What follows belongs to an exercise in optimizing a design on an open flow for small area, a short achievable clock period and few clock cycles per item; a production flow would make more cautious choices. RTL that was checked went through simulation tests only; none was proved equivalent to the original. Not every run is shown, and edits may drop behaviour that the tests do not exercise. Function not checked in runs 2 to 4 and 10: the RTL went through the layout flow alone.

### Cell area per tile, run 1

(2 px per um) The die is cut into 18 by 18 equal tiles; dark blue is low, red is high, 0 to 100% covered.
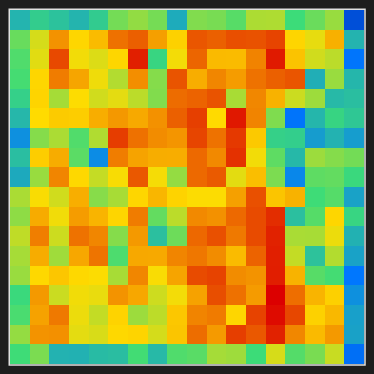
### Ports around the boundary, run 1

(2 px per um) Pins as bars across the die edge, other pins in gray.
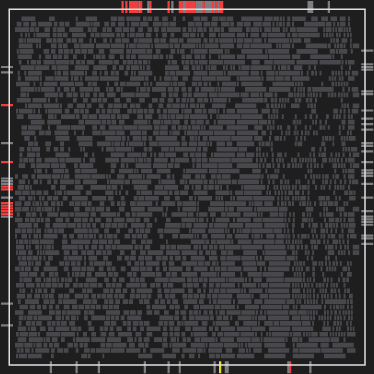
### Layout detail, run 1

Window x 34 to 54, y 34 to 54 um. Cells in gray, sequential cells in the stronger gray; small squares are vias.
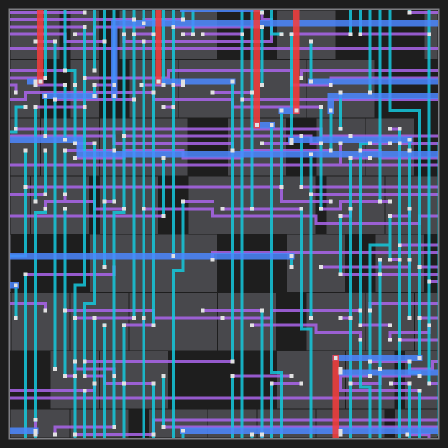
### Clock nets, run 1

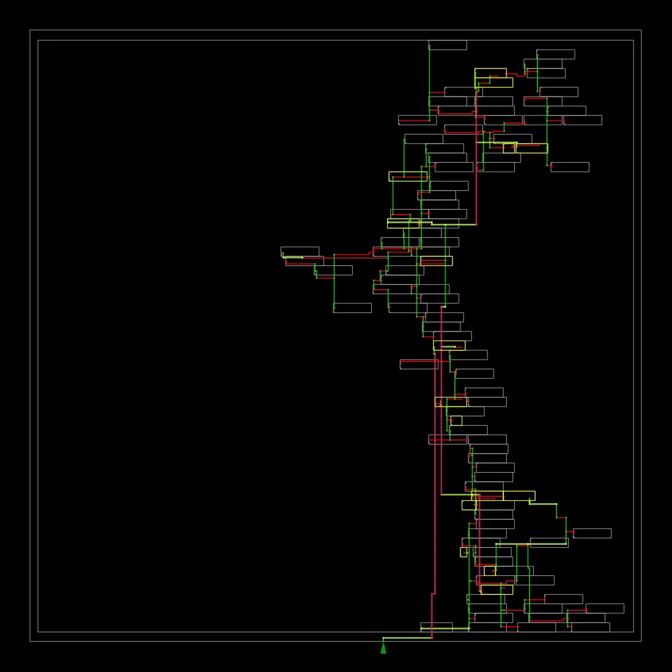
## flow/config.mk

```make
export PLATFORM = sky130hd
export DESIGN_NAME = single_prec_mult
export DESIGN_NICKNAME = single_prec_mult
export VERILOG_FILES = /design/flow/design.v
export SDC_FILE = /design/flow/constraint.sdc
export NUM_CORES = 4
export LEC_CHECK = 0
export ABC_AREA = 1
export CAP_MARGIN = 20
export CORE_MARGIN = 2
export CORE_UTILIZATION = 60
export PLACE_DENSITY = 0.72
export SETUP_SLACK_MARGIN = 0.1
export SLEW_MARGIN = 20
```

## flow/constraint.sdc

```tcl
create_clock -name core_clock -period 5.0 [get_ports {clk}]
set_input_delay 1.0000 -clock core_clock [delete_from_list [all_inputs] [get_ports {clk}]]
set_output_delay 1.0000 -clock core_clock [all_outputs]
set_load 0.01 [all_outputs]
```

## flow/design.v

```verilog
module mant_l1
  (
    input  wire [22:0] x,
    input  wire [22:0] y,
    output wire [75:0] cut
  );
wire s1;
wire c2;
wire s3;
wire c4;
wire s5;
wire c6;
wire s7;
wire c8;
wire s9;
wire c10;
wire s11;
wire c12;
wire s13;
wire c14;
wire s15;
wire c16;
wire s17;
wire c18;
wire s19;
wire c20;
wire s21;
wire c22;
wire s23;
wire c24;
wire s25;
wire c26;
wire s27;
wire c28;
wire s29;
wire c30;
wire s31;
wire c32;
wire s33;
wire c34;
wire s35;
wire c36;
wire s37;
wire c38;
wire s39;
wire c40;
wire s41;
wire c42;
wire s43;
wire c44;
wire s45;
wire c46;
wire s47;
wire c48;
wire s49;
wire c50;
wire s51;
wire c52;
wire s53;
wire c54;
wire s55;
wire c56;
wire s57;
wire c58;
wire s59;
wire c60;
wire s61;
wire c62;
wire s63;
wire c64;
wire s65;
wire c66;
wire s67;
wire c68;
wire s69;
wire c70;
wire s71;
wire c72;
wire s73;
wire c74;
wire s75;
wire c76;
wire s77;
wire c78;
wire s79;
wire c80;
wire s81;
wire c82;
wire s83;
wire c84;
wire s85;
wire c86;
wire s87;
wire c88;
wire s89;
wire c90;
wire s91;
wire c92;
wire s93;
wire c94;
wire s95;
wire c96;
wire s97;
wire c98;
wire s99;
wire c100;
wire s101;
wire c102;
wire s103;
wire c104;
wire s105;
wire c106;
wire s107;
wire c108;
wire s109;
wire c110;
wire s111;
wire c112;
wire s113;
wire c114;
wire s115;
wire c116;
wire s117;
wire c118;
wire s119;
wire c120;
wire s121;
wire c122;
wire s123;
wire c124;
wire s125;
wire c126;
wire s127;
wire c128;
wire s129;
wire c130;
wire s131;
wire c132;
wire s133;
wire c134;
wire s135;
wire c136;
wire s137;
wire c138;
wire s139;
wire c140;
wire s141;
wire c142;
wire s143;
wire c144;
wire s145;
wire c146;
wire s147;
wire c148;
wire s149;
wire c150;
wire s151;
wire c152;
wire s153;
wire c154;
wire s155;
wire c156;
wire s157;
wire c158;
wire s159;
wire c160;
wire s161;
wire c162;
wire s163;
wire c164;
wire s165;
wire c166;
wire s167;
wire c168;
wire s169;
wire c170;
wire s171;
wire c172;
wire s173;
wire c174;
wire s175;
wire c176;
wire s177;
wire c178;
wire s179;
wire c180;
wire s181;
wire c182;
wire s183;
wire c184;
wire s185;
wire c186;
wire s187;
wire c188;
wire s189;
wire c190;
wire s191;
wire c192;
wire s193;
wire c194;
wire s195;
wire c196;
wire s197;
wire c198;
wire s199;
wire c200;
wire s201;
wire c202;
wire s203;
wire c204;
wire s205;
wire c206;
wire s207;
wire c208;
wire s209;
wire c210;
wire s211;
wire c212;
wire s213;
wire c214;
wire s215;
wire c216;
wire s217;
wire c218;
wire s219;
wire c220;
wire s221;
wire c222;
wire s223;
wire c224;
wire s225;
wire c226;
wire s227;
wire c228;
wire s229;
wire c230;
wire s231;
wire c232;
wire s233;
wire c234;
wire s235;
wire c236;
wire s237;
wire c238;
wire s239;
wire c240;
wire s241;
wire c242;
wire s243;
wire c244;
wire s245;
wire c246;
wire s247;
wire c248;
wire s249;
wire c250;
wire s251;
wire c252;
wire s253;
wire c254;
wire s255;
wire c256;
wire s257;
wire c258;
wire s259;
wire c260;
wire s261;
wire c262;
wire s263;
wire c264;
wire s265;
wire c266;
wire s267;
wire c268;
wire s269;
wire c270;
wire s271;
wire c272;
wire s273;
wire c274;
wire s275;
wire c276;
wire s277;
wire c278;
wire s279;
wire c280;
wire s281;
wire c282;
wire s283;
wire c284;
wire s285;
wire c286;
wire s287;
wire c288;
wire s289;
wire c290;
wire s291;
wire c292;
wire s293;
wire c294;
wire s295;
wire c296;
wire s297;
wire c298;
wire s299;
wire c300;
wire s301;
wire c302;
wire s303;
wire c304;
wire s305;
wire c306;
wire s307;
wire c308;
wire s309;
wire c310;
wire s311;
wire c312;
wire s313;
wire c314;
wire s315;
wire c316;
wire s317;
wire c318;
wire s319;
wire c320;
wire s321;
wire c322;
wire s323;
wire c324;
wire s325;
wire c326;
wire s327;
wire c328;
wire s329;
wire c330;
wire s331;
wire c332;
wire s333;
wire c334;
wire s335;
wire c336;
wire s337;
wire c338;
wire s339;
wire c340;
wire s341;
wire c342;
wire s343;
wire c344;
wire s345;
wire c346;
wire s347;
wire c348;
wire s349;
wire c350;
wire s351;
wire c352;
wire s353;
wire c354;
wire s355;
wire c356;
wire s357;
wire c358;
wire s359;
wire c360;
wire s361;
wire c362;
wire s363;
wire c364;
wire s365;
wire c366;
wire s367;
wire c368;
wire s369;
wire c370;
wire s371;
wire c372;
wire s373;
wire c374;
wire s375;
wire c376;
wire s377;
wire c378;
wire s379;
wire c380;
wire s381;
wire c382;
wire s383;
wire c384;
wire s385;
wire c386;
wire s387;
wire c388;
wire s389;
wire c390;
wire s391;
wire c392;
wire s393;
wire c394;
wire s395;
wire c396;
wire s397;
wire c398;
wire s399;
wire c400;
wire s401;
wire c402;
wire s403;
wire c404;
wire s405;
wire c406;
wire s407;
wire c408;
wire s409;
wire c410;
wire s411;
wire c412;
wire s413;
wire c414;
wire s415;
wire c416;
wire s417;
wire c418;
wire s419;
wire c420;
wire s421;
wire c422;
wire s423;
wire c424;
wire s425;
wire c426;
wire s427;
wire c428;
wire s429;
wire c430;
wire s431;
wire c432;
wire s433;
wire c434;
wire s435;
wire c436;
wire s437;
wire c438;
wire s439;
wire c440;
wire s441;
wire c442;
wire s443;
wire c444;
wire s445;
wire c446;
wire s447;
wire c448;
wire s449;
wire c450;
wire s451;
wire c452;
wire s453;
wire c454;
wire s455;
wire c456;
wire s457;
wire c458;
wire s459;
wire c460;
wire s461;
wire c462;
wire s463;
wire c464;
wire s465;
wire c466;
wire s467;
wire c468;
wire s469;
wire c470;
wire s471;
wire c472;
wire s473;
wire c474;
wire s475;
wire c476;
wire s477;
wire c478;
wire s479;
wire c480;
wire s481;
wire c482;
wire s483;
wire c484;
wire s485;
wire c486;
wire s487;
wire c488;
wire s489;
wire c490;
wire s491;
wire c492;
wire s493;
wire c494;
wire s495;
wire c496;
wire s497;
wire c498;
wire s499;
wire c500;
wire s501;
wire c502;
wire s503;
wire c504;
wire s505;
wire c506;
wire s507;
wire c508;
wire s509;
wire c510;
wire s511;
wire c512;
wire s513;
wire c514;
wire s515;
wire c516;
wire s517;
wire c518;
wire s519;
wire c520;
wire s521;
wire c522;
wire s523;
wire c524;
wire s525;
wire c526;
wire s527;
wire c528;
wire s529;
wire c530;
wire s531;
wire c532;
wire s533;
wire c534;
wire s535;
wire c536;
wire s537;
wire c538;
wire s539;
wire c540;
wire s541;
wire c542;
wire s543;
wire c544;
wire s545;
wire c546;
wire s547;
wire c548;
wire s549;
wire c550;
wire s551;
wire c552;
wire s553;
wire c554;
wire s555;
wire c556;
wire s557;
wire c558;
wire s559;
wire c560;
wire s561;
wire c562;
wire s563;
wire c564;
wire s565;
wire c566;
wire s567;
wire c568;
wire s569;
wire c570;
wire s571;
wire c572;
wire s573;
wire c574;
wire s575;
wire c576;
wire s577;
wire c578;
wire s579;
wire c580;
wire s581;
wire c582;
wire s583;
wire c584;
wire s585;
wire c586;
wire s587;
wire c588;
wire s589;
wire c590;
wire s591;
wire c592;
wire s593;
wire c594;
wire s595;
wire c596;
wire one0 = y[0] ^ 1'b0;
wire two0 = (y[1] & ~y[0] & ~1'b0) | (~y[1] & y[0] & 1'b0);
wire neg0 = y[1];
wire pp0_0 = ((one0 & x[0]) | (two0 & 1'b0)) ^ neg0;
wire pp0_1 = ((one0 & x[1]) | (two0 & x[0])) ^ neg0;
wire pp0_2 = ((one0 & x[2]) | (two0 & x[1])) ^ neg0;
wire pp0_3 = ((one0 & x[3]) | (two0 & x[2])) ^ neg0;
wire pp0_4 = ((one0 & x[4]) | (two0 & x[3])) ^ neg0;
wire pp0_5 = ((one0 & x[5]) | (two0 & x[4])) ^ neg0;
wire pp0_6 = ((one0 & x[6]) | (two0 & x[5])) ^ neg0;
wire pp0_7 = ((one0 & x[7]) | (two0 & x[6])) ^ neg0;
wire pp0_8 = ((one0 & x[8]) | (two0 & x[7])) ^ neg0;
wire pp0_9 = ((one0 & x[9]) | (two0 & x[8])) ^ neg0;
wire pp0_10 = ((one0 & x[10]) | (two0 & x[9])) ^ neg0;
wire pp0_11 = ((one0 & x[11]) | (two0 & x[10])) ^ neg0;
wire pp0_12 = ((one0 & x[12]) | (two0 & x[11])) ^ neg0;
wire pp0_13 = ((one0 & x[13]) | (two0 & x[12])) ^ neg0;
wire pp0_14 = ((one0 & x[14]) | (two0 & x[13])) ^ neg0;
wire pp0_15 = ((one0 & x[15]) | (two0 & x[14])) ^ neg0;
wire pp0_16 = ((one0 & x[16]) | (two0 & x[15])) ^ neg0;
wire pp0_17 = ((one0 & x[17]) | (two0 & x[16])) ^ neg0;
wire pp0_18 = ((one0 & x[18]) | (two0 & x[17])) ^ neg0;
wire pp0_19 = ((one0 & x[19]) | (two0 & x[18])) ^ neg0;
wire pp0_20 = ((one0 & x[20]) | (two0 & x[19])) ^ neg0;
wire pp0_21 = ((one0 & x[21]) | (two0 & x[20])) ^ neg0;
wire pp0_22 = ((one0 & x[22]) | (two0 & x[21])) ^ neg0;
wire pp0_23 = ((one0 & 1'b1) | (two0 & x[22])) ^ neg0;
wire pp0_24 = ((one0 & 1'b0) | (two0 & 1'b1)) ^ neg0;
wire one1 = y[2] ^ y[1];
wire two1 = (y[3] & ~y[2] & ~y[1]) | (~y[3] & y[2] & y[1]);
wire neg1 = y[3];
wire pp1_0 = ((one1 & x[0]) | (two1 & 1'b0)) ^ neg1;
wire pp1_1 = ((one1 & x[1]) | (two1 & x[0])) ^ neg1;
wire pp1_2 = ((one1 & x[2]) | (two1 & x[1])) ^ neg1;
wire pp1_3 = ((one1 & x[3]) | (two1 & x[2])) ^ neg1;
wire pp1_4 = ((one1 & x[4]) | (two1 & x[3])) ^ neg1;
wire pp1_5 = ((one1 & x[5]) | (two1 & x[4])) ^ neg1;
wire pp1_6 = ((one1 & x[6]) | (two1 & x[5])) ^ neg1;
wire pp1_7 = ((one1 & x[7]) | (two1 & x[6])) ^ neg1;
wire pp1_8 = ((one1 & x[8]) | (two1 & x[7])) ^ neg1;
wire pp1_9 = ((one1 & x[9]) | (two1 & x[8])) ^ neg1;
wire pp1_10 = ((one1 & x[10]) | (two1 & x[9])) ^ neg1;
wire pp1_11 = ((one1 & x[11]) | (two1 & x[10])) ^ neg1;
wire pp1_12 = ((one1 & x[12]) | (two1 & x[11])) ^ neg1;
wire pp1_13 = ((one1 & x[13]) | (two1 & x[12])) ^ neg1;
wire pp1_14 = ((one1 & x[14]) | (two1 & x[13])) ^ neg1;
wire pp1_15 = ((one1 & x[15]) | (two1 & x[14])) ^ neg1;
wire pp1_16 = ((one1 & x[16]) | (two1 & x[15])) ^ neg1;
wire pp1_17 = ((one1 & x[17]) | (two1 & x[16])) ^ neg1;
wire pp1_18 = ((one1 & x[18]) | (two1 & x[17])) ^ neg1;
wire pp1_19 = ((one1 & x[19]) | (two1 & x[18])) ^ neg1;
wire pp1_20 = ((one1 & x[20]) | (two1 & x[19])) ^ neg1;
wire pp1_21 = ((one1 & x[21]) | (two1 & x[20])) ^ neg1;
wire pp1_22 = ((one1 & x[22]) | (two1 & x[21])) ^ neg1;
wire pp1_23 = ((one1 & 1'b1) | (two1 & x[22])) ^ neg1;
wire pp1_24 = ((one1 & 1'b0) | (two1 & 1'b1)) ^ neg1;
wire one2 = y[4] ^ y[3];
wire two2 = (y[5] & ~y[4] & ~y[3]) | (~y[5] & y[4] & y[3]);
wire neg2 = y[5];
wire pp2_0 = ((one2 & x[0]) | (two2 & 1'b0)) ^ neg2;
wire pp2_1 = ((one2 & x[1]) | (two2 & x[0])) ^ neg2;
wire pp2_2 = ((one2 & x[2]) | (two2 & x[1])) ^ neg2;
wire pp2_3 = ((one2 & x[3]) | (two2 & x[2])) ^ neg2;
wire pp2_4 = ((one2 & x[4]) | (two2 & x[3])) ^ neg2;
wire pp2_5 = ((one2 & x[5]) | (two2 & x[4])) ^ neg2;
wire pp2_6 = ((one2 & x[6]) | (two2 & x[5])) ^ neg2;
wire pp2_7 = ((one2 & x[7]) | (two2 & x[6])) ^ neg2;
wire pp2_8 = ((one2 & x[8]) | (two2 & x[7])) ^ neg2;
wire pp2_9 = ((one2 & x[9]) | (two2 & x[8])) ^ neg2;
wire pp2_10 = ((one2 & x[10]) | (two2 & x[9])) ^ neg2;
wire pp2_11 = ((one2 & x[11]) | (two2 & x[10])) ^ neg2;
wire pp2_12 = ((one2 & x[12]) | (two2 & x[11])) ^ neg2;
wire pp2_13 = ((one2 & x[13]) | (two2 & x[12])) ^ neg2;
wire pp2_14 = ((one2 & x[14]) | (two2 & x[13])) ^ neg2;
wire pp2_15 = ((one2 & x[15]) | (two2 & x[14])) ^ neg2;
wire pp2_16 = ((one2 & x[16]) | (two2 & x[15])) ^ neg2;
wire pp2_17 = ((one2 & x[17]) | (two2 & x[16])) ^ neg2;
wire pp2_18 = ((one2 & x[18]) | (two2 & x[17])) ^ neg2;
wire pp2_19 = ((one2 & x[19]) | (two2 & x[18])) ^ neg2;
wire pp2_20 = ((one2 & x[20]) | (two2 & x[19])) ^ neg2;
wire pp2_21 = ((one2 & x[21]) | (two2 & x[20])) ^ neg2;
wire pp2_22 = ((one2 & x[22]) | (two2 & x[21])) ^ neg2;
wire pp2_23 = ((one2 & 1'b1) | (two2 & x[22])) ^ neg2;
wire pp2_24 = ((one2 & 1'b0) | (two2 & 1'b1)) ^ neg2;
wire one3 = y[6] ^ y[5];
wire two3 = (y[7] & ~y[6] & ~y[5]) | (~y[7] & y[6] & y[5]);
wire neg3 = y[7];
wire pp3_0 = ((one3 & x[0]) | (two3 & 1'b0)) ^ neg3;
wire pp3_1 = ((one3 & x[1]) | (two3 & x[0])) ^ neg3;
wire pp3_2 = ((one3 & x[2]) | (two3 & x[1])) ^ neg3;
wire pp3_3 = ((one3 & x[3]) | (two3 & x[2])) ^ neg3;
wire pp3_4 = ((one3 & x[4]) | (two3 & x[3])) ^ neg3;
wire pp3_5 = ((one3 & x[5]) | (two3 & x[4])) ^ neg3;
wire pp3_6 = ((one3 & x[6]) | (two3 & x[5])) ^ neg3;
wire pp3_7 = ((one3 & x[7]) | (two3 & x[6])) ^ neg3;
wire pp3_8 = ((one3 & x[8]) | (two3 & x[7])) ^ neg3;
wire pp3_9 = ((one3 & x[9]) | (two3 & x[8])) ^ neg3;
wire pp3_10 = ((one3 & x[10]) | (two3 & x[9])) ^ neg3;
wire pp3_11 = ((one3 & x[11]) | (two3 & x[10])) ^ neg3;
wire pp3_12 = ((one3 & x[12]) | (two3 & x[11])) ^ neg3;
wire pp3_13 = ((one3 & x[13]) | (two3 & x[12])) ^ neg3;
wire pp3_14 = ((one3 & x[14]) | (two3 & x[13])) ^ neg3;
wire pp3_15 = ((one3 & x[15]) | (two3 & x[14])) ^ neg3;
wire pp3_16 = ((one3 & x[16]) | (two3 & x[15])) ^ neg3;
wire pp3_17 = ((one3 & x[17]) | (two3 & x[16])) ^ neg3;
wire pp3_18 = ((one3 & x[18]) | (two3 & x[17])) ^ neg3;
wire pp3_19 = ((one3 & x[19]) | (two3 & x[18])) ^ neg3;
wire pp3_20 = ((one3 & x[20]) | (two3 & x[19])) ^ neg3;
wire pp3_21 = ((one3 & x[21]) | (two3 & x[20])) ^ neg3;
wire pp3_22 = ((one3 & x[22]) | (two3 & x[21])) ^ neg3;
wire pp3_23 = ((one3 & 1'b1) | (two3 & x[22])) ^ neg3;
wire pp3_24 = ((one3 & 1'b0) | (two3 & 1'b1)) ^ neg3;
wire one4 = y[8] ^ y[7];
wire two4 = (y[9] & ~y[8] & ~y[7]) | (~y[9] & y[8] & y[7]);
wire neg4 = y[9];
wire pp4_0 = ((one4 & x[0]) | (two4 & 1'b0)) ^ neg4;
wire pp4_1 = ((one4 & x[1]) | (two4 & x[0])) ^ neg4;
wire pp4_2 = ((one4 & x[2]) | (two4 & x[1])) ^ neg4;
wire pp4_3 = ((one4 & x[3]) | (two4 & x[2])) ^ neg4;
wire pp4_4 = ((one4 & x[4]) | (two4 & x[3])) ^ neg4;
wire pp4_5 = ((one4 & x[5]) | (two4 & x[4])) ^ neg4;
wire pp4_6 = ((one4 & x[6]) | (two4 & x[5])) ^ neg4;
wire pp4_7 = ((one4 & x[7]) | (two4 & x[6])) ^ neg4;
wire pp4_8 = ((one4 & x[8]) | (two4 & x[7])) ^ neg4;
wire pp4_9 = ((one4 & x[9]) | (two4 & x[8])) ^ neg4;
wire pp4_10 = ((one4 & x[10]) | (two4 & x[9])) ^ neg4;
wire pp4_11 = ((one4 & x[11]) | (two4 & x[10])) ^ neg4;
wire pp4_12 = ((one4 & x[12]) | (two4 & x[11])) ^ neg4;
wire pp4_13 = ((one4 & x[13]) | (two4 & x[12])) ^ neg4;
wire pp4_14 = ((one4 & x[14]) | (two4 & x[13])) ^ neg4;
wire pp4_15 = ((one4 & x[15]) | (two4 & x[14])) ^ neg4;
wire pp4_16 = ((one4 & x[16]) | (two4 & x[15])) ^ neg4;
wire pp4_17 = ((one4 & x[17]) | (two4 & x[16])) ^ neg4;
wire pp4_18 = ((one4 & x[18]) | (two4 & x[17])) ^ neg4;
wire pp4_19 = ((one4 & x[19]) | (two4 & x[18])) ^ neg4;
wire pp4_20 = ((one4 & x[20]) | (two4 & x[19])) ^ neg4;
wire pp4_21 = ((one4 & x[21]) | (two4 & x[20])) ^ neg4;
wire pp4_22 = ((one4 & x[22]) | (two4 & x[21])) ^ neg4;
wire pp4_23 = ((one4 & 1'b1) | (two4 & x[22])) ^ neg4;
wire pp4_24 = ((one4 & 1'b0) | (two4 & 1'b1)) ^ neg4;
wire one5 = y[10] ^ y[9];
wire two5 = (y[11] & ~y[10] & ~y[9]) | (~y[11] & y[10] & y[9]);
wire neg5 = y[11];
wire pp5_0 = ((one5 & x[0]) | (two5 & 1'b0)) ^ neg5;
wire pp5_1 = ((one5 & x[1]) | (two5 & x[0])) ^ neg5;
wire pp5_2 = ((one5 & x[2]) | (two5 & x[1])) ^ neg5;
wire pp5_3 = ((one5 & x[3]) | (two5 & x[2])) ^ neg5;
wire pp5_4 = ((one5 & x[4]) | (two5 & x[3])) ^ neg5;
wire pp5_5 = ((one5 & x[5]) | (two5 & x[4])) ^ neg5;
wire pp5_6 = ((one5 & x[6]) | (two5 & x[5])) ^ neg5;
wire pp5_7 = ((one5 & x[7]) | (two5 & x[6])) ^ neg5;
wire pp5_8 = ((one5 & x[8]) | (two5 & x[7])) ^ neg5;
wire pp5_9 = ((one5 & x[9]) | (two5 & x[8])) ^ neg5;
wire pp5_10 = ((one5 & x[10]) | (two5 & x[9])) ^ neg5;
wire pp5_11 = ((one5 & x[11]) | (two5 & x[10])) ^ neg5;
wire pp5_12 = ((one5 & x[12]) | (two5 & x[11])) ^ neg5;
wire pp5_13 = ((one5 & x[13]) | (two5 & x[12])) ^ neg5;
wire pp5_14 = ((one5 & x[14]) | (two5 & x[13])) ^ neg5;
wire pp5_15 = ((one5 & x[15]) | (two5 & x[14])) ^ neg5;
wire pp5_16 = ((one5 & x[16]) | (two5 & x[15])) ^ neg5;
wire pp5_17 = ((one5 & x[17]) | (two5 & x[16])) ^ neg5;
wire pp5_18 = ((one5 & x[18]) | (two5 & x[17])) ^ neg5;
wire pp5_19 = ((one5 & x[19]) | (two5 & x[18])) ^ neg5;
wire pp5_20 = ((one5 & x[20]) | (two5 & x[19])) ^ neg5;
wire pp5_21 = ((one5 & x[21]) | (two5 & x[20])) ^ neg5;
wire pp5_22 = ((one5 & x[22]) | (two5 & x[21])) ^ neg5;
wire pp5_23 = ((one5 & 1'b1) | (two5 & x[22])) ^ neg5;
wire pp5_24 = ((one5 & 1'b0) | (two5 & 1'b1)) ^ neg5;
wire one6 = y[12] ^ y[11];
wire two6 = (y[13] & ~y[12] & ~y[11]) | (~y[13] & y[12] & y[11]);
wire neg6 = y[13];
wire pp6_0 = ((one6 & x[0]) | (two6 & 1'b0)) ^ neg6;
wire pp6_1 = ((one6 & x[1]) | (two6 & x[0])) ^ neg6;
wire pp6_2 = ((one6 & x[2]) | (two6 & x[1])) ^ neg6;
wire pp6_3 = ((one6 & x[3]) | (two6 & x[2])) ^ neg6;
wire pp6_4 = ((one6 & x[4]) | (two6 & x[3])) ^ neg6;
wire pp6_5 = ((one6 & x[5]) | (two6 & x[4])) ^ neg6;
wire pp6_6 = ((one6 & x[6]) | (two6 & x[5])) ^ neg6;
wire pp6_7 = ((one6 & x[7]) | (two6 & x[6])) ^ neg6;
wire pp6_8 = ((one6 & x[8]) | (two6 & x[7])) ^ neg6;
wire pp6_9 = ((one6 & x[9]) | (two6 & x[8])) ^ neg6;
wire pp6_10 = ((one6 & x[10]) | (two6 & x[9])) ^ neg6;
wire pp6_11 = ((one6 & x[11]) | (two6 & x[10])) ^ neg6;
wire pp6_12 = ((one6 & x[12]) | (two6 & x[11])) ^ neg6;
wire pp6_13 = ((one6 & x[13]) | (two6 & x[12])) ^ neg6;
wire pp6_14 = ((one6 & x[14]) | (two6 & x[13])) ^ neg6;
wire pp6_15 = ((one6 & x[15]) | (two6 & x[14])) ^ neg6;
wire pp6_16 = ((one6 & x[16]) | (two6 & x[15])) ^ neg6;
wire pp6_17 = ((one6 & x[17]) | (two6 & x[16])) ^ neg6;
wire pp6_18 = ((one6 & x[18]) | (two6 & x[17])) ^ neg6;
wire pp6_19 = ((one6 & x[19]) | (two6 & x[18])) ^ neg6;
wire pp6_20 = ((one6 & x[20]) | (two6 & x[19])) ^ neg6;
wire pp6_21 = ((one6 & x[21]) | (two6 & x[20])) ^ neg6;
wire pp6_22 = ((one6 & x[22]) | (two6 & x[21])) ^ neg6;
wire pp6_23 = ((one6 & 1'b1) | (two6 & x[22])) ^ neg6;
wire pp6_24 = ((one6 & 1'b0) | (two6 & 1'b1)) ^ neg6;
wire one7 = y[14] ^ y[13];
wire two7 = (y[15] & ~y[14] & ~y[13]) | (~y[15] & y[14] & y[13]);
wire neg7 = y[15];
wire pp7_0 = ((one7 & x[0]) | (two7 & 1'b0)) ^ neg7;
wire pp7_1 = ((one7 & x[1]) | (two7 & x[0])) ^ neg7;
wire pp7_2 = ((one7 & x[2]) | (two7 & x[1])) ^ neg7;
wire pp7_3 = ((one7 & x[3]) | (two7 & x[2])) ^ neg7;
wire pp7_4 = ((one7 & x[4]) | (two7 & x[3])) ^ neg7;
wire pp7_5 = ((one7 & x[5]) | (two7 & x[4])) ^ neg7;
wire pp7_6 = ((one7 & x[6]) | (two7 & x[5])) ^ neg7;
wire pp7_7 = ((one7 & x[7]) | (two7 & x[6])) ^ neg7;
wire pp7_8 = ((one7 & x[8]) | (two7 & x[7])) ^ neg7;
wire pp7_9 = ((one7 & x[9]) | (two7 & x[8])) ^ neg7;
wire pp7_10 = ((one7 & x[10]) | (two7 & x[9])) ^ neg7;
wire pp7_11 = ((one7 & x[11]) | (two7 & x[10])) ^ neg7;
wire pp7_12 = ((one7 & x[12]) | (two7 & x[11])) ^ neg7;
wire pp7_13 = ((one7 & x[13]) | (two7 & x[12])) ^ neg7;
wire pp7_14 = ((one7 & x[14]) | (two7 & x[13])) ^ neg7;
wire pp7_15 = ((one7 & x[15]) | (two7 & x[14])) ^ neg7;
wire pp7_16 = ((one7 & x[16]) | (two7 & x[15])) ^ neg7;
wire pp7_17 = ((one7 & x[17]) | (two7 & x[16])) ^ neg7;
wire pp7_18 = ((one7 & x[18]) | (two7 & x[17])) ^ neg7;
wire pp7_19 = ((one7 & x[19]) | (two7 & x[18])) ^ neg7;
wire pp7_20 = ((one7 & x[20]) | (two7 & x[19])) ^ neg7;
wire pp7_21 = ((one7 & x[21]) | (two7 & x[20])) ^ neg7;
wire pp7_22 = ((one7 & x[22]) | (two7 & x[21])) ^ neg7;
wire pp7_23 = ((one7 & 1'b1) | (two7 & x[22])) ^ neg7;
wire pp7_24 = ((one7 & 1'b0) | (two7 & 1'b1)) ^ neg7;
wire one8 = y[16] ^ y[15];
wire two8 = (y[17] & ~y[16] & ~y[15]) | (~y[17] & y[16] & y[15]);
wire neg8 = y[17];
wire pp8_0 = ((one8 & x[0]) | (two8 & 1'b0)) ^ neg8;
wire pp8_1 = ((one8 & x[1]) | (two8 & x[0])) ^ neg8;
wire pp8_2 = ((one8 & x[2]) | (two8 & x[1])) ^ neg8;
wire pp8_3 = ((one8 & x[3]) | (two8 & x[2])) ^ neg8;
wire pp8_4 = ((one8 & x[4]) | (two8 & x[3])) ^ neg8;
wire pp8_5 = ((one8 & x[5]) | (two8 & x[4])) ^ neg8;
wire pp8_6 = ((one8 & x[6]) | (two8 & x[5])) ^ neg8;
wire pp8_7 = ((one8 & x[7]) | (two8 & x[6])) ^ neg8;
wire pp8_8 = ((one8 & x[8]) | (two8 & x[7])) ^ neg8;
wire pp8_9 = ((one8 & x[9]) | (two8 & x[8])) ^ neg8;
wire pp8_10 = ((one8 & x[10]) | (two8 & x[9])) ^ neg8;
wire pp8_11 = ((one8 & x[11]) | (two8 & x[10])) ^ neg8;
wire pp8_12 = ((one8 & x[12]) | (two8 & x[11])) ^ neg8;
wire pp8_13 = ((one8 & x[13]) | (two8 & x[12])) ^ neg8;
wire pp8_14 = ((one8 & x[14]) | (two8 & x[13])) ^ neg8;
wire pp8_15 = ((one8 & x[15]) | (two8 & x[14])) ^ neg8;
wire pp8_16 = ((one8 & x[16]) | (two8 & x[15])) ^ neg8;
wire pp8_17 = ((one8 & x[17]) | (two8 & x[16])) ^ neg8;
wire pp8_18 = ((one8 & x[18]) | (two8 & x[17])) ^ neg8;
wire pp8_19 = ((one8 & x[19]) | (two8 & x[18])) ^ neg8;
wire pp8_20 = ((one8 & x[20]) | (two8 & x[19])) ^ neg8;
wire pp8_21 = ((one8 & x[21]) | (two8 & x[20])) ^ neg8;
wire pp8_22 = ((one8 & x[22]) | (two8 & x[21])) ^ neg8;
wire pp8_23 = ((one8 & 1'b1) | (two8 & x[22])) ^ neg8;
wire pp8_24 = ((one8 & 1'b0) | (two8 & 1'b1)) ^ neg8;
wire one9 = y[18] ^ y[17];
wire two9 = (y[19] & ~y[18] & ~y[17]) | (~y[19] & y[18] & y[17]);
wire neg9 = y[19];
wire pp9_0 = ((one9 & x[0]) | (two9 & 1'b0)) ^ neg9;
wire pp9_1 = ((one9 & x[1]) | (two9 & x[0])) ^ neg9;
wire pp9_2 = ((one9 & x[2]) | (two9 & x[1])) ^ neg9;
wire pp9_3 = ((one9 & x[3]) | (two9 & x[2])) ^ neg9;
wire pp9_4 = ((one9 & x[4]) | (two9 & x[3])) ^ neg9;
wire pp9_5 = ((one9 & x[5]) | (two9 & x[4])) ^ neg9;
wire pp9_6 = ((one9 & x[6]) | (two9 & x[5])) ^ neg9;
wire pp9_7 = ((one9 & x[7]) | (two9 & x[6])) ^ neg9;
wire pp9_8 = ((one9 & x[8]) | (two9 & x[7])) ^ neg9;
wire pp9_9 = ((one9 & x[9]) | (two9 & x[8])) ^ neg9;
wire pp9_10 = ((one9 & x[10]) | (two9 & x[9])) ^ neg9;
wire pp9_11 = ((one9 & x[11]) | (two9 & x[10])) ^ neg9;
wire pp9_12 = ((one9 & x[12]) | (two9 & x[11])) ^ neg9;
wire pp9_13 = ((one9 & x[13]) | (two9 & x[12])) ^ neg9;
wire pp9_14 = ((one9 & x[14]) | (two9 & x[13])) ^ neg9;
wire pp9_15 = ((one9 & x[15]) | (two9 & x[14])) ^ neg9;
wire pp9_16 = ((one9 & x[16]) | (two9 & x[15])) ^ neg9;
wire pp9_17 = ((one9 & x[17]) | (two9 & x[16])) ^ neg9;
wire pp9_18 = ((one9 & x[18]) | (two9 & x[17])) ^ neg9;
wire pp9_19 = ((one9 & x[19]) | (two9 & x[18])) ^ neg9;
wire pp9_20 = ((one9 & x[20]) | (two9 & x[19])) ^ neg9;
wire pp9_21 = ((one9 & x[21]) | (two9 & x[20])) ^ neg9;
wire pp9_22 = ((one9 & x[22]) | (two9 & x[21])) ^ neg9;
wire pp9_23 = ((one9 & 1'b1) | (two9 & x[22])) ^ neg9;
wire pp9_24 = ((one9 & 1'b0) | (two9 & 1'b1)) ^ neg9;
wire one10 = y[20] ^ y[19];
wire two10 = (y[21] & ~y[20] & ~y[19]) | (~y[21] & y[20] & y[19]);
wire neg10 = y[21];
wire pp10_0 = ((one10 & x[0]) | (two10 & 1'b0)) ^ neg10;
wire pp10_1 = ((one10 & x[1]) | (two10 & x[0])) ^ neg10;
wire pp10_2 = ((one10 & x[2]) | (two10 & x[1])) ^ neg10;
wire pp10_3 = ((one10 & x[3]) | (two10 & x[2])) ^ neg10;
wire pp10_4 = ((one10 & x[4]) | (two10 & x[3])) ^ neg10;
wire pp10_5 = ((one10 & x[5]) | (two10 & x[4])) ^ neg10;
wire pp10_6 = ((one10 & x[6]) | (two10 & x[5])) ^ neg10;
wire pp10_7 = ((one10 & x[7]) | (two10 & x[6])) ^ neg10;
wire pp10_8 = ((one10 & x[8]) | (two10 & x[7])) ^ neg10;
wire pp10_9 = ((one10 & x[9]) | (two10 & x[8])) ^ neg10;
wire pp10_10 = ((one10 & x[10]) | (two10 & x[9])) ^ neg10;
wire pp10_11 = ((one10 & x[11]) | (two10 & x[10])) ^ neg10;
wire pp10_12 = ((one10 & x[12]) | (two10 & x[11])) ^ neg10;
wire pp10_13 = ((one10 & x[13]) | (two10 & x[12])) ^ neg10;
wire pp10_14 = ((one10 & x[14]) | (two10 & x[13])) ^ neg10;
wire pp10_15 = ((one10 & x[15]) | (two10 & x[14])) ^ neg10;
wire pp10_16 = ((one10 & x[16]) | (two10 & x[15])) ^ neg10;
wire pp10_17 = ((one10 & x[17]) | (two10 & x[16])) ^ neg10;
wire pp10_18 = ((one10 & x[18]) | (two10 & x[17])) ^ neg10;
wire pp10_19 = ((one10 & x[19]) | (two10 & x[18])) ^ neg10;
wire pp10_20 = ((one10 & x[20]) | (two10 & x[19])) ^ neg10;
wire pp10_21 = ((one10 & x[21]) | (two10 & x[20])) ^ neg10;
wire pp10_22 = ((one10 & x[22]) | (two10 & x[21])) ^ neg10;
wire pp10_23 = ((one10 & 1'b1) | (two10 & x[22])) ^ neg10;
wire pp10_24 = ((one10 & 1'b0) | (two10 & 1'b1)) ^ neg10;
wire one11 = y[22] ^ y[21];
wire two11 = (1'b1 & ~y[22] & ~y[21]) | (~1'b1 & y[22] & y[21]);
wire neg11 = 1'b1;
wire pp11_0 = ((one11 & x[0]) | (two11 & 1'b0)) ^ neg11;
wire pp11_1 = ((one11 & x[1]) | (two11 & x[0])) ^ neg11;
wire pp11_2 = ((one11 & x[2]) | (two11 & x[1])) ^ neg11;
wire pp11_3 = ((one11 & x[3]) | (two11 & x[2])) ^ neg11;
wire pp11_4 = ((one11 & x[4]) | (two11 & x[3])) ^ neg11;
wire pp11_5 = ((one11 & x[5]) | (two11 & x[4])) ^ neg11;
wire pp11_6 = ((one11 & x[6]) | (two11 & x[5])) ^ neg11;
wire pp11_7 = ((one11 & x[7]) | (two11 & x[6])) ^ neg11;
wire pp11_8 = ((one11 & x[8]) | (two11 & x[7])) ^ neg11;
wire pp11_9 = ((one11 & x[9]) | (two11 & x[8])) ^ neg11;
wire pp11_10 = ((one11 & x[10]) | (two11 & x[9])) ^ neg11;
wire pp11_11 = ((one11 & x[11]) | (two11 & x[10])) ^ neg11;
wire pp11_12 = ((one11 & x[12]) | (two11 & x[11])) ^ neg11;
wire pp11_13 = ((one11 & x[13]) | (two11 & x[12])) ^ neg11;
wire pp11_14 = ((one11 & x[14]) | (two11 & x[13])) ^ neg11;
wire pp11_15 = ((one11 & x[15]) | (two11 & x[14])) ^ neg11;
wire pp11_16 = ((one11 & x[16]) | (two11 & x[15])) ^ neg11;
wire pp11_17 = ((one11 & x[17]) | (two11 & x[16])) ^ neg11;
wire pp11_18 = ((one11 & x[18]) | (two11 & x[17])) ^ neg11;
wire pp11_19 = ((one11 & x[19]) | (two11 & x[18])) ^ neg11;
wire pp11_20 = ((one11 & x[20]) | (two11 & x[19])) ^ neg11;
wire pp11_21 = ((one11 & x[21]) | (two11 & x[20])) ^ neg11;
wire pp11_22 = ((one11 & x[22]) | (two11 & x[21])) ^ neg11;
wire pp11_23 = ((one11 & 1'b1) | (two11 & x[22])) ^ neg11;
wire pp11_24 = ((one11 & 1'b0) | (two11 & 1'b1)) ^ neg11;
assign s1 = neg1 ^ pp0_2;
assign c2 = neg1 & pp0_2;
assign s3 = pp0_3 ^ pp1_1;
assign c4 = pp0_3 & pp1_1;
assign s5 = neg2 ^ pp0_4 ^ pp1_2;
assign c6 = (neg2 & pp0_4) | (pp1_2 & (neg2 ^ pp0_4));
assign s7 = pp2_0 ^ c4;
assign c8 = pp2_0 & c4;
assign s9 = pp0_5 ^ pp1_3 ^ pp2_1;
assign c10 = (pp0_5 & pp1_3) | (pp2_1 & (pp0_5 ^ pp1_3));
assign s11 = c6 ^ c8;
assign c12 = c6 & c8;
assign s13 = neg3 ^ pp0_6 ^ pp1_4;
assign c14 = (neg3 & pp0_6) | (pp1_4 & (neg3 ^ pp0_6));
assign s15 = pp2_2 ^ pp3_0 ^ c10;
assign c16 = (pp2_2 & pp3_0) | (c10 & (pp2_2 ^ pp3_0));
assign s17 = s13 ^ c12;
assign c18 = s13 & c12;
assign s19 = pp0_7 ^ pp1_5 ^ pp2_3;
assign c20 = (pp0_7 & pp1_5) | (pp2_3 & (pp0_7 ^ pp1_5));
assign s21 = pp3_1 ^ c14 ^ s19;
assign c22 = (pp3_1 & c14) | (s19 & (pp3_1 ^ c14));
assign s23 = c16 ^ c18;
assign c24 = c16 & c18;
assign s25 = neg4 ^ pp0_8 ^ pp1_6;
assign c26 = (neg4 & pp0_8) | (pp1_6 & (neg4 ^ pp0_8));
assign s27 = pp2_4 ^ pp3_2 ^ pp4_0;
assign c28 = (pp2_4 & pp3_2) | (pp4_0 & (pp2_4 ^ pp3_2));
assign s29 = c20 ^ s25 ^ s27;
assign c30 = (c20 & s25) | (s27 & (c20 ^ s25));
assign s31 = c22 ^ s29;
assign c32 = c22 & s29;
assign s33 = pp0_9 ^ pp1_7 ^ pp2_5;
assign c34 = (pp0_9 & pp1_7) | (pp2_5 & (pp0_9 ^ pp1_7));
assign s35 = pp3_3 ^ pp4_1 ^ c26;
assign c36 = (pp3_3 & pp4_1) | (c26 & (pp3_3 ^ pp4_1));
assign s37 = c28 ^ s33 ^ s35;
assign c38 = (c28 & s33) | (s35 & (c28 ^ s33));
assign s39 = c30 ^ c32;
assign c40 = c30 & c32;
wire [10:0] lowsum = {1'b0, s37, c24, s21, s15, s9, s5, c2, pp1_0, pp0_1, neg0} + {1'b0, s39, s31, s23, s17, s11, s7, s3, s1, 1'b0, pp0_0};
assign s41 = neg5 ^ pp0_10 ^ pp1_8;
assign c42 = (neg5 & pp0_10) | (pp1_8 & (neg5 ^ pp0_10));
assign s43 = pp2_6 ^ pp3_4 ^ pp4_2;
assign c44 = (pp2_6 & pp3_4) | (pp4_2 & (pp2_6 ^ pp3_4));
assign s45 = pp5_0 ^ c34 ^ s41;
assign c46 = (pp5_0 & c34) | (s41 & (pp5_0 ^ c34));
assign s47 = s43 ^ c36 ^ s45;
assign c48 = (s43 & c36) | (s45 & (s43 ^ c36));
assign s49 = c38 ^ s47 ^ c40;
assign c50 = (c38 & s47) | (c40 & (c38 ^ s47));
assign s51 = pp0_11 ^ pp1_9 ^ pp2_7;
assign c52 = (pp0_11 & pp1_9) | (pp2_7 & (pp0_11 ^ pp1_9));
assign s53 = pp3_5 ^ pp4_3 ^ pp5_1;
assign c54 = (pp3_5 & pp4_3) | (pp5_1 & (pp3_5 ^ pp4_3));
assign s55 = c42 ^ c44 ^ s51;
assign c56 = (c42 & c44) | (s51 & (c42 ^ c44));
assign s57 = s53 ^ c46 ^ s55;
assign c58 = (s53 & c46) | (s55 & (s53 ^ c46));
assign s59 = c48 ^ s57;
assign c60 = c48 & s57;
assign s61 = neg6 ^ pp0_12 ^ pp1_10;
assign c62 = (neg6 & pp0_12) | (pp1_10 & (neg6 ^ pp0_12));
assign s63 = pp2_8 ^ pp3_6 ^ pp4_4;
assign c64 = (pp2_8 & pp3_6) | (pp4_4 & (pp2_8 ^ pp3_6));
assign s65 = pp5_2 ^ pp6_0 ^ c52;
assign c66 = (pp5_2 & pp6_0) | (c52 & (pp5_2 ^ pp6_0));
assign s67 = c54 ^ s61 ^ s63;
assign c68 = (c54 & s61) | (s63 & (c54 ^ s61));
assign s69 = s65 ^ c56 ^ s67;
assign c70 = (s65 & c56) | (s67 & (s65 ^ c56));
assign s71 = c58 ^ s69;
assign c72 = c58 & s69;
assign s73 = pp0_13 ^ pp1_11 ^ pp2_9;
assign c74 = (pp0_13 & pp1_11) | (pp2_9 & (pp0_13 ^ pp1_11));
assign s75 = pp3_7 ^ pp4_5 ^ pp5_3;
assign c76 = (pp3_7 & pp4_5) | (pp5_3 & (pp3_7 ^ pp4_5));
assign s77 = pp6_1 ^ c62 ^ c64;
assign c78 = (pp6_1 & c62) | (c64 & (pp6_1 ^ c62));
assign s79 = s73 ^ s75 ^ c66;
assign c80 = (s73 & s75) | (c66 & (s73 ^ s75));
assign s81 = c68 ^ s77 ^ s79;
assign c82 = (c68 & s77) | (s79 & (c68 ^ s77));
assign s83 = c70 ^ c72;
assign c84 = c70 & c72;
assign s85 = neg7 ^ pp0_14 ^ pp1_12;
assign c86 = (neg7 & pp0_14) | (pp1_12 & (neg7 ^ pp0_14));
assign s87 = pp2_10 ^ pp3_8 ^ pp4_6;
assign c88 = (pp2_10 & pp3_8) | (pp4_6 & (pp2_10 ^ pp3_8));
assign s89 = pp5_4 ^ pp6_2 ^ pp7_0;
assign c90 = (pp5_4 & pp6_2) | (pp7_0 & (pp5_4 ^ pp6_2));
assign s91 = c74 ^ c76 ^ s85;
assign c92 = (c74 & c76) | (s85 & (c74 ^ c76));
assign s93 = s87 ^ s89 ^ c78;
assign c94 = (s87 & s89) | (c78 & (s87 ^ s89));
assign s95 = s91 ^ c80 ^ s93;
assign c96 = (s91 & c80) | (s93 & (s91 ^ c80));
assign s97 = c82 ^ s95;
assign c98 = c82 & s95;
assign s99 = pp0_15 ^ pp1_13 ^ pp2_11;
assign c100 = (pp0_15 & pp1_13) | (pp2_11 & (pp0_15 ^ pp1_13));
assign s101 = pp3_9 ^ pp4_7 ^ pp5_5;
assign c102 = (pp3_9 & pp4_7) | (pp5_5 & (pp3_9 ^ pp4_7));
assign s103 = pp6_3 ^ pp7_1 ^ c86;
assign c104 = (pp6_3 & pp7_1) | (c86 & (pp6_3 ^ pp7_1));
assign s105 = c88 ^ c90 ^ s101;
assign c106 = (c88 & c90) | (s101 & (c88 ^ c90));
assign s107 = s99 ^ s103 ^ c92;
assign c108 = (s99 & s103) | (c92 & (s99 ^ s103));
assign s109 = s105 ^ c94 ^ s107;
assign c110 = (s105 & c94) | (s107 & (s105 ^ c94));
assign s111 = c96 ^ s109;
assign c112 = c96 & s109;
assign s113 = neg8 ^ pp0_16 ^ pp1_14;
assign c114 = (neg8 & pp0_16) | (pp1_14 & (neg8 ^ pp0_16));
assign s115 = pp2_12 ^ pp3_10 ^ pp4_8;
assign c116 = (pp2_12 & pp3_10) | (pp4_8 & (pp2_12 ^ pp3_10));
assign s117 = pp5_6 ^ pp6_4 ^ pp7_2;
assign c118 = (pp5_6 & pp6_4) | (pp7_2 & (pp5_6 ^ pp6_4));
assign s119 = pp8_0 ^ c100 ^ c102;
assign c120 = (pp8_0 & c100) | (c102 & (pp8_0 ^ c100));
assign s121 = s113 ^ s115 ^ s117;
assign c122 = (s113 & s115) | (s117 & (s113 ^ s115));
assign s123 = c104 ^ c106 ^ s119;
assign c124 = (c104 & c106) | (s119 & (c104 ^ c106));
assign s125 = s121 ^ c108 ^ s123;
assign c126 = (s121 & c108) | (s123 & (s121 ^ c108));
assign s127 = c110 ^ s125;
assign c128 = c110 & s125;
assign s129 = pp0_17 ^ pp1_15 ^ pp2_13;
assign c130 = (pp0_17 & pp1_15) | (pp2_13 & (pp0_17 ^ pp1_15));
assign s131 = pp3_11 ^ pp4_9 ^ pp5_7;
assign c132 = (pp3_11 & pp4_9) | (pp5_7 & (pp3_11 ^ pp4_9));
assign s133 = pp6_5 ^ pp7_3 ^ pp8_1;
assign c134 = (pp6_5 & pp7_3) | (pp8_1 & (pp6_5 ^ pp7_3));
assign s135 = c114 ^ c116 ^ c118;
assign c136 = (c114 & c116) | (c118 & (c114 ^ c116));
assign s137 = s129 ^ s131 ^ s133;
assign c138 = (s129 & s131) | (s133 & (s129 ^ s131));
assign s139 = c120 ^ c122 ^ s135;
assign c140 = (c120 & c122) | (s135 & (c120 ^ c122));
assign s141 = s137 ^ c124 ^ s139;
assign c142 = (s137 & c124) | (s139 & (s137 ^ c124));
assign s143 = c126 ^ s141;
assign c144 = c126 & s141;
assign s145 = neg9 ^ pp0_18 ^ pp1_16;
assign c146 = (neg9 & pp0_18) | (pp1_16 & (neg9 ^ pp0_18));
assign s147 = pp2_14 ^ pp3_12 ^ pp4_10;
assign c148 = (pp2_14 & pp3_12) | (pp4_10 & (pp2_14 ^ pp3_12));
assign s149 = pp5_8 ^ pp6_6 ^ pp7_4;
assign c150 = (pp5_8 & pp6_6) | (pp7_4 & (pp5_8 ^ pp6_6));
assign s151 = pp8_2 ^ pp9_0 ^ c130;
assign c152 = (pp8_2 & pp9_0) | (c130 & (pp8_2 ^ pp9_0));
assign s153 = c132 ^ c134 ^ s145;
assign c154 = (c132 & c134) | (s145 & (c132 ^ c134));
assign s155 = s147 ^ s149 ^ c136;
assign c156 = (s147 & s149) | (c136 & (s147 ^ s149));
assign s157 = s151 ^ c138 ^ s153;
assign c158 = (s151 & c138) | (s153 & (s151 ^ c138));
assign s159 = s155 ^ c140 ^ s157;
assign c160 = (s155 & c140) | (s157 & (s155 ^ c140));
assign s161 = c142 ^ s159;
assign c162 = c142 & s159;
assign s163 = pp0_19 ^ pp1_17 ^ pp2_15;
assign c164 = (pp0_19 & pp1_17) | (pp2_15 & (pp0_19 ^ pp1_17));
assign s165 = pp3_13 ^ pp4_11 ^ pp5_9;
assign c166 = (pp3_13 & pp4_11) | (pp5_9 & (pp3_13 ^ pp4_11));
assign s167 = pp6_7 ^ pp7_5 ^ pp8_3;
assign c168 = (pp6_7 & pp7_5) | (pp8_3 & (pp6_7 ^ pp7_5));
assign s169 = pp9_1 ^ c146 ^ c148;
assign c170 = (pp9_1 & c146) | (c148 & (pp9_1 ^ c146));
assign s171 = c150 ^ s163 ^ s165;
assign c172 = (c150 & s163) | (s165 & (c150 ^ s163));
assign s173 = s167 ^ c152 ^ c154;
assign c174 = (s167 & c152) | (c154 & (s167 ^ c152));
assign s175 = s169 ^ s171 ^ c156;
assign c176 = (s169 & s171) | (c156 & (s169 ^ s171));
assign s177 = s173 ^ c158 ^ s175;
assign c178 = (s173 & c158) | (s175 & (s173 ^ c158));
assign s179 = c160 ^ c162;
assign c180 = c160 & c162;
assign s181 = neg10 ^ pp0_20 ^ pp10_0;
assign c182 = (neg10 & pp0_20) | (pp10_0 & (neg10 ^ pp0_20));
assign s183 = pp1_18 ^ pp2_16 ^ pp3_14;
assign c184 = (pp1_18 & pp2_16) | (pp3_14 & (pp1_18 ^ pp2_16));
assign s185 = pp4_12 ^ pp5_10 ^ pp6_8;
assign c186 = (pp4_12 & pp5_10) | (pp6_8 & (pp4_12 ^ pp5_10));
assign s187 = pp7_6 ^ pp8_4 ^ pp9_2;
assign c188 = (pp7_6 & pp8_4) | (pp9_2 & (pp7_6 ^ pp8_4));
assign s189 = c164 ^ c166 ^ c168;
assign c190 = (c164 & c166) | (c168 & (c164 ^ c166));
assign s191 = s181 ^ s183 ^ s185;
assign c192 = (s181 & s183) | (s185 & (s181 ^ s183));
assign s193 = s187 ^ c170 ^ c172;
assign c194 = (s187 & c170) | (c172 & (s187 ^ c170));
assign s195 = s189 ^ s191 ^ c174;
assign c196 = (s189 & s191) | (c174 & (s189 ^ s191));
assign s197 = s193 ^ c176 ^ s195;
assign c198 = (s193 & c176) | (s195 & (s193 ^ c176));
assign s199 = c178 ^ s197;
assign c200 = c178 & s197;
assign s201 = pp0_21 ^ pp10_1 ^ pp1_19;
assign c202 = (pp0_21 & pp10_1) | (pp1_19 & (pp0_21 ^ pp10_1));
assign s203 = pp2_17 ^ pp3_15 ^ pp4_13;
assign c204 = (pp2_17 & pp3_15) | (pp4_13 & (pp2_17 ^ pp3_15));
assign s205 = pp5_11 ^ pp6_9 ^ pp7_7;
assign c206 = (pp5_11 & pp6_9) | (pp7_7 & (pp5_11 ^ pp6_9));
assign s207 = pp8_5 ^ pp9_3 ^ c182;
assign c208 = (pp8_5 & pp9_3) | (c182 & (pp8_5 ^ pp9_3));
assign s209 = c184 ^ c186 ^ c188;
assign c210 = (c184 & c186) | (c188 & (c184 ^ c186));
assign s211 = s201 ^ s203 ^ s205;
assign c212 = (s201 & s203) | (s205 & (s201 ^ s203));
assign s213 = c190 ^ s207 ^ c192;
assign c214 = (c190 & s207) | (c192 & (c190 ^ s207));
assign s215 = s209 ^ s211 ^ c194;
assign c216 = (s209 & s211) | (c194 & (s209 ^ s211));
assign s217 = s213 ^ c196 ^ s215;
assign c218 = (s213 & c196) | (s215 & (s213 ^ c196));
assign s219 = c198 ^ s217;
assign c220 = c198 & s217;
assign s221 = 1'b1 ^ pp0_22 ^ pp10_2;
assign c222 = (1'b1 & pp0_22) | (pp10_2 & (1'b1 ^ pp0_22));
assign s223 = pp11_0 ^ pp1_20 ^ pp2_18;
assign c224 = (pp11_0 & pp1_20) | (pp2_18 & (pp11_0 ^ pp1_20));
assign s225 = pp3_16 ^ pp4_14 ^ pp5_12;
assign c226 = (pp3_16 & pp4_14) | (pp5_12 & (pp3_16 ^ pp4_14));
assign s227 = pp6_10 ^ pp7_8 ^ pp8_6;
assign c228 = (pp6_10 & pp7_8) | (pp8_6 & (pp6_10 ^ pp7_8));
assign s229 = pp9_4 ^ c202 ^ c204;
assign c230 = (pp9_4 & c202) | (c204 & (pp9_4 ^ c202));
assign s231 = c206 ^ s221 ^ s223;
assign c232 = (c206 & s221) | (s223 & (c206 ^ s221));
assign s233 = s225 ^ s227 ^ c208;
assign c234 = (s225 & s227) | (c208 & (s225 ^ s227));
assign s235 = c210 ^ c212 ^ s229;
assign c236 = (c210 & c212) | (s229 & (c210 ^ c212));
assign s237 = s231 ^ s233 ^ c214;
assign c238 = (s231 & s233) | (c214 & (s231 ^ s233));
assign s239 = s235 ^ c216 ^ s237;
assign c240 = (s235 & c216) | (s237 & (s235 ^ c216));
assign s241 = c218 ^ s239;
assign c242 = c218 & s239;
assign s243 = pp0_23 ^ pp10_3 ^ pp11_1;
assign c244 = (pp0_23 & pp10_3) | (pp11_1 & (pp0_23 ^ pp10_3));
assign s245 = pp1_21 ^ pp2_19 ^ pp3_17;
assign c246 = (pp1_21 & pp2_19) | (pp3_17 & (pp1_21 ^ pp2_19));
assign s247 = pp4_15 ^ pp5_13 ^ pp6_11;
assign c248 = (pp4_15 & pp5_13) | (pp6_11 & (pp4_15 ^ pp5_13));
assign s249 = pp7_9 ^ pp8_7 ^ pp9_5;
assign c250 = (pp7_9 & pp8_7) | (pp9_5 & (pp7_9 ^ pp8_7));
assign s251 = c222 ^ c224 ^ c226;
assign c252 = (c222 & c224) | (c226 & (c222 ^ c224));
assign s253 = c228 ^ s243 ^ s245;
assign c254 = (c228 & s243) | (s245 & (c228 ^ s243));
assign s255 = s247 ^ s249 ^ c230;
assign c256 = (s247 & s249) | (c230 & (s247 ^ s249));
assign s257 = c232 ^ s251 ^ s253;
assign c258 = (c232 & s251) | (s253 & (c232 ^ s251));
assign s259 = c234 ^ s255 ^ c236;
assign c260 = (c234 & s255) | (c236 & (c234 ^ s255));
assign s261 = s257 ^ c238 ^ s259;
assign c262 = (s257 & c238) | (s259 & (s257 ^ c238));
assign s263 = c240 ^ s261;
assign c264 = c240 & s261;
assign s265 = x[0] ^ pp0_24 ^ pp10_4;
assign c266 = (x[0] & pp0_24) | (pp10_4 & (x[0] ^ pp0_24));
assign s267 = pp11_2 ^ pp1_22 ^ pp2_20;
assign c268 = (pp11_2 & pp1_22) | (pp2_20 & (pp11_2 ^ pp1_22));
assign s269 = pp3_18 ^ pp4_16 ^ pp5_14;
assign c270 = (pp3_18 & pp4_16) | (pp5_14 & (pp3_18 ^ pp4_16));
assign s271 = pp6_12 ^ pp7_10 ^ pp8_8;
assign c272 = (pp6_12 & pp7_10) | (pp8_8 & (pp6_12 ^ pp7_10));
assign s273 = pp9_6 ^ c244 ^ c246;
assign c274 = (pp9_6 & c244) | (c246 & (pp9_6 ^ c244));
assign s275 = c248 ^ c250 ^ s265;
assign c276 = (c248 & c250) | (s265 & (c248 ^ c250));
assign s277 = s267 ^ s269 ^ s271;
assign c278 = (s267 & s269) | (s271 & (s267 ^ s269));
assign s279 = c252 ^ c254 ^ s273;
assign c280 = (c252 & c254) | (s273 & (c252 ^ c254));
assign s281 = s275 ^ s277 ^ c256;
assign c282 = (s275 & s277) | (c256 & (s275 ^ s277));
assign s283 = c258 ^ s279 ^ s281;
assign c284 = (c258 & s279) | (s281 & (c258 ^ s279));
assign s285 = c260 ^ s283 ^ c262;
assign c286 = (c260 & s283) | (c262 & (c260 ^ s283));
assign s287 = 1'b1 ^ x[1] ^ ~neg0;
assign c288 = (1'b1 & x[1]) | (~neg0 & (1'b1 ^ x[1]));
assign s289 = pp10_5 ^ pp11_3 ^ pp1_23;
assign c290 = (pp10_5 & pp11_3) | (pp1_23 & (pp10_5 ^ pp11_3));
assign s291 = pp2_21 ^ pp3_19 ^ pp4_17;
assign c292 = (pp2_21 & pp3_19) | (pp4_17 & (pp2_21 ^ pp3_19));
assign s293 = pp5_15 ^ pp6_13 ^ pp7_11;
assign c294 = (pp5_15 & pp6_13) | (pp7_11 & (pp5_15 ^ pp6_13));
assign s295 = pp8_9 ^ pp9_7 ^ s287;
assign c296 = (pp8_9 & pp9_7) | (s287 & (pp8_9 ^ pp9_7));
assign s297 = c266 ^ c268 ^ c270;
assign c298 = (c266 & c268) | (c270 & (c266 ^ c268));
assign s299 = c272 ^ s289 ^ s291;
assign c300 = (c272 & s289) | (s291 & (c272 ^ s289));
assign s301 = s293 ^ s295 ^ c274;
assign c302 = (s293 & s295) | (c274 & (s293 ^ s295));
assign s303 = c276 ^ c278 ^ s297;
assign c304 = (c276 & c278) | (s297 & (c276 ^ c278));
assign s305 = s299 ^ s301 ^ c280;
assign c306 = (s299 & s301) | (c280 & (s299 ^ s301));
assign s307 = s303 ^ c282 ^ s305;
assign c308 = (s303 & c282) | (s305 & (s303 ^ c282));
assign s309 = c284 ^ s307;
assign c310 = c284 & s307;
assign s311 = 1'b1 ^ x[2] ^ pp10_6;
assign c312 = (1'b1 & x[2]) | (pp10_6 & (1'b1 ^ x[2]));
assign s313 = pp11_4 ^ pp1_24 ^ pp2_22;
assign c314 = (pp11_4 & pp1_24) | (pp2_22 & (pp11_4 ^ pp1_24));
assign s315 = pp3_20 ^ pp4_18 ^ pp5_16;
assign c316 = (pp3_20 & pp4_18) | (pp5_16 & (pp3_20 ^ pp4_18));
assign s317 = pp6_14 ^ pp7_12 ^ pp8_10;
assign c318 = (pp6_14 & pp7_12) | (pp8_10 & (pp6_14 ^ pp7_12));
assign s319 = pp9_8 ^ c288 ^ c290;
assign c320 = (pp9_8 & c288) | (c290 & (pp9_8 ^ c288));
assign s321 = c292 ^ c294 ^ s311;
assign c322 = (c292 & c294) | (s311 & (c292 ^ c294));
assign s323 = s313 ^ s315 ^ s317;
assign c324 = (s313 & s315) | (s317 & (s313 ^ s315));
assign s325 = c296 ^ c298 ^ s319;
assign c326 = (c296 & c298) | (s319 & (c296 ^ c298));
assign s327 = c300 ^ s321 ^ s323;
assign c328 = (c300 & s321) | (s323 & (c300 ^ s321));
assign s329 = c302 ^ c304 ^ s325;
assign c330 = (c302 & c304) | (s325 & (c302 ^ c304));
assign s331 = s327 ^ c306 ^ s329;
assign c332 = (s327 & c306) | (s329 & (s327 ^ c306));
assign s333 = c308 ^ s331;
assign c334 = c308 & s331;
assign s335 = x[3] ^ ~neg1 ^ pp10_7;
assign c336 = (x[3] & ~neg1) | (pp10_7 & (x[3] ^ ~neg1));
assign s337 = pp11_5 ^ pp2_23 ^ pp3_21;
assign c338 = (pp11_5 & pp2_23) | (pp3_21 & (pp11_5 ^ pp2_23));
assign s339 = pp4_19 ^ pp5_17 ^ pp6_15;
assign c340 = (pp4_19 & pp5_17) | (pp6_15 & (pp4_19 ^ pp5_17));
assign s341 = pp7_13 ^ pp8_11 ^ pp9_9;
assign c342 = (pp7_13 & pp8_11) | (pp9_9 & (pp7_13 ^ pp8_11));
assign s343 = c312 ^ c314 ^ c316;
assign c344 = (c312 & c314) | (c316 & (c312 ^ c314));
assign s345 = c318 ^ s335 ^ s337;
assign c346 = (c318 & s335) | (s337 & (c318 ^ s335));
assign s347 = s339 ^ s341 ^ c320;
assign c348 = (s339 & s341) | (c320 & (s339 ^ s341));
assign s349 = c322 ^ c324 ^ s343;
assign c350 = (c322 & c324) | (s343 & (c322 ^ c324));
assign s351 = s345 ^ s347 ^ c326;
assign c352 = (s345 & s347) | (c326 & (s345 ^ s347));
assign s353 = c328 ^ s349 ^ s351;
assign c354 = (c328 & s349) | (s351 & (c328 ^ s349));
assign s355 = c330 ^ s353 ^ c332;
assign c356 = (c330 & s353) | (c332 & (c330 ^ s353));
assign s357 = 1'b1 ^ x[4] ^ pp10_8;
assign c358 = (1'b1 & x[4]) | (pp10_8 & (1'b1 ^ x[4]));
assign s359 = pp11_6 ^ pp2_24 ^ pp3_22;
assign c360 = (pp11_6 & pp2_24) | (pp3_22 & (pp11_6 ^ pp2_24));
assign s361 = pp4_20 ^ pp5_18 ^ pp6_16;
assign c362 = (pp4_20 & pp5_18) | (pp6_16 & (pp4_20 ^ pp5_18));
assign s363 = pp7_14 ^ pp8_12 ^ pp9_10;
assign c364 = (pp7_14 & pp8_12) | (pp9_10 & (pp7_14 ^ pp8_12));
assign s365 = c336 ^ c338 ^ c340;
assign c366 = (c336 & c338) | (c340 & (c336 ^ c338));
assign s367 = c342 ^ s357 ^ s359;
assign c368 = (c342 & s357) | (s359 & (c342 ^ s357));
assign s369 = s361 ^ s363 ^ c344;
assign c370 = (s361 & s363) | (c344 & (s361 ^ s363));
assign s371 = c346 ^ s365 ^ s367;
assign c372 = (c346 & s365) | (s367 & (c346 ^ s365));
assign s373 = c348 ^ s369 ^ c350;
assign c374 = (c348 & s369) | (c350 & (c348 ^ s369));
assign s375 = s371 ^ c352 ^ s373;
assign c376 = (s371 & c352) | (s373 & (s371 ^ c352));
assign s377 = c354 ^ s375;
assign c378 = c354 & s375;
assign s379 = x[5] ^ ~neg2 ^ pp10_9;
assign c380 = (x[5] & ~neg2) | (pp10_9 & (x[5] ^ ~neg2));
assign s381 = pp11_7 ^ pp3_23 ^ pp4_21;
assign c382 = (pp11_7 & pp3_23) | (pp4_21 & (pp11_7 ^ pp3_23));
assign s383 = pp5_19 ^ pp6_17 ^ pp7_15;
assign c384 = (pp5_19 & pp6_17) | (pp7_15 & (pp5_19 ^ pp6_17));
assign s385 = pp8_13 ^ pp9_11 ^ c358;
assign c386 = (pp8_13 & pp9_11) | (c358 & (pp8_13 ^ pp9_11));
assign s387 = c360 ^ c362 ^ c364;
assign c388 = (c360 & c362) | (c364 & (c360 ^ c362));
assign s389 = s379 ^ s381 ^ s383;
assign c390 = (s379 & s381) | (s383 & (s379 ^ s381));
assign s391 = s385 ^ c366 ^ c368;
assign c392 = (s385 & c366) | (c368 & (s385 ^ c366));
assign s393 = s387 ^ s389 ^ c370;
assign c394 = (s387 & s389) | (c370 & (s387 ^ s389));
assign s395 = c372 ^ s391 ^ s393;
assign c396 = (c372 & s391) | (s393 & (c372 ^ s391));
assign s397 = c374 ^ s395 ^ c376;
assign c398 = (c374 & s395) | (c376 & (c374 ^ s395));
assign s399 = 1'b1 ^ x[6] ^ pp10_10;
assign c400 = (1'b1 & x[6]) | (pp10_10 & (1'b1 ^ x[6]));
assign s401 = pp11_8 ^ pp3_24 ^ pp4_22;
assign c402 = (pp11_8 & pp3_24) | (pp4_22 & (pp11_8 ^ pp3_24));
assign s403 = pp5_20 ^ pp6_18 ^ pp7_16;
assign c404 = (pp5_20 & pp6_18) | (pp7_16 & (pp5_20 ^ pp6_18));
assign s405 = pp8_14 ^ pp9_12 ^ c380;
assign c406 = (pp8_14 & pp9_12) | (c380 & (pp8_14 ^ pp9_12));
assign s407 = c382 ^ c384 ^ s399;
assign c408 = (c382 & c384) | (s399 & (c382 ^ c384));
assign s409 = s401 ^ s403 ^ c386;
assign c410 = (s401 & s403) | (c386 & (s401 ^ s403));
assign s411 = s405 ^ c388 ^ c390;
assign c412 = (s405 & c388) | (c390 & (s405 ^ c388));
assign s413 = s407 ^ s409 ^ c392;
assign c414 = (s407 & s409) | (c392 & (s407 ^ s409));
assign s415 = s411 ^ c394 ^ s413;
assign c416 = (s411 & c394) | (s413 & (s411 ^ c394));
assign s417 = c396 ^ s415;
assign c418 = c396 & s415;
assign s419 = x[7] ^ ~neg3 ^ pp10_11;
assign c420 = (x[7] & ~neg3) | (pp10_11 & (x[7] ^ ~neg3));
assign s421 = pp11_9 ^ pp4_23 ^ pp5_21;
assign c422 = (pp11_9 & pp4_23) | (pp5_21 & (pp11_9 ^ pp4_23));
assign s423 = pp6_19 ^ pp7_17 ^ pp8_15;
assign c424 = (pp6_19 & pp7_17) | (pp8_15 & (pp6_19 ^ pp7_17));
assign s425 = pp9_13 ^ c400 ^ c402;
assign c426 = (pp9_13 & c400) | (c402 & (pp9_13 ^ c400));
assign s427 = c404 ^ s419 ^ s421;
assign c428 = (c404 & s419) | (s421 & (c404 ^ s419));
assign s429 = s423 ^ c406 ^ c408;
assign c430 = (s423 & c406) | (c408 & (s423 ^ c406));
assign s431 = s425 ^ s427 ^ c410;
assign c432 = (s425 & s427) | (c410 & (s425 ^ s427));
assign s433 = s429 ^ c412 ^ s431;
assign c434 = (s429 & c412) | (s431 & (s429 ^ c412));
assign s435 = c414 ^ s433 ^ c416;
assign c436 = (c414 & s433) | (c416 & (c414 ^ s433));
assign s437 = 1'b1 ^ x[8] ^ pp10_12;
assign c438 = (1'b1 & x[8]) | (pp10_12 & (1'b1 ^ x[8]));
assign s439 = pp11_10 ^ pp4_24 ^ pp5_22;
assign c440 = (pp11_10 & pp4_24) | (pp5_22 & (pp11_10 ^ pp4_24));
assign s441 = pp6_20 ^ pp7_18 ^ pp8_16;
assign c442 = (pp6_20 & pp7_18) | (pp8_16 & (pp6_20 ^ pp7_18));
assign s443 = pp9_14 ^ c420 ^ c422;
assign c444 = (pp9_14 & c420) | (c422 & (pp9_14 ^ c420));
assign s445 = c424 ^ s437 ^ s439;
assign c446 = (c424 & s437) | (s439 & (c424 ^ s437));
assign s447 = s441 ^ c426 ^ c428;
assign c448 = (s441 & c426) | (c428 & (s441 ^ c426));
assign s449 = s443 ^ s445 ^ c430;
assign c450 = (s443 & s445) | (c430 & (s443 ^ s445));
assign s451 = s447 ^ c432 ^ s449;
assign c452 = (s447 & c432) | (s449 & (s447 ^ c432));
assign s453 = c434 ^ s451;
assign c454 = c434 & s451;
assign s455 = x[9] ^ ~neg4 ^ pp10_13;
assign c456 = (x[9] & ~neg4) | (pp10_13 & (x[9] ^ ~neg4));
assign s457 = pp11_11 ^ pp5_23 ^ pp6_21;
assign c458 = (pp11_11 & pp5_23) | (pp6_21 & (pp11_11 ^ pp5_23));
assign s459 = pp7_19 ^ pp8_17 ^ pp9_15;
assign c460 = (pp7_19 & pp8_17) | (pp9_15 & (pp7_19 ^ pp8_17));
assign s461 = c438 ^ c440 ^ c442;
assign c462 = (c438 & c440) | (c442 & (c438 ^ c440));
assign s463 = s455 ^ s457 ^ s459;
assign c464 = (s455 & s457) | (s459 & (s455 ^ s457));
assign s465 = c444 ^ c446 ^ s461;
assign c466 = (c444 & c446) | (s461 & (c444 ^ c446));
assign s467 = s463 ^ c448 ^ s465;
assign c468 = (s463 & c448) | (s465 & (s463 ^ c448));
assign s469 = c450 ^ s467 ^ c452;
assign c470 = (c450 & s467) | (c452 & (c450 ^ s467));
assign s471 = 1'b1 ^ x[10] ^ pp10_14;
assign c472 = (1'b1 & x[10]) | (pp10_14 & (1'b1 ^ x[10]));
assign s473 = pp11_12 ^ pp5_24 ^ pp6_22;
assign c474 = (pp11_12 & pp5_24) | (pp6_22 & (pp11_12 ^ pp5_24));
assign s475 = pp7_20 ^ pp8_18 ^ pp9_16;
assign c476 = (pp7_20 & pp8_18) | (pp9_16 & (pp7_20 ^ pp8_18));
assign s477 = c456 ^ c458 ^ c460;
assign c478 = (c456 & c458) | (c460 & (c456 ^ c458));
assign s479 = s471 ^ s473 ^ s475;
assign c480 = (s471 & s473) | (s475 & (s471 ^ s473));
assign s481 = c462 ^ c464 ^ s477;
assign c482 = (c462 & c464) | (s477 & (c462 ^ c464));
assign s483 = s479 ^ c466 ^ s481;
assign c484 = (s479 & c466) | (s481 & (s479 ^ c466));
assign s485 = c468 ^ s483;
assign c486 = c468 & s483;
assign s487 = x[11] ^ ~neg5 ^ pp10_15;
assign c488 = (x[11] & ~neg5) | (pp10_15 & (x[11] ^ ~neg5));
assign s489 = pp11_13 ^ pp6_23 ^ pp7_21;
assign c490 = (pp11_13 & pp6_23) | (pp7_21 & (pp11_13 ^ pp6_23));
assign s491 = pp8_19 ^ pp9_17 ^ c472;
assign c492 = (pp8_19 & pp9_17) | (c472 & (pp8_19 ^ pp9_17));
assign s493 = c474 ^ c476 ^ s487;
assign c494 = (c474 & c476) | (s487 & (c474 ^ c476));
assign s495 = s489 ^ s491 ^ c478;
assign c496 = (s489 & s491) | (c478 & (s489 ^ s491));
assign s497 = c480 ^ s493 ^ s495;
assign c498 = (c480 & s493) | (s495 & (c480 ^ s493));
assign s499 = c482 ^ s497 ^ c484;
assign c500 = (c482 & s497) | (c484 & (c482 ^ s497));
assign s501 = 1'b1 ^ x[12] ^ pp10_16;
assign c502 = (1'b1 & x[12]) | (pp10_16 & (1'b1 ^ x[12]));
assign s503 = pp11_14 ^ pp6_24 ^ pp7_22;
assign c504 = (pp11_14 & pp6_24) | (pp7_22 & (pp11_14 ^ pp6_24));
assign s505 = pp8_20 ^ pp9_18 ^ c488;
assign c506 = (pp8_20 & pp9_18) | (c488 & (pp8_20 ^ pp9_18));
assign s507 = c490 ^ s501 ^ s503;
assign c508 = (c490 & s501) | (s503 & (c490 ^ s501));
assign s509 = c492 ^ s505 ^ c494;
assign c510 = (c492 & s505) | (c494 & (c492 ^ s505));
assign s511 = s507 ^ c496 ^ s509;
assign c512 = (s507 & c496) | (s509 & (s507 ^ c496));
assign s513 = c498 ^ s511;
assign c514 = c498 & s511;
assign s515 = x[13] ^ ~neg6 ^ pp10_17;
assign c516 = (x[13] & ~neg6) | (pp10_17 & (x[13] ^ ~neg6));
assign s517 = pp11_15 ^ pp7_23 ^ pp8_21;
assign c518 = (pp11_15 & pp7_23) | (pp8_21 & (pp11_15 ^ pp7_23));
assign s519 = pp9_19 ^ c502 ^ c504;
assign c520 = (pp9_19 & c502) | (c504 & (pp9_19 ^ c502));
assign s521 = s515 ^ s517 ^ c506;
assign c522 = (s515 & s517) | (c506 & (s515 ^ s517));
assign s523 = c508 ^ s519 ^ s521;
assign c524 = (c508 & s519) | (s521 & (c508 ^ s519));
assign s525 = c510 ^ s523 ^ c512;
assign c526 = (c510 & s523) | (c512 & (c510 ^ s523));
assign s527 = 1'b1 ^ x[14] ^ pp10_18;
assign c528 = (1'b1 & x[14]) | (pp10_18 & (1'b1 ^ x[14]));
assign s529 = pp11_16 ^ pp7_24 ^ pp8_22;
assign c530 = (pp11_16 & pp7_24) | (pp8_22 & (pp11_16 ^ pp7_24));
assign s531 = pp9_20 ^ c516 ^ c518;
assign c532 = (pp9_20 & c516) | (c518 & (pp9_20 ^ c516));
assign s533 = s527 ^ s529 ^ c520;
assign c534 = (s527 & s529) | (c520 & (s527 ^ s529));
assign s535 = s531 ^ c522 ^ s533;
assign c536 = (s531 & c522) | (s533 & (s531 ^ c522));
assign s537 = c524 ^ s535;
assign c538 = c524 & s535;
assign s539 = x[15] ^ ~neg7 ^ pp10_19;
assign c540 = (x[15] & ~neg7) | (pp10_19 & (x[15] ^ ~neg7));
assign s541 = pp11_17 ^ pp8_23 ^ pp9_21;
assign c542 = (pp11_17 & pp8_23) | (pp9_21 & (pp11_17 ^ pp8_23));
assign s543 = c528 ^ c530 ^ s539;
assign c544 = (c528 & c530) | (s539 & (c528 ^ c530));
assign s545 = s541 ^ c532 ^ s543;
assign c546 = (s541 & c532) | (s543 & (s541 ^ c532));
assign s547 = c534 ^ s545 ^ c536;
assign c548 = (c534 & s545) | (c536 & (c534 ^ s545));
assign s549 = 1'b1 ^ x[16] ^ pp10_20;
assign c550 = (1'b1 & x[16]) | (pp10_20 & (1'b1 ^ x[16]));
assign s551 = pp11_18 ^ pp8_24 ^ pp9_22;
assign c552 = (pp11_18 & pp8_24) | (pp9_22 & (pp11_18 ^ pp8_24));
assign s553 = c540 ^ c542 ^ s549;
assign c554 = (c540 & c542) | (s549 & (c540 ^ c542));
assign s555 = s551 ^ c544 ^ s553;
assign c556 = (s551 & c544) | (s553 & (s551 ^ c544));
assign s557 = c546 ^ s555;
assign c558 = c546 & s555;
assign s559 = x[17] ^ ~neg8 ^ pp10_21;
assign c560 = (x[17] & ~neg8) | (pp10_21 & (x[17] ^ ~neg8));
assign s561 = pp11_19 ^ pp9_23 ^ c550;
assign c562 = (pp11_19 & pp9_23) | (c550 & (pp11_19 ^ pp9_23));
assign s563 = c552 ^ s559 ^ s561;
assign c564 = (c552 & s559) | (s561 & (c552 ^ s559));
assign s565 = c554 ^ s563 ^ c556;
assign c566 = (c554 & s563) | (c556 & (c554 ^ s563));
assign s567 = 1'b1 ^ x[18] ^ pp10_22;
assign c568 = (1'b1 & x[18]) | (pp10_22 & (1'b1 ^ x[18]));
assign s569 = pp11_20 ^ pp9_24 ^ c560;
assign c570 = (pp11_20 & pp9_24) | (c560 & (pp11_20 ^ pp9_24));
assign s571 = s567 ^ c562 ^ s569;
assign c572 = (s567 & c562) | (s569 & (s567 ^ c562));
assign s573 = c564 ^ s571;
assign c574 = c564 & s571;
assign s575 = x[19] ^ ~neg9 ^ pp10_23;
assign c576 = (x[19] & ~neg9) | (pp10_23 & (x[19] ^ ~neg9));
assign s577 = pp11_21 ^ c568 ^ s575;
assign c578 = (pp11_21 & c568) | (s575 & (pp11_21 ^ c568));
assign s579 = c570 ^ s577 ^ c572;
assign c580 = (c570 & s577) | (c572 & (c570 ^ s577));
assign s581 = 1'b1 ^ x[20] ^ pp10_24;
assign c582 = (1'b1 & x[20]) | (pp10_24 & (1'b1 ^ x[20]));
assign s583 = pp11_22 ^ c576 ^ s581;
assign c584 = (pp11_22 & c576) | (s581 & (pp11_22 ^ c576));
assign s585 = c578 ^ s583;
assign c586 = c578 & s583;
assign s587 = x[21] ^ ~neg10 ^ pp11_23;
assign c588 = (x[21] & ~neg10) | (pp11_23 & (x[21] ^ ~neg10));
assign s589 = c582 ^ s587 ^ c584;
assign c590 = (c582 & s587) | (c584 & (c582 ^ s587));
assign s591 = 1'b1 ^ x[22] ^ pp11_24;
assign c592 = (1'b1 & x[22]) | (pp11_24 & (1'b1 ^ x[22]));
assign s593 = c588 ^ s591;
assign c594 = c588 & s591;
assign s595 = 1'b1 ^ c592;
assign c596 = 1'b1 & c592;
assign cut = {c594, s595, c590, s593, s589, c586, c580, s585, s579, c574, c566, s573, s565, c558, c548, s557, s547, c538, c526, s537, s525, c514, c500, s513, s499, c486, c470, s485, s469, c454, c436, s453, s435, c418, c398, s417, s397, c378, c356, s377, s355, c334, s333, c310, c286, s309, s285, c264, s263, c242, s241, c220, s219, c200, s199, c180, s179, s177, s161, c144, s143, c128, s127, c112, s111, c98, s97, c84, s83, s81, s71, c60, c50, s59, lowsum[10], s49};
endmodule
module mant_l2
  (
    input  wire [75:0] q,
    output wire [24:0] p
  );
wire [37:0] fsum = {q[74], q[72], q[70], q[68], q[66], q[64], q[62], q[60], q[58], q[56], q[54], q[52], q[50], q[48], q[46], q[44], q[42], q[40], q[38], q[36], q[34], q[32], q[30], q[28], q[26], q[24], q[22], q[20], q[18], q[16], q[14], q[12], q[10], q[8], q[6], q[4], q[2], q[0]} + {q[75], q[73], q[71], q[69], q[67], q[65], q[63], q[61], q[59], q[57], q[55], q[53], q[51], q[49], q[47], q[45], q[43], q[41], q[39], q[37], q[35], q[33], q[31], q[29], q[27], q[25], q[23], q[21], q[19], q[17], q[15], q[13], q[11], q[9], q[7], q[5], q[3], q[1]};
assign p = fsum[37:13];
endmodule
module mant_pipe
  (
    input  wire        clk,
    input  wire        en,
    input  wire [22:0] x,
    input  wire [22:0] y,
    output wire [24:0] p
  );
wire [75:0] cut;
reg  [75:0] cut_q;
mant_l1 mant_l1 (.x(x), .y(y), .cut(cut));
always @(posedge clk)
  if (en)
    cut_q <= cut;
mant_l2 mant_l2 (.q(cut_q), .p(p));
endmodule
module single_prec_mult
  (
    input  wire        clk,
    input  wire        reset,
    input  wire        start,
    input  wire [31:0] a,
    input  wire [31:0] b,
    output wire [31:0] product,
    output reg         mult_done
  );
wire        prod0 = (a[30:0] == 31'd0) || (b[30:0] == 31'd0);
wire [24:0] p;                    
reg  [ 7:0] e_q;                  
reg         s_q;
reg         z_q;
always @(posedge clk, posedge reset)
  if (reset)
    mult_done <= 1'b0;
  else if (start)
    mult_done <= 1'b1;
always @(posedge clk)
  if (start) begin
    e_q <= a[30:23] + b[30:23] + 8'd129;
    s_q <= a[31] ^ b[31];
    z_q <= prod0;
  end
mant_pipe mant_pipe (.clk(clk), .en(start), .x(a[22:0]), .y(b[22:0]), .p(p));
wire [ 7:0] e_inc = e_q + 8'd1;
wire [ 7:0] o_exp = p[24] ? e_inc : e_q;
wire [22:0] o_man = p[24] ? p[23:1] : p[22:0];
assign product = z_q ? {s_q, 31'd0} : {s_q, o_exp, o_man};
endmodule
```

## flow/run.sh

```bash
#!/bin/bash
# synth_recipe.tcl (not shown) runs the flow's synth.tcl, then flattens the netlist and writes it again
# the make line also repeats each setting of config.mk as NAME=value (left out here)
make -C /OpenROAD-flow-scripts/flow DESIGN_CONFIG=/design/flow/config.mk WORK_HOME=/design/flow/orfs CLKGATE_MAP_FILE= SYNTH_SCRIPT=/design/flow/synth_recipe.tcl finish
```

==> summary.txt, run 1 <==
Global routing
  – Number of antenna violations at the first check in global routing: 0
  – Gr usage total: 39.7%
  – Largest net degree at the start of global routing: 55
  – Remaining Overflow, GRT: 0
  – Wire length of the first global-routing pass: 93.6 mm

Synthesis
  – Instance count of the mapped netlist: 2178
  – Register area share after synthesis: 14.5%
  – Asr flop ratio synth: 1.15%
  – Most instantiated flip-flop cell in the synthesis netlist: edfxtp_1
  – Unique masters post-synth: 41
  – Number of synthesized register bits: 87
  – Post-Syn Area: 18000 um^2

Drt
  – Via Count: 16854
  – DRC Markers: 0
  – Routed wire length: 61.8 mm
  – Avg Vias per Cell: 5.93

Placed design
  – Half-perimeter wire length after detailed placement: 49.4 mm

Setup path
  – Critical-path cell list: clkbuf_2, nor2_4, buf_4, o21ai_4, buf_6, buf_6, o22ai_2, xor2_2, fa_1, inv_1, fa_1, inv_1, fa_1, inv_1, fa_1, inv_2, fa_1
  – Most Frequent Cell on Critical Path: fa_1
  – WS Path Type: primary input to flip-flop
  – Data arrival, critical path: 4.93 ns
  – R2R depth: 1
  – Maximum single-stage delay on the critical path: 0.56 ns
  – Master of the slowest instance on the critical path: fa_1
  – Endpoint type of the worst setup path: flip-flop

Finish
  – Number of nets in the layout: 2869
  – # fillers: 2233
  – Highest-count cells in the layout ignoring fill and taps: inv_1 (340), nand2_1 (338), xor2_1 (259)
  – Area used by multi-input combinational logic: 14000 um^2

CTS
  – Clock slew at reported path FFs: 0.07 ns
  – Clock root buffer: clkbuf_16
  – CTS H-Tree Depth: 3

Timing
  – Count of pins over their slew limit: 0
  – Setup repair after global routing missed its margin: yes
  – Final setup vio count: 0
  – Relative slew slack: 36.1%
  – Timing-limited maximum frequency: 0.206 GHz

Job
  – Maximum capacitance violations: 0

Worst hold path
  – Class of the most critical hold timing path: flip-flop to flip-flop
  – Worst Hold Depth: 1

Floorplan
  – Full die area: 31400 um^2

Status
  – Result of the run: timing/DRC/antenna clean
Testbench counts for the RTL of run 1, summed over its fixed seeds: cycles 2,048, items 2,048.
About 'Cell area per tile':
fullest tile: 100%
mean over tiles: 70%
tiles over 75% full: 50%
final design utilization: 75.8%
Core ar.: 29600 um^2
Starting Density: 60.8%

About 'Ports around the boundary':
| port | color | pins | direction | edge |
|---|---|---|---|---|
| a | red | 32 | input | 22 north, 9 west, 1 south |
| start | yellow | 1 | input | south |
all pins by edge: 41 north, 27 east, 19 west, 13 south
DIE HEIGHT: 177 um
number of buffers added on ports: 99
die outline width: 177 um

About 'Layout detail':
| layer | color |
|---|---|
| met4 | red |
| met3 | blue |
| met2 | cyan |
| met1 | purple |
sequential cells in the window: 0
cells with their middle in the window: 38
most frequent: buf_4 (15), o22ai_1 (10), xor2_1 (4)

About 'Clock nets':
clk_skew: 0 ns
clock network latency to the later pin of the worst-skew pair: 0.35 ns
TritonCTS sink count: 87

==> run 1: per-stage QoR <==
| step | cell area (um^2) | setup WS [ns] | cells | TNS [ns] | hold slack [ns] |
|---|---|---|---|---|---|
| floorplan | 18000 | 0.0798 | 2178 | 0 | 0.512 |
| global placement | 21000 | -0.676 | 2787 | -19.49 | 0.454 |
| detailed placement | 21000 | -0.715 | 2787 | -21.49 | 0.489 |
| CTS | 21900 | 0.101 | 2825 | 0 | 0.518 |
| global route | 22400 | 0.0691 | 2840 | 0 | 0.523 |
| finish | 22400 | 0.148 | 2840 | 0 | 0.525 |
==> run 1: Yosys cell counts (11+ instances only) <==
master | instances | area share, %
fa_1 | 251 | 28
buf_1 | 31 | 0.65
ha_1 | 106 | 7.4
o21ai_0 | 23 | 0.64
buf_2 | 18 | 0.50
inv_2 | 21 | 0.44
nor3_1 | 12 | 0.33
o22ai_1 | 263 | 9.2
edfxtp_1 | 86 | 14
clkbuf_1 | 76 | 1.6
inv_1 | 360 | 7.5
a21oi_1 | 29 | 0.81
nand3_1 | 34 | 0.95
xnor2_1 | 11 | 0.54
o21ai_1 | 12 | 0.33
xor2_1 | 273 | 13
nand2_1 | 349 | 7.3
nor2_1 | 145 | 3.0
==> run 1: layout make-up <==
type | count | share of cell area [%]
clock buffers | 9 | 1.01
inverters | 383 | 6.62
well taps | 390 | 2.18
multi-input cells | 1576 | 62.7
repair buffers | 386 | 15.4
repair inverters | 2 | 0.0670
flip-flops and latches | 87 | 11.6
clock inverters | 7 | 0.458
==> run 1: logic make-up (layout without fill, tap and decap cells) <==
logic type	count (synthesis)	after routing	synth area share, %
xor gates and xnor gates	284	284	13.8
buffers and inverters	515	787	11.1
AOI/OAI and AO/OA	346	346	11.7
and+or+nand+nor	589	589	13.5
DFF	87	87	14.5
adders and majority gates	357	357	35.3
==> run 1: timing repair <==
action,CTS,global route
buffers inserted,19,15
endpoints found under the setup margin,42,35
resized for setup,128,134
gates cloned,3,0
pin swaps,35,34
==> run 1: critical path, delay by kind of cell <==
family | cells | cell delay [ns]
fa+ha+maj | 5 | 2.63
buf+inv | 8 | 0.85
compound gates | 2 | 0.20
simple gates | 1 | 0.05
xor+xnor | 1 | 0.19
==> run 1: final timing paths <==
check	start	endpoint	slack (ns)
max reg2reg	mult_done$_DFFE_PP0P_	mult_done$_DFFE_PP0P_	4.18
min in group asynchronous	reset	mult_done$_DFFE_PP0P_	0.78
max in group asynchronous	reset	mult_done$_DFFE_PP0P_	4.13
min	mult_done$_DFFE_PP0P_	mult_done$_DFFE_PP0P_	0.53
min reg2reg	mult_done$_DFFE_PP0P_	mult_done$_DFFE_PP0P_	0.53
max	b[19]	mant_pipe.cut_q[43]$_DFFE_PP_	0.15
==> run 1: layer usage <==
layer | wire length (um) | GRT usage, % | part of all wire [%]
met1 | 24300 | 53.6 | 39
met2 | 28200 | 63.7 | 46
met3 | 5950 | 5.30 | 9.6
met4 | 3300 | 18.5 | 5.3
met5 | 0 | 0 | 0
==> run 1: flip-flops by register name (all words and copies together), names as in the netlist <==
register / count
mant_pipe.cut_q: 76
s_q: 1
e_q: 8
z_q: 1
mult_done: 1
## Run 2: what changed since run 1
--- a/flow/design.v
+++ b/flow/design.v
@@ -2,7 +2,7 @@
   (
     input  wire [22:0] x,
     input  wire [22:0] y,
-    output wire [75:0] cut
+    output wire [77:0] cut
   );
 wire s1;
 wire c2;
@@ -596,10 +596,6 @@
 wire c590;
 wire s591;
 wire c592;
-wire s593;
-wire c594;
-wire s595;
-wire c596;
 wire one0 = y[0] ^ 1'b0;
 wire two0 = (y[1] & ~y[0] & ~1'b0) | (~y[1] & y[0] & 1'b0);
 wire neg0 = y[1];
@@ -1291,256 +1287,474 @@
 assign c352 = (s345 & s347) | (c326 & (s345 ^ s347));
 assign s353 = c328 ^ s349 ^ s351;
 assign c354 = (c328 & s349) | (s351 & (c328 ^ s349));
-assign s355 = c330 ^ s353 ^ c332;
-assign c356 = (c330 & s353) | (c332 & (c330 ^ s353));
-assign s357 = 1'b1 ^ x[4] ^ pp10_8;
-assign c358 = (1'b1 & x[4]) | (pp10_8 & (1'b1 ^ x[4]));
-assign s359 = pp11_6 ^ pp2_24 ^ pp3_22;
-assign c360 = (pp11_6 & pp2_24) | (pp3_22 & (pp11_6 ^ pp2_24));
-assign s361 = pp4_20 ^ pp5_18 ^ pp6_16;
-assign c362 = (pp4_20 & pp5_18) | (pp6_16 & (pp4_20 ^ pp5_18));
-assign s363 = pp7_14 ^ pp8_12 ^ pp9_10;
-assign c364 = (pp7_14 & pp8_12) | (pp9_10 & (pp7_14 ^ pp8_12));
-assign s365 = c336 ^ c338 ^ c340;
-assign c366 = (c336 & c338) | (c340 & (c336 ^ c338));
-assign s367 = c342 ^ s357 ^ s359;
-assign c368 = (c342 & s357) | (s359 & (c342 ^ s357));
-assign s369 = s361 ^ s363 ^ c344;
-assign c370 = (s361 & s363) | (c344 & (s361 ^ s363));
-assign s371 = c346 ^ s365 ^ s367;
-assign c372 = (c346 & s365) | (s367 & (c346 ^ s365));
-assign s373 = c348 ^ s369 ^ c350;
-assign c374 = (c348 & s369) | (c350 & (c348 ^ s369));
-assign s375 = s371 ^ c352 ^ s373;
-assign c376 = (s371 & c352) | (s373 & (s371 ^ c352));
-assign s377 = c354 ^ s375;
-assign c378 = c354 & s375;
-assign s379 = x[5] ^ ~neg2 ^ pp10_9;
-assign c380 = (x[5] & ~neg2) | (pp10_9 & (x[5] ^ ~neg2));
-assign s381 = pp11_7 ^ pp3_23 ^ pp4_21;
-assign c382 = (pp11_7 & pp3_23) | (pp4_21 & (pp11_7 ^ pp3_23));
-assign s383 = pp5_19 ^ pp6_17 ^ pp7_15;
-assign c384 = (pp5_19 & pp6_17) | (pp7_15 & (pp5_19 ^ pp6_17));
-assign s385 = pp8_13 ^ pp9_11 ^ c358;
-assign c386 = (pp8_13 & pp9_11) | (c358 & (pp8_13 ^ pp9_11));
-assign s387 = c360 ^ c362 ^ c364;
-assign c388 = (c360 & c362) | (c364 & (c360 ^ c362));
-assign s389 = s379 ^ s381 ^ s383;
-assign c390 = (s379 & s381) | (s383 & (s379 ^ s381));
-assign s391 = s385 ^ c366 ^ c368;
-assign c392 = (s385 & c366) | (c368 & (s385 ^ c366));
-assign s393 = s387 ^ s389 ^ c370;
-assign c394 = (s387 & s389) | (c370 & (s387 ^ s389));
-assign s395 = c372 ^ s391 ^ s393;
-assign c396 = (c372 & s391) | (s393 & (c372 ^ s391));
-assign s397 = c374 ^ s395 ^ c376;
-assign c398 = (c374 & s395) | (c376 & (c374 ^ s395));
-assign s399 = 1'b1 ^ x[6] ^ pp10_10;
-assign c400 = (1'b1 & x[6]) | (pp10_10 & (1'b1 ^ x[6]));
-assign s401 = pp11_8 ^ pp3_24 ^ pp4_22;
-assign c402 = (pp11_8 & pp3_24) | (pp4_22 & (pp11_8 ^ pp3_24));
-assign s403 = pp5_20 ^ pp6_18 ^ pp7_16;
-assign c404 = (pp5_20 & pp6_18) | (pp7_16 & (pp5_20 ^ pp6_18));
-assign s405 = pp8_14 ^ pp9_12 ^ c380;
-assign c406 = (pp8_14 & pp9_12) | (c380 & (pp8_14 ^ pp9_12));
-assign s407 = c382 ^ c384 ^ s399;
-assign c408 = (c382 & c384) | (s399 & (c382 ^ c384));
-assign s409 = s401 ^ s403 ^ c386;
-assign c410 = (s401 & s403) | (c386 & (s401 ^ s403));
-assign s411 = s405 ^ c388 ^ c390;
-assign c412 = (s405 & c388) | (c390 & (s405 ^ c388));
-assign s413 = s407 ^ s409 ^ c392;
-assign c414 = (s407 & s409) | (c392 & (s407 ^ s409));
-assign s415 = s411 ^ c394 ^ s413;
-assign c416 = (s411 & c394) | (s413 & (s411 ^ c394));
-assign s417 = c396 ^ s415;
-assign c418 = c396 & s415;
-assign s419 = x[7] ^ ~neg3 ^ pp10_11;
-assign c420 = (x[7] & ~neg3) | (pp10_11 & (x[7] ^ ~neg3));
-assign s421 = pp11_9 ^ pp4_23 ^ pp5_21;
-assign c422 = (pp11_9 & pp4_23) | (pp5_21 & (pp11_9 ^ pp4_23));
-assign s423 = pp6_19 ^ pp7_17 ^ pp8_15;
-assign c424 = (pp6_19 & pp7_17) | (pp8_15 & (pp6_19 ^ pp7_17));
-assign s425 = pp9_13 ^ c400 ^ c402;
-assign c426 = (pp9_13 & c400) | (c402 & (pp9_13 ^ c400));
-assign s427 = c404 ^ s419 ^ s421;
-assign c428 = (c404 & s419) | (s421 & (c404 ^ s419));
-assign s429 = s423 ^ c406 ^ c408;
-assign c430 = (s423 & c406) | (c408 & (s423 ^ c406));
-assign s431 = s425 ^ s427 ^ c410;
-assign c432 = (s425 & s427) | (c410 & (s425 ^ s427));
-assign s433 = s429 ^ c412 ^ s431;
-assign c434 = (s429 & c412) | (s431 & (s429 ^ c412));
-assign s435 = c414 ^ s433 ^ c416;
-assign c436 = (c414 & s433) | (c416 & (c414 ^ s433));
-assign s437 = 1'b1 ^ x[8] ^ pp10_12;
-assign c438 = (1'b1 & x[8]) | (pp10_12 & (1'b1 ^ x[8]));
-assign s439 = pp11_10 ^ pp4_24 ^ pp5_22;
-assign c440 = (pp11_10 & pp4_24) | (pp5_22 & (pp11_10 ^ pp4_24));
-assign s441 = pp6_20 ^ pp7_18 ^ pp8_16;
-assign c442 = (pp6_20 & pp7_18) | (pp8_16 & (pp6_20 ^ pp7_18));
-assign s443 = pp9_14 ^ c420 ^ c422;
-assign c444 = (pp9_14 & c420) | (c422 & (pp9_14 ^ c420));
-assign s445 = c424 ^ s437 ^ s439;
-assign c446 = (c424 & s437) | (s439 & (c424 ^ s437));
-assign s447 = s441 ^ c426 ^ c428;
-assign c448 = (s441 & c426) | (c428 & (s441 ^ c426));
-assign s449 = s443 ^ s445 ^ c430;
-assign c450 = (s443 & s445) | (c430 & (s443 ^ s445));
-assign s451 = s447 ^ c432 ^ s449;
-assign c452 = (s447 & c432) | (s449 & (s447 ^ c432));
-assign s453 = c434 ^ s451;
-assign c454 = c434 & s451;
-assign s455 = x[9] ^ ~neg4 ^ pp10_13;
-assign c456 = (x[9] & ~neg4) | (pp10_13 & (x[9] ^ ~neg4));
-assign s457 = pp11_11 ^ pp5_23 ^ pp6_21;
-assign c458 = (pp11_11 & pp5_23) | (pp6_21 & (pp11_11 ^ pp5_23));
-assign s459 = pp7_19 ^ pp8_17 ^ pp9_15;
-assign c460 = (pp7_19 & pp8_17) | (pp9_15 & (pp7_19 ^ pp8_17));
-assign s461 = c438 ^ c440 ^ c442;
-assign c462 = (c438 & c440) | (c442 & (c438 ^ c440));
-assign s463 = s455 ^ s457 ^ s459;
-assign c464 = (s455 & s457) | (s459 & (s455 ^ s457));
-assign s465 = c444 ^ c446 ^ s461;
-assign c466 = (c444 & c446) | (s461 & (c444 ^ c446));
-assign s467 = s463 ^ c448 ^ s465;
-assign c468 = (s463 & c448) | (s465 & (s463 ^ c448));
-assign s469 = c450 ^ s467 ^ c452;
-assign c470 = (c450 & s467) | (c452 & (c450 ^ s467));
-assign s471 = 1'b1 ^ x[10] ^ pp10_14;
-assign c472 = (1'b1 & x[10]) | (pp10_14 & (1'b1 ^ x[10]));
-assign s473 = pp11_12 ^ pp5_24 ^ pp6_22;
-assign c474 = (pp11_12 & pp5_24) | (pp6_22 & (pp11_12 ^ pp5_24));
-assign s475 = pp7_20 ^ pp8_18 ^ pp9_16;
-assign c476 = (pp7_20 & pp8_18) | (pp9_16 & (pp7_20 ^ pp8_18));
-assign s477 = c456 ^ c458 ^ c460;
-assign c478 = (c456 & c458) | (c460 & (c456 ^ c458));
-assign s479 = s471 ^ s473 ^ s475;
-assign c480 = (s471 & s473) | (s475 & (s471 ^ s473));
-assign s481 = c462 ^ c464 ^ s477;
-assign c482 = (c462 & c464) | (s477 & (c462 ^ c464));
-assign s483 = s479 ^ c466 ^ s481;
-assign c484 = (s479 & c466) | (s481 & (s479 ^ c466));
-assign s485 = c468 ^ s483;
-assign c486 = c468 & s483;
-assign s487 = x[11] ^ ~neg5 ^ pp10_15;
-assign c488 = (x[11] & ~neg5) | (pp10_15 & (x[11] ^ ~neg5));
-assign s489 = pp11_13 ^ pp6_23 ^ pp7_21;
-assign c490 = (pp11_13 & pp6_23) | (pp7_21 & (pp11_13 ^ pp6_23));
-assign s491 = pp8_19 ^ pp9_17 ^ c472;
-assign c492 = (pp8_19 & pp9_17) | (c472 & (pp8_19 ^ pp9_17));
-assign s493 = c474 ^ c476 ^ s487;
-assign c494 = (c474 & c476) | (s487 & (c474 ^ c476));
-assign s495 = s489 ^ s491 ^ c478;
-assign c496 = (s489 & s491) | (c478 & (s489 ^ s491));
-assign s497 = c480 ^ s493 ^ s495;
-assign c498 = (c480 & s493) | (s495 & (c480 ^ s493));
-assign s499 = c482 ^ s497 ^ c484;
-assign c500 = (c482 & s497) | (c484 & (c482 ^ s497));
-assign s501 = 1'b1 ^ x[12] ^ pp10_16;
-assign c502 = (1'b1 & x[12]) | (pp10_16 & (1'b1 ^ x[12]));
-assign s503 = pp11_14 ^ pp6_24 ^ pp7_22;
-assign c504 = (pp11_14 & pp6_24) | (pp7_22 & (pp11_14 ^ pp6_24));
-assign s505 = pp8_20 ^ pp9_18 ^ c488;
-assign c506 = (pp8_20 & pp9_18) | (c488 & (pp8_20 ^ pp9_18));
-assign s507 = c490 ^ s501 ^ s503;
-assign c508 = (c490 & s501) | (s503 & (c490 ^ s501));
-assign s509 = c492 ^ s505 ^ c494;
-assign c510 = (c492 & s505) | (c494 & (c492 ^ s505));
-assign s511 = s507 ^ c496 ^ s509;
-assign c512 = (s507 & c496) | (s509 & (s507 ^ c496));
-assign s513 = c498 ^ s511;
-assign c514 = c498 & s511;
-assign s515 = x[13] ^ ~neg6 ^ pp10_17;
-assign c516 = (x[13] & ~neg6) | (pp10_17 & (x[13] ^ ~neg6));
-assign s517 = pp11_15 ^ pp7_23 ^ pp8_21;
-assign c518 = (pp11_15 & pp7_23) | (pp8_21 & (pp11_15 ^ pp7_23));
-assign s519 = pp9_19 ^ c502 ^ c504;
-assign c520 = (pp9_19 & c502) | (c504 & (pp9_19 ^ c502));
-assign s521 = s515 ^ s517 ^ c506;
-assign c522 = (s515 & s517) | (c506 & (s515 ^ s517));
-assign s523 = c508 ^ s519 ^ s521;
-assign c524 = (c508 & s519) | (s521 & (c508 ^ s519));
-assign s525 = c510 ^ s523 ^ c512;
-assign c526 = (c510 & s523) | (c512 & (c510 ^ s523));
-assign s527 = 1'b1 ^ x[14] ^ pp10_18;
-assign c528 = (1'b1 & x[14]) | (pp10_18 & (1'b1 ^ x[14]));
-assign s529 = pp11_16 ^ pp7_24 ^ pp8_22;
-assign c530 = (pp11_16 & pp7_24) | (pp8_22 & (pp11_16 ^ pp7_24));
-assign s531 = pp9_20 ^ c516 ^ c518;
-assign c532 = (pp9_20 & c516) | (c518 & (pp9_20 ^ c516));
-assign s533 = s527 ^ s529 ^ c520;
-assign c534 = (s527 & s529) | (c520 & (s527 ^ s529));
-assign s535 = s531 ^ c522 ^ s533;
-assign c536 = (s531 & c522) | (s533 & (s531 ^ c522));
-assign s537 = c524 ^ s535;
-assign c538 = c524 & s535;
-assign s539 = x[15] ^ ~neg7 ^ pp10_19;
-assign c540 = (x[15] & ~neg7) | (pp10_19 & (x[15] ^ ~neg7));
-assign s541 = pp11_17 ^ pp8_23 ^ pp9_21;
-assign c542 = (pp11_17 & pp8_23) | (pp9_21 & (pp11_17 ^ pp8_23));
-assign s543 = c528 ^ c530 ^ s539;
-assign c544 = (c528 & c530) | (s539 & (c528 ^ c530));
-assign s545 = s541 ^ c532 ^ s543;
-assign c546 = (s541 & c532) | (s543 & (s541 ^ c532));
-assign s547 = c534 ^ s545 ^ c536;
-assign c548 = (c534 & s545) | (c536 & (c534 ^ s545));
-assign s549 = 1'b1 ^ x[16] ^ pp10_20;
-assign c550 = (1'b1 & x[16]) | (pp10_20 & (1'b1 ^ x[16]));
-assign s551 = pp11_18 ^ pp8_24 ^ pp9_22;
-assign c552 = (pp11_18 & pp8_24) | (pp9_22 & (pp11_18 ^ pp8_24));
-assign s553 = c540 ^ c542 ^ s549;
-assign c554 = (c540 & c542) | (s549 & (c540 ^ c542));
-assign s555 = s551 ^ c544 ^ s553;
-assign c556 = (s551 & c544) | (s553 & (s551 ^ c544));
-assign s557 = c546 ^ s555;
-assign c558 = c546 & s555;
-assign s559 = x[17] ^ ~neg8 ^ pp10_21;
-assign c560 = (x[17] & ~neg8) | (pp10_21 & (x[17] ^ ~neg8));
-assign s561 = pp11_19 ^ pp9_23 ^ c550;
-assign c562 = (pp11_19 & pp9_23) | (c550 & (pp11_19 ^ pp9_23));
-assign s563 = c552 ^ s559 ^ s561;
-assign c564 = (c552 & s559) | (s561 & (c552 ^ s559));
-assign s565 = c554 ^ s563 ^ c556;
-assign c566 = (c554 & s563) | (c556 & (c554 ^ s563));
-assign s567 = 1'b1 ^ x[18] ^ pp10_22;
-assign c568 = (1'b1 & x[18]) | (pp10_22 & (1'b1 ^ x[18]));
-assign s569 = pp11_20 ^ pp9_24 ^ c560;
-assign c570 = (pp11_20 & pp9_24) | (c560 & (pp11_20 ^ pp9_24));
-assign s571 = s567 ^ c562 ^ s569;
-assign c572 = (s567 & c562) | (s569 & (s567 ^ c562));
-assign s573 = c564 ^ s571;
-assign c574 = c564 & s571;
-assign s575 = x[19] ^ ~neg9 ^ pp10_23;
-assign c576 = (x[19] & ~neg9) | (pp10_23 & (x[19] ^ ~neg9));
-assign s577 = pp11_21 ^ c568 ^ s575;
-assign c578 = (pp11_21 & c568) | (s575 & (pp11_21 ^ c568));
-assign s579 = c570 ^ s577 ^ c572;
-assign c580 = (c570 & s577) | (c572 & (c570 ^ s577));
-assign s581 = 1'b1 ^ x[20] ^ pp10_24;
-assign c582 = (1'b1 & x[20]) | (pp10_24 & (1'b1 ^ x[20]));
-assign s583 = pp11_22 ^ c576 ^ s581;
-assign c584 = (pp11_22 & c576) | (s581 & (pp11_22 ^ c576));
-assign s585 = c578 ^ s583;
-assign c586 = c578 & s583;
-assign s587 = x[21] ^ ~neg10 ^ pp11_23;
-assign c588 = (x[21] & ~neg10) | (pp11_23 & (x[21] ^ ~neg10));
-assign s589 = c582 ^ s587 ^ c584;
-assign c590 = (c582 & s587) | (c584 & (c582 ^ s587));
-assign s591 = 1'b1 ^ x[22] ^ pp11_24;
-assign c592 = (1'b1 & x[22]) | (pp11_24 & (1'b1 ^ x[22]));
-assign s593 = c588 ^ s591;
-assign c594 = c588 & s591;
-assign s595 = 1'b1 ^ c592;
-assign c596 = 1'b1 & c592;
-assign cut = {c594, s595, c590, s593, s589, c586, c580, s585, s579, c574, c566, s573, s565, c558, c548, s557, s547, c538, c526, s537, s525, c514, c500, s513, s499, c486, c470, s485, s469, c454, c436, s453, s435, c418, c398, s417, s397, c378, c356, s377, s355, c334, s333, c310, c286, s309, s285, c264, s263, c242, s241, c220, s219, c200, s199, c180, s179, s177, s161, c144, s143, c128, s127, c112, s111, c98, s97, c84, s83, s81, s71, c60, c50, s59, lowsum[10], s49};
+assign s355 = 1'b1 ^ x[4] ^ pp10_8;
+assign c356 = (1'b1 & x[4]) | (pp10_8 & (1'b1 ^ x[4]));
+assign s357 = pp11_6 ^ pp2_24 ^ pp3_22;
+assign c358 = (pp11_6 & pp2_24) | (pp3_22 & (pp11_6 ^ pp2_24));
+assign s359 = pp4_20 ^ pp5_18 ^ pp6_16;
+assign c360 = (pp4_20 & pp5_18) | (pp6_16 & (pp4_20 ^ pp5_18));
+assign s361 = pp7_14 ^ pp8_12 ^ pp9_10;
+assign c362 = (pp7_14 & pp8_12) | (pp9_10 & (pp7_14 ^ pp8_12));
+assign s363 = c336 ^ c338 ^ c340;
+assign c364 = (c336 & c338) | (c340 & (c336 ^ c338));
+assign s365 = c342 ^ s355 ^ s357;
+assign c366 = (c342 & s355) | (s357 & (c342 ^ s355));
+assign s367 = s359 ^ s361 ^ c344;
+assign c368 = (s359 & s361) | (c344 & (s359 ^ s361));
+assign s369 = c346 ^ s363 ^ s365;
+assign c370 = (c346 & s363) | (s365 & (c346 ^ s363));
+assign s371 = c348 ^ s367 ^ c350;
+assign c372 = (c348 & s367) | (c350 & (c348 ^ s367));
+assign s373 = s369 ^ c352 ^ s371;
+assign c374 = (s369 & c352) | (s371 & (s369 ^ c352));
+assign s375 = x[5] ^ ~neg2 ^ pp10_9;
+assign c376 = (x[5] & ~neg2) | (pp10_9 & (x[5] ^ ~neg2));
+assign s377 = pp11_7 ^ pp3_23 ^ pp4_21;
+assign c378 = (pp11_7 & pp3_23) | (pp4_21 & (pp11_7 ^ pp3_23));
+assign s379 = pp5_19 ^ pp6_17 ^ pp7_15;
+assign c380 = (pp5_19 & pp6_17) | (pp7_15 & (pp5_19 ^ pp6_17));
+assign s381 = pp8_13 ^ pp9_11 ^ c356;
+assign c382 = (pp8_13 & pp9_11) | (c356 & (pp8_13 ^ pp9_11));
+assign s383 = c358 ^ c360 ^ c362;
+assign c384 = (c358 & c360) | (c362 & (c358 ^ c360));
+assign s385 = s375 ^ s377 ^ s379;
+assign c386 = (s375 & s377) | (s379 & (s375 ^ s377));
+assign s387 = s381 ^ c364 ^ c366;
+assign c388 = (s381 & c364) | (c366 & (s381 ^ c364));
+assign s389 = s383 ^ s385 ^ c368;
+assign c390 = (s383 & s385) | (c368 & (s383 ^ s385));
+assign s391 = c370 ^ s387 ^ s389;
+assign c392 = (c370 & s387) | (s389 & (c370 ^ s387));
+assign s393 = c372 ^ s391;
+assign c394 = c372 & s391;
+assign s395 = 1'b1 ^ x[6] ^ pp10_10;
+assign c396 = (1'b1 & x[6]) | (pp10_10 & (1'b1 ^ x[6]));
+assign s397 = pp11_8 ^ pp3_24 ^ pp4_22;
+assign c398 = (pp11_8 & pp3_24) | (pp4_22 & (pp11_8 ^ pp3_24));
+assign s399 = pp5_20 ^ pp6_18 ^ pp7_16;
+assign c400 = (pp5_20 & pp6_18) | (pp7_16 & (pp5_20 ^ pp6_18));
+assign s401 = pp8_14 ^ pp9_12 ^ c376;
+assign c402 = (pp8_14 & pp9_12) | (c376 & (pp8_14 ^ pp9_12));
+assign s403 = c378 ^ c380 ^ s395;
+assign c404 = (c378 & c380) | (s395 & (c378 ^ c380));
+assign s405 = s397 ^ s399 ^ c382;
+assign c406 = (s397 & s399) | (c382 & (s397 ^ s399));
+assign s407 = s401 ^ c384 ^ c386;
+assign c408 = (s401 & c384) | (c386 & (s401 ^ c384));
+assign s409 = s403 ^ s405 ^ c388;
+assign c410 = (s403 & s405) | (c388 & (s403 ^ s405));
+assign s411 = s407 ^ c390 ^ s409;
+assign c412 = (s407 & c390) | (s409 & (s407 ^ c390));
+assign s413 = c392 ^ s411;
+assign c414 = c392 & s411;
+assign s415 = x[7] ^ ~neg3 ^ pp10_11;
+assign c416 = (x[7] & ~neg3) | (pp10_11 & (x[7] ^ ~neg3));
+assign s417 = pp11_9 ^ pp4_23 ^ pp5_21;
+assign c418 = (pp11_9 & pp4_23) | (pp5_21 & (pp11_9 ^ pp4_23));
+assign s419 = pp6_19 ^ pp7_17 ^ pp8_15;
+assign c420 = (pp6_19 & pp7_17) | (pp8_15 & (pp6_19 ^ pp7_17));
+assign s421 = pp9_13 ^ c396 ^ c398;
+assign c422 = (pp9_13 & c396) | (c398 & (pp9_13 ^ c396));
+assign s423 = c400 ^ s415 ^ s417;
+assign c424 = (c400 & s415) | (s417 & (c400 ^ s415));
+assign s425 = s419 ^ c402 ^ c404;
+assign c426 = (s419 & c402) | (c404 & (s419 ^ c402));
+assign s427 = s421 ^ s423 ^ c406;
+assign c428 = (s421 & s423) | (c406 & (s421 ^ s423));
+assign s429 = s425 ^ c408 ^ s427;
+assign c430 = (s425 & c408) | (s427 & (s425 ^ c408));
+assign s431 = c410 ^ s429 ^ c412;
+assign c432 = (c410 & s429) | (c412 & (c410 ^ s429));
+assign s433 = 1'b1 ^ x[8] ^ pp10_12;
+assign c434 = (1'b1 & x[8]) | (pp10_12 & (1'b1 ^ x[8]));
+assign s435 = pp11_10 ^ pp4_24 ^ pp5_22;
+assign c436 = (pp11_10 & pp4_24) | (pp5_22 & (pp11_10 ^ pp4_24));
+assign s437 = pp6_20 ^ pp7_18 ^ pp8_16;
+assign c438 = (pp6_20 & pp7_18) | (pp8_16 & (pp6_20 ^ pp7_18));
+assign s439 = pp9_14 ^ c416 ^ c418;
+assign c440 = (pp9_14 & c416) | (c418 & (pp9_14 ^ c416));
+assign s441 = c420 ^ s433 ^ s435;
+assign c442 = (c420 & s433) | (s435 & (c420 ^ s433));
+assign s443 = s437 ^ c422 ^ c424;
+assign c444 = (s437 & c422) | (c424 & (s437 ^ c422));
+assign s445 = s439 ^ s441 ^ c426;
+assign c446 = (s439 & s441) | (c426 & (s439 ^ s441));
+assign s447 = s443 ^ c428 ^ s445;
+assign c448 = (s443 & c428) | (s445 & (s443 ^ c428));
+assign s449 = c430 ^ s447;
+assign c450 = c430 & s447;
+assign s451 = x[9] ^ ~neg4 ^ pp10_13;
+assign c452 = (x[9] & ~neg4) | (pp10_13 & (x[9] ^ ~neg4));
+assign s453 = pp11_11 ^ pp5_23 ^ pp6_21;
+assign c454 = (pp11_11 & pp5_23) | (pp6_21 & (pp11_11 ^ pp5_23));
+assign s455 = pp7_19 ^ pp8_17 ^ pp9_15;
+assign c456 = (pp7_19 & pp8_17) | (pp9_15 & (pp7_19 ^ pp8_17));
+assign s457 = c434 ^ c436 ^ c438;
+assign c458 = (c434 & c436) | (c438 & (c434 ^ c436));
+assign s459 = s451 ^ s453 ^ s455;
+assign c460 = (s451 & s453) | (s455 & (s451 ^ s453));
+assign s461 = c440 ^ c442 ^ s457;
+assign c462 = (c440 & c442) | (s457 & (c440 ^ c442));
+assign s463 = s459 ^ c444 ^ s461;
+assign c464 = (s459 & c444) | (s461 & (s459 ^ c444));
+assign s465 = c446 ^ s463 ^ c448;
+assign c466 = (c446 & s463) | (c448 & (c446 ^ s463));
+assign s467 = 1'b1 ^ x[10] ^ pp10_14;
+assign c468 = (1'b1 & x[10]) | (pp10_14 & (1'b1 ^ x[10]));
+assign s469 = pp11_12 ^ pp5_24 ^ pp6_22;
+assign c470 = (pp11_12 & pp5_24) | (pp6_22 & (pp11_12 ^ pp5_24));
+assign s471 = pp7_20 ^ pp8_18 ^ pp9_16;
+assign c472 = (pp7_20 & pp8_18) | (pp9_16 & (pp7_20 ^ pp8_18));
+assign s473 = c452 ^ c454 ^ c456;
+assign c474 = (c452 & c454) | (c456 & (c452 ^ c454));
+assign s475 = s467 ^ s469 ^ s471;
+assign c476 = (s467 & s469) | (s471 & (s467 ^ s469));
+assign s477 = c458 ^ c460 ^ s473;
+assign c478 = (c458 & c460) | (s473 & (c458 ^ c460));
+assign s479 = s475 ^ c462 ^ s477;
+assign c480 = (s475 & c462) | (s477 & (s475 ^ c462));
+assign s481 = c464 ^ s479;
+assign c482 = c464 & s479;
+assign s483 = x[11] ^ ~neg5 ^ pp10_15;
+assign c484 = (x[11] & ~neg5) | (pp10_15 & (x[11] ^ ~neg5));
+assign s485 = pp11_13 ^ pp6_23 ^ pp7_21;
+assign c486 = (pp11_13 & pp6_23) | (pp7_21 & (pp11_13 ^ pp6_23));
+assign s487 = pp8_19 ^ pp9_17 ^ c468;
+assign c488 = (pp8_19 & pp9_17) | (c468 & (pp8_19 ^ pp9_17));
+assign s489 = c470 ^ c472 ^ s483;
+assign c490 = (c470 & c472) | (s483 & (c470 ^ c472));
+assign s491 = s485 ^ s487 ^ c474;
+assign c492 = (s485 & s487) | (c474 & (s485 ^ s487));
+assign s493 = c476 ^ s489 ^ s491;
+assign c494 = (c476 & s489) | (s491 & (c476 ^ s489));
+assign s495 = c478 ^ s493 ^ c480;
+assign c496 = (c478 & s493) | (c480 & (c478 ^ s493));
+assign s497 = 1'b1 ^ x[12] ^ pp10_16;
+assign c498 = (1'b1 & x[12]) | (pp10_16 & (1'b1 ^ x[12]));
+assign s499 = pp11_14 ^ pp6_24 ^ pp7_22;
+assign c500 = (pp11_14 & pp6_24) | (pp7_22 & (pp11_14 ^ pp6_24));
+assign s501 = pp8_20 ^ pp9_18 ^ c484;
+assign c502 = (pp8_20 & pp9_18) | (c484 & (pp8_20 ^ pp9_18));
+assign s503 = c486 ^ s497 ^ s499;
+assign c504 = (c486 & s497) | (s499 & (c486 ^ s497));
+assign s505 = c488 ^ s501 ^ c490;
+assign c506 = (c488 & s501) | (c490 & (c488 ^ s501));
+assign s507 = s503 ^ c492 ^ s505;
+assign c508 = (s503 & c492) | (s505 & (s503 ^ c492));
+assign s509 = c494 ^ s507;
+assign c510 = c494 & s507;
+assign s511 = x[13] ^ ~neg6 ^ pp10_17;
+assign c512 = (x[13] & ~neg6) | (pp10_17 & (x[13] ^ ~neg6));
+assign s513 = pp11_15 ^ pp7_23 ^ pp8_21;
+assign c514 = (pp11_15 & pp7_23) | (pp8_21 & (pp11_15 ^ pp7_23));
+assign s515 = pp9_19 ^ c498 ^ c500;
+assign c516 = (pp9_19 & c498) | (c500 & (pp9_19 ^ c498));
+assign s517 = s511 ^ s513 ^ c502;
+assign c518 = (s511 & s513) | (c502 & (s511 ^ s513));
+assign s519 = c504 ^ s515 ^ s517;
+assign c520 = (c504 & s515) | (s517 & (c504 ^ s515));
+assign s521 = c506 ^ s519 ^ c508;
+assign c522 = (c506 & s519) | (c508 & (c506 ^ s519));
+assign s523 = 1'b1 ^ x[14] ^ pp10_18;
+assign c524 = (1'b1 & x[14]) | (pp10_18 & (1'b1 ^ x[14]));
+assign s525 = pp11_16 ^ pp7_24 ^ pp8_22;
+assign c526 = (pp11_16 & pp7_24) | (pp8_22 & (pp11_16 ^ pp7_24));
+assign s527 = pp9_20 ^ c512 ^ c514;
+assign c528 = (pp9_20 & c512) | (c514 & (pp9_20 ^ c512));
+assign s529 = s523 ^ s525 ^ c516;
+assign c530 = (s523 & s525) | (c516 & (s523 ^ s525));
+assign s531 = s527 ^ c518 ^ s529;
+assign c532 = (s527 & c518) | (s529 & (s527 ^ c518));
+assign s533 = c520 ^ s531;
+assign c534 = c520 & s531;
+assign s535 = x[15] ^ ~neg7 ^ pp10_19;
+assign c536 = (x[15] & ~neg7) | (pp10_19 & (x[15] ^ ~neg7));
+assign s537 = pp11_17 ^ pp8_23 ^ pp9_21;
+assign c538 = (pp11_17 & pp8_23) | (pp9_21 & (pp11_17 ^ pp8_23));
+assign s539 = c524 ^ c526 ^ s535;
+assign c540 = (c524 & c526) | (s535 & (c524 ^ c526));
+assign s541 = s537 ^ c528 ^ s539;
+assign c542 = (s537 & c528) | (s539 & (s537 ^ c528));
+assign s543 = c530 ^ s541 ^ c532;
+assign c544 = (c530 & s541) | (c532 & (c530 ^ s541));
+assign s545 = 1'b1 ^ x[16] ^ pp10_20;
+assign c546 = (1'b1 & x[16]) | (pp10_20 & (1'b1 ^ x[16]));
+assign s547 = pp11_18 ^ pp8_24 ^ pp9_22;
+assign c548 = (pp11_18 & pp8_24) | (pp9_22 & (pp11_18 ^ pp8_24));
+assign s549 = c536 ^ c538 ^ s545;
+assign c550 = (c536 & c538) | (s545 & (c536 ^ c538));
+assign s551 = s547 ^ c540 ^ s549;
+assign c552 = (s547 & c540) | (s549 & (s547 ^ c540));
+assign s553 = c542 ^ s551;
+assign c554 = c542 & s551;
+assign s555 = x[17] ^ ~neg8 ^ pp10_21;
+assign c556 = (x[17] & ~neg8) | (pp10_21 & (x[17] ^ ~neg8));
+assign s557 = pp11_19 ^ pp9_23 ^ c546;
+assign c558 = (pp11_19 & pp9_23) | (c546 & (pp11_19 ^ pp9_23));
+assign s559 = c548 ^ s555 ^ s557;
+assign c560 = (c548 & s555) | (s557 & (c548 ^ s555));
+assign s561 = c550 ^ s559 ^ c552;
+assign c562 = (c550 & s559) | (c552 & (c550 ^ s559));
+assign s563 = 1'b1 ^ x[18] ^ pp10_22;
+assign c564 = (1'b1 & x[18]) | (pp10_22 & (1'b1 ^ x[18]));
+assign s565 = pp11_20 ^ pp9_24 ^ c556;
+assign c566 = (pp11_20 & pp9_24) | (c556 & (pp11_20 ^ pp9_24));
+assign s567 = s563 ^ c558 ^ s565;
+assign c568 = (s563 & c558) | (s565 & (s563 ^ c558));
+assign s569 = c560 ^ s567;
+assign c570 = c560 & s567;
+assign s571 = x[19] ^ ~neg9 ^ pp10_23;
+assign c572 = (x[19] & ~neg9) | (pp10_23 & (x[19] ^ ~neg9));
+assign s573 = pp11_21 ^ c564 ^ s571;
+assign c574 = (pp11_21 & c564) | (s571 & (pp11_21 ^ c564));
+assign s575 = c566 ^ s573 ^ c568;
+assign c576 = (c566 & s573) | (c568 & (c566 ^ s573));
+assign s577 = 1'b1 ^ x[20] ^ pp10_24;
+assign c578 = (1'b1 & x[20]) | (pp10_24 & (1'b1 ^ x[20]));
+assign s579 = pp11_22 ^ c572 ^ s577;
+assign c580 = (pp11_22 & c572) | (s577 & (pp11_22 ^ c572));
+assign s581 = c574 ^ s579;
+assign c582 = c574 & s579;
+assign s583 = x[21] ^ ~neg10 ^ pp11_23;
+assign c584 = (x[21] & ~neg10) | (pp11_23 & (x[21] ^ ~neg10));
+assign s585 = c578 ^ s583 ^ c580;
+assign c586 = (c578 & s583) | (c580 & (c578 ^ s583));
+assign s587 = 1'b1 ^ x[22] ^ pp11_24;
+assign c588 = (1'b1 & x[22]) | (pp11_24 & (1'b1 ^ x[22]));
+assign s589 = c584 ^ s587;
+assign c590 = c584 & s587;
+assign s591 = 1'b1 ^ c588;
+assign c592 = 1'b1 & c588;
+assign cut = {c590, s591, c586, s589, s585, c582, c576, s581, s575, c570, c562, s569, s561, c554, c544, s553, s543, c534, c522, s533, s521, c510, c496, s509, s495, c482, c466, s481, s465, c450, c432, s449, s431, c414, s413, c394, s393, c374, s373, c354, c334, c332, s353, c330, s333, c310, c286, s309, s285, c264, s263, c242, s241, c220, s219, c200, s199, c180, s179, s177, s161, c144, s143, c128, s127, c112, s111, c98, s97, c84, s83, s81, s71, c60, c50, s59, lowsum[10], s49};
 endmodule
 module mant_l2
   (
-    input  wire [75:0] q,
+    input  wire [77:0] q,
     output wire [24:0] p
   );
-wire [37:0] fsum = {q[74], q[72], q[70], q[68], q[66], q[64], q[62], q[60], q[58], q[56], q[54], q[52], q[50], q[48], q[46], q[44], q[42], q[40], q[38], q[36], q[34], q[32], q[30], q[28], q[26], q[24], q[22], q[20], q[18], q[16], q[14], q[12], q[10], q[8], q[6], q[4], q[2], q[0]} + {q[75], q[73], q[71], q[69], q[67], q[65], q[63], q[61], q[59], q[57], q[55], q[53], q[51], q[49], q[47], q[45], q[43], q[41], q[39], q[37], q[35], q[33], q[31], q[29], q[27], q[25], q[23], q[21], q[19], q[17], q[15], q[13], q[11], q[9], q[7], q[5], q[3], q[1]};
+wire s593;
+wire c594;
+wire s595;
+wire c596;
+wire s597;
+wire c598;
+wire s599;
+wire c600;
+wire s601;
+wire c602;
+wire s603;
+wire c604;
+wire s605;
+wire c606;
+wire s607;
+wire c608;
+wire s609;
+wire c610;
+wire s611;
+wire c612;
+wire s613;
+wire c614;
+wire s615;
+wire c616;
+wire s617;
+wire c618;
+wire s619;
+wire c620;
+wire s621;
+wire c622;
+wire s623;
+wire c624;
+wire s625;
+wire c626;
+wire s627;
+wire c628;
+wire s629;
+wire c630;
+wire s631;
+wire c632;
+wire s633;
+wire c634;
+assign s593 = q[34] ^ q[35] ^ q[36];
+assign c594 = (q[34] & q[35]) | (q[36] & (q[34] ^ q[35]));
+assign s595 = q[38] ^ q[39];
+assign c596 = q[38] & q[39];
+assign s597 = q[40] ^ q[41];
+assign c598 = q[40] & q[41];
+assign s599 = q[42] ^ q[43];
+assign c600 = q[42] & q[43];
+assign s601 = q[44] ^ q[45];
+assign c602 = q[44] & q[45];
+assign s603 = q[46] ^ q[47];
+assign c604 = q[46] & q[47];
+assign s605 = q[48] ^ q[49];
+assign c606 = q[48] & q[49];
+assign s607 = q[50] ^ q[51];
+assign c608 = q[50] & q[51];
+assign s609 = q[52] ^ q[53];
+assign c610 = q[52] & q[53];
+assign s611 = q[54] ^ q[55];
+assign c612 = q[54] & q[55];
+assign s613 = q[56] ^ q[57];
+assign c614 = q[56] & q[57];
+assign s615 = q[58] ^ q[59];
+assign c616 = q[58] & q[59];
+assign s617 = q[60] ^ q[61];
+assign c618 = q[60] & q[61];
+assign s619 = q[62] ^ q[63];
+assign c620 = q[62] & q[63];
+assign s621 = q[64] ^ q[65];
+assign c622 = q[64] & q[65];
+assign s623 = q[66] ^ q[67];
+assign c624 = q[66] & q[67];
+assign s625 = q[68] ^ q[69];
+assign c626 = q[68] & q[69];
+assign s627 = q[70] ^ q[71];
+assign c628 = q[70] & q[71];
+assign s629 = q[72] ^ q[73];
+assign c630 = q[72] & q[73];
+assign s631 = q[74] ^ q[75];
+assign c632 = q[74] & q[75];
+assign s633 = q[76] ^ q[77];
+assign c634 = q[76] & q[77];
+wire [37:0] fa_a = {c632, c630, c628, c626, c624, c622, c620, c618, c616, c614, c612, c610, c608, c606, c604, c602, c600, c598, c596, s595, q[37], q[32], q[30], q[28], q[26], q[24], q[22], q[20], q[18], q[16], q[14], q[12], q[10], q[8], q[6], q[4], q[2], q[0]};
+wire [37:0] fa_b = {s633, s631, s629, s627, s625, s623, s621, s619, s617, s615, s613, s611, s609, s607, s605, s603, s601, s599, s597, c594, s593, q[33], q[31], q[29], q[27], q[25], q[23], q[21], q[19], q[17], q[15], q[13], q[11], q[9], q[7], q[5], q[3], q[1]};
+wire [37:0] fg = fa_a & fa_b;
+wire [37:0] fp = fa_a ^ fa_b;
+wire bg1 = fg[1] | (fp[1] & fg[0]);
+wire bp1 = fp[1] & fp[0];
+wire bg2 = fg[3] | (fp[3] & fg[2]);
+wire bp2 = fp[3] & fp[2];
+wire bg3 = fg[5] | (fp[5] & fg[4]);
+wire bp3 = fp[5] & fp[4];
+wire bg4 = fg[7] | (fp[7] & fg[6]);
+wire bp4 = fp[7] & fp[6];
+wire bg5 = fg[9] | (fp[9] & fg[8]);
+wire bp5 = fp[9] & fp[8];
+wire bg6 = fg[11] | (fp[11] & fg[10]);
+wire bp6 = fp[11] & fp[10];
+wire bg7 = fg[13] | (fp[13] & fg[12]);
+wire bp7 = fp[13] & fp[12];
+wire bg8 = fg[15] | (fp[15] & fg[14]);
+wire bp8 = fp[15] & fp[14];
+wire bg9 = fg[17] | (fp[17] & fg[16]);
+wire bp9 = fp[17] & fp[16];
+wire bg10 = fg[19] | (fp[19] & fg[18]);
+wire bp10 = fp[19] & fp[18];
+wire bg11 = fg[21] | (fp[21] & fg[20]);
+wire bp11 = fp[21] & fp[20];
+wire bg12 = fg[23] | (fp[23] & fg[22]);
+wire bp12 = fp[23] & fp[22];
+wire bg13 = fg[25] | (fp[25] & fg[24]);
+wire bp13 = fp[25] & fp[24];
+wire bg14 = fg[27] | (fp[27] & fg[26]);
+wire bp14 = fp[27] & fp[26];
+wire bg15 = fg[29] | (fp[29] & fg[28]);
+wire bp15 = fp[29] & fp[28];
+wire bg16 = fg[31] | (fp[31] & fg[30]);
+wire bp16 = fp[31] & fp[30];
+wire bg17 = fg[33] | (fp[33] & fg[32]);
+wire bp17 = fp[33] & fp[32];
+wire bg18 = fg[35] | (fp[35] & fg[34]);
+wire bp18 = fp[35] & fp[34];
+wire bg19 = fg[37] | (fp[37] & fg[36]);
+wire bp19 = fp[37] & fp[36];
+wire bg20 = bg2 | (bp2 & bg1);
+wire bp20 = bp2 & bp1;
+wire bg21 = bg4 | (bp4 & bg3);
+wire bp21 = bp4 & bp3;
+wire bg22 = bg6 | (bp6 & bg5);
+wire bp22 = bp6 & bp5;
+wire bg23 = bg8 | (bp8 & bg7);
+wire bp23 = bp8 & bp7;
+wire bg24 = bg10 | (bp10 & bg9);
+wire bp24 = bp10 & bp9;
+wire bg25 = bg12 | (bp12 & bg11);
+wire bp25 = bp12 & bp11;
+wire bg26 = bg14 | (bp14 & bg13);
+wire bp26 = bp14 & bp13;
+wire bg27 = bg16 | (bp16 & bg15);
+wire bp27 = bp16 & bp15;
+wire bg28 = bg18 | (bp18 & bg17);
+wire bp28 = bp18 & bp17;
+wire bg29 = bg21 | (bp21 & bg20);
+wire bp29 = bp21 & bp20;
+wire bg30 = bg23 | (bp23 & bg22);
+wire bp30 = bp23 & bp22;
+wire bg31 = bg25 | (bp25 & bg24);
+wire bp31 = bp25 & bp24;
+wire bg32 = bg27 | (bp27 & bg26);
+wire bp32 = bp27 & bp26;
+wire bg33 = bg30 | (bp30 & bg29);
+wire bp33 = bp30 & bp29;
+wire bg34 = bg32 | (bp32 & bg31);
+wire bp34 = bp32 & bp31;
+wire bg35 = bg34 | (bp34 & bg33);
+wire bp35 = bp34 & bp33;
+wire bg36 = bg31 | (bp31 & bg33);
+wire bp36 = bp31 & bp33;
+wire bg37 = bg22 | (bp22 & bg29);
+wire bp37 = bp22 & bp29;
+wire bg38 = bg24 | (bp24 & bg33);
+wire bp38 = bp24 & bp33;
+wire bg39 = bg26 | (bp26 & bg36);
+wire bp39 = bp26 & bp36;
+wire bg40 = bg28 | (bp28 & bg35);
+wire bp40 = bp28 & bp35;
+wire bg41 = bg3 | (bp3 & bg20);
+wire bp41 = bp3 & bp20;
+wire bg42 = bg5 | (bp5 & bg29);
+wire bp42 = bp5 & bp29;
+wire bg43 = bg7 | (bp7 & bg37);
+wire bp43 = bp7 & bp37;
+wire bg44 = bg9 | (bp9 & bg33);
+wire bp44 = bp9 & bp33;
+wire bg45 = bg11 | (bp11 & bg38);
+wire bp45 = bp11 & bp38;
+wire bg46 = bg13 | (bp13 & bg36);
+wire bp46 = bp13 & bp36;
+wire bg47 = bg15 | (bp15 & bg39);
+wire bp47 = bp15 & bp39;
+wire bg48 = bg17 | (bp17 & bg35);
+wire bp48 = bp17 & bp35;
+wire bg49 = bg19 | (bp19 & bg40);
+wire bp49 = bp19 & bp40;
+wire bg50 = fg[2] | (fp[2] & bg1);
+wire bp50 = fp[2] & bp1;
+wire bg51 = fg[4] | (fp[4] & bg20);
+wire bp51 = fp[4] & bp20;
+wire bg52 = fg[6] | (fp[6] & bg41);
+wire bp52 = fp[6] & bp41;
+wire bg53 = fg[8] | (fp[8] & bg29);
+wire bp53 = fp[8] & bp29;
+wire bg54 = fg[10] | (fp[10] & bg42);
+wire bp54 = fp[10] & bp42;
+wire bg55 = fg[12] | (fp[12] & bg37);
+wire bp55 = fp[12] & bp37;
+wire bg56 = fg[14] | (fp[14] & bg43);
+wire bp56 = fp[14] & bp43;
+wire bg57 = fg[16] | (fp[16] & bg33);
+wire bp57 = fp[16] & bp33;
+wire bg58 = fg[18] | (fp[18] & bg44);
+wire bp58 = fp[18] & bp44;
+wire bg59 = fg[20] | (fp[20] & bg38);
+wire bp59 = fp[20] & bp38;
+wire bg60 = fg[22] | (fp[22] & bg45);
+wire bp60 = fp[22] & bp45;
+wire bg61 = fg[24] | (fp[24] & bg36);
+wire bp61 = fp[24] & bp36;
+wire bg62 = fg[26] | (fp[26] & bg46);
+wire bp62 = fp[26] & bp46;
+wire bg63 = fg[28] | (fp[28] & bg39);
+wire bp63 = fp[28] & bp39;
+wire bg64 = fg[30] | (fp[30] & bg47);
+wire bp64 = fp[30] & bp47;
+wire bg65 = fg[32] | (fp[32] & bg35);
+wire bp65 = fp[32] & bp35;
+wire bg66 = fg[34] | (fp[34] & bg48);
+wire bp66 = fp[34] & bp48;
+wire bg67 = fg[36] | (fp[36] & bg40);
+wire bp67 = fp[36] & bp40;
+wire [37:0] fsum = {fp[37] ^ bg67, fp[36] ^ bg40, fp[35] ^ bg66, fp[34] ^ bg48, fp[33] ^ bg65, fp[32] ^ bg35, fp[31] ^ bg64, fp[30] ^ bg47, fp[29] ^ bg63, fp[28] ^ bg39, fp[27] ^ bg62, fp[26] ^ bg46, fp[25] ^ bg61, fp[24] ^ bg36, fp[23] ^ bg60, fp[22] ^ bg45, fp[21] ^ bg59, fp[20] ^ bg38, fp[19] ^ bg58, fp[18] ^ bg44, fp[17] ^ bg57, fp[16] ^ bg33, fp[15] ^ bg56, fp[14] ^ bg43, fp[13] ^ bg55, fp[12] ^ bg37, fp[11] ^ bg54, fp[10] ^ bg42, fp[9] ^ bg53, fp[8] ^ bg29, fp[7] ^ bg52, fp[6] ^ bg41, fp[5] ^ bg51, fp[4] ^ bg20, fp[3] ^ bg50, fp[2] ^ bg1, fp[1] ^ fg[0], fp[0]};
 assign p = fsum[37:13];
 endmodule
 module mant_pipe
@@ -1551,8 +1765,8 @@
     input  wire [22:0] y,
     output wire [24:0] p
   );
-wire [75:0] cut;
-reg  [75:0] cut_q;
+wire [77:0] cut;
+reg  [77:0] cut_q;
 mant_l1 mant_l1 (.x(x), .y(y), .cut(cut));
 always @(posedge clk)
   if (en)
@@ -1586,8 +1800,10 @@
     z_q <= prod0;
   end
 mant_pipe mant_pipe (.clk(clk), .en(start), .x(a[22:0]), .y(b[22:0]), .p(p));
-wire [ 7:0] e_inc = e_q + 8'd1;
-wire [ 7:0] o_exp = p[24] ? e_inc : e_q;
-wire [22:0] o_man = p[24] ? p[23:1] : p[22:0];
-assign product = z_q ? {s_q, 31'd0} : {s_q, o_exp, o_man};
+wire        sel_hi = ~z_q &  p[24];
+wire        sel_lo = ~z_q & ~p[24];
+wire [ 7:0] e_inc  = e_q + 8'd1;
+wire [ 7:0] o_exp  = ({8{sel_hi}} & e_inc) | ({8{sel_lo}} & e_q);
+wire [22:0] o_man  = ({23{sel_hi}} & p[23:1]) | ({23{sel_lo}} & p[22:0]);
+assign product = {s_q, o_exp, o_man};
 endmodule
==> flow/flow/run.sh (new file) <==
#!/bin/bash
# Standard layout with two changes:
#  - the port buffers are buf_2 cells rather than the resizer's default pick
#    (a slow delay buffer);
#  - after the standard synthesis, polarity.py flips full adders (which are
#    self-dual) to remove inverters between them; registers are untouched.
set -euo pipefail
export BUFFER_PORTS_ARGS="-buffer_cell sky130_fd_sc_hd__buf_2"
R="$PWD/orfs/results/$FLOW_PLATFORM/single_prec_mult/base"
bash standard.sh "$R/1_2_yosys.v" > synth.log 2>&1
python3 flow/polarity.py "$R/1_2_yosys.v" "$R/1_2_yosys.pol.v" > polarity.log 2>&1
cp "$R/1_2_yosys.v" "$R/1_2_yosys.std.v"
mv "$R/1_2_yosys.pol.v" "$R/1_2_yosys.v"
bash standard.sh > standard.log 2>&1
==> flow/flow/polarity.py (new file) <==
#!/usr/bin/env python3
"""Remove inverters around full adders in a mapped sky130 netlist.

A full adder is self-dual: FA(~a,~b,~c) = (~sum, ~cout).  So a full adder may be
replaced by the same cell fed with the complements of its inputs, its outputs then
carrying the complements.  This picks, by local search, which full adders to flip
so that fewest signals need an inverted copy, and rebuilds the inverters: one
inverter per signal whose inverted copy some load still needs.  Everything else
in the netlist (registers included) is kept as it is.

usage: polarity.py IN.v OUT.v
"""
import re, sys, collections

src = open(sys.argv[1]).read()
m = re.search(r'^(module .*?;\n)(.*)^endmodule', src, re.S | re.M)
head, body = m.group(1), m.group(2)
inst_re = re.compile(r'^\s*(sky130_fd_sc_hd__\w+)\s+(\S+)\s*\((.*?)\);\n', re.S | re.M)
decls = []
cells = []
pos = 0
for mm in inst_re.finditer(body):
    pre = body[pos:mm.start()]
    decls.append(pre)
    pins = [(p, n.strip()) for p, n in re.findall(r'\.(\w+)\(([^()]*)\)', mm.group(3))]
    cells.append([mm.group(1), mm.group(2), pins])
    pos = mm.end()
tail = body[pos:]
decl_txt = ''.join(decls)
assert 'assign' not in decl_txt and 'assign' not in tail, 'assign statements not handled'

OUTPINS = {'X', 'Y', 'Q', 'Q_N', 'SUM', 'COUT', 'HI', 'LO'}
def is_inv(t):
    return re.match(r'sky130_fd_sc_hd__(clk)?inv_\d+$', t) is not None
def is_fa(t):
    return re.match(r'sky130_fd_sc_hd__fa_\d+$', t) is not None

ports_out = set()
for mm in re.finditer(r'^\s*output\s+(\[(\d+):(\d+)\]\s+)?(\S+);', head + decl_txt, re.M):
    name = mm.group(4)
    if mm.group(1):
        hi, lo = int(mm.group(2)), int(mm.group(3))
        for i in range(min(hi, lo), max(hi, lo) + 1):
            ports_out.add('%s[%d]' % (name, i))
    else:
        ports_out.add(name)

driver = {}
for ci, (t, n, pins) in enumerate(cells):
    for p, net in pins:
        if p in OUTPINS:
            driver[net] = (ci, p)
invs = set(ci for ci, c in enumerate(cells) if is_inv(c[0]))
fas = [ci for ci, c in enumerate(cells) if is_fa(c[0])]

def base_of(net):
    par = 0
    seen = 0
    while net in driver and driver[net][0] in invs:
        ci = driver[net][0]
        net = dict(cells[ci][2])['A']
        par ^= 1
        seen += 1
        assert seen < 100
    return net, par

# loads: every input pin of a non-inverter cell, plus output ports driven through inverters
loads = []   # (cell index or None, pin, base, parity)
for ci, (t, n, pins) in enumerate(cells):
    if ci in invs:
        continue
    for pi, (p, net) in enumerate(pins):
        if p in OUTPINS:
            continue
        if net.startswith("1'") or net == '':
            continue
        b, par = base_of(net)
        loads.append((ci, pi, b, par))
# output ports driven by inverters need a load entry too
port_loads = []
for net in ports_out:
    if net in driver and driver[net][0] in invs:
        b, par = base_of(net)
        port_loads.append((net, b, par))

fixed = set()
for ci in fas:
    for p, net in cells[ci][2]:
        if p in ('SUM', 'COUT') and net in ports_out:
            fixed.add(ci)
fa_set = set(fas)
flip = collections.defaultdict(int)

by_base = collections.defaultdict(list)
for L in loads:
    by_base[L[2]].append(L)
for net, b, par in port_loads:
    by_base[b].append((None, net, b, par))
cell_bases = collections.defaultdict(set)   # bases touching an FA (as load or driver)
for b, Ls in by_base.items():
    for L in Ls:
        if L[0] is not None and L[0] in fa_set:
            cell_bases[L[0]].add(b)
    if b in driver and driver[b][0] in fa_set:
        cell_bases[driver[b][0]].add(b)

def need_inv(b):
    d = flip[driver[b][0]] if b in driver and driver[b][0] in fa_set else 0
    for ci, pi, bb, par in by_base[b]:
        f = flip[ci] if ci is not None and ci in fa_set else 0
        if par ^ f ^ d:
            return 1
    return 0

def cost_around(ci):
    return sum(need_inv(b) for b in cell_bases[ci])

before = sum(need_inv(b) for b in by_base)
changed = True
passes = 0
while changed and passes < 50:
    changed = False
    passes += 1
    for ci in fas:
        if ci in fixed:
            continue
        c0 = cost_around(ci)
        flip[ci] ^= 1
        c1 = cost_around(ci)
        if c1 < c0:
            changed = True
        else:
            flip[ci] ^= 1
# simulated annealing from the greedy result (deterministic seed)
import random, math
rng = random.Random(1)
cur = sum(need_inv(b) for b in by_base)
best = cur; best_flip = dict(flip)
free = [c for c in fas if c not in fixed]
T = 2.0
for it in range(200000):
    ci = free[rng.randrange(len(free))]
    c0 = cost_around(ci)
    flip[ci] ^= 1
    c1 = cost_around(ci)
    dlt = c1 - c0
    if dlt <= 0 or rng.random() < math.exp(-dlt / T):
        cur += dlt
        if cur < best:
            best = cur; best_flip = dict(flip)
    else:
        flip[ci] ^= 1
    T = max(0.05, 2.0 * (1 - it / 150000.0))
flip = collections.defaultdict(int, best_flip)
after = sum(need_inv(b) for b in by_base)

# rebuild
newcells = []
inv_net = {}
extra_wires = []
cnt = [0]
def inverted(b):
    if b not in inv_net:
        cnt[0] += 1
        nn = '_pol_n%d_' % cnt[0]
        extra_wires.append(nn)
        inv_net[b] = nn
        newcells.append(['sky130_fd_sc_hd__inv_1', '_pol_i%d_' % cnt[0], [('A', b), ('Y', nn)]])
    return inv_net[b]
load_map = {}
for b, Ls in by_base.items():
    d = flip[driver[b][0]] if b in driver and driver[b][0] in fa_set else 0
    for ci, pi, bb, par in Ls:
        f = flip[ci] if ci is not None and ci in fa_set else 0
        want_inv = par ^ f ^ d
        load_map[(ci, pi)] = inverted(b) if want_inv else b
out_cells = []
port_assign = []
for ci, (t, n, pins) in enumerate(cells):
    if ci in invs:
        continue
    newpins = []
    for pi, (p, net) in enumerate(pins):
        if (ci, pi) in load_map:
            net = load_map[(ci, pi)]
        newpins.append((p, net))
    out_cells.append([t, n, newpins])
# output ports that were driven by inverters: drive them with a buffer-free inverter or direct
for (ci, net), nn in ((k, v) for k, v in load_map.items() if k[0] is None):
    pass
for net, b, par in port_loads:
    d = flip[driver[b][0]] if b in driver and driver[b][0] in fa_set else 0
    if par ^ d:
        cnt[0] += 1
        out_cells.append(['sky130_fd_sc_hd__inv_1', '_pol_o%d_' % cnt[0], [('A', b), ('Y', net)]])
    else:
        cnt[0] += 1
        out_cells.append(['sky130_fd_sc_hd__buf_1', '_pol_o%d_' % cnt[0], [('A', b), ('X', net)]])
out_cells.extend(newcells)

# drop declarations of nets no longer used? keep them (dangling wires are harmless)
o = [head, decl_txt]
for w in extra_wires:
    o.append('  wire %s;\n' % w)
for t, n, pins in out_cells:
    o.append('  %s %s (\n%s\n  );\n' % (t, n, ',\n'.join('    .%s(%s%s)' % (p, net, ' ' if net.startswith('\\') else '') for p, net in pins)))
o.append(tail)
o.append('endmodule\n')
open(sys.argv[2], 'w').write(''.join(o) + src[m.end():])
sys.stderr.write('polarity: %d FAs, %d flipped, inverters %d -> %d (old inverter cells %d), %d passes\n'
                 % (len(fas), sum(flip[c] for c in fas), before, after, len(invs), passes))
==> flow/standard.sh (new file) <==
#!/bin/bash
# synth_recipe.tcl (not shown) runs the flow's synth.tcl, then flattens the netlist and writes it again
# the make line also repeats each setting of config.mk as NAME=value (left out here)
make -C /OpenROAD-flow-scripts/flow DESIGN_CONFIG=/design/flow/config.mk WORK_HOME=/design/flow/orfs CLKGATE_MAP_FILE= SYNTH_SCRIPT=/design/flow/synth_recipe.tcl "${@:-finish}"
removed: flow/run.sh
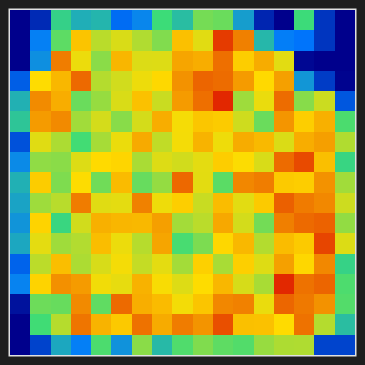
*Cell area per tile, run 2*
(2 px per um) The die is cut into 17 by 17 equal tiles; dark blue is low, red is high, 0 to 100% covered.
nearly empty tiles: 4.2%
mean over tiles: 64%
fullest tile: 96%
Starting Density: 61.2%
final design utilization: 69.9%
Core ar.: 27900 um^2

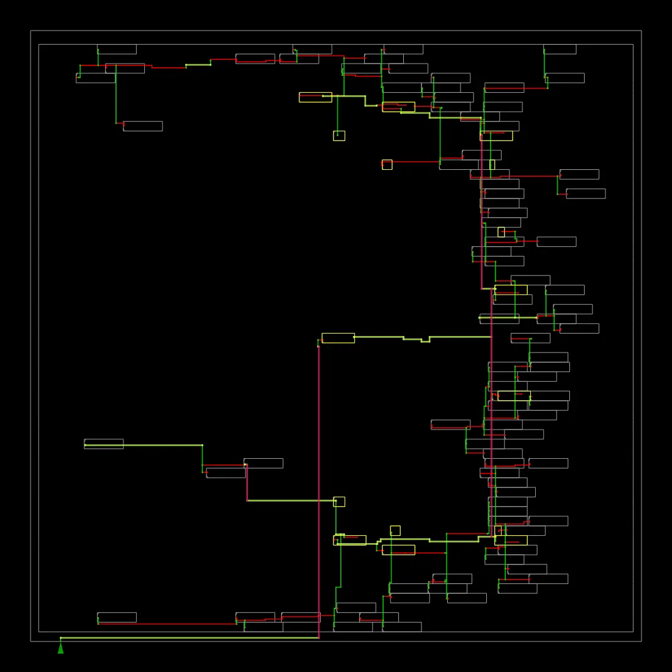
*Clock nets, run 2*
number of buffers added by the clock tree synthesis step: 9

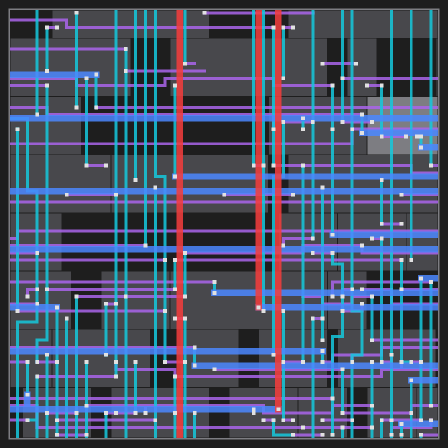
*Layout detail, run 2*
Window x 33 to 53, y 33 to 53 um. Cells in gray, sequential cells in the stronger gray; small squares are vias.
| layer | color |
|---|---|
| met1 | purple |
| met2 | cyan |
| met3 | blue |
| met4 | red |
most frequent: xor2_1 (7), fa_1 (6), o22ai_2 (4)
cells with their middle in the window: 24
sequential cells in the window: 0

==> run 2 against run 1 <==
Highest routed layer unchanged; first-iteration DRC count decreased by 27%; global-route usage down 5.5 points.
==> summary.txt, run 2 <==
Status
  – Result of the run: timing/DRC/antenna clean

Floorplan
  – Number of rows in the core area: 61
  – Full die area: 29800 um^2 (-5.1%)
  – DIE HEIGHT: 173 um (-2.6%)
  – I/O pins: 100
  – Die outline width: 173 um (-2.6%)

Finish
  – Most common cell after layout, fill and taps aside: xor2_1
  – Number of nets in the layout: 2278 (-21%)
  – Register containing the most flip-flops in the final layout: mant_pipe.cut_q
  – Antenna fix cells: 0
  – Max reg flops: 78 (+2.6%)
  – Total non-filler cell area in the finished layout: 19500 um^2 (-13%)
  – Highest-count cells in the layout ignoring fill and taps: xor2_1 (276), fa_1 (261), inv_1 (228)
  – Synth-to-layout area growth: 14.2%
  – Final cell count without fillers: 2208 (-22%)
  – # fillers: 2111 (-5.5%)
  – Regs by FF count: mant_pipe.cut_q (78), e_q (8)
  – Share of final-layout standard cells stronger than drive strength 1: 23.6%

CTS
  – Bufs on Longest Clock Path: 2
  – Clock root buffer: clkbuf_16
  – Clock slew at reported path FFs: 0.06 ns (about the same)
  – Clock network latency to the later pin of the worst-skew pair: 0.35 ns (about the same)
  – CTS H-Tree Depth: 3 (unchanged)
  – TritonCTS sink count: 89 (+2.3%)

Global routing
  – Remaining Overflow, GRT: 0 (unchanged)
  – Gr busiest metal: met2
  – Fraction of met2 tracks used by global routing: 51.3% (-12 points)
  – Gr usage total: 34.2% (-5.5 points)
  – Met3 layer usage reported by global route: 10.4% (+5.1 points)
  – Largest net degree at the start of global routing: 48 (-13%)
  – Number of antenna violations at the first check in global routing: 0 (unchanged)
  – Met1 capacity usage during global routing: 47.8% (-5.8 points)
  – Wire length of the first global-routing pass: 77.8 mm (-17%)
  – Number of global-route vias before repair: 13963

Timing
  – Timing-limited maximum frequency: 0.206 GHz (about the same)
  – Count of endpoints failing hold in the final timing report: 0
  – Clk_skew: 0 ns (unchanged)
  – Setup repair after global routing missed its margin: yes
  – Relative slew slack: 44.6% (+8.5 points)
  – Minimum setup slack in the final design: 0.151 ns (+0.00253 ns)
  – Final setup vio count: 0 (unchanged)
  – Count of pins over their slew limit: 0 (unchanged)
  – Part of the cycle the worst path needs: 97.0%
  – Clock period minus final worst setup slack: 4.85 ns
  – Total Negative Setup Slacks: 0 ns (unchanged)
  – Transition time of the tightest slew-check pin: 0.825 ns

Setup path
  – Setup slack of the most critical reg-to-reg path: 4.23 ns (+0.05 ns)
  – Launch point of the worst path: mant_pipe.cut_q[36]$_DFFE_PP_
  – Launch point of the worst reg-to-reg path: mult_done$_DFFE_PP0P_
  – Kind of launch point of the worst setup path: flip-flop
  – Endpoint type of the worst setup path: output port
  – Endpoint of the most critical setup path: product[7]
  – R2R depth: 1 (unchanged)
  – End of the worst register-to-register path: mult_done$_DFFE_PP0P_
  – Data arrival, critical path: 3.85 ns (-1.08 ns)
  – WS Path Type: flip-flop to output port
  – Worst path required time: 4.00 ns
  – Max Fanout on Critical Path: 6

Placed design
  – Final RePlAce weighted congestion: 1.01
  – Half-perimeter wire length after detailed placement: 40.3 mm (-19%)
  – Number of buffers added on ports: 99 (unchanged)
  – Post-Place Worst Slack: -0.141 ns (+0.574 ns)
  – Number of placed instances, taps included: 2178 (-22%)
  – Placed Instance Area: 18700 um^2 (-11%)

Synthesis
  – Mean Syn Cell Area: 10.3 um^2
  – Instance count of the mapped netlist: 1657 (-24%)
  – Post-Syn Area: 17000 um^2 (-5.2%)
  – Number of warnings printed during yosys synthesis: 2
  – Number of nets in the synthesized netlist: 2110

Drt
  – Avg Vias per Cell: 6.17 (+4.0%)
  – Violation count after the first detailed-route iteration: 1475
  – DR pass1 iterations: 6
  – Via Count: 13629 (-19%)
  – Routed wire length: 51.4 mm (-17%)
  – Average wire per standard cell: 23.3 um
  – DRC Markers: 0 (unchanged)
  – Post-route ant nets: 0

Job
  – Maximum capacitance violations: 0 (unchanged)

Worst hold path
  – Class of the most critical hold timing path: primary input to asynchronous set/reset pin
run 2: how the worst min path moves through the flow:
stage | startpoint | end | slack [ns]
floorplan | mult_done$_DFFE_PP0P_ | mult_done$_DFFE_PP0P_ | 0.51
global placement | mult_done$_DFFE_PP0P_ | mult_done$_DFFE_PP0P_ | 0.45
detailed placement | mult_done$_DFFE_PP0P_ | mult_done$_DFFE_PP0P_ | 0.45
CTS | reset | mult_done$_DFFE_PP0P_ | 0.44
global route | reset | mult_done$_DFFE_PP0P_ | 0.45
finish | reset | mult_done$_DFFE_PP0P_ | 0.46
run 2: area by class of cell:
cell class                      instances  area (um^2)  area share, %
Timing Repair Buffer                  284         2180           11.2
Sequential cell                        89         2670           13.7
Clock buffer                            9          225           1.16
Tap cell                              378          473           2.43
Clock inverter                          7         46.3          0.238
Multi-Input combinational cell       1210        13000           66.8
Inverter                              231          878           4.51
run 2: per-layer routing:
metal,vias up,share of wire [%]
li1,5931,-
met1,6652,40
met2,898,44
met3,148,12
met4,0,3.6
met5,-,0
run 2: critical path, cell delays in order, from the launching register on:
cell,delay (ns)
edfxtp_1,0.40
fa_1,0.54
ha_4,0.31
a21o_1,0.13
nand3_1,0.07
nand2_1,0.10
nand2_1,0.07
nand3_2,0.09
a21oi_2,0.06
nand2_1,0.11
a21oi_2,0.08
fa_2,0.38
xnor2_2,0.14
or2_1,0.24
nand2_4,0.15
nand2_8,0.11
clkbuf_16,0.20
o22ai_2,0.14
buf_2,0.15
run 2: timing repair:
| item | in CTS | in global routing |
|---|---|---|
| cloned | 0 | 4 |
| pin swaps | 0 | 9 |
| endpoints found under the setup margin | 29 | 34 |
| setup buffers | 0 | 10 |
| gates resized for setup | 5 | 48 |
| hold buffers | 0 | 0 |
run 2: metrics by stage:
step	util [%]	hold WS, ns
after floorplan	-	0.512
after global placement	67.3	0.448
after detailed placement	67.3	0.454
after CTS	68.3	0.443
after global routing	69.9	0.453
final	69.9	0.462
--- run 3: outline of the changes from run 2 ---
flow/design.v: 1809 -> 1653 lines; modules unchanged: 0
  mant_l1: edited, 1529 -> 1461 lines
  mant_l2: edited, 230 -> 144 lines
  mant_pipe: edited, 16 -> 16 lines
  single_prec_mult: edited, 34 -> 32 lines
==> module single_prec_mult as of run 3 <==
module single_prec_mult
  (
    input  wire        clk,
    input  wire        reset,
    input  wire        start,
    input  wire [31:0] a,
    input  wire [31:0] b,
    output wire [31:0] product,
    output reg         mult_done
  );
wire        prod0 = (a[30:0] == 31'd0) || (b[30:0] == 31'd0);
wire [24:0] p;                    
reg  [ 7:0] e_q;                  
reg         s_q;
reg         z_q;
always @(posedge clk, posedge reset)
  if (reset)
    mult_done <= 1'b0;
  else if (start)
    mult_done <= 1'b1;
always @(posedge clk)
  if (start) begin
    e_q <= a[30:23] + b[30:23] + 8'd129;
    s_q <= a[31] ^ b[31];
    z_q <= prod0;
  end
mant_pipe mant_pipe (.clk(clk), .en(start), .x(a[22:0]), .y(b[22:0]), .p(p));
wire [ 7:0] e_inc = e_q + 8'd1;
wire [ 7:0] o_exp = p[24] ? e_inc : e_q;
wire [22:0] o_man = p[24] ? p[23:1] : p[22:0];
assign product = z_q ? {s_q, 31'd0} : {s_q, o_exp, o_man};
endmodule
==> module mant_pipe as of run 3 <==
module mant_pipe
  (
    input  wire        clk,
    input  wire        en,
    input  wire [22:0] x,
    input  wire [22:0] y,
    output wire [24:0] p
  );
wire [89:0] cut;
reg  [89:0] cut_q;
mant_l1 mant_l1 (.x(x), .y(y), .cut(cut));
always @(posedge clk)
  if (en)
    cut_q <= cut;
mant_l2 mant_l2 (.q(cut_q), .p(p));
endmodule
==> module mant_l2 as of run 3 <==
module mant_l2
  (
    input  wire [89:0] q,
    output wire [24:0] p
  );
wire s559;
wire c560;
wire s561;
wire c562;
wire s563;
wire c564;
wire s565;
wire c566;
wire s567;
wire c568;
wire s569;
wire c570;
wire s571;
wire c572;
wire s573;
wire c574;
wire s575;
wire c576;
wire s577;
wire c578;
wire s579;
wire c580;
wire s581;
wire c582;
wire s583;
wire c584;
wire s585;
wire c586;
wire s587;
wire c588;
wire s589;
wire c590;
wire s591;
wire c592;
wire s593;
wire c594;
wire s595;
wire c596;
wire s597;
wire c598;
wire s599;
wire c600;
wire s601;
wire c602;
wire s603;
wire c604;
wire s605;
wire c606;
wire s607;
wire c608;
wire s609;
wire c610;
wire s611;
wire c612;
wire s613;
wire c614;
wire s615;
wire c616;
wire s617;
wire c618;
wire s619;
wire c620;
wire s621;
wire c622;
wire s623;
wire c624;
wire s625;
wire c626;
assign s559 = q[18] ^ q[19];
assign c560 = q[18] & q[19];
assign s561 = q[21] ^ q[22];
assign c562 = q[21] & q[22];
assign s563 = q[23] ^ q[24] ^ q[25];
assign c564 = (q[23] & q[24]) | (q[25] & (q[23] ^ q[24]));
assign s565 = q[26] ^ c562;
assign c566 = q[26] & c562;
assign s567 = q[27] ^ q[28] ^ c564;
assign c568 = (q[27] & q[28]) | (c564 & (q[27] ^ q[28]));
assign s569 = q[29] ^ q[30] ^ q[31];
assign c570 = (q[29] & q[30]) | (q[31] & (q[29] ^ q[30]));
assign s571 = q[32] ^ s569;
assign c572 = q[32] & s569;
assign s573 = q[33] ^ q[34] ^ c570;
assign c574 = (q[33] & q[34]) | (c570 & (q[33] ^ q[34]));
assign s575 = q[35] ^ q[36] ^ q[37];
assign c576 = (q[35] & q[36]) | (q[37] & (q[35] ^ q[36]));
assign s577 = q[38] ^ s575;
assign c578 = q[38] & s575;
assign s579 = q[39] ^ q[40] ^ c576;
assign c580 = (q[39] & q[40]) | (c576 & (q[39] ^ q[40]));
assign s581 = q[41] ^ q[42] ^ q[43];
assign c582 = (q[41] & q[42]) | (q[43] & (q[41] ^ q[42]));
assign s583 = q[44] ^ q[45] ^ s581;
assign c584 = (q[44] & q[45]) | (s581 & (q[44] ^ q[45]));
assign s585 = q[46] ^ q[47] ^ c582;
assign c586 = (q[46] & q[47]) | (c582 & (q[46] ^ q[47]));
assign s587 = q[48] ^ q[49];
assign c588 = q[48] & q[49];
assign s589 = q[50] ^ q[51] ^ q[52];
assign c590 = (q[50] & q[51]) | (q[52] & (q[50] ^ q[51]));
assign s591 = q[53] ^ q[54] ^ q[55];
assign c592 = (q[53] & q[54]) | (q[55] & (q[53] ^ q[54]));
assign s593 = q[56] ^ q[57];
assign c594 = q[56] & q[57];
assign s595 = q[58] ^ q[59];
assign c596 = q[58] & q[59];
assign s597 = q[60] ^ q[61];
assign c598 = q[60] & q[61];
assign s599 = q[62] ^ q[63] ^ q[64];
assign c600 = (q[62] & q[63]) | (q[64] & (q[62] ^ q[63]));
assign s601 = q[65] ^ c598;
assign c602 = q[65] & c598;
assign s603 = q[66] ^ q[67] ^ c600;
assign c604 = (q[66] & q[67]) | (c600 & (q[66] ^ q[67]));
assign s605 = q[68] ^ q[69];
assign c606 = q[68] & q[69];
assign s607 = q[70] ^ q[71];
assign c608 = q[70] & q[71];
assign s609 = q[72] ^ q[73];
assign c610 = q[72] & q[73];
assign s611 = q[74] ^ q[75];
assign c612 = q[74] & q[75];
assign s613 = q[76] ^ q[77];
assign c614 = q[76] & q[77];
assign s615 = q[78] ^ q[79];
assign c616 = q[78] & q[79];
assign s617 = q[80] ^ q[81];
assign c618 = q[80] & q[81];
assign s619 = q[82] ^ q[83];
assign c620 = q[82] & q[83];
assign s621 = q[84] ^ q[85];
assign c622 = q[84] & q[85];
assign s623 = q[86] ^ q[87];
assign c624 = q[86] & q[87];
assign s625 = q[88] ^ q[89];
assign c626 = q[88] & q[89];
wire [37:0] fsum = {c624, c622, c620, c618, c616, c614, c612, c610, c608, c606, s605, c602, s599, c596, c594, s593, c590, c588, s587, s585, c580, c578, s577, c572, s571, c566, s563, c560, q[20], q[16], q[14], q[12], q[10], q[8], q[6], q[4], q[2], q[0]} + {s625, s623, s621, s619, s617, s615, s613, s611, s609, s607, c604, s603, s601, s597, s595, c592, s591, s589, c586, c584, s583, s579, c574, s573, c568, s567, s565, s561, s559, q[17], q[15], q[13], q[11], q[9], q[7], q[5], q[3], q[1]};
assign p = fsum[37:13];
endmodule
==> flow/run.sh (new file) <==
#!/bin/bash
# synth_recipe.tcl (not shown) runs the flow's synth.tcl, then flattens the netlist and writes it again
# the make line also repeats each setting of config.mk as NAME=value (left out here)
make -C /OpenROAD-flow-scripts/flow DESIGN_CONFIG=/design/flow/config.mk WORK_HOME=/design/flow/orfs CLKGATE_MAP_FILE= SYNTH_SCRIPT=/design/flow/synth_recipe.tcl finish
--- a/flow/config.mk
+++ b/flow/config.mk
@@ -6,9 +6,6 @@
 export NUM_CORES = 4
 export LEC_CHECK = 0
-export ABC_AREA = 1
 export CAP_MARGIN = 20
 export CORE_MARGIN = 2
-export CORE_UTILIZATION = 60
-export PLACE_DENSITY = 0.72
-export SETUP_SLACK_MARGIN = 0.1
+export CORE_UTILIZATION = 40
 export SLEW_MARGIN = 20
removed: flow/flow/run.sh
removed: flow/flow/polarity.py
removed: flow/standard.sh
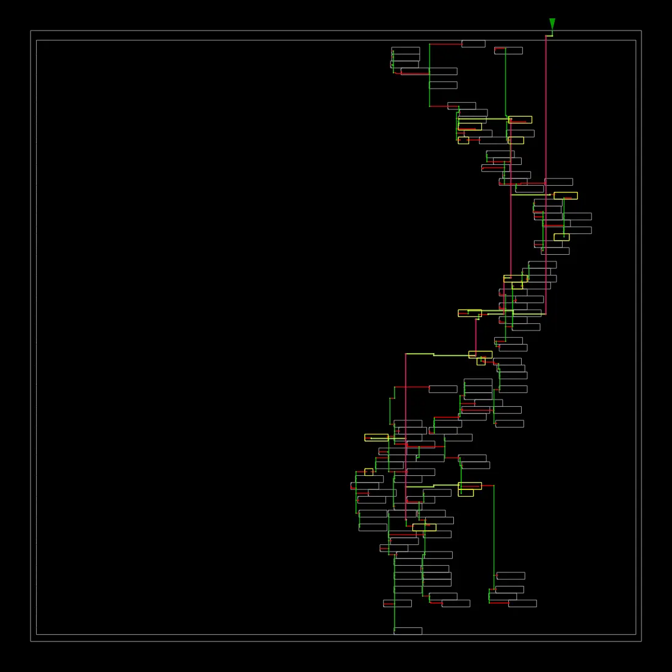
*Clock nets, run 3*
FFs & Latches: 101
number of clock buffer instances in the layout: 9

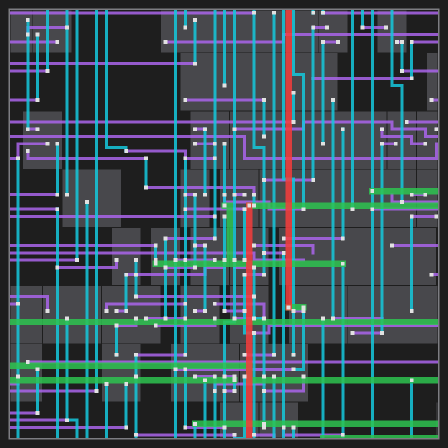
*Layout detail, run 3*
Window x 50 to 70, y 50 to 70 um. Cells in gray, sequential cells in the stronger gray; small squares are vias.
| layer | color |
|---|---|
| met1 | purple |
| met3 | green |
| met2 | cyan |
| met4 | red |
most frequent: o21ai_0 (6), fa_1 (6), inv_1 (5)
sequential cells in the window: 0
cells with their middle in the window: 34

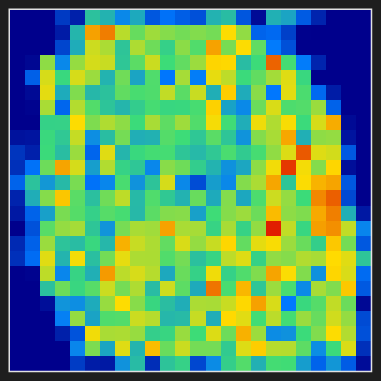
*Cell area per tile, run 3*
(1.5 px per um) The die is cut into 24 by 24 equal tiles; dark blue is low, red is high, 0 to 100% covered.
nearly empty tiles: 12%
mean over tiles: 44%
emptiest ninth of the die: north-east
Starting Density: 40.5%
Core ar.: 55200 um^2
final design utilization: 48.2%

==> run 3 against run 2 <==
Critical path depth is the same; the layout now fails its checks (setup timing); via count grew 68%; die area grew 94%; clock-buffer cell count is the same; worst hold slack gained 0.015 ns; wire length grew 66%; maximum frequency shrank 3.3%; area after synthesis grew 31%; highest routed layer is now met5.
==> summary.txt, run 3 <==
Status
  – Result of the run: finished with violations
  – Layout Check Fail Reasons: setup timing

Synthesis
  – Most numerous cell types in the synthesized netlist: nor2_1 (295), inv_1 (293), a21oi_1 (273), clkbuf_1 (273), fa_1 (250)
  – Asr flop ratio synth: 0.990%
  – Instance count of the mapped netlist: 2904 (+75%)
  – Number of nets in the synthesized netlist: 3342 (+58%)
  – Number of synthesized register bits: 101
  – Number of warnings printed during yosys synthesis: 2 (unchanged)
  – Post-synth top area share: 22.4%
  – Post-Syn Area: 22400 um^2 (+31%)
  – Mean Syn Cell Area: 7.70 um^2 (-25%)
  – Main area contributors after synthesis: fa_1 (22%), edfxtp_1 (13%), ha_1 (6.8%)
  – Biggest area consumer among synthesized cells: fa_1

Placed design
  – Final RePlAce weighted congestion: 0.989 (-1.9%)
  – Half-perimeter wire length after detailed placement: 67.0 mm (+66%)
  – Number of buffers added on ports: 99 (unchanged)
  – Post-Place Worst Slack: -0.148 ns (-0.00750 ns)

CTS
  – Clock tree from TritonCTS: done
  – CTS H-Tree Depth: 3 (unchanged)
  – TritonCTS sink count: 101 (+13%)
  – Bufs on Longest Clock Path: 2 (unchanged)
  – Number of buffers added by the clock tree synthesis step: 9 (unchanged)
  – Clock slew at reported path FFs: 0.08 ns (+0.02 ns)
  – Clock root buffer: clkbuf_16
  – CTS Hold Bufs: 0 (unchanged)
  – Clock network latency to the later pin of the worst-skew pair: 0.36 ns (about the same)

Setup path
  – Critical-path cell list: inv_2, fa_2, inv_2, fa_2, ha_4, buf_6, nor3_2, nor2_1, o21ai_1, o21ai_2, a221o_1, buf_6, nor3_4, buf_4, buf_6, nor2_1, nor4_2, buf_2
  – Top delay family on crit path: adder cells
  – Maximum single-stage delay on the critical path: 0.45 ns (-0.09 ns)
  – Most Frequent Cell on Critical Path: buf_6
  – Master of the slowest instance on the critical path: fa_2
  – Worst path buffer plus inverter count: 7 (+5)
  – WS Path Type: flip-flop to output port
  – Kind of launch point of the worst setup path: flip-flop
  – Endpoint type of the worst setup path: output port
  – Worst path required time: 4.00 ns (about the same)
  – Data arrival, critical path: 4.02 ns (+0.17 ns)
  – Max Fanout on Critical Path: 3 (-3)
  – Launch point of the worst reg-to-reg path: mult_done$_DFFE_PP0P_
  – Launch point of the worst path: mant_pipe.cut_q[62]$_DFFE_PP_

Global routing
  – Remaining Overflow, GRT: 0 (unchanged)
  – Wire length of the first global-routing pass: 128 mm (+65%)
  – Gr usage total: 28.9% (-5.3 points)
  – Number of global-route vias before repair: 21148 (+51%)
  – Largest net degree at the start of global routing: 61 (+27%)
  – Number of antenna violations at the first check in global routing: 2 (+2)

Drt
  – Via Count: 22902 (+68%)
  – Routed wire length: 85.0 mm (+66%)
  – DRC Markers: 0 (unchanged)
  – Average wire per standard cell: 22.5 um (-3.4%)
  – Avg Vias per Cell: 6.05 (-2.0%)
  – DR pass1 iterations: 6 (unchanged)
  – Violation count after the first detailed-route iteration: 3090 (+110%)
  – Post-route ant nets: 0 (unchanged)

Timing
  – Relative slew slack: 20.4% (-24 points)
  – Count of pins over their slew limit: 0 (unchanged)
  – Count of endpoints failing hold in the final timing report: 0 (unchanged)
  – Clock period minus final worst setup slack: 5.02 ns (+0.167 ns)
  – Clk_skew: 0 ns (unchanged)
  – WHS: 0.477 ns (+0.0145 ns)
  – Timing-limited maximum frequency: 0.199 GHz (-3.3%)
  – Setup repair after global routing missed its margin: yes
  – Transition time of the tightest slew-check pin: 1.19 ns (+0.360 ns)
  – Final setup vio count: 1 (+1)
  – Part of the cycle the worst path needs: 100% (+3.3 points)
  – Minimum setup slack in the final design: -0.0159 ns (-0.167 ns)

Finish
  – Number of nets in the layout: 3469 (+52%)
  – Synth-to-layout area growth: 19.0%
  – Register containing the most flip-flops in the final layout: mant_pipe.cut_q
  – Most common cell after layout, fill and taps aside: buf_4
  – Regs by FF count: mant_pipe.cut_q (90), e_q (8)
  – Max reg flops: 90 (+15%)
  – Highest-count cells in the layout ignoring fill and taps: buf_4 (302), nor2_1 (288), inv_1 (287)
  – Share of final-layout standard cells stronger than drive strength 1: 17.7% (-5.9 points)

Floorplan
  – DIE HEIGHT: 240 um (+39%)
  – Number of rows in the core area: 86 (+41%)
  – Die outline width: 240 um (+39%)
  – Full die area: 57800 um^2 (+94%)
  – I/O pins: 100 (unchanged)

Job
  – Maximum capacitance violations: 0 (unchanged)

Worst hold path
  – Class of the most critical hold timing path: flip-flop to flip-flop
  – Source of the worst hold timing path: mult_done$_DFFE_PP0P_
run 3: cell families (layout without fill, tap and decap cells):
group	Yosys count	in the layout	synth area share, %
other	0	1	0
multiplexers	3	3	0.134
XOR/XNOR	69	69	2.70
buffers and inverters	630	761	10.7
adder cells (fa/ha/maj)	405	405	30.7
AO/OA/AOI/OAI	1019	1019	29.0
AND/OR/NAND/NOR	677	678	13.3
flip-flops	101	101	13.5
run 3: metrics by stage:
step           area [um^2]  std cells  TNS, ns
2_1_floorplan        22400       2904        0
3_3_place_gp         25700       3748    -1.72
6_report             26600       3785  -0.0159
3_5_place_dp         25700       3748    -2.40
5_1_grt              26600       3785    -2.42
4_1_cts              26200       3774   -0.500
run 3: repair_timing:
action                                  CTS  global route
buffers inserted                          8            11
pin swaps                                19            35
gates cloned                              2             0
endpoints found under the setup margin   31            31
resized for setup                       158            96
run 3: path summary, 6_finish.rpt:
| path | to | slack, ns | cells after the start |
|---|---|---|---|
| max | product[8] | -0.02 | 18 |
| min | mult_done$_DFFE_PP0P_ | 0.48 | 1 |
| min reg2reg | mult_done$_DFFE_PP0P_ | 0.48 | 1 |
| max reg2reg | mult_done$_DFFE_PP0P_ | 4.22 | 1 |
| max in group asynchronous | mult_done$_DFFE_PP0P_ | 4.15 | 2 |
| min in group asynchronous | mult_done$_DFFE_PP0P_ | 0.76 | 2 |
run 3: per-layer routing:
layer	part of all wire [%]	GRT usage (%)
met1	43	42.0
met2	44	44.5
met4	2.9	7.94
met5	0.011	0
met3	9.9	4.47
run 3: layout make-up:
class	instances	area, um^2
fill	5330	28600
antenna	1	2.50
inverter	296	1110
sequential	101	3030
clock buffer	9	225
multi-input combinational	2174	17500
tap	748	936
clock inverter	7	88.8
timing repair buffer	449	3760
## Run 4: files that changed since run 3, shown whole
==> flow/design.v <==
module mant_mult
  (
    input  wire [22:0] x,
    input  wire [22:0] y,
    output wire [47:0] p
  );
assign p = {1'b1, x} * {1'b1, y};
endmodule
module single_prec_mult
  (
    input  wire        clk,
    input  wire        reset,
    input  wire        start,
    input  wire [31:0] a,
    input  wire [31:0] b,
    output reg  [31:0] product,
    output reg         mult_done
  );
wire        o_sign = a[31] ^ b[31];
wire        prod0  = (a[30:0] == 31'd0) || (b[30:0] == 31'd0);
wire [47:0] p;
wire [ 7:0] e_sum  = a[30:23] + b[30:23] + 8'd129 + {7'd0, p[47]};
wire [22:0] man    = p[47] ? p[46:24] : p[45:23];
mant_mult mant_mult (.x(a[22:0]), .y(b[22:0]), .p(p));
always @(posedge clk, posedge reset)
  if (reset)
    mult_done <= 1'b0;
  else if (start)
    mult_done <= 1'b1;
always @(posedge clk)
  if (start)
    product <= prod0 ? {o_sign, 31'd0} : {o_sign, e_sum, man};
endmodule
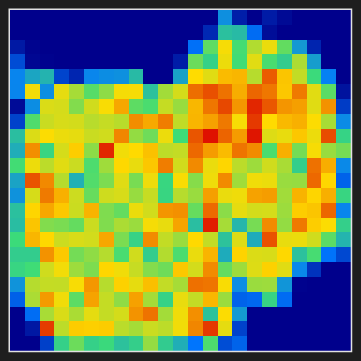
*Cell area per tile, run 4*
(1.5 px per um) The die is cut into 23 by 23 equal tiles; dark blue is low, red is high, 0 to 100% covered.
nearly empty tiles: 19%
fullest tile: 98%
tiles over 75% full: 23%
mean over tiles: 51%
final design utilization: 55.0%
Starting Density: 40.6%
Core ar.: 49100 um^2

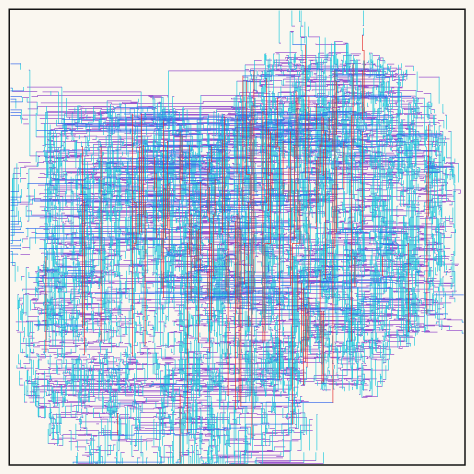
*Routed metal, one color a layer, run 4*
(2 px per um)
| layer | color | wire length |
|---|---|---|
| met3 | blue | 6140 um |
| met2 | cyan | 32.2 mm |
| met4 | red | 4910 um |
| met1 | purple | 26.1 mm |
routed wire length: 69.4 mm
average wire per standard cell: 21.1 um
Via Count: 16793
gr usage total: 27.8%

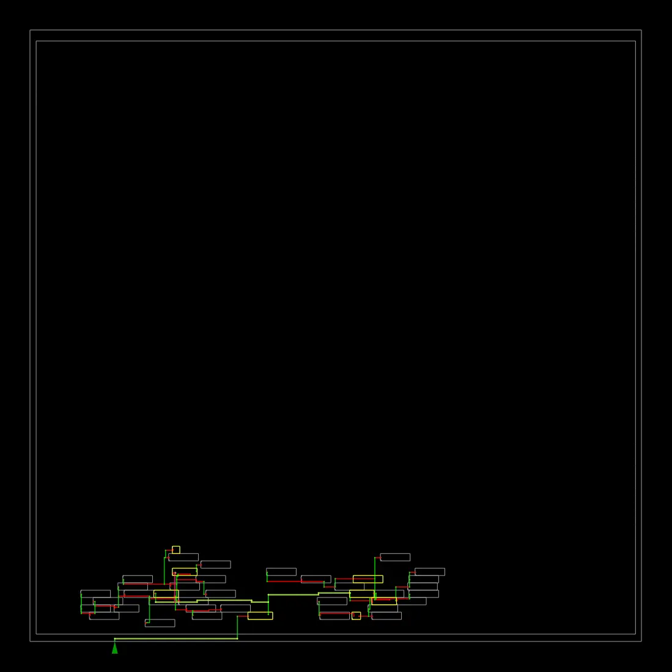
*Clock nets, run 4*
TritonCTS sink count: 33
number of clock buffer instances in the layout: 5
clock network latency to the later pin of the worst-skew pair: 0.28 ns
FFs & Latches: 33

==> run 4 against run 3 <==
Still fails the layout checks on setup timing; core utilization rose by 6.8 points; first-iteration DRC count is 63% lower; wire length shrank 18%; register-to-register slack barely moved; largest cell class unchanged.
==> summary.txt, run 4 <==
Synthesis
  – Number of nets in the synthesized netlist: 2923 (-13%)
  – Post-Syn Area: 19900 um^2 (-11%)
  – Register area share after synthesis: 4.95%
  – Asr flop ratio synth: 3.03% (+2.0 points)
  – Number of synthesized flops with an enable pin: 32
  – Most instantiated library cell after synthesis: inv_1
  – Biggest area consumer among synthesized cells: fa_1
  – Unique masters post-synth: 53
  – Most numerous cell types in the synthesized netlist: inv_1 (572), fa_1 (482), nand2_1 (302)
  – Number of synthesized register bits: 33 (-67%)
  – Post-synth top area share: 48.5% (+26 points)
  – Number of warnings printed during yosys synthesis: 1 (-1)
  – Most instantiated flip-flop cell in the synthesis netlist: edfxtp_1
  – Main area contributors after synthesis: fa_1 (48%), ha_1 (11%), inv_1 (11%)
  – Mean Syn Cell Area: 9.09 um^2 (+18%)
  – Instance count of the mapped netlist: 2192 (-25%)

Floorplan
  – DIE HEIGHT: 227 um (-5.5%)
  – I/O pins: 100 (unchanged)
  – Full die area: 51600 um^2 (-11%)
  – Number of rows in the core area: 81 (-5.8%)
  – Die outline width: 227 um (-5.5%)

Finish
  – Share of final-layout standard cells stronger than drive strength 1: 26.5% (+8.8 points)
  – Synth-to-layout area growth: 35.4%
  – Regs by FF count: product (32), mult_done (1)
  – Total non-filler cell area in the finished layout: 27000 um^2 (+1.4%)
  – Reg area: 986 um^2 (-67%)
  – Register containing the most flip-flops in the final layout: product
  – Highest-count cells in the layout ignoring fill and taps: inv_1 (532), fa_1 (445), buf_4 (310)
  – Antenna fix cells: 0 (-1)
  – Number of nets in the layout: 3351 (-3.4%)
  – # fillers: 4345 (-18%)
  – Area used by multi-input combinational logic: 17300 um^2 (-0.92%)
  – Max reg flops: 32 (-64%)
  – Most common cell after layout, fill and taps aside: inv_1

Drt
  – Post-route ant nets: 0 (unchanged)
  – DRC Markers: 0 (unchanged)
  – DR pass1 iterations: 7 (+1)
  – Avg Vias per Cell: 5.11 (-16%)
  – Violation count after the first detailed-route iteration: 1140 (-63%)

Placed design
  – Number of buffers added on ports: 99 (unchanged)
  – Final RePlAce weighted congestion: 0.921 (-6.9%)
  – Half-perimeter wire length after detailed placement: 52.2 mm (-22%)
  – Placed Instance Area: 24500 um^2 (-4.6%)

Timing
  – Clk_skew: 0 ns (unchanged)
  – Setup repair after global routing missed its margin: yes
  – Count of endpoints failing hold in the final timing report: 0 (unchanged)
  – WHS: 0.462 ns (-0.0149 ns)
  – Count of pins over their slew limit: 0 (unchanged)
  – Clock period minus final worst setup slack: 8.52 ns (+3.50 ns)
  – Timing-limited maximum frequency: 0.117 GHz (-41%)
  – Transition time of the tightest slew-check pin: 0.593 ns (-0.592 ns)
  – Minimum setup slack in the final design: -3.52 ns (-3.50 ns)
  – Relative slew slack: 60.1% (+40 points)
  – Part of the cycle the worst path needs: 170% (+70 points)
  – Final setup vio count: 31 (+30)

CTS
  – Clock root buffer: clkbuf_16
  – Clock tree from TritonCTS: done
  – Bufs on Longest Clock Path: 2 (unchanged)
  – Number of buffers added by the clock tree synthesis step: 5 (-4)
  – Clock slew at reported path FFs: 0.06 ns (-0.02 ns)
  – CTS H-Tree Depth: 2 (-1)

Worst hold path
  – Class of the most critical hold timing path: flip-flop to flip-flop
  – Worst Hold Depth: 1 (unchanged)

Setup path
  – Maximum single-stage delay on the critical path: 0.56 ns (+0.11 ns)
  – Data arrival, critical path: 8.54 ns (+4.52 ns)
  – Master of the slowest instance on the critical path: fa_1
  – Kind of launch point of the worst setup path: primary input
  – Worst path required time: 5.02 ns (+1.02 ns)
  – Most Frequent Cell on Critical Path: fa_1
  – Max Fanout on Critical Path: 4 (+1)
  – R2R depth: 1 (unchanged)
  – Endpoint type of the worst setup path: flip-flop
  – WS Path Type: primary input to flip-flop

Status
  – Result of the run: finished with violations
  – Layout Check Fail Reasons: setup timing

Global routing
  – Largest net degree at the start of global routing: 32 (-48%)
  – Number of global-route vias before repair: 18468 (-13%)
  – Number of antenna violations at the first check in global routing: 0 (-2)
  – Wire length of the first global-routing pass: 105 mm (-18%)
  – Remaining Overflow, GRT: 0 (unchanged)

Job
  – Maximum capacitance violations: 0 (unchanged)
[run 4: metrics by stage]
step | setup WS, ns | TNS (ns) | instances
floorplan | -3.42 | -75.18 | 2192
global placement | -4.37 | -110.42 | 3162
detailed placement | -4.37 | -111.65 | 3162
CTS | -3.59 | -86.91 | 3273
global route | -3.72 | -91.13 | 3285
finish | -3.52 | -85.25 | 3285
[run 4: path summary, 6_finish.rpt]
| check | slack [ns] | end | start |
|---|---|---|---|
| max | -3.52 | product[30]$_SDFFCE_PP0P_ | b[7] |
| min | 0.46 | mult_done$_DFFE_PP0P_ | mult_done$_DFFE_PP0P_ |
| max reg2reg | 4.23 | mult_done$_DFFE_PP0P_ | mult_done$_DFFE_PP0P_ |
| min reg2reg | 0.46 | mult_done$_DFFE_PP0P_ | mult_done$_DFFE_PP0P_ |
| max in group asynchronous | 4.06 | mult_done$_DFFE_PP0P_ | reset |
| min in group asynchronous | 0.86 | mult_done$_DFFE_PP0P_ | reset |
[run 4: what timing repair did]
action	4_1_cts	5_1_grt
pin swaps	95	66
hold buffers	0	0
gates resized for setup	336	134
cloned	24	0
buffers inserted	81	16
endpoints found under the setup margin	31	31
[run 4: cell type report]
| type | count | share of cell area [%] |
|---|---|---|
| multi-input cells | 1489 | 64.1 |
| well taps | 664 | 3.08 |
| clock buffers | 5 | 0.464 |
| clock inverters | 3 | 0.172 |
| inverters | 574 | 8.12 |
| repair buffers | 517 | 20.4 |
| flip-flops and latches | 33 | 3.66 |
[run 4: critical path, delay by kind of cell]
family	cells	cell delay [ns]
xor gates and xnor gates	2	0.29
AOI/OAI and AO/OA	13	2.41
and+or+nand+nor	3	0.32
adders and majority gates	9	4.02
buffers and inverters	4	0.47
[run 4: logic make-up (layout without fill, tap and decap cells)]
group	Yosys count	after routing	synth area share (%)
buffers and inverters	670	1099	12.7
multiplexers	23	23	1.16
adder cells (fa/ha/maj)	664	664	59.9
XOR/XNOR	36	36	1.68
AO/OA/AOI/OAI	116	116	3.95
AND/OR/NAND/NOR	650	650	15.7
flip-flops	33	33	4.95
[run 4: layer usage]
metal / track usage [%] / part of all wire (%) / vias to the layer above
met1: 34.3 / 38 / 8519
met4: 15.1 / 7.1 / 0
li1: - / - / 7296
met2: 45.2 / 46 / 749
met5: 0 / 0 / -
met3: 6.38 / 8.8 / 229
## Run 5: large edit since run 4, in outline
flow/design.v: 33 -> 1665 lines; modules unchanged: 0
  mant_l1: new, 1493 lines
  mant_l2: new, 124 lines
  mant_pipe: new, 16 lines
  single_prec_mult: edited, 25 -> 32 lines
  removed: mant_mult
==> module mant_l2 as of run 5 <==
module mant_l2
  (
    input  wire [81:0] q,
    output wire [24:0] p
  );
wire s575;
wire c576;
wire s577;
wire c578;
wire s579;
wire c580;
wire s581;
wire c582;
wire s583;
wire c584;
wire s585;
wire c586;
wire s587;
wire c588;
wire s589;
wire c590;
wire s591;
wire c592;
wire s593;
wire c594;
wire s595;
wire c596;
wire s597;
wire c598;
wire s599;
wire c600;
wire s601;
wire c602;
wire s603;
wire c604;
wire s605;
wire c606;
wire s607;
wire c608;
wire s609;
wire c610;
wire s611;
wire c612;
wire s613;
wire c614;
wire s615;
wire c616;
wire s617;
wire c618;
wire s619;
wire c620;
wire s621;
wire c622;
wire s623;
wire c624;
wire s625;
wire c626;
wire s627;
wire c628;
wire s629;
wire c630;
wire s631;
wire c632;
assign s575 = q[20] ^ q[21];
assign c576 = q[20] & q[21];
assign s577 = q[23] ^ q[24];
assign c578 = q[23] & q[24];
assign s579 = q[25] ^ q[26];
assign c580 = q[25] & q[26];
assign s581 = q[27] ^ q[28];
assign c582 = q[27] & q[28];
assign s583 = q[29] ^ q[30];
assign c584 = q[29] & q[30];
assign s585 = q[31] ^ q[32] ^ q[33];
assign c586 = (q[31] & q[32]) | (q[33] & (q[31] ^ q[32]));
assign s587 = q[34] ^ q[35];
assign c588 = q[34] & q[35];
assign s589 = q[36] ^ q[37] ^ q[38];
assign c590 = (q[36] & q[37]) | (q[38] & (q[36] ^ q[37]));
assign s591 = q[39] ^ q[40];
assign c592 = q[39] & q[40];
assign s593 = q[41] ^ q[42];
assign c594 = q[41] & q[42];
assign s595 = q[43] ^ q[44] ^ q[45];
assign c596 = (q[43] & q[44]) | (q[45] & (q[43] ^ q[44]));
assign s597 = q[46] ^ q[47];
assign c598 = q[46] & q[47];
assign s599 = q[48] ^ q[49];
assign c600 = q[48] & q[49];
assign s601 = q[50] ^ q[51] ^ q[52];
assign c602 = (q[50] & q[51]) | (q[52] & (q[50] ^ q[51]));
assign s603 = q[53] ^ c600;
assign c604 = q[53] & c600;
assign s605 = q[54] ^ q[55] ^ c602;
assign c606 = (q[54] & q[55]) | (c602 & (q[54] ^ q[55]));
assign s607 = q[56] ^ q[57];
assign c608 = q[56] & q[57];
assign s609 = q[58] ^ q[59];
assign c610 = q[58] & q[59];
assign s611 = q[60] ^ q[61];
assign c612 = q[60] & q[61];
assign s613 = q[62] ^ q[63];
assign c614 = q[62] & q[63];
assign s615 = q[64] ^ q[65];
assign c616 = q[64] & q[65];
assign s617 = q[66] ^ q[67];
assign c618 = q[66] & q[67];
assign s619 = q[68] ^ q[69];
assign c620 = q[68] & q[69];
assign s621 = q[70] ^ q[71];
assign c622 = q[70] & q[71];
assign s623 = q[72] ^ q[73];
assign c624 = q[72] & q[73];
assign s625 = q[74] ^ q[75];
assign c626 = q[74] & q[75];
assign s627 = q[76] ^ q[77];
assign c628 = q[76] & q[77];
assign s629 = q[78] ^ q[79];
assign c630 = q[78] & q[79];
assign s631 = q[80] ^ q[81];
assign c632 = q[80] & q[81];
wire [37:0] fsum = {c630, c628, c626, c624, c622, c620, c618, c616, c614, c612, c610, c608, s607, c604, s601, c598, s597, c594, c592, s591, c588, s587, c584, c582, c580, c578, c576, q[22], q[18], q[16], q[14], q[12], q[10], q[8], q[6], q[4], q[2], q[0]} + {s631, s629, s627, s625, s623, s621, s619, s617, s615, s613, s611, s609, c606, s605, s603, s599, c596, s595, s593, c590, s589, c586, s585, s583, s581, s579, s577, s575, q[19], q[17], q[15], q[13], q[11], q[9], q[7], q[5], q[3], q[1]};
assign p = fsum[37:13];
endmodule
==> module single_prec_mult as of run 5 <==
module single_prec_mult
  (
    input  wire        clk,
    input  wire        reset,
    input  wire        start,
    input  wire [31:0] a,
    input  wire [31:0] b,
    output wire [31:0] product,
    output reg         mult_done
  );
wire        prod0 = (a[30:0] == 31'd0) || (b[30:0] == 31'd0);
wire [24:0] p;                    
reg  [ 7:0] e_q;                  
reg         s_q;
reg         z_q;
always @(posedge clk, posedge reset)
  if (reset)
    mult_done <= 1'b0;
  else if (start)
    mult_done <= 1'b1;
always @(posedge clk)
  if (start) begin
    e_q <= a[30:23] + b[30:23] + 8'd129;
    s_q <= a[31] ^ b[31];
    z_q <= prod0;
  end
mant_pipe mant_pipe (.clk(clk), .en(start), .x(a[22:0]), .y(b[22:0]), .p(p));
wire [ 7:0] e_inc = e_q + 8'd1;
wire [ 7:0] o_exp = p[24] ? e_inc : e_q;
wire [22:0] o_man = p[24] ? p[23:1] : p[22:0];
assign product = z_q ? {s_q, 31'd0} : {s_q, o_exp, o_man};
endmodule
==> module mant_pipe as of run 5 <==
module mant_pipe
  (
    input  wire        clk,
    input  wire        en,
    input  wire [22:0] x,
    input  wire [22:0] y,
    output wire [24:0] p
  );
wire [81:0] cut;
reg  [81:0] cut_q;
mant_l1 mant_l1 (.x(x), .y(y), .cut(cut));
always @(posedge clk)
  if (en)
    cut_q <= cut;
mant_l2 mant_l2 (.q(cut_q), .p(p));
endmodule
--- a/flow/config.mk
+++ b/flow/config.mk
@@ -6,6 +6,9 @@
 export NUM_CORES = 4
 export LEC_CHECK = 0
+export ABC_AREA = 1
 export CAP_MARGIN = 20
 export CORE_MARGIN = 2
-export CORE_UTILIZATION = 40
+export CORE_UTILIZATION = 60
+export PLACE_DENSITY = 0.72
+export SETUP_SLACK_MARGIN = 0.1
 export SLEW_MARGIN = 20
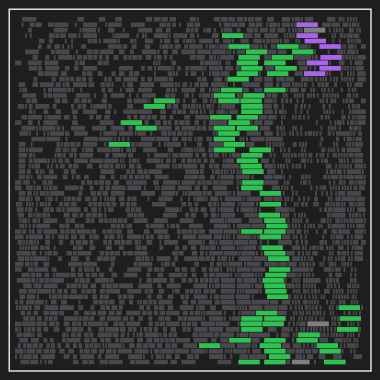
*Sequential cells colored by netlist name, run 5*
(2 px per um) Other sequential cells in the stronger gray, the rest of the logic in the fainter gray.
| netlist name | color | flops |
|---|---|---|
| mant_pipe.cut_q | green | 82 |
| e_q | purple | 8 |
final design utilization: 72.7%
Reg area: 2790 um^2

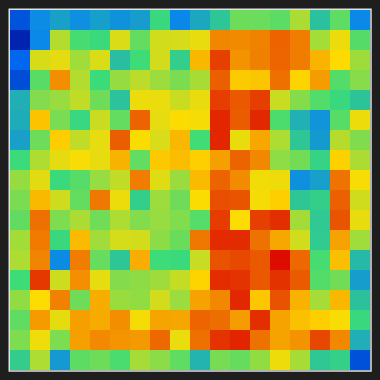
*Cell area per tile, run 5*
(2 px per um) The die is cut into 18 by 18 equal tiles; dark blue is low, red is high, 0 to 100% covered.
mean over tiles: 67%
tiles over 75% full: 36%
emptiest ninth of the die: north-west
fullest tile: 99%
Core ar.: 30600 um^2
Starting Density: 60.8%

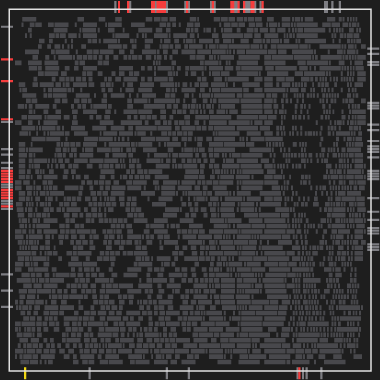
*Ports around the boundary, run 5*
(2 px per um) Pins as bars across the die edge, other pins in gray.
| port | color | pins | direction | edge |
|---|---|---|---|---|
| a | red | 32 | input | 18 north, 13 west, 1 south |
| start | yellow | 1 | input | south |
all pins by edge: 37 north, 27 west, 27 east, 9 south
DIE HEIGHT: 180 um
die outline width: 180 um

==> run 5 against run 4 <==
Now clean on timing, DRC and antenna; global-route usage is 10 points higher; non-clock buffer count is 175 lower; sequential cell count increased by 60; highest routed layer unchanged; critical path depth down 20; die area down 37%.
==> summary.txt, run 5 <==
Status
  – Result of the run: timing/DRC/antenna clean

Finish
  – Max reg flops: 82 (+160%)
  – Regs by FF count: mant_pipe.cut_q (82), e_q (8)
  – # fillers: 2373 (-45%)
  – Antenna fix cells: 0 (unchanged)
  – Number of nets in the layout: 2923 (-13%)
  – Synth-to-layout area growth: 19.5%
  – Register containing the most flip-flops in the final layout: mant_pipe.cut_q
  – Share of final-layout standard cells stronger than drive strength 1: 13.0% (-13 points)

Synthesis
  – Number of synthesized flops with an enable pin: 92 (+190%)
  – Post-Syn Area: 18600 um^2 (-6.6%)
  – Asr flop ratio synth: 1.08% (-2.0 points)
  – Number of warnings printed during yosys synthesis: 2 (+1)
  – Most numerous cell types in the synthesized netlist: inv_1 (401), nand2_1 (362), xor2_1 (276)
  – Main area contributors after synthesis: fa_1 (27%), edfxtp_1 (15%), xor2_1 (13%)
  – Instance count of the mapped netlist: 2259 (+3.1%)
  – Mean Syn Cell Area: 8.24 um^2 (-9.4%)
  – Biggest area consumer among synthesized cells: fa_1
  – Post-synth top area share: 26.9% (-22 points)
  – Unique masters post-synth: 39 (-26%)

Placed design
  – Half-perimeter wire length after detailed placement: 50.0 mm (-4.2%)
  – Number of buffers added on ports: 99 (unchanged)
  – Final RePlAce weighted congestion: 1.03 (+12%)
  – Placed Instance Area: 21500 um^2 (-12%)

Setup path
  – Worst path required time: 5.10 ns (+0.08 ns)
  – Max Fanout on Critical Path: 14 (+10)
  – Kind of launch point of the worst setup path: primary input
  – WS Path Type: primary input to flip-flop
  – Endpoint type of the worst setup path: flip-flop

Global routing
  – Wire length of the first global-routing pass: 95.2 mm (-9.5%)
  – Remaining Overflow, GRT: 0 (unchanged)
  – Gr usage total: 38.2% (+10 points)
  – Number of antenna violations at the first check in global routing: 0 (unchanged)
  – Largest net degree at the start of global routing: 68 (+110%)
  – Number of global-route vias before repair: 17015 (-7.9%)

Drt
  – Average wire per standard cell: 21.8 um (+3.2%)
  – Avg Vias per Cell: 5.92 (+16%)
  – DR pass1 iterations: 6 (-1)
  – Routed wire length: 62.8 mm (-9.4%)
  – Post-route ant nets: 0 (unchanged)
  – Violation count after the first detailed-route iteration: 1939 (+70%)
  – Via Count: 17075 (+1.7%)
  – DRC Markers: 0 (unchanged)

Floorplan
  – I/O pins: 100 (unchanged)
  – Full die area: 32400 um^2 (-37%)
  – Number of rows in the core area: 64 (-21%)

CTS
  – Clock tree from TritonCTS: done
  – CTS H-Tree Depth: 3 (+1)
  – Number of buffers added by the clock tree synthesis step: 9 (+4)
  – Clock root buffer: clkbuf_16
  – CTS Hold Bufs: 0 (unchanged)
  – Clock network latency to the later pin of the worst-skew pair: 0.35 ns (+0.07 ns)
  – TritonCTS sink count: 93 (+180%)

Timing
  – Relative slew slack: 37.7% (-22 points)
  – Clk_skew: 0 ns (unchanged)
  – Count of endpoints failing hold in the final timing report: 0 (unchanged)
  – Timing-limited maximum frequency: 0.205 GHz (+75%)
  – Final setup vio count: 0 (-100%)
  – Clock period minus final worst setup slack: 4.88 ns (-3.64 ns)
  – Transition time of the tightest slew-check pin: 0.931 ns (+0.338 ns)

Job
  – Maximum capacitance violations: 0 (unchanged)
Testbench counts for the RTL of run 5, summed over its fixed seeds: cycles 2,048, items 2,048.
## run 5: changes by cell type in the layout (fill, tap and decap cells not counted), moves of 34 or more
cell,change
inv_1,-134
fa_1,-197
fa_2,-35
and2_1,-170
buf_6,-34
buf_12,-35
xor2_1,+269
buf_4,-95
nand2_1,+83
edfxtp_1,+60
nor2_1,+77
ha_1,-36
o22ai_1,+261
## run 5: worst paths after layout
check | start | slack (ns) | to | cells past startpoint
setup / recovery | a[9] | 0.12 | mant_pipe.cut_q[19]$_DFFE_PP_ | 11
min in group asynchronous | reset | 0.79 | mult_done$_DFFE_PP0P_ | 2
hold / removal | mult_done$_DFFE_PP0P_ | 0.49 | mult_done$_DFFE_PP0P_ | 1
max in group asynchronous | reset | 4.13 | mult_done$_DFFE_PP0P_ | 2
setup reg to reg | mult_done$_DFFE_PP0P_ | 4.21 | mult_done$_DFFE_PP0P_ | 1
hold reg to reg | mult_done$_DFFE_PP0P_ | 0.49 | mult_done$_DFFE_PP0P_ | 1
## run 5: layout make-up
type | instances | area (um^2) | share of cell area (%)
Inverter | 419 | 1570 | 7.08
Sequential cell | 93 | 2790 | 12.5
Timing Repair Buffer | 342 | 3190 | 14.3
Multi-Input combinational cell | 1617 | 13900 | 62.5
Clock inverter | 5 | 60.1 | 0.270
Tap cell | 396 | 495 | 2.23
Clock buffer | 11 | 233 | 1.05
## run 5: per-layer routing
metal | vias to the layer above | part of all wire, % | track usage, %
li1 | 7670 | - | -
met1 | 8174 | 39 | 51.4
met2 | 1056 | 45 | 59.9
met3 | 175 | 11 | 9.38
met4 | 0 | 4.5 | 14.8
met5 | - | 0 | 0
## run 5: what timing repair did
item                                   CTS  global route
pin swaps                                4            12
cloned                                   1             5
setup endpoints to repair               35            49
endpoints found under the hold margin    0             0
resized for setup                       11            72
buffers inserted                         1            16
## run 5: metrics by stage
step                std cells  worst slack (ns)  hold WS [ns]  setup TNS (ns)
floorplan                2259             0.122         0.512               0
global route             2883           -0.0493         0.491         -0.0493
detailed placement       2844            -0.396         0.464           -6.89
finish                   2883             0.125         0.489               0
global placement         2844            -0.253         0.451           -4.53
CTS                      2862             0.135         0.478               0
## run 5: cell families (layout without fill, tap and decap cells)
family / count (synthesis) / in the layout / share of synthesized area, %
flops: 93 / 93 / 15.0
simple gates: 608 / 613 / 13.5
compound gates: 345 / 345 / 11.2
xor+xnor: 285 / 285 / 13.4
fa+ha+maj: 374 / 374 / 35.2
buf+inv: 554 / 777 / 11.6
## run 5: worst max-delay path, stage by stage
cell	delay [ns]
clkdlybuf4s50_1	0.44
inv_1	0.61
o22ai_1	0.21
xor2_1	0.19
fa_1	0.46
fa_1	0.56
inv_1	0.06
fa_1	0.51
fa_1	0.43
ha_1	0.20
ha_1	0.28
## Run 6: what changed since run 5
--- a/flow/config.mk
+++ b/flow/config.mk
@@ -10,5 +10,5 @@
 export CORE_MARGIN = 2
 export CORE_UTILIZATION = 60
 export PLACE_DENSITY = 0.72
-export SETUP_SLACK_MARGIN = 0.1
+export SETUP_SLACK_MARGIN = 1.0
 export SLEW_MARGIN = 20
==> run 6 against run 5 <==
The run now fails in global routing (5_1_grt); synthesized cell count unchanged; area after synthesis unchanged.
==> summary.txt, run 6 <==
CTS
  – CTS Hold Bufs: 0 (unchanged)
  – Number of buffers added by the clock tree synthesis step: 9 (unchanged)
  – CTS H-Tree Depth: 3 (unchanged)
  – Bufs on Longest Clock Path: 2
  – TritonCTS sink count: 93 (unchanged)
  – Clock root buffer: clkbuf_16

Timing
  – Worst_ep grt: product[11]
  – Kind of endpoint with the least setup slack: output port

Synthesis
  – Biggest area consumer among synthesized cells: fa_1
  – Asr flop ratio synth: 1.08% (unchanged)
  – Number of synthesized flops with an enable pin: 92 (unchanged)
  – Mean Syn Cell Area: 8.24 um^2 (unchanged)
  – Main area contributors after synthesis: fa_1 (27%), edfxtp_1 (15%), xor2_1 (13%)
  – Number of synthesized register bits: 93
  – Number of nets in the synthesized netlist: 2700
  – Post-Syn Area: 18600 um^2 (unchanged)
  – Number of warnings printed during yosys synthesis: 2 (unchanged)
  – Post-synth top area share: 26.9% (unchanged)
  – Most numerous cell types in the synthesized netlist: inv_1 (401), nand2_1 (362), xor2_1 (276)
  – Instance count of the mapped netlist: 2259 (unchanged)
  – Most instantiated flip-flop cell in the synthesis netlist: edfxtp_1
  – Most instantiated library cell after synthesis: inv_1
  – Unique masters post-synth: 39 (unchanged)
  – Register area share after synthesis: 15.0%

Status
  – Tool error: [ERROR GRT-0232] Routing congestion too high. Check the congestion heatmap in the GUI.
  – Result of the run: did not finish
  – Terminating stage of the flow: global routing (5_1_grt)

Floorplan
  – Die outline width: 180 um (unchanged)
  – Number of rows in the core area: 64 (unchanged)
  – I/O pins: 100 (unchanged)
  – DIE HEIGHT: 180 um (unchanged)
  – Starting Density: 60.8% (unchanged)

Placed design
  – Post-Place Worst Slack: -0.117 ns (+0.280 ns)
  – Number of buffers added on ports: 99 (unchanged)
  – Number of placed instances, taps included: 2816 (-0.98%)
  – Final RePlAce weighted congestion: 1.06 (+3.2%)
  – Half-perimeter wire length after detailed placement: 50.1 mm (+0.14%)

Global routing
  – Largest net degree at the start of global routing: 63
  – Gr usage total: 77.0%
  – Number of antenna violations at the first check in global routing: 6
  – Remaining Overflow, GRT: 10
[run 6: what timing repair did]
action,CTS
pin swaps,134
gates resized for setup,584
endpoints found under the setup margin,103
gates cloned,19
buffers inserted,144
[run 6: how the worst max path moves through the flow]
stage,end,startpoint,depth (start not counted)
2_1_floorplan,mant_pipe.cut_q[30]$_DFFE_PP_,b[11],14
3_3_place_gp,mant_pipe.cut_q[49]$_DFFE_PP_,b[21],13
3_5_place_dp,mant_pipe.cut_q[19]$_DFFE_PP_,b[5],14
4_1_cts,product[2],mant_pipe.cut_q[52]$_DFFE_PP_,20
[run 6: cell families after synthesis]
family,Yosys count,synth area share (%)
AOI/OAI and AO/OA,345,11.2
adders and majority gates,374,35.2
buffers and inverters,554,11.6
xor gates and xnor gates,285,13.4
and+or+nand+nor,608,13.5
DFF,93,15.0
[run 6: stage by stage]
| stage | setup TNS (ns) | hold slack [ns] | instance area, um^2 |
|---|---|---|---|
| global placement | -0.0971 | 0.451 | 22000 |
| CTS | 0 | 0.480 | 25200 |
| floorplan | 0 | 0.512 | 20000 |
| detailed placement | -0.620 | 0.459 | 22000 |
[run 6: metal layers]
layer  GRT overflow  GRT usage (%)
met1              0           75.0
met2              2           91.0
met3              0           66.5
met4              8           75.6
met5              0           48.7
## Run 7: what changed since run 6
--- a/flow/config.mk
+++ b/flow/config.mk
@@ -10,5 +10,5 @@
 export CORE_MARGIN = 2
 export CORE_UTILIZATION = 60
 export PLACE_DENSITY = 0.72
-export SETUP_SLACK_MARGIN = 1.0
+export SETUP_SLACK_MARGIN = 0.5
 export SLEW_MARGIN = 20
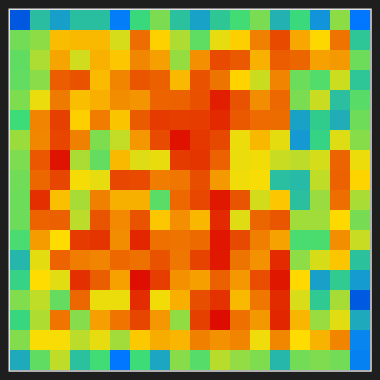
*Cell area per tile, run 7*
(2 px per um) The die is cut into 18 by 18 equal tiles; dark blue is low, red is high, 0 to 100% covered.
fullest tile: 99%
mean over tiles: 73%
tiles over 75% full: 54%
final design utilization: 78.8%

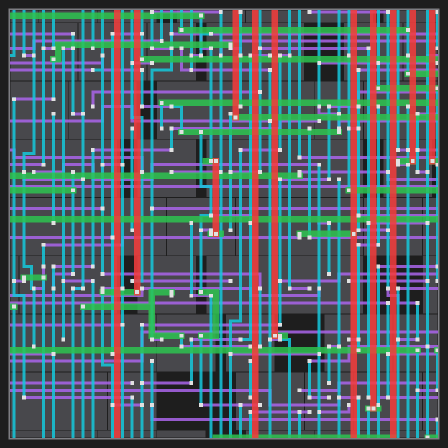
*Layout detail, run 7*
Window x 35 to 55, y 35 to 55 um. Cells in gray, sequential cells in the stronger gray; small squares are vias.
| layer | color |
|---|---|
| met1 | purple |
| met3 | green |
| met2 | cyan |
| met4 | red |
cells with their middle in the window: 30
sequential cells in the window: 0
most frequent: xor2_1 (7), buf_4 (7), o22ai_1 (6)

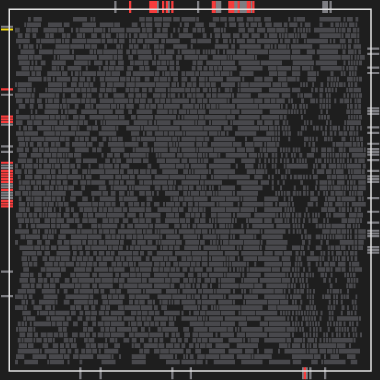
*Ports around the boundary, run 7*
(2 px per um) Pins as bars across the die edge, other pins in gray.
| port | color | pins | direction | edge |
|---|---|---|---|---|
| a | red | 32 | input | 17 north, 14 west, 1 south |
| start | yellow | 1 | input | west |

==> run 7 against run 6 <==
The run now finishes clean; synthesized cell count stayed put; area after synthesis stayed put.
==> summary.txt, run 7 <==
Floorplan
  – DIE HEIGHT: 180 um (unchanged)
  – Starting Density: 60.8% (unchanged)
  – Number of rows in the core area: 64 (unchanged)
  – I/O pins: 100 (unchanged)
  – Die outline width: 180 um (unchanged)
  – Core ar.: 30600 um^2

Synthesis
  – Instance count of the mapped netlist: 2259 (unchanged)
  – Number of nets in the synthesized netlist: 2700 (unchanged)
  – Register area share after synthesis: 15.0% (unchanged)
  – Main area contributors after synthesis: fa_1 (27%), edfxtp_1 (15%), xor2_1 (13%)
  – Most instantiated flip-flop cell in the synthesis netlist: edfxtp_1
  – Biggest area consumer among synthesized cells: fa_1
  – Asr flop ratio synth: 1.08% (unchanged)
  – Number of synthesized flops with an enable pin: 92 (unchanged)
  – Most numerous cell types in the synthesized netlist: inv_1 (401), nand2_1 (362), xor2_1 (276)
  – Unique masters post-synth: 39 (unchanged)
  – Number of warnings printed during yosys synthesis: 2 (unchanged)
  – Mean Syn Cell Area: 8.24 um^2 (unchanged)
  – Number of synthesized register bits: 93 (unchanged)
  – Post-synth top area share: 26.9% (unchanged)
  – Post-Syn Area: 18600 um^2 (unchanged)
  – Most instantiated library cell after synthesis: inv_1

Placed design
  – Final RePlAce weighted congestion: 1.01 (-4.7%)
  – Post-Place Worst Slack: -0.379 ns (-0.262 ns)
  – Number of buffers added on ports: 99 (unchanged)
  – Number of placed instances, taps included: 2835 (+0.67%)
  – Half-perimeter wire length after detailed placement: 49.6 mm (-0.92%)

CTS
  – Clock network latency to the later pin of the worst-skew pair: 0.36 ns
  – Bufs on Longest Clock Path: 2 (unchanged)
  – CTS Hold Bufs: 0 (unchanged)
  – Clock root buffer: clkbuf_16
  – Clock tree from TritonCTS: done
  – CTS H-Tree Depth: 3 (unchanged)
  – Number of buffers added by the clock tree synthesis step: 9 (unchanged)
  – TritonCTS sink count: 93 (unchanged)

Drt
  – WL met1: 25.7 mm
  – Highest signal layer in the routed design: met5
  – DR pass1 iterations: 8

Timing
  – WHS: 0.493 ns

Global routing
  – Gr usage total: 40.2%
  – Largest net degree at the start of global routing: 62
  – Remaining Overflow, GRT: 0
  – Number of antenna violations at the first check in global routing: 4

Setup path
  – Endpoint type of the worst setup path: output port
  – Worst path required time: 4.00 ns
  – Data arrival, critical path: 3.56 ns

Finish
  – Final cell count without fillers: 2963
  – Highest-count cells in the layout ignoring fill and taps: inv_1 (371), nand2_1 (318), xor2_1 (258)

Status
  – Result of the run: timing/DRC/antenna clean
-- run 7: cell counts after synthesis --
Identical to the previous run, type by type.
-- run 7: area by class of cell --
class,count,area [um^2]
timing repair inverter,1,7.51
timing repair buffer,417,3870
sequential,93,2790
multi-input combinational,1620,15000
tap,396,495
clock buffer,9,225
clock inverter,7,92.6
fill,2012,6470
inverter,419,1650
antenna,1,2.50
-- run 7: final timing paths --
path	slack [ns]	startpoint	cells past startpoint	endpoint
setup / recovery	0.44	mant_pipe.cut_q[51]$_DFFE_PP_	21	product[7]
hold / removal	0.49	mult_done$_DFFE_PP0P_	1	mult_done$_DFFE_PP0P_
setup reg to reg	4.21	mult_done$_DFFE_PP0P_	1	mult_done$_DFFE_PP0P_
hold reg to reg	0.49	mult_done$_DFFE_PP0P_	1	mult_done$_DFFE_PP0P_
max in group asynchronous	4.14	reset	2	mult_done$_DFFE_PP0P_
min in group asynchronous	0.76	reset	2	mult_done$_DFFE_PP0P_
-- run 7: cells by family (layout without fill, tap and decap cells) --
family,after synthesis,in the layout,synth area share [%]
AO/OA/AOI/OAI,345,346,11.2
XOR/XNOR,285,285,13.4
adder cells (fa/ha/maj),374,374,35.2
buffers and inverters,554,853,11.6
flip-flops,93,93,15.0
other,0,1,0
AND/OR/NAND/NOR,608,615,13.5
-- run 7: what timing repair did --
item                       CTS  global route
cloned                      12             4
setup endpoints to repair   89            73
pin swaps                   84           105
setup buffers               60            35
hold endpoints to repair     0             0
resized for setup          307           236
-- run 7: metrics by stage --
stage / area [um^2] / setup TNS [ns] / util, %
floorplan: 18900 / 0 / -
global placement: 21500 / -7.20 / 70.4
detailed placement: 21500 / -8.66 / 70.4
CTS: 23000 / 0 / 75.3
global route: 24100 / 0 / 78.8
finish: 24100 / 0 / 78.8
-- run 7: layer usage --
metal  global-route usage (%)  vias up
li1                         -     7809
met2                     63.1     1290
met5                        0        -
met4                     18.8        6
met3                     10.4      352
met1                     52.4     8626
-- run 7: critical path, cell delays in order (launching register included) --
cell and delay [ns]:
edfxtp_1 0.36, inv_2 0.05, fa_2 0.38, inv_2 0.07, fa_2 0.46, ha_4 0.33, nand2_4 0.08, inv_2 0.07
nand2_2 0.05, nand2_2 0.08, a21oi_2 0.06, nor2_2 0.13, nor2_4 0.06, buf_6 0.13, nand3_4 0.08, nand2_4 0.08
buf_6 0.12, buf_6 0.12, nand2_1 0.07, nand2_1 0.08, nor2_1 0.17, buf_2 0.15
## Run 8: what changed since run 7
==> flow/flow/run.sh (new file) <==
#!/bin/bash
# Standard layout, but the port buffers use buf_2 instead of the resizer's
# default pick (a slow delay buffer).
set -euo pipefail
export BUFFER_PORTS_ARGS="-buffer_cell sky130_fd_sc_hd__buf_2"
bash standard.sh > standard.log 2>&1
==> flow/standard.sh (new file) <==
#!/bin/bash
# synth_recipe.tcl (not shown) runs the flow's synth.tcl, then flattens the netlist and writes it again
# the make line also repeats each setting of config.mk as NAME=value (left out here)
make -C /OpenROAD-flow-scripts/flow DESIGN_CONFIG=/design/flow/config.mk WORK_HOME=/design/flow/orfs CLKGATE_MAP_FILE= SYNTH_SCRIPT=/design/flow/synth_recipe.tcl "${@:-finish}"
--- a/flow/config.mk
+++ b/flow/config.mk
@@ -10,5 +10,5 @@
 export CORE_MARGIN = 2
 export CORE_UTILIZATION = 60
 export PLACE_DENSITY = 0.72
-export SETUP_SLACK_MARGIN = 0.5
+export SETUP_SLACK_MARGIN = 0.1
 export SLEW_MARGIN = 20
removed: flow/run.sh
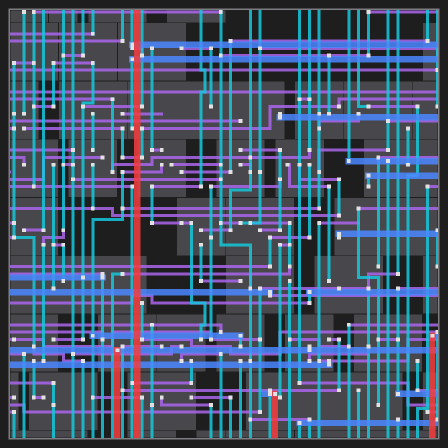
*Layout detail, run 8*
Window x 35 to 55, y 35 to 55 um. Cells in gray, sequential cells in the stronger gray; small squares are vias.
| layer | color |
|---|---|
| met2 | cyan |
| met1 | purple |
| met4 | red |
| met3 | blue |
most frequent: o22ai_1 (11), xor2_1 (11), fa_1 (4)
sequential cells in the window: 0
cells with their middle in the window: 29

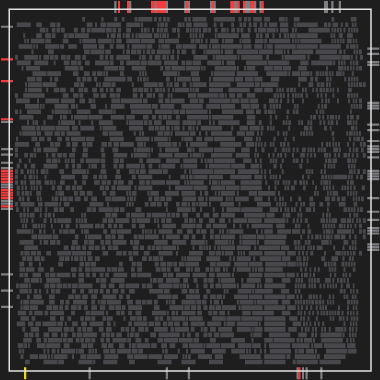
*Ports around the boundary, run 8*
(2 px per um) Pins as bars across the die edge, other pins in gray.
| port | color | pins | direction | edge |
|---|---|---|---|---|
| start | yellow | 1 | input | south |
| a | red | 32 | input | 18 north, 13 west, 1 south |

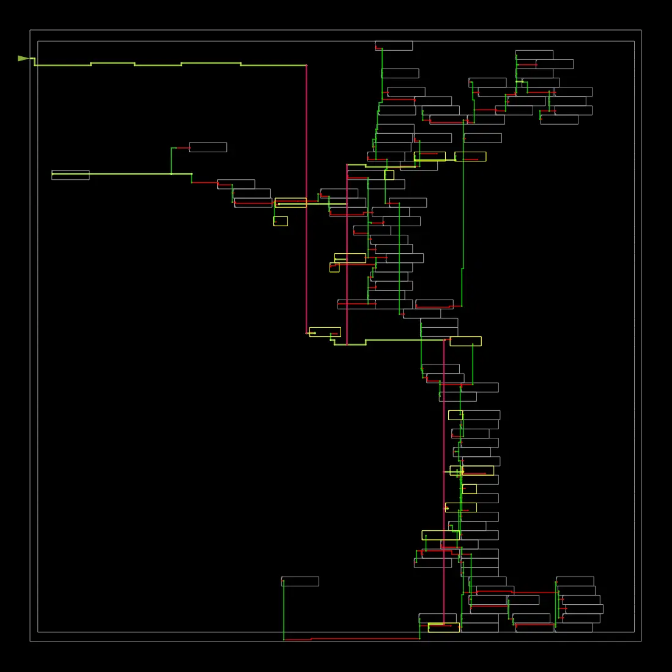
*Clock nets, run 8*
FFs & Latches: 93
TritonCTS sink count: 93

==> run 8 against run 7 <==
Still clean; core utilization shrank 12 points; wire length shrank 14%; final cell count shrank 7.1%; die area is the same; global-route usage shrank 3.2 points; sequential cell count is the same; critical path depth shrank 6; critical path type is now primary input to flip-flop.
==> summary.txt, run 8 <==
Setup path
  – Data arrival, critical path: 4.73 ns (+1.17 ns)
  – Worst path required time: 5.09 ns (+1.09 ns)
  – Kind of launch point of the worst setup path: primary input
  – Critical-path cell list: buf_2, nor2_1, buf_4, inv_1, nand2_1, buf_12, o22ai_1, xor2_1, fa_1, inv_1, fa_1, fa_1, fa_1, inv_1, fa_1
  – Endpoint type of the worst setup path: flip-flop
  – Most Frequent Cell on Critical Path: fa_1
  – Maximum single-stage delay on the critical path: 0.55 ns (+0.09 ns)
  – Master of the slowest instance on the critical path: fa_1

CTS
  – Bufs on Longest Clock Path: 2 (unchanged)
  – Clock network latency to the later pin of the worst-skew pair: 0.35 ns (about the same)
  – Number of buffers added by the clock tree synthesis step: 9 (unchanged)
  – Clock tree from TritonCTS: done
  – Clock root buffer: clkbuf_16
  – CTS Hold Bufs: 0 (unchanged)
  – CTS H-Tree Depth: 3 (unchanged)

Global routing
  – Number of antenna violations at the first check in global routing: 0 (-4)
  – Gr usage total: 37.0% (-3.2 points)
  – Remaining Overflow, GRT: 0 (unchanged)
  – Largest net degree at the start of global routing: 67 (+8.1%)
  – Wire length of the first global-routing pass: 92.4 mm

Finish
  – Antenna fix cells: 0 (-1)
  – Total non-filler cell area in the finished layout: 20500 um^2 (-15%)
  – Final cell count without fillers: 2754 (-7.1%)
  – Max reg flops: 82
  – Highest-count cells in the layout ignoring fill and taps: inv_1 (401), nand2_1 (362), xor2_1 (276)

Timing
  – WHS: 0.467 ns (-0.0261 ns)

Synthesis
  – Number of synthesized register bits: 93 (unchanged)
  – Most instantiated library cell after synthesis: inv_1
  – Post-Syn Area: 18600 um^2 (unchanged)
  – Number of nets in the synthesized netlist: 2700 (unchanged)
  – Most instantiated flip-flop cell in the synthesis netlist: edfxtp_1
  – Register area share after synthesis: 15.0% (unchanged)
  – Number of synthesized flops with an enable pin: 92 (unchanged)
  – Unique masters post-synth: 39 (unchanged)
  – Main area contributors after synthesis: fa_1 (27%), edfxtp_1 (15%), xor2_1 (13%)
  – Asr flop ratio synth: 1.08% (unchanged)
  – Instance count of the mapped netlist: 2259 (unchanged)
  – Biggest area consumer among synthesized cells: fa_1
  – Most numerous cell types in the synthesized netlist: inv_1 (401), nand2_1 (362), xor2_1 (276)
  – Post-synth top area share: 26.9% (unchanged)
  – Mean Syn Cell Area: 8.24 um^2 (unchanged)
  – Number of warnings printed during yosys synthesis: 2 (unchanged)

Floorplan
  – Die outline width: 180 um (unchanged)
  – I/O pins: 100 (unchanged)
  – Core ar.: 30600 um^2 (unchanged)
  – Starting Density: 60.8% (unchanged)
  – DIE HEIGHT: 180 um (unchanged)
  – Number of rows in the core area: 64 (unchanged)

Placed design
  – Number of buffers added on ports: 99 (unchanged)
  – Number of placed instances, taps included: 2738 (-3.4%)
  – Half-perimeter wire length after detailed placement: 47.2 mm (-5.0%)
  – Post-Place Worst Slack: -0.0968 ns (+0.282 ns)
  – Final RePlAce weighted congestion: 1.00 (-0.76%)
  – Placed Instance Area: 20100 um^2 (-6.6%)

Drt
  – DR pass1 iterations: 6 (-2)

Status
  – Result of the run: timing/DRC/antenna clean
[run 8: cell count changes in the layout (fill, tap and decap cells not counted), moves of 35 or more]
cell	previous run	this run
clkdlybuf4s50_1	38	0
fa_1	202	250
o22ai_2	35	0
buf_6	36	0
buf_4	240	102
o22ai_1	216	263
fa_2	48	0
buf_2	29	98
nand2_1	318	362
[run 8: cell families (layout without fill, tap and decap cells)]
kind of cell	Yosys count	after routing	share of synthesized area, %
fa+ha+maj	374	374	35.2
simple gates	608	608	13.5
xor+xnor	285	285	13.4
flops	93	93	15.0
compound gates	345	345	11.2
buf+inv	554	653	11.6
[run 8: what timing repair did]
action / 4_1_cts / 5_1_grt
setup endpoints to repair: 0 / 32
endpoints found under the hold margin: 0 / 0
gates resized for setup: 0 / 5
buffers inserted: 0 / 0
[run 8: worst max-delay path, delay by kind of cell]
kind,cells,cell delay (ns)
simple gates,2,0.44
fa+ha+maj,5,2.31
buf+inv,6,0.68
compound gates,1,0.09
xor+xnor,1,0.19
[run 8: metal layers]
metal / vias up / track usage (%) / part of all wire, %
met4: 0 / 15.0 / 4.8
met1: 7793 / 51.2 / 40
met5: - / 0 / 0
met3: 180 / 8.55 / 11
met2: 1022 / 56.7 / 44
li1: 7393 / - / -
[run 8: layout make-up]
class                      instances  area (um^2)
clock buffer                       9          225
clock inverter                     7         87.6
fill                            2648        10100
inverter                         419         1570
multi-input combinational       1612        13700
sequential                        93         2790
tap                              396          495
timing repair buffer             218         1620
[run 8: stage by stage]
| stage | utilization [%] | TNS [ns] |
|---|---|---|
| after floorplan | - | 0 |
| after global placement | 65.8 | -0.319 |
| after detailed placement | 65.8 | -0.224 |
| after CTS | 66.8 | 0 |
| after global routing | 66.9 | 0 |
| final | 66.9 | 0 |
[run 8: worst paths after layout]
| kind | from | end | slack, ns | cells after the start |
|---|---|---|---|---|
| worst min-delay path | reset | mult_done$_DFFE_PP0P_ | 0.47 | 2 |
| worst max register to register | mult_done$_DFFE_PP0P_ | mult_done$_DFFE_PP0P_ | 4.21 | 1 |
| min in group core_clock | mult_done$_DFFE_PP0P_ | mult_done$_DFFE_PP0P_ | 0.49 | 1 |
| worst max-delay path | b[9] | mant_pipe.cut_q[28]$_DFFE_PP_ | 0.36 | 15 |
| max in group asynchronous | reset | mult_done$_DFFE_PP0P_ | 4.44 | 2 |
| worst min register to register | mult_done$_DFFE_PP0P_ | mult_done$_DFFE_PP0P_ | 0.49 | 1 |
## Run 9: what changed since run 8
==> flow/flow/run.sh (replaced) <==
#!/bin/bash
# Standard layout with two changes:
#  - the port buffers are buf_2 cells rather than the resizer's default pick
#    (a slow delay buffer);
#  - after the standard synthesis, polarity.py flips full adders (which are
#    self-dual) to remove inverters between them; registers are untouched.
set -euo pipefail
export BUFFER_PORTS_ARGS="-buffer_cell sky130_fd_sc_hd__buf_2"
R="$PWD/orfs/results/$FLOW_PLATFORM/single_prec_mult/base"
bash standard.sh "$R/1_2_yosys.v" > synth.log 2>&1
python3 flow/polarity.py "$R/1_2_yosys.v" "$R/1_2_yosys.pol.v" > polarity.log 2>&1
cp "$R/1_2_yosys.v" "$R/1_2_yosys.std.v"
mv "$R/1_2_yosys.pol.v" "$R/1_2_yosys.v"
bash standard.sh > standard.log 2>&1
==> flow/flow/polarity.py (new file) <==
#!/usr/bin/env python3
"""Remove inverters around full adders in a mapped sky130 netlist.

A full adder is self-dual: FA(~a,~b,~c) = (~sum, ~cout).  So a full adder may be
replaced by the same cell fed with the complements of its inputs, its outputs then
carrying the complements.  This picks, by local search, which full adders to flip
so that fewest signals need an inverted copy, and rebuilds the inverters: one
inverter per signal whose inverted copy some load still needs.  Everything else
in the netlist (registers included) is kept as it is.

usage: polarity.py IN.v OUT.v
"""
import re, sys, collections

src = open(sys.argv[1]).read()
m = re.search(r'^(module .*?;\n)(.*)^endmodule', src, re.S | re.M)
head, body = m.group(1), m.group(2)
inst_re = re.compile(r'^\s*(sky130_fd_sc_hd__\w+)\s+(\S+)\s*\((.*?)\);\n', re.S | re.M)
decls = []
cells = []
pos = 0
for mm in inst_re.finditer(body):
    pre = body[pos:mm.start()]
    decls.append(pre)
    pins = [(p, n.strip()) for p, n in re.findall(r'\.(\w+)\(([^()]*)\)', mm.group(3))]
    cells.append([mm.group(1), mm.group(2), pins])
    pos = mm.end()
tail = body[pos:]
decl_txt = ''.join(decls)
assert 'assign' not in decl_txt and 'assign' not in tail, 'assign statements not handled'

OUTPINS = {'X', 'Y', 'Q', 'Q_N', 'SUM', 'COUT', 'HI', 'LO'}
def is_inv(t):
    return re.match(r'sky130_fd_sc_hd__(clk)?inv_\d+$', t) is not None
def is_fa(t):
    return re.match(r'sky130_fd_sc_hd__fa_\d+$', t) is not None

ports_out = set()
for mm in re.finditer(r'^\s*output\s+(\[(\d+):(\d+)\]\s+)?(\S+);', head + decl_txt, re.M):
    name = mm.group(4)
    if mm.group(1):
        hi, lo = int(mm.group(2)), int(mm.group(3))
        for i in range(min(hi, lo), max(hi, lo) + 1):
            ports_out.add('%s[%d]' % (name, i))
    else:
        ports_out.add(name)

driver = {}
for ci, (t, n, pins) in enumerate(cells):
    for p, net in pins:
        if p in OUTPINS:
            driver[net] = (ci, p)
invs = set(ci for ci, c in enumerate(cells) if is_inv(c[0]))
fas = [ci for ci, c in enumerate(cells) if is_fa(c[0])]

def base_of(net):
    par = 0
    seen = 0
    while net in driver and driver[net][0] in invs:
        ci = driver[net][0]
        net = dict(cells[ci][2])['A']
        par ^= 1
        seen += 1
        assert seen < 100
    return net, par

# loads: every input pin of a non-inverter cell, plus output ports driven through inverters
loads = []   # (cell index or None, pin, base, parity)
for ci, (t, n, pins) in enumerate(cells):
    if ci in invs:
        continue
    for pi, (p, net) in enumerate(pins):
        if p in OUTPINS:
            continue
        if net.startswith("1'") or net == '':
            continue
        b, par = base_of(net)
        loads.append((ci, pi, b, par))
# output ports driven by inverters need a load entry too
port_loads = []
for net in ports_out:
    if net in driver and driver[net][0] in invs:
        b, par = base_of(net)
        port_loads.append((net, b, par))

fixed = set()
for ci in fas:
    for p, net in cells[ci][2]:
        if p in ('SUM', 'COUT') and net in ports_out:
            fixed.add(ci)
fa_set = set(fas)
flip = collections.defaultdict(int)

by_base = collections.defaultdict(list)
for L in loads:
    by_base[L[2]].append(L)
for net, b, par in port_loads:
    by_base[b].append((None, net, b, par))
cell_bases = collections.defaultdict(set)   # bases touching an FA (as load or driver)
for b, Ls in by_base.items():
    for L in Ls:
        if L[0] is not None and L[0] in fa_set:
            cell_bases[L[0]].add(b)
    if b in driver and driver[b][0] in fa_set:
        cell_bases[driver[b][0]].add(b)

def need_inv(b):
    d = flip[driver[b][0]] if b in driver and driver[b][0] in fa_set else 0
    for ci, pi, bb, par in by_base[b]:
        f = flip[ci] if ci is not None and ci in fa_set else 0
        if par ^ f ^ d:
            return 1
    return 0

def cost_around(ci):
    return sum(need_inv(b) for b in cell_bases[ci])

before = sum(need_inv(b) for b in by_base)
changed = True
passes = 0
while changed and passes < 50:
    changed = False
    passes += 1
    for ci in fas:
        if ci in fixed:
            continue
        c0 = cost_around(ci)
        flip[ci] ^= 1
        c1 = cost_around(ci)
        if c1 < c0:
            changed = True
        else:
            flip[ci] ^= 1
# simulated annealing from the greedy result (deterministic seed)
import random, math
rng = random.Random(1)
cur = sum(need_inv(b) for b in by_base)
best = cur; best_flip = dict(flip)
free = [c for c in fas if c not in fixed]
T = 2.0
for it in range(200000):
    ci = free[rng.randrange(len(free))]
    c0 = cost_around(ci)
    flip[ci] ^= 1
    c1 = cost_around(ci)
    dlt = c1 - c0
    if dlt <= 0 or rng.random() < math.exp(-dlt / T):
        cur += dlt
        if cur < best:
            best = cur; best_flip = dict(flip)
    else:
        flip[ci] ^= 1
    T = max(0.05, 2.0 * (1 - it / 150000.0))
flip = collections.defaultdict(int, best_flip)
after = sum(need_inv(b) for b in by_base)

# rebuild
newcells = []
inv_net = {}
extra_wires = []
cnt = [0]
def inverted(b):
    if b not in inv_net:
        cnt[0] += 1
        nn = '_pol_n%d_' % cnt[0]
        extra_wires.append(nn)
        inv_net[b] = nn
        newcells.append(['sky130_fd_sc_hd__inv_1', '_pol_i%d_' % cnt[0], [('A', b), ('Y', nn)]])
    return inv_net[b]
load_map = {}
for b, Ls in by_base.items():
    d = flip[driver[b][0]] if b in driver and driver[b][0] in fa_set else 0
    for ci, pi, bb, par in Ls:
        f = flip[ci] if ci is not None and ci in fa_set else 0
        want_inv = par ^ f ^ d
        load_map[(ci, pi)] = inverted(b) if want_inv else b
out_cells = []
port_assign = []
for ci, (t, n, pins) in enumerate(cells):
    if ci in invs:
        continue
    newpins = []
    for pi, (p, net) in enumerate(pins):
        if (ci, pi) in load_map:
            net = load_map[(ci, pi)]
        newpins.append((p, net))
    out_cells.append([t, n, newpins])
# output ports that were driven by inverters: drive them with a buffer-free inverter or direct
for (ci, net), nn in ((k, v) for k, v in load_map.items() if k[0] is None):
    pass
for net, b, par in port_loads:
    d = flip[driver[b][0]] if b in driver and driver[b][0] in fa_set else 0
    if par ^ d:
        cnt[0] += 1
        out_cells.append(['sky130_fd_sc_hd__inv_1', '_pol_o%d_' % cnt[0], [('A', b), ('Y', net)]])
    else:
        cnt[0] += 1
        out_cells.append(['sky130_fd_sc_hd__buf_1', '_pol_o%d_' % cnt[0], [('A', b), ('X', net)]])
out_cells.extend(newcells)

# drop declarations of nets no longer used? keep them (dangling wires are harmless)
o = [head, decl_txt]
for w in extra_wires:
    o.append('  wire %s;\n' % w)
for t, n, pins in out_cells:
    o.append('  %s %s (\n%s\n  );\n' % (t, n, ',\n'.join('    .%s(%s%s)' % (p, net, ' ' if net.startswith('\\') else '') for p, net in pins)))
o.append(tail)
o.append('endmodule\n')
open(sys.argv[2], 'w').write(''.join(o) + src[m.end():])
sys.stderr.write('polarity: %d FAs, %d flipped, inverters %d -> %d (old inverter cells %d), %d passes\n'
                 % (len(fas), sum(flip[c] for c in fas), before, after, len(invs), passes))
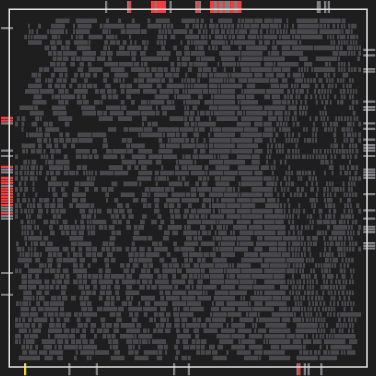
*Ports around the boundary, run 9*
(2 px per um) Pins as bars across the die edge, other pins in gray.
| port | color | pins | direction | edge |
|---|---|---|---|---|
| start | yellow | 1 | input | south |
| a | red | 32 | input | 17 north, 14 west, 1 south |
all pins by edge: 36 north, 27 west, 27 east, 10 south
DIE HEIGHT: 178 um
die outline width: 178 um

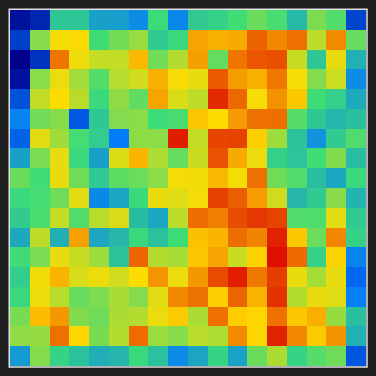
*Cell area per tile, run 9*
(2 px per um) The die is cut into 18 by 18 equal tiles; dark blue is low, red is high, 0 to 100% covered.
tiles over 75% full: 28%
nearly empty tiles: 0.30%
mean over tiles: 62%
fullest tile: 98%
Starting Density: 61.2%
final design utilization: 67.8%

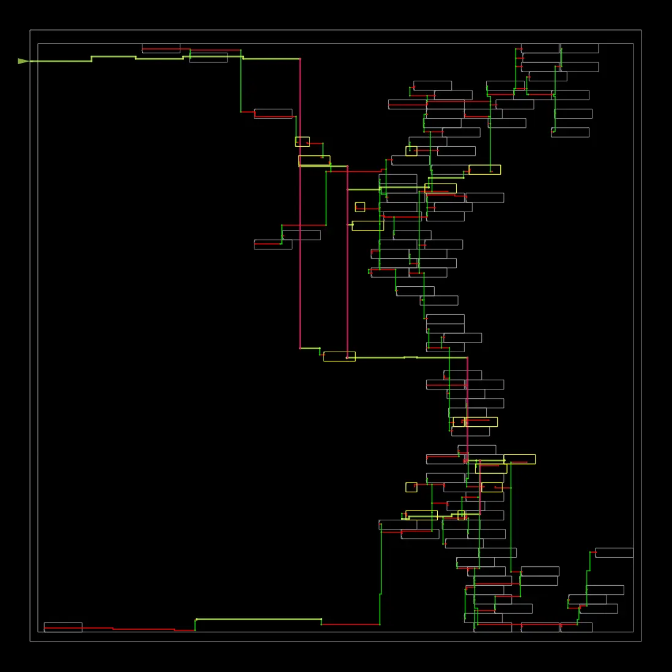
*Clock nets, run 9*
number of clock buffer instances in the layout: 9

==> run 9 against run 8 <==
Still clean on timing, DRC and antenna; worst setup slack lost 0.090 ns; design area shrank 1.5%; sequential share of layout area grew 0.21 points; critical path depth shrank 1; worst hold slack lost 0.0046 ns; clock skew is the same; wire length grew 1.6%; synthesized cell count shrank 5.0%; sequential cell count is the same; non-clock buffer count grew 23; first-iteration DRC count shrank 9.6%; critical endpoint is now mant_pipe.cut_q[19]$_DFFE_PP_.
==> summary.txt, run 9 <==
Setup path
  – Max Fanout on Critical Path: 23
  – Kind of launch point of the worst setup path: primary input
  – R2R depth: 1 (unchanged)
  – Setup slack of the most critical reg-to-reg path: 4.22 ns (about the same)
  – Worst path required time: 5.13 ns (+0.04 ns)
  – Launch point of the worst reg-to-reg path: mult_done$_DFFE_PP0P_
  – Data arrival, critical path: 4.85 ns (+0.12 ns)
  – Most Frequent Cell on Critical Path: fa_1
  – Top delay family on crit path: adder cells
  – Worst path buffer plus inverter count: 4 (-2)
  – Master of the slowest instance on the critical path: fa_1
  – Critical-path cell list: buf_2, buf_4, nor2_1, o21ai_1, buf_12, o22ai_1, xor2_1, fa_1, fa_1, fa_1, fa_1, inv_1, ha_1, ha_1
  – Endpoint type of the worst setup path: flip-flop
  – Maximum single-stage delay on the critical path: 0.50 ns (-0.05 ns)
  – End of the worst register-to-register path: mult_done$_DFFE_PP0P_
  – Launch point of the worst path: b[15]
  – WS Path Type: primary input to flip-flop

Finish
  – Reg area: 2790 um^2 (unchanged)
  – Max reg flops: 82 (unchanged)
  – Antenna fix cells: 0 (unchanged)
  – # fillers: 2463 (-7.0%)
  – Most common cell after layout, fill and taps aside: nand2_1
  – Highest-count cells in the layout ignoring fill and taps: nand2_1 (361), inv_1 (305), xor2_1 (276)
  – Number of nets in the layout: 2704
  – Share of final-layout standard cells stronger than drive strength 1: 12.3%
  – Area used by multi-input combinational logic: 13700 um^2 (about the same)
  – Total non-filler cell area in the finished layout: 20200 um^2 (-1.5%)

Drt
  – Avg Vias per Cell: 6.05
  – Post-route ant nets: 0
  – Via Count: 16090
  – DR pass1 iterations: 6 (unchanged)
  – Violation count after the first detailed-route iteration: 1741

CTS
  – Clock tree from TritonCTS: done
  – Clock root buffer: clkbuf_16
  – Clock slew at reported path FFs: 0.09 ns
  – CTS H-Tree Depth: 3 (unchanged)
  – Number of post-CTS setup repair buffers: 0 (unchanged)
  – TritonCTS sink count: 93 (unchanged)
  – Bufs on Longest Clock Path: 2 (unchanged)
  – Number of buffers added by the clock tree synthesis step: 9 (unchanged)
  – Clock network latency to the later pin of the worst-skew pair: 0.36 ns (about the same)

Global routing
  – Wire length of the first global-routing pass: 91.0 mm (-1.5%)
  – Gr usage total: 38.9% (+1.8 points)
  – Remaining Overflow, GRT: 0 (unchanged)
  – Number of antenna violations at the first check in global routing: 1 (+1)
  – Largest net degree at the start of global routing: 60 (-10%)

Worst hold path
  – Class of the most critical hold timing path: primary input to asynchronous set/reset pin

Floorplan
  – Full die area: 31700 um^2
  – I/O pins: 100 (unchanged)
  – Number of rows in the core area: 63 (-1.6%)
  – Core ar.: 29700 um^2 (-2.9%)

Timing
  – WHS: 0.462 ns (-0.00459 ns)
  – Timing-limited maximum frequency: 0.212 GHz
  – Transition time of the tightest slew-check pin: 0.881 ns
  – Total Negative Setup Slacks: 0 ns (unchanged)
  – Clk_skew: 0 ns
  – Part of the cycle the worst path needs: 94.5%
  – Final setup vio count: 0

Synthesis
  – Number of warnings printed during yosys synthesis: 2 (unchanged)
  – Mean Syn Cell Area: 8.47 um^2 (+2.9%)
  – Number of nets in the synthesized netlist: 2587 (-4.2%)
  – Instance count of the mapped netlist: 2146 (-5.0%)
  – Post-Syn Area: 18200 um^2 (-2.3%)

Placed design
  – Final RePlAce weighted congestion: 1.03 (+2.9%)
  – Half-perimeter wire length after detailed placement: 49.1 mm (+4.1%)
  – Number of buffers added on ports: 99 (unchanged)
  – Placed Instance Area: 19800 um^2 (-1.4%)

Status
  – Result of the run: timing/DRC/antenna clean

Job
  – Maximum capacitance violations: 0
-- run 9: per-layer routing --
metal	global-route usage, %	up-vias	routed length (um)
li1	-	7217	-
met1	54.4	7723	24700
met2	57.8	975	26000
met3	9.87	175	6800
met4	15.7	0	2800
met5	0	-	0
-- run 9: area by class of cell --
cell class	instances	area share, %
Clock buffer	9	1.12
Clock inverter	7	0.329
Inverter	306	5.70
Multi-Input combinational cell	1612	67.9
Sequential cell	93	13.8
Tap cell	390	2.42
Timing Repair Buffer	241	8.75
-- run 9: worst max path at each step --
stage                                          endpoint  cells after the start  slack (ns)
after global placement    mant_pipe.cut_q[19]$_DFFE_PP_                     14       0.009
after detailed placement  mant_pipe.cut_q[19]$_DFFE_PP_                     14       0.002
final                     mant_pipe.cut_q[19]$_DFFE_PP_                     14        0.27
after CTS                                   product[21]                     17        0.21
after floorplan           mant_pipe.cut_q[49]$_DFFE_PP_                     14        0.14
after global routing                         product[0]                     16        0.10
-- run 9: repair_timing --
| item | in CTS | in global routing |
|---|---|---|
| gates resized for setup | 0 | 5 |
| setup endpoints to repair | 0 | 24 |
| hold buffers | 0 | 0 |
-- run 9: per-stage QoR --
step,cells,setup WS [ns]
2_1_floorplan,2146,0.140
3_3_place_gp,2642,0.00886
3_5_place_dp,2642,0.00221
4_1_cts,2658,0.209
5_1_grt,2658,0.101
6_report,2658,0.273
## Run 10: what changed since run 9
--- a/flow/design.v
+++ b/flow/design.v
@@ -1612,7 +1612,145 @@
 assign c630 = q[78] & q[79];
 assign s631 = q[80] ^ q[81];
 assign c632 = q[80] & q[81];
-wire [37:0] fsum = {c630, c628, c626, c624, c622, c620, c618, c616, c614, c612, c610, c608, s607, c604, s601, c598, s597, c594, c592, s591, c588, s587, c584, c582, c580, c578, c576, q[22], q[18], q[16], q[14], q[12], q[10], q[8], q[6], q[4], q[2], q[0]} + {s631, s629, s627, s625, s623, s621, s619, s617, s615, s613, s611, s609, c606, s605, s603, s599, c596, s595, s593, c590, s589, c586, s585, s583, s581, s579, s577, s575, q[19], q[17], q[15], q[13], q[11], q[9], q[7], q[5], q[3], q[1]};
+wire [37:0] fa_a = {c630, c628, c626, c624, c622, c620, c618, c616, c614, c612, c610, c608, s607, c604, s601, c598, s597, c594, c592, s591, c588, s587, c584, c582, c580, c578, c576, q[22], q[18], q[16], q[14], q[12], q[10], q[8], q[6], q[4], q[2], q[0]};
+wire [37:0] fa_b = {s631, s629, s627, s625, s623, s621, s619, s617, s615, s613, s611, s609, c606, s605, s603, s599, c596, s595, s593, c590, s589, c586, s585, s583, s581, s579, s577, s575, q[19], q[17], q[15], q[13], q[11], q[9], q[7], q[5], q[3], q[1]};
+wire [37:0] fg = fa_a & fa_b;
+wire [37:0] fp = fa_a ^ fa_b;
+wire bg1 = fg[1] | (fp[1] & fg[0]);
+wire bp1 = fp[1] & fp[0];
+wire bg2 = fg[3] | (fp[3] & fg[2]);
+wire bp2 = fp[3] & fp[2];
+wire bg3 = fg[5] | (fp[5] & fg[4]);
+wire bp3 = fp[5] & fp[4];
+wire bg4 = fg[7] | (fp[7] & fg[6]);
+wire bp4 = fp[7] & fp[6];
+wire bg5 = fg[9] | (fp[9] & fg[8]);
+wire bp5 = fp[9] & fp[8];
+wire bg6 = fg[11] | (fp[11] & fg[10]);
+wire bp6 = fp[11] & fp[10];
+wire bg7 = fg[13] | (fp[13] & fg[12]);
+wire bp7 = fp[13] & fp[12];
+wire bg8 = fg[15] | (fp[15] & fg[14]);
+wire bp8 = fp[15] & fp[14];
+wire bg9 = fg[17] | (fp[17] & fg[16]);
+wire bp9 = fp[17] & fp[16];
+wire bg10 = fg[19] | (fp[19] & fg[18]);
+wire bp10 = fp[19] & fp[18];
+wire bg11 = fg[21] | (fp[21] & fg[20]);
+wire bp11 = fp[21] & fp[20];
+wire bg12 = fg[23] | (fp[23] & fg[22]);
+wire bp12 = fp[23] & fp[22];
+wire bg13 = fg[25] | (fp[25] & fg[24]);
+wire bp13 = fp[25] & fp[24];
+wire bg14 = fg[27] | (fp[27] & fg[26]);
+wire bp14 = fp[27] & fp[26];
+wire bg15 = fg[29] | (fp[29] & fg[28]);
+wire bp15 = fp[29] & fp[28];
+wire bg16 = fg[31] | (fp[31] & fg[30]);
+wire bp16 = fp[31] & fp[30];
+wire bg17 = fg[33] | (fp[33] & fg[32]);
+wire bp17 = fp[33] & fp[32];
+wire bg18 = fg[35] | (fp[35] & fg[34]);
+wire bp18 = fp[35] & fp[34];
+wire bg19 = fg[37] | (fp[37] & fg[36]);
+wire bp19 = fp[37] & fp[36];
+wire bg20 = bg2 | (bp2 & bg1);
+wire bp20 = bp2 & bp1;
+wire bg21 = bg4 | (bp4 & bg3);
+wire bp21 = bp4 & bp3;
+wire bg22 = bg6 | (bp6 & bg5);
+wire bp22 = bp6 & bp5;
+wire bg23 = bg8 | (bp8 & bg7);
+wire bp23 = bp8 & bp7;
+wire bg24 = bg10 | (bp10 & bg9);
+wire bp24 = bp10 & bp9;
+wire bg25 = bg12 | (bp12 & bg11);
+wire bp25 = bp12 & bp11;
+wire bg26 = bg14 | (bp14 & bg13);
+wire bp26 = bp14 & bp13;
+wire bg27 = bg16 | (bp16 & bg15);
+wire bp27 = bp16 & bp15;
+wire bg28 = bg18 | (bp18 & bg17);
+wire bp28 = bp18 & bp17;
+wire bg29 = bg21 | (bp21 & bg20);
+wire bp29 = bp21 & bp20;
+wire bg30 = bg23 | (bp23 & bg22);
+wire bp30 = bp23 & bp22;
+wire bg31 = bg25 | (bp25 & bg24);
+wire bp31 = bp25 & bp24;
+wire bg32 = bg27 | (bp27 & bg26);
+wire bp32 = bp27 & bp26;
+wire bg33 = bg30 | (bp30 & bg29);
+wire bp33 = bp30 & bp29;
+wire bg34 = bg32 | (bp32 & bg31);
+wire bp34 = bp32 & bp31;
+wire bg35 = bg34 | (bp34 & bg33);
+wire bp35 = bp34 & bp33;
+wire bg36 = bg31 | (bp31 & bg33);
+wire bp36 = bp31 & bp33;
+wire bg37 = bg22 | (bp22 & bg29);
+wire bp37 = bp22 & bp29;
+wire bg38 = bg24 | (bp24 & bg33);
+wire bp38 = bp24 & bp33;
+wire bg39 = bg26 | (bp26 & bg36);
+wire bp39 = bp26 & bp36;
+wire bg40 = bg28 | (bp28 & bg35);
+wire bp40 = bp28 & bp35;
+wire bg41 = bg3 | (bp3 & bg20);
+wire bp41 = bp3 & bp20;
+wire bg42 = bg5 | (bp5 & bg29);
+wire bp42 = bp5 & bp29;
+wire bg43 = bg7 | (bp7 & bg37);
+wire bp43 = bp7 & bp37;
+wire bg44 = bg9 | (bp9 & bg33);
+wire bp44 = bp9 & bp33;
+wire bg45 = bg11 | (bp11 & bg38);
+wire bp45 = bp11 & bp38;
+wire bg46 = bg13 | (bp13 & bg36);
+wire bp46 = bp13 & bp36;
+wire bg47 = bg15 | (bp15 & bg39);
+wire bp47 = bp15 & bp39;
+wire bg48 = bg17 | (bp17 & bg35);
+wire bp48 = bp17 & bp35;
+wire bg49 = bg19 | (bp19 & bg40);
+wire bp49 = bp19 & bp40;
+wire bg50 = fg[2] | (fp[2] & bg1);
+wire bp50 = fp[2] & bp1;
+wire bg51 = fg[4] | (fp[4] & bg20);
+wire bp51 = fp[4] & bp20;
+wire bg52 = fg[6] | (fp[6] & bg41);
+wire bp52 = fp[6] & bp41;
+wire bg53 = fg[8] | (fp[8] & bg29);
+wire bp53 = fp[8] & bp29;
+wire bg54 = fg[10] | (fp[10] & bg42);
+wire bp54 = fp[10] & bp42;
+wire bg55 = fg[12] | (fp[12] & bg37);
+wire bp55 = fp[12] & bp37;
+wire bg56 = fg[14] | (fp[14] & bg43);
+wire bp56 = fp[14] & bp43;
+wire bg57 = fg[16] | (fp[16] & bg33);
+wire bp57 = fp[16] & bp33;
+wire bg58 = fg[18] | (fp[18] & bg44);
+wire bp58 = fp[18] & bp44;
+wire bg59 = fg[20] | (fp[20] & bg38);
+wire bp59 = fp[20] & bp38;
+wire bg60 = fg[22] | (fp[22] & bg45);
+wire bp60 = fp[22] & bp45;
+wire bg61 = fg[24] | (fp[24] & bg36);
+wire bp61 = fp[24] & bp36;
+wire bg62 = fg[26] | (fp[26] & bg46);
+wire bp62 = fp[26] & bp46;
+wire bg63 = fg[28] | (fp[28] & bg39);
+wire bp63 = fp[28] & bp39;
+wire bg64 = fg[30] | (fp[30] & bg47);
+wire bp64 = fp[30] & bp47;
+wire bg65 = fg[32] | (fp[32] & bg35);
+wire bp65 = fp[32] & bp35;
+wire bg66 = fg[34] | (fp[34] & bg48);
+wire bp66 = fp[34] & bp48;
+wire bg67 = fg[36] | (fp[36] & bg40);
+wire bp67 = fp[36] & bp40;
+wire [37:0] fsum = {fp[37] ^ bg67, fp[36] ^ bg40, fp[35] ^ bg66, fp[34] ^ bg48, fp[33] ^ bg65, fp[32] ^ bg35, fp[31] ^ bg64, fp[30] ^ bg47, fp[29] ^ bg63, fp[28] ^ bg39, fp[27] ^ bg62, fp[26] ^ bg46, fp[25] ^ bg61, fp[24] ^ bg36, fp[23] ^ bg60, fp[22] ^ bg45, fp[21] ^ bg59, fp[20] ^ bg38, fp[19] ^ bg58, fp[18] ^ bg44, fp[17] ^ bg57, fp[16] ^ bg33, fp[15] ^ bg56, fp[14] ^ bg43, fp[13] ^ bg55, fp[12] ^ bg37, fp[11] ^ bg54, fp[10] ^ bg42, fp[9] ^ bg53, fp[8] ^ bg29, fp[7] ^ bg52, fp[6] ^ bg41, fp[5] ^ bg51, fp[4] ^ bg20, fp[3] ^ bg50, fp[2] ^ bg1, fp[1] ^ fg[0], fp[0]};
 assign p = fsum[37:13];
 endmodule
 module mant_pipe
@@ -1658,8 +1796,10 @@
     z_q <= prod0;
   end
 mant_pipe mant_pipe (.clk(clk), .en(start), .x(a[22:0]), .y(b[22:0]), .p(p));
-wire [ 7:0] e_inc = e_q + 8'd1;
-wire [ 7:0] o_exp = p[24] ? e_inc : e_q;
-wire [22:0] o_man = p[24] ? p[23:1] : p[22:0];
-assign product = z_q ? {s_q, 31'd0} : {s_q, o_exp, o_man};
+wire        sel_hi = ~z_q &  p[24];
+wire        sel_lo = ~z_q & ~p[24];
+wire [ 7:0] e_inc  = e_q + 8'd1;
+wire [ 7:0] o_exp  = ({8{sel_hi}} & e_inc) | ({8{sel_lo}} & e_q);
+wire [22:0] o_man  = ({23{sel_hi}} & p[23:1]) | ({23{sel_lo}} & p[22:0]);
+assign product = {s_q, o_exp, o_man};
 endmodule
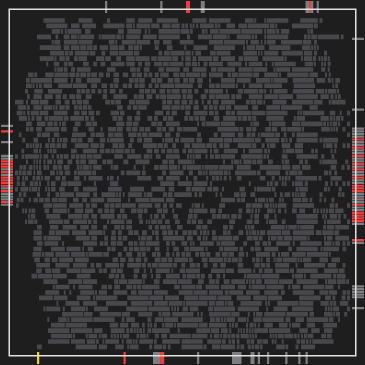
*Ports around the boundary, run 10*
(2 px per um) Pins as bars across the die edge, other pins in gray.
| port | color | pins | direction | edge |
|---|---|---|---|---|
| start | yellow | 1 | input | south |
| a | red | 32 | input | 15 east, 11 west, 3 south, 3 north |
all pins by edge: 46 east, 22 west, 21 south, 11 north
DIE HEIGHT: 173 um
die outline width: 173 um

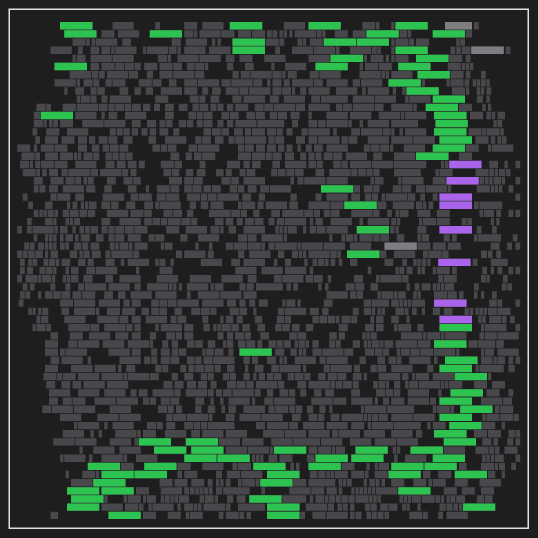
*Sequential cells colored by netlist name, run 10*
(3 px per um) Other sequential cells in the stronger gray, the rest of the logic in the fainter gray.
| netlist name | color | flops | where |
|---|---|---|---|
| mant_pipe.cut_q | green | 82 | spread over the die |
| e_q | purple | 8 | east |
not colored: 3
final design utilization: 68.3%
fraction of standard cell area that is sequential: 14.7%

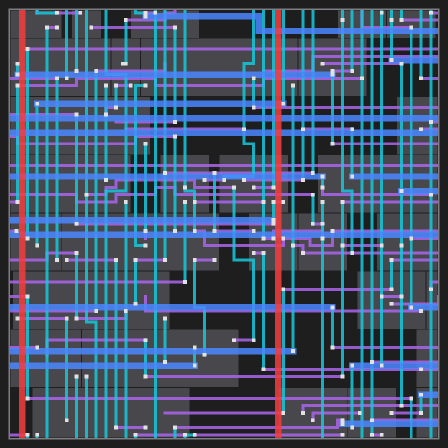
*Layout detail, run 10*
Window x 33 to 53, y 33 to 53 um. Cells in gray, sequential cells in the stronger gray; small squares are vias.
| layer | color |
|---|---|
| met3 | blue |
| met1 | purple |
| met2 | cyan |
| met4 | red |
sequential cells in the window: 0
cells with their middle in the window: 20
most frequent: fa_1 (9), xor2_1 (6), o22ai_1 (4)

==> run 10 against run 9 <==
Now fails the layout checks on setup timing; maximum frequency down 8.1%; area after synthesis down 6.3%; global-route usage down 2.7 points; register-to-register slack about the same; wire length down 13%; via count down 15%; critical path depth up 5; core utilization up 0.44 points.
==> summary.txt, run 10 <==
Status
  – Result of the run: finished with violations
  – Layout Check Fail Reasons: setup timing

Drt
  – Violation count after the first detailed-route iteration: 1510 (-13%)
  – Avg Vias per Cell: 6.23 (+3.0%)
  – DR pass1 iterations: 7 (+1)
  – Routed wire length: 52.7 mm
  – Detailed route wirelength on metal2: 23.0 mm (-12%)
  – Post-route ant nets: 0 (unchanged)
  – Via Count: 13650 (-15%)
  – WL met3: 6.23 mm (-8.4%)
  – WL met1: 21.2 mm (-14%)
  – Average wire per standard cell: 24.0 um
  – Highest signal layer in the routed design: met4

CTS
  – Number of buffers added by the clock tree synthesis step: 9 (unchanged)
  – CTS H-Tree Depth: 3 (unchanged)
  – Bufs on Longest Clock Path: 2 (unchanged)
  – Clock slew at reported path FFs: 0.08 ns (about the same)
  – CTS Hold Bufs: 0 (unchanged)
  – Clock network latency to the later pin of the worst-skew pair: 0.37 ns (about the same)
  – TritonCTS sink count: 93 (unchanged)
  – Clock root buffer: clkbuf_16
  – Clock tree from TritonCTS: done

Floorplan
  – Core ar.: 27900 um^2 (-6.3%)
  – Starting Density: 61.2% (about the same)
  – Number of rows in the core area: 61 (-3.2%)
  – I/O pins: 100 (unchanged)
  – Full die area: 29800 um^2 (-6.1%)

Setup path
  – Setup slack of the most critical reg-to-reg path: 4.23 ns (about the same)
  – Endpoint type of the worst setup path: output port
  – End of the worst register-to-register path: mult_done$_DFFE_PP0P_
  – Max Fanout on Critical Path: 23 (unchanged)
  – Data arrival, critical path: 4.14 ns (-0.71 ns)
  – WS Path Type: flip-flop to output port
  – R2R depth: 1 (unchanged)
  – Kind of launch point of the worst setup path: flip-flop
  – Worst path required time: 4.00 ns (-1.13 ns)
  – Launch point of the worst reg-to-reg path: mult_done$_DFFE_PP0P_

Finish
  – # fillers: 2168 (-12%)
  – Highest-count cells in the layout ignoring fill and taps: xor2_1 (276), fa_1 (260), inv_1 (237)
  – Max reg flops: 82 (unchanged)
  – Synth-to-layout area growth: 11.6%
  – Antenna fix cells: 0 (unchanged)
  – Regs by FF count: mant_pipe.cut_q (82), e_q (8)
  – Share of final-layout standard cells stronger than drive strength 1: 20.3% (+7.9 points)
  – Most common cell after layout, fill and taps aside: xor2_1
  – Number of nets in the layout: 2260 (-16%)

Timing
  – Minimum setup slack in the final design: -0.142 ns (-0.415 ns)
  – Setup repair after global routing missed its margin: yes
  – Final setup vio count: 29 (+29)
  – Part of the cycle the worst path needs: 103% (+8.3 points)
  – Clk_skew: 0 ns (unchanged)
  – Relative slew slack: 34.8%
  – WHS: 0.451 ns (-0.0107 ns)
  – Timing-limited maximum frequency: 0.194 GHz (-8.1%)
  – Count of pins over their slew limit: 0
  – Transition time of the tightest slew-check pin: 0.977 ns (+0.0963 ns)
  – Count of endpoints failing hold in the final timing report: 0

Placed design
  – Half-perimeter wire length after detailed placement: 41.6 mm (-15%)
  – Post-Place Worst Slack: -0.00725 ns (-0.00946 ns)
  – Number of buffers added on ports: 99 (unchanged)
  – Final RePlAce weighted congestion: 1.05 (+2.2%)

Global routing
  – Wire length of the first global-routing pass: 82.1 mm (-9.8%)
  – Gr usage total: 36.1% (-2.7 points)
  – Remaining Overflow, GRT: 0 (unchanged)
  – Number of global-route vias before repair: 14246
  – Number of antenna violations at the first check in global routing: 1 (unchanged)
  – Largest net degree at the start of global routing: 68 (+13%)

Synthesis
  – Number of nets in the synthesized netlist: 2131 (-18%)
  – Mean Syn Cell Area: 10.1 um^2 (+20%)
  – Post-Syn Area: 17000 um^2 (-6.3%)
  – Instance count of the mapped netlist: 1679 (-22%)
  – Number of warnings printed during yosys synthesis: 2 (unchanged)

Job
  – Maximum capacitance violations: 0 (unchanged)

Worst hold path
  – Class of the most critical hold timing path: primary input to asynchronous set/reset pin
[run 10: worst max-delay path by stage]
| stage | slack (ns) | endpoint | from | depth (start not counted) |
|---|---|---|---|---|
| final | -0.14 | product[30] | mant_pipe.cut_q[50]$_DFFE_PP_ | 19 |
| after global routing | -0.37 | product[29] | mant_pipe.cut_q[50]$_DFFE_PP_ | 20 |
| after CTS | -0.11 | product[30] | mant_pipe.cut_q[50]$_DFFE_PP_ | 20 |
| after detailed placement | -0.007 | product[9] | mant_pipe.cut_q[50]$_DFFE_PP_ | 19 |
| after global placement | 0.08 | product[3] | mant_pipe.cut_q[50]$_DFFE_PP_ | 19 |
| after floorplan | 0.12 | mant_pipe.cut_q[49]$_DFFE_PP_ | b[21] | 14 |
[run 10: metrics by stage]
stage	area (um^2)	cells	utilization [%]	TNS [ns]
after floorplan	17000	1679	-	0
after global placement	18500	2170	66.4	0
after detailed placement	18500	2170	66.4	-0.00998
after CTS	18900	2190	67.9	-1.90
after global routing	19000	2190	68.3	-9.27
final	19000	2190	68.3	-3.26
[run 10: critical path, cell delays in order (launching register included)]
cell and delay [ns]:
edfxtp_1 0.41, fa_2 0.40, fa_1 0.43, ha_4 0.32
a21o_1 0.15, nand2_1 0.06, nand2_1 0.10, a21oi_2 0.07
nand3_2 0.12, a21oi_2 0.08, fa_2 0.36, xnor2_2 0.14
or2_4 0.26, nand2_4 0.08, clkinvlp_4 0.16, nor2_8 0.12
inv_2 0.05, buf_12 0.15, o22ai_2 0.13, buf_2 0.14
[run 10: what timing repair did]
action | 4_1_cts | 5_1_grt
cloned | 0 | 0
setup endpoints to repair | 31 | 31
pin swaps | 4 | 4
setup buffers | 5 | 1
resized for setup | 13 | 22
[run 10: final cells by class]
cell class | count | area (um^2) | area share (%)
Clock buffer | 10 | 229 | 1.20
Inverter | 241 | 908 | 4.78
Multi-Input combinational cell | 1216 | 12800 | 67.4
Tap cell | 378 | 473 | 2.49
Timing Repair Buffer | 247 | 1740 | 9.14
Sequential cell | 93 | 2790 | 14.7
Clock inverter | 5 | 61.3 | 0.322
[run 10: layer usage]
layer	vias up	global-route usage [%]
li1	5896	-
met1	6733	50.3
met2	863	54.0
met3	158	10.1
met4	0	14.0
met5	-	0
## Run 11: what changed since run 10
--- a/flow/design.v
+++ b/flow/design.v
@@ -1654,103 +1654,155 @@
 wire bp18 = fp[35] & fp[34];
 wire bg19 = fg[37] | (fp[37] & fg[36]);
 wire bp19 = fp[37] & fp[36];
-wire bg20 = bg2 | (bp2 & bg1);
-wire bp20 = bp2 & bp1;
-wire bg21 = bg4 | (bp4 & bg3);
-wire bp21 = bp4 & bp3;
-wire bg22 = bg6 | (bp6 & bg5);
-wire bp22 = bp6 & bp5;
-wire bg23 = bg8 | (bp8 & bg7);
-wire bp23 = bp8 & bp7;
-wire bg24 = bg10 | (bp10 & bg9);
-wire bp24 = bp10 & bp9;
-wire bg25 = bg12 | (bp12 & bg11);
-wire bp25 = bp12 & bp11;
-wire bg26 = bg14 | (bp14 & bg13);
-wire bp26 = bp14 & bp13;
-wire bg27 = bg16 | (bp16 & bg15);
-wire bp27 = bp16 & bp15;
-wire bg28 = bg18 | (bp18 & bg17);
-wire bp28 = bp18 & bp17;
-wire bg29 = bg21 | (bp21 & bg20);
-wire bp29 = bp21 & bp20;
-wire bg30 = bg23 | (bp23 & bg22);
-wire bp30 = bp23 & bp22;
-wire bg31 = bg25 | (bp25 & bg24);
-wire bp31 = bp25 & bp24;
-wire bg32 = bg27 | (bp27 & bg26);
-wire bp32 = bp27 & bp26;
-wire bg33 = bg30 | (bp30 & bg29);
-wire bp33 = bp30 & bp29;
-wire bg34 = bg32 | (bp32 & bg31);
-wire bp34 = bp32 & bp31;
-wire bg35 = bg34 | (bp34 & bg33);
-wire bp35 = bp34 & bp33;
-wire bg36 = bg31 | (bp31 & bg33);
-wire bp36 = bp31 & bp33;
-wire bg37 = bg22 | (bp22 & bg29);
-wire bp37 = bp22 & bp29;
-wire bg38 = bg24 | (bp24 & bg33);
-wire bp38 = bp24 & bp33;
-wire bg39 = bg26 | (bp26 & bg36);
-wire bp39 = bp26 & bp36;
-wire bg40 = bg28 | (bp28 & bg35);
-wire bp40 = bp28 & bp35;
-wire bg41 = bg3 | (bp3 & bg20);
-wire bp41 = bp3 & bp20;
-wire bg42 = bg5 | (bp5 & bg29);
-wire bp42 = bp5 & bp29;
-wire bg43 = bg7 | (bp7 & bg37);
-wire bp43 = bp7 & bp37;
-wire bg44 = bg9 | (bp9 & bg33);
-wire bp44 = bp9 & bp33;
-wire bg45 = bg11 | (bp11 & bg38);
-wire bp45 = bp11 & bp38;
-wire bg46 = bg13 | (bp13 & bg36);
-wire bp46 = bp13 & bp36;
-wire bg47 = bg15 | (bp15 & bg39);
-wire bp47 = bp15 & bp39;
-wire bg48 = bg17 | (bp17 & bg35);
-wire bp48 = bp17 & bp35;
-wire bg49 = bg19 | (bp19 & bg40);
-wire bp49 = bp19 & bp40;
-wire bg50 = fg[2] | (fp[2] & bg1);
-wire bp50 = fp[2] & bp1;
-wire bg51 = fg[4] | (fp[4] & bg20);
-wire bp51 = fp[4] & bp20;
-wire bg52 = fg[6] | (fp[6] & bg41);
-wire bp52 = fp[6] & bp41;
-wire bg53 = fg[8] | (fp[8] & bg29);
-wire bp53 = fp[8] & bp29;
-wire bg54 = fg[10] | (fp[10] & bg42);
-wire bp54 = fp[10] & bp42;
-wire bg55 = fg[12] | (fp[12] & bg37);
-wire bp55 = fp[12] & bp37;
-wire bg56 = fg[14] | (fp[14] & bg43);
-wire bp56 = fp[14] & bp43;
-wire bg57 = fg[16] | (fp[16] & bg33);
-wire bp57 = fp[16] & bp33;
-wire bg58 = fg[18] | (fp[18] & bg44);
-wire bp58 = fp[18] & bp44;
-wire bg59 = fg[20] | (fp[20] & bg38);
-wire bp59 = fp[20] & bp38;
-wire bg60 = fg[22] | (fp[22] & bg45);
-wire bp60 = fp[22] & bp45;
-wire bg61 = fg[24] | (fp[24] & bg36);
-wire bp61 = fp[24] & bp36;
-wire bg62 = fg[26] | (fp[26] & bg46);
-wire bp62 = fp[26] & bp46;
-wire bg63 = fg[28] | (fp[28] & bg39);
-wire bp63 = fp[28] & bp39;
-wire bg64 = fg[30] | (fp[30] & bg47);
-wire bp64 = fp[30] & bp47;
-wire bg65 = fg[32] | (fp[32] & bg35);
-wire bp65 = fp[32] & bp35;
-wire bg66 = fg[34] | (fp[34] & bg48);
-wire bp66 = fp[34] & bp48;
-wire bg67 = fg[36] | (fp[36] & bg40);
-wire bp67 = fp[36] & bp40;
-wire [37:0] fsum = {fp[37] ^ bg67, fp[36] ^ bg40, fp[35] ^ bg66, fp[34] ^ bg48, fp[33] ^ bg65, fp[32] ^ bg35, fp[31] ^ bg64, fp[30] ^ bg47, fp[29] ^ bg63, fp[28] ^ bg39, fp[27] ^ bg62, fp[26] ^ bg46, fp[25] ^ bg61, fp[24] ^ bg36, fp[23] ^ bg60, fp[22] ^ bg45, fp[21] ^ bg59, fp[20] ^ bg38, fp[19] ^ bg58, fp[18] ^ bg44, fp[17] ^ bg57, fp[16] ^ bg33, fp[15] ^ bg56, fp[14] ^ bg43, fp[13] ^ bg55, fp[12] ^ bg37, fp[11] ^ bg54, fp[10] ^ bg42, fp[9] ^ bg53, fp[8] ^ bg29, fp[7] ^ bg52, fp[6] ^ bg41, fp[5] ^ bg51, fp[4] ^ bg20, fp[3] ^ bg50, fp[2] ^ bg1, fp[1] ^ fg[0], fp[0]};
+wire bg20 = fg[2] | (fp[2] & bg1);
+wire bp20 = fp[2] & bp1;
+wire bg21 = bg2 | (bp2 & bg1);
+wire bp21 = bp2 & bp1;
+wire bg22 = fg[6] | (fp[6] & bg3);
+wire bp22 = fp[6] & bp3;
+wire bg23 = bg4 | (bp4 & bg3);
+wire bp23 = bp4 & bp3;
+wire bg24 = fg[10] | (fp[10] & bg5);
+wire bp24 = fp[10] & bp5;
+wire bg25 = bg6 | (bp6 & bg5);
+wire bp25 = bp6 & bp5;
+wire bg26 = fg[14] | (fp[14] & bg7);
+wire bp26 = fp[14] & bp7;
+wire bg27 = bg8 | (bp8 & bg7);
+wire bp27 = bp8 & bp7;
+wire bg28 = fg[18] | (fp[18] & bg9);
+wire bp28 = fp[18] & bp9;
+wire bg29 = bg10 | (bp10 & bg9);
+wire bp29 = bp10 & bp9;
+wire bg30 = fg[22] | (fp[22] & bg11);
+wire bp30 = fp[22] & bp11;
+wire bg31 = bg12 | (bp12 & bg11);
+wire bp31 = bp12 & bp11;
+wire bg32 = fg[26] | (fp[26] & bg13);
+wire bp32 = fp[26] & bp13;
+wire bg33 = bg14 | (bp14 & bg13);
+wire bp33 = bp14 & bp13;
+wire bg34 = fg[30] | (fp[30] & bg15);
+wire bp34 = fp[30] & bp15;
+wire bg35 = bg16 | (bp16 & bg15);
+wire bp35 = bp16 & bp15;
+wire bg36 = fg[34] | (fp[34] & bg17);
+wire bp36 = fp[34] & bp17;
+wire bg37 = bg18 | (bp18 & bg17);
+wire bp37 = bp18 & bp17;
+wire bg38 = fg[4] | (fp[4] & bg21);
+wire bp38 = fp[4] & bp21;
+wire bg39 = bg3 | (bp3 & bg21);
+wire bp39 = bp3 & bp21;
+wire bg40 = bg22 | (bp22 & bg21);
+wire bp40 = bp22 & bp21;
+wire bg41 = bg23 | (bp23 & bg21);
+wire bp41 = bp23 & bp21;
+wire bg42 = fg[12] | (fp[12] & bg25);
+wire bp42 = fp[12] & bp25;
+wire bg43 = bg7 | (bp7 & bg25);
+wire bp43 = bp7 & bp25;
+wire bg44 = bg26 | (bp26 & bg25);
+wire bp44 = bp26 & bp25;
+wire bg45 = bg27 | (bp27 & bg25);
+wire bp45 = bp27 & bp25;
+wire bg46 = fg[20] | (fp[20] & bg29);
+wire bp46 = fp[20] & bp29;
+wire bg47 = bg11 | (bp11 & bg29);
+wire bp47 = bp11 & bp29;
+wire bg48 = bg30 | (bp30 & bg29);
+wire bp48 = bp30 & bp29;
+wire bg49 = bg31 | (bp31 & bg29);
+wire bp49 = bp31 & bp29;
+wire bg50 = fg[28] | (fp[28] & bg33);
+wire bp50 = fp[28] & bp33;
+wire bg51 = bg15 | (bp15 & bg33);
+wire bp51 = bp15 & bp33;
+wire bg52 = bg34 | (bp34 & bg33);
+wire bp52 = bp34 & bp33;
+wire bg53 = bg35 | (bp35 & bg33);
+wire bp53 = bp35 & bp33;
+wire bg54 = fg[36] | (fp[36] & bg37);
+wire bp54 = fp[36] & bp37;
+wire bg55 = bg19 | (bp19 & bg37);
+wire bp55 = bp19 & bp37;
+wire bg56 = fg[8] | (fp[8] & bg41);
+wire bp56 = fp[8] & bp41;
+wire bg57 = bg5 | (bp5 & bg41);
+wire bp57 = bp5 & bp41;
+wire bg58 = bg24 | (bp24 & bg41);
+wire bp58 = bp24 & bp41;
+wire bg59 = bg25 | (bp25 & bg41);
+wire bp59 = bp25 & bp41;
+wire bg60 = bg42 | (bp42 & bg41);
+wire bp60 = bp42 & bp41;
+wire bg61 = bg43 | (bp43 & bg41);
+wire bp61 = bp43 & bp41;
+wire bg62 = bg44 | (bp44 & bg41);
+wire bp62 = bp44 & bp41;
+wire bg63 = bg45 | (bp45 & bg41);
+wire bp63 = bp45 & bp41;
+wire bg64 = fg[24] | (fp[24] & bg49);
+wire bp64 = fp[24] & bp49;
+wire bg65 = bg13 | (bp13 & bg49);
+wire bp65 = bp13 & bp49;
+wire bg66 = bg32 | (bp32 & bg49);
+wire bp66 = bp32 & bp49;
+wire bg67 = bg33 | (bp33 & bg49);
+wire bp67 = bp33 & bp49;
+wire bg68 = bg50 | (bp50 & bg49);
+wire bp68 = bp50 & bp49;
+wire bg69 = bg51 | (bp51 & bg49);
+wire bp69 = bp51 & bp49;
+wire bg70 = bg52 | (bp52 & bg49);
+wire bp70 = bp52 & bp49;
+wire bg71 = bg53 | (bp53 & bg49);
+wire bp71 = bp53 & bp49;
+wire bg72 = fg[16] | (fp[16] & bg63);
+wire bp72 = fp[16] & bp63;
+wire bg73 = bg9 | (bp9 & bg63);
+wire bp73 = bp9 & bp63;
+wire bg74 = bg28 | (bp28 & bg63);
+wire bp74 = bp28 & bp63;
+wire bg75 = bg29 | (bp29 & bg63);
+wire bp75 = bp29 & bp63;
+wire bg76 = bg46 | (bp46 & bg63);
+wire bp76 = bp46 & bp63;
+wire bg77 = bg47 | (bp47 & bg63);
+wire bp77 = bp47 & bp63;
+wire bg78 = bg48 | (bp48 & bg63);
+wire bp78 = bp48 & bp63;
+wire bg79 = bg49 | (bp49 & bg63);
+wire bp79 = bp49 & bp63;
+wire bg80 = bg64 | (bp64 & bg63);
+wire bp80 = bp64 & bp63;
+wire bg81 = bg65 | (bp65 & bg63);
+wire bp81 = bp65 & bp63;
+wire bg82 = bg66 | (bp66 & bg63);
+wire bp82 = bp66 & bp63;
+wire bg83 = bg67 | (bp67 & bg63);
+wire bp83 = bp67 & bp63;
+wire bg84 = bg68 | (bp68 & bg63);
+wire bp84 = bp68 & bp63;
+wire bg85 = bg69 | (bp69 & bg63);
+wire bp85 = bp69 & bp63;
+wire bg86 = bg70 | (bp70 & bg63);
+wire bp86 = bp70 & bp63;
+wire bg87 = bg71 | (bp71 & bg63);
+wire bp87 = bp71 & bp63;
+wire bg88 = fg[32] | (fp[32] & bg87);
+wire bp88 = fp[32] & bp87;
+wire bg89 = bg17 | (bp17 & bg87);
+wire bp89 = bp17 & bp87;
+wire bg90 = bg36 | (bp36 & bg87);
+wire bp90 = bp36 & bp87;
+wire bg91 = bg37 | (bp37 & bg87);
+wire bp91 = bp37 & bp87;
+wire bg92 = bg54 | (bp54 & bg87);
+wire bp92 = bp54 & bp87;
+wire bg93 = bg55 | (bp55 & bg87);
+wire bp93 = bp55 & bp87;
+wire [37:0] fsum = {fp[37] ^ bg92, fp[36] ^ bg91, fp[35] ^ bg90, fp[34] ^ bg89, fp[33] ^ bg88, fp[32] ^ bg87, fp[31] ^ bg86, fp[30] ^ bg85, fp[29] ^ bg84, fp[28] ^ bg83, fp[27] ^ bg82, fp[26] ^ bg81, fp[25] ^ bg80, fp[24] ^ bg79, fp[23] ^ bg78, fp[22] ^ bg77, fp[21] ^ bg76, fp[20] ^ bg75, fp[19] ^ bg74, fp[18] ^ bg73, fp[17] ^ bg72, fp[16] ^ bg63, fp[15] ^ bg62, fp[14] ^ bg61, fp[13] ^ bg60, fp[12] ^ bg59, fp[11] ^ bg58, fp[10] ^ bg57, fp[9] ^ bg56, fp[8] ^ bg41, fp[7] ^ bg40, fp[6] ^ bg39, fp[5] ^ bg38, fp[4] ^ bg21, fp[3] ^ bg20, fp[2] ^ bg1, fp[1] ^ fg[0], fp[0]};
 assign p = fsum[37:13];
 endmodule
 module mant_pipe
--- a/flow/config.mk
+++ b/flow/config.mk
@@ -8,7 +8,7 @@
 export ABC_AREA = 1
 export CAP_MARGIN = 20
 export CORE_MARGIN = 2
-export CORE_UTILIZATION = 60
-export PLACE_DENSITY = 0.72
+export CORE_UTILIZATION = 70
+export PLACE_DENSITY = 0.8
 export SETUP_SLACK_MARGIN = 0.1
 export SLEW_MARGIN = 20
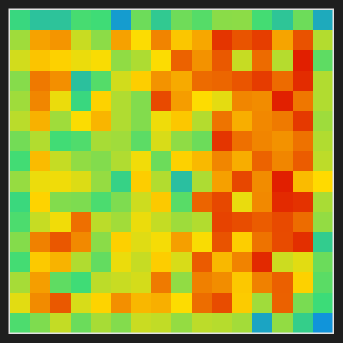
*Cell area per tile, run 11*
(2 px per um) The die is cut into 16 by 16 equal tiles; dark blue is low, red is high, 0 to 100% covered.
mean over tiles: 72%
tiles over 75% full: 44%
densest ninth of the die: east
fullest tile: 97%
Core ar.: 24300 um^2
final design utilization: 78.3%
Starting Density: 71.2%

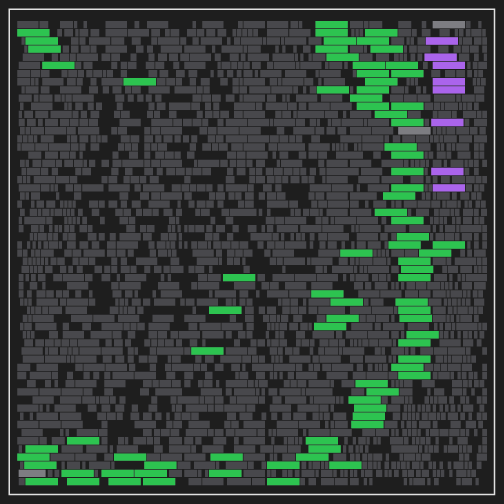
*Sequential cells colored by netlist name, run 11*
(3 px per um) Other sequential cells in the stronger gray, the rest of the logic in the fainter gray.
| netlist name | color | flops | where |
|---|---|---|---|
| e_q | purple | 8 | north-east |
| mant_pipe.cut_q | green | 82 | spread over the die |
fraction of standard cell area that is sequential: 14.6%

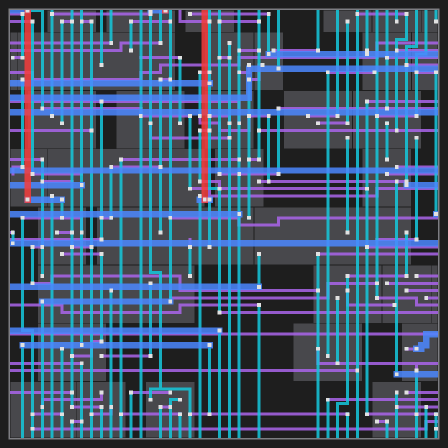
*Layout detail, run 11*
Window x 30 to 50, y 30 to 50 um. Cells in gray, sequential cells in the stronger gray; small squares are vias.
| layer | color |
|---|---|
| met2 | cyan |
| met1 | purple |
| met3 | blue |
| met4 | red |
most frequent: o22ai_1 (10), xor2_1 (8), fa_1 (5)
cells with their middle in the window: 24
sequential cells in the window: 0

==> run 11 against run 10 <==
The run now finishes clean; area after synthesis up 1.6%; clock skew unchanged; maximum frequency up 8.9%; sequential cell count unchanged; wire length up 6.4%.
==> summary.txt, run 11 <==
Status
  – Result of the run: timing/DRC/antenna clean

Setup path
  – Kind of launch point of the worst setup path: flip-flop
  – WS Path Type: flip-flop to output port

Timing
  – Total Negative Setup Slacks: 0 ns (+3.26 ns)
  – Count of pins over their slew limit: 0 (unchanged)
  – Count of endpoints failing hold in the final timing report: 0 (unchanged)
  – Minimum setup slack in the final design: 0.278 ns (+0.420 ns)

Drt
  – Post-route ant nets: 0 (unchanged)
  – Via Count: 14800 (+8.4%)
  – Routed wire length: 56.0 mm (+6.4%)
  – Average wire per standard cell: 24.8 um (+3.3%)

Placed design
  – Number of buffers added on ports: 99 (unchanged)
  – Placed Instance Area: 18600 um^2 (+0.59%)

Finish
  – Total non-filler cell area in the finished layout: 19000 um^2 (+0.11%)
  – Final cell count without fillers: 2255 (+3.0%)
  – Share of final-layout standard cells stronger than drive strength 1: 15.5% (-4.7 points)
  – # fillers: 1664 (-23%)

Global routing
  – Wire length of the first global-routing pass: 85.4 mm (+4.1%)

Worst hold path
  – Class of the most critical hold timing path: primary input to asynchronous set/reset pin

CTS
  – Clock network latency to the later pin of the worst-skew pair: 0.37 ns (about the same)
Testbench counts for the RTL of run 11, summed over its fixed seeds: cycles 2,048, items 2,048.
==> run 11: repair_timing <==
action | in CTS | in global routing
setup endpoints to repair | 31 | 31
pin swaps | 1 | 4
resized for setup | 3 | 7
gates cloned | 1 | 3
hold buffers | 0 | 0
==> run 11: path summary, 6_finish.rpt <==
| path | from | endpoint | slack (ns) | cells after the start |
|---|---|---|---|---|
| setup / recovery | mant_pipe.cut_q[50]$_DFFE_PP_ | product[3] | 0.28 | 18 |
| hold / removal | reset | mult_done$_DFFE_PP0P_ | 0.47 | 2 |
| setup reg to reg | mult_done$_DFFE_PP0P_ | mult_done$_DFFE_PP0P_ | 4.22 | 1 |
| hold reg to reg | mult_done$_DFFE_PP0P_ | mult_done$_DFFE_PP0P_ | 0.48 | 1 |
| max in group asynchronous | reset | mult_done$_DFFE_PP0P_ | 4.42 | 2 |
| min in group core_clock | mult_done$_DFFE_PP0P_ | mult_done$_DFFE_PP0P_ | 0.48 | 1 |
==> run 11: worst max-delay path: cells and delay by family (launching register included) <==
| family | cells | cell delay [ns] |
|---|---|---|
| AO/OA/AOI/OAI | 1 | 0.09 |
| adder cells (fa/ha/maj) | 3 | 1.25 |
| buffers and inverters | 1 | 0.13 |
| flip-flops | 1 | 0.40 |
| AND/OR/NAND/NOR | 13 | 1.49 |
==> run 11: through the flow <==
step	hold slack [ns]	utilization [%]
3_5_place_dp	0.456	76.6
6_report	0.474	78.3
2_1_floorplan	0.512	-
3_3_place_gp	0.449	76.6
5_1_grt	0.485	78.3
4_1_cts	0.473	78.0
==> run 11: cell type report <==
cell class / count / area share [%]
well taps: 324 / 2.13
clock inverters: 7 / 0.434
clock buffers: 9 / 1.18
inverters: 256 / 5.05
multi-input cells: 1348 / 68.5
flip-flops and latches: 93 / 14.6
repair buffers: 218 / 8.09

[port drivers added, routing unchanged]
In the flow no input, the clock included, has a driving cell. The finished layouts below were timed again as built, in two steps.
Step 1: set_driving_cell puts a clkbuf_16 on clk and a buf_2 on each other input, an assumption about the parent block.
Step 2 times the ports against the registers' clock, not the clock port: input delays grow and output delays shrink by t, the midpoint of the rising clock arrivals with the driver on.
Three values: ideal ports, drivers, drivers and shift; two values: the first two.
| run | shift t [ns] | setup slack, ns | clock arrival spread, ns | worst register clock-pin slew, ns | cell pins on the clock port's net |
|---|---|---|---|---|---|
| run 1 | 0.386 | 0.148 / 0.166 / -0.219 | 0.015 / 0.015 | 0.07 / 0.07 | 1 |
| run 2 | 0.409 | 0.151 / 0.103 / -0.165 | 0.018 / 0.018 | 0.08 / 0.08 | 1 |
| run 3 | 0.402 | -0.016 / -0.062 / -0.142 | 0.011 / 0.011 | 0.08 / 0.08 | 1 |
| run 4 | 0.308 | -3.518 / -3.536 / -3.845 | 0.005 / 0.005 | 0.06 / 0.06 | 1 |
| run 5 | 0.407 | 0.125 / 0.106 / -0.243 | 0.011 / 0.011 | 0.07 / 0.07 | 1 |
| run 7 | 0.416 | 0.439 / 0.385 / 0.116 | 0.025 / 0.025 | 0.09 / 0.09 | 1 |
| run 8 | 0.409 | 0.364 / 0.398 / -0.011 | 0.017 / 0.017 | 0.08 / 0.08 | 1 |
| run 9 | 0.408 | 0.273 / 0.293 / -0.100 | 0.024 / 0.024 | 0.09 / 0.09 | 1 |
| run 10 | 0.419 | -0.142 / -0.193 / -0.033 | 0.016 / 0.016 | 0.08 / 0.08 | 1 |
| run 11 | 0.413 | 0.278 / 0.227 / -0.115 | 0.024 / 0.023 | 0.09 / 0.09 | 1 |
Met with ideal ports but missed after step 2: setup timing in 6 of these runs. For run 11, which loses most, drivers alone change the setup slack by -0.051 ns; drivers and shift together by -0.393 ns.
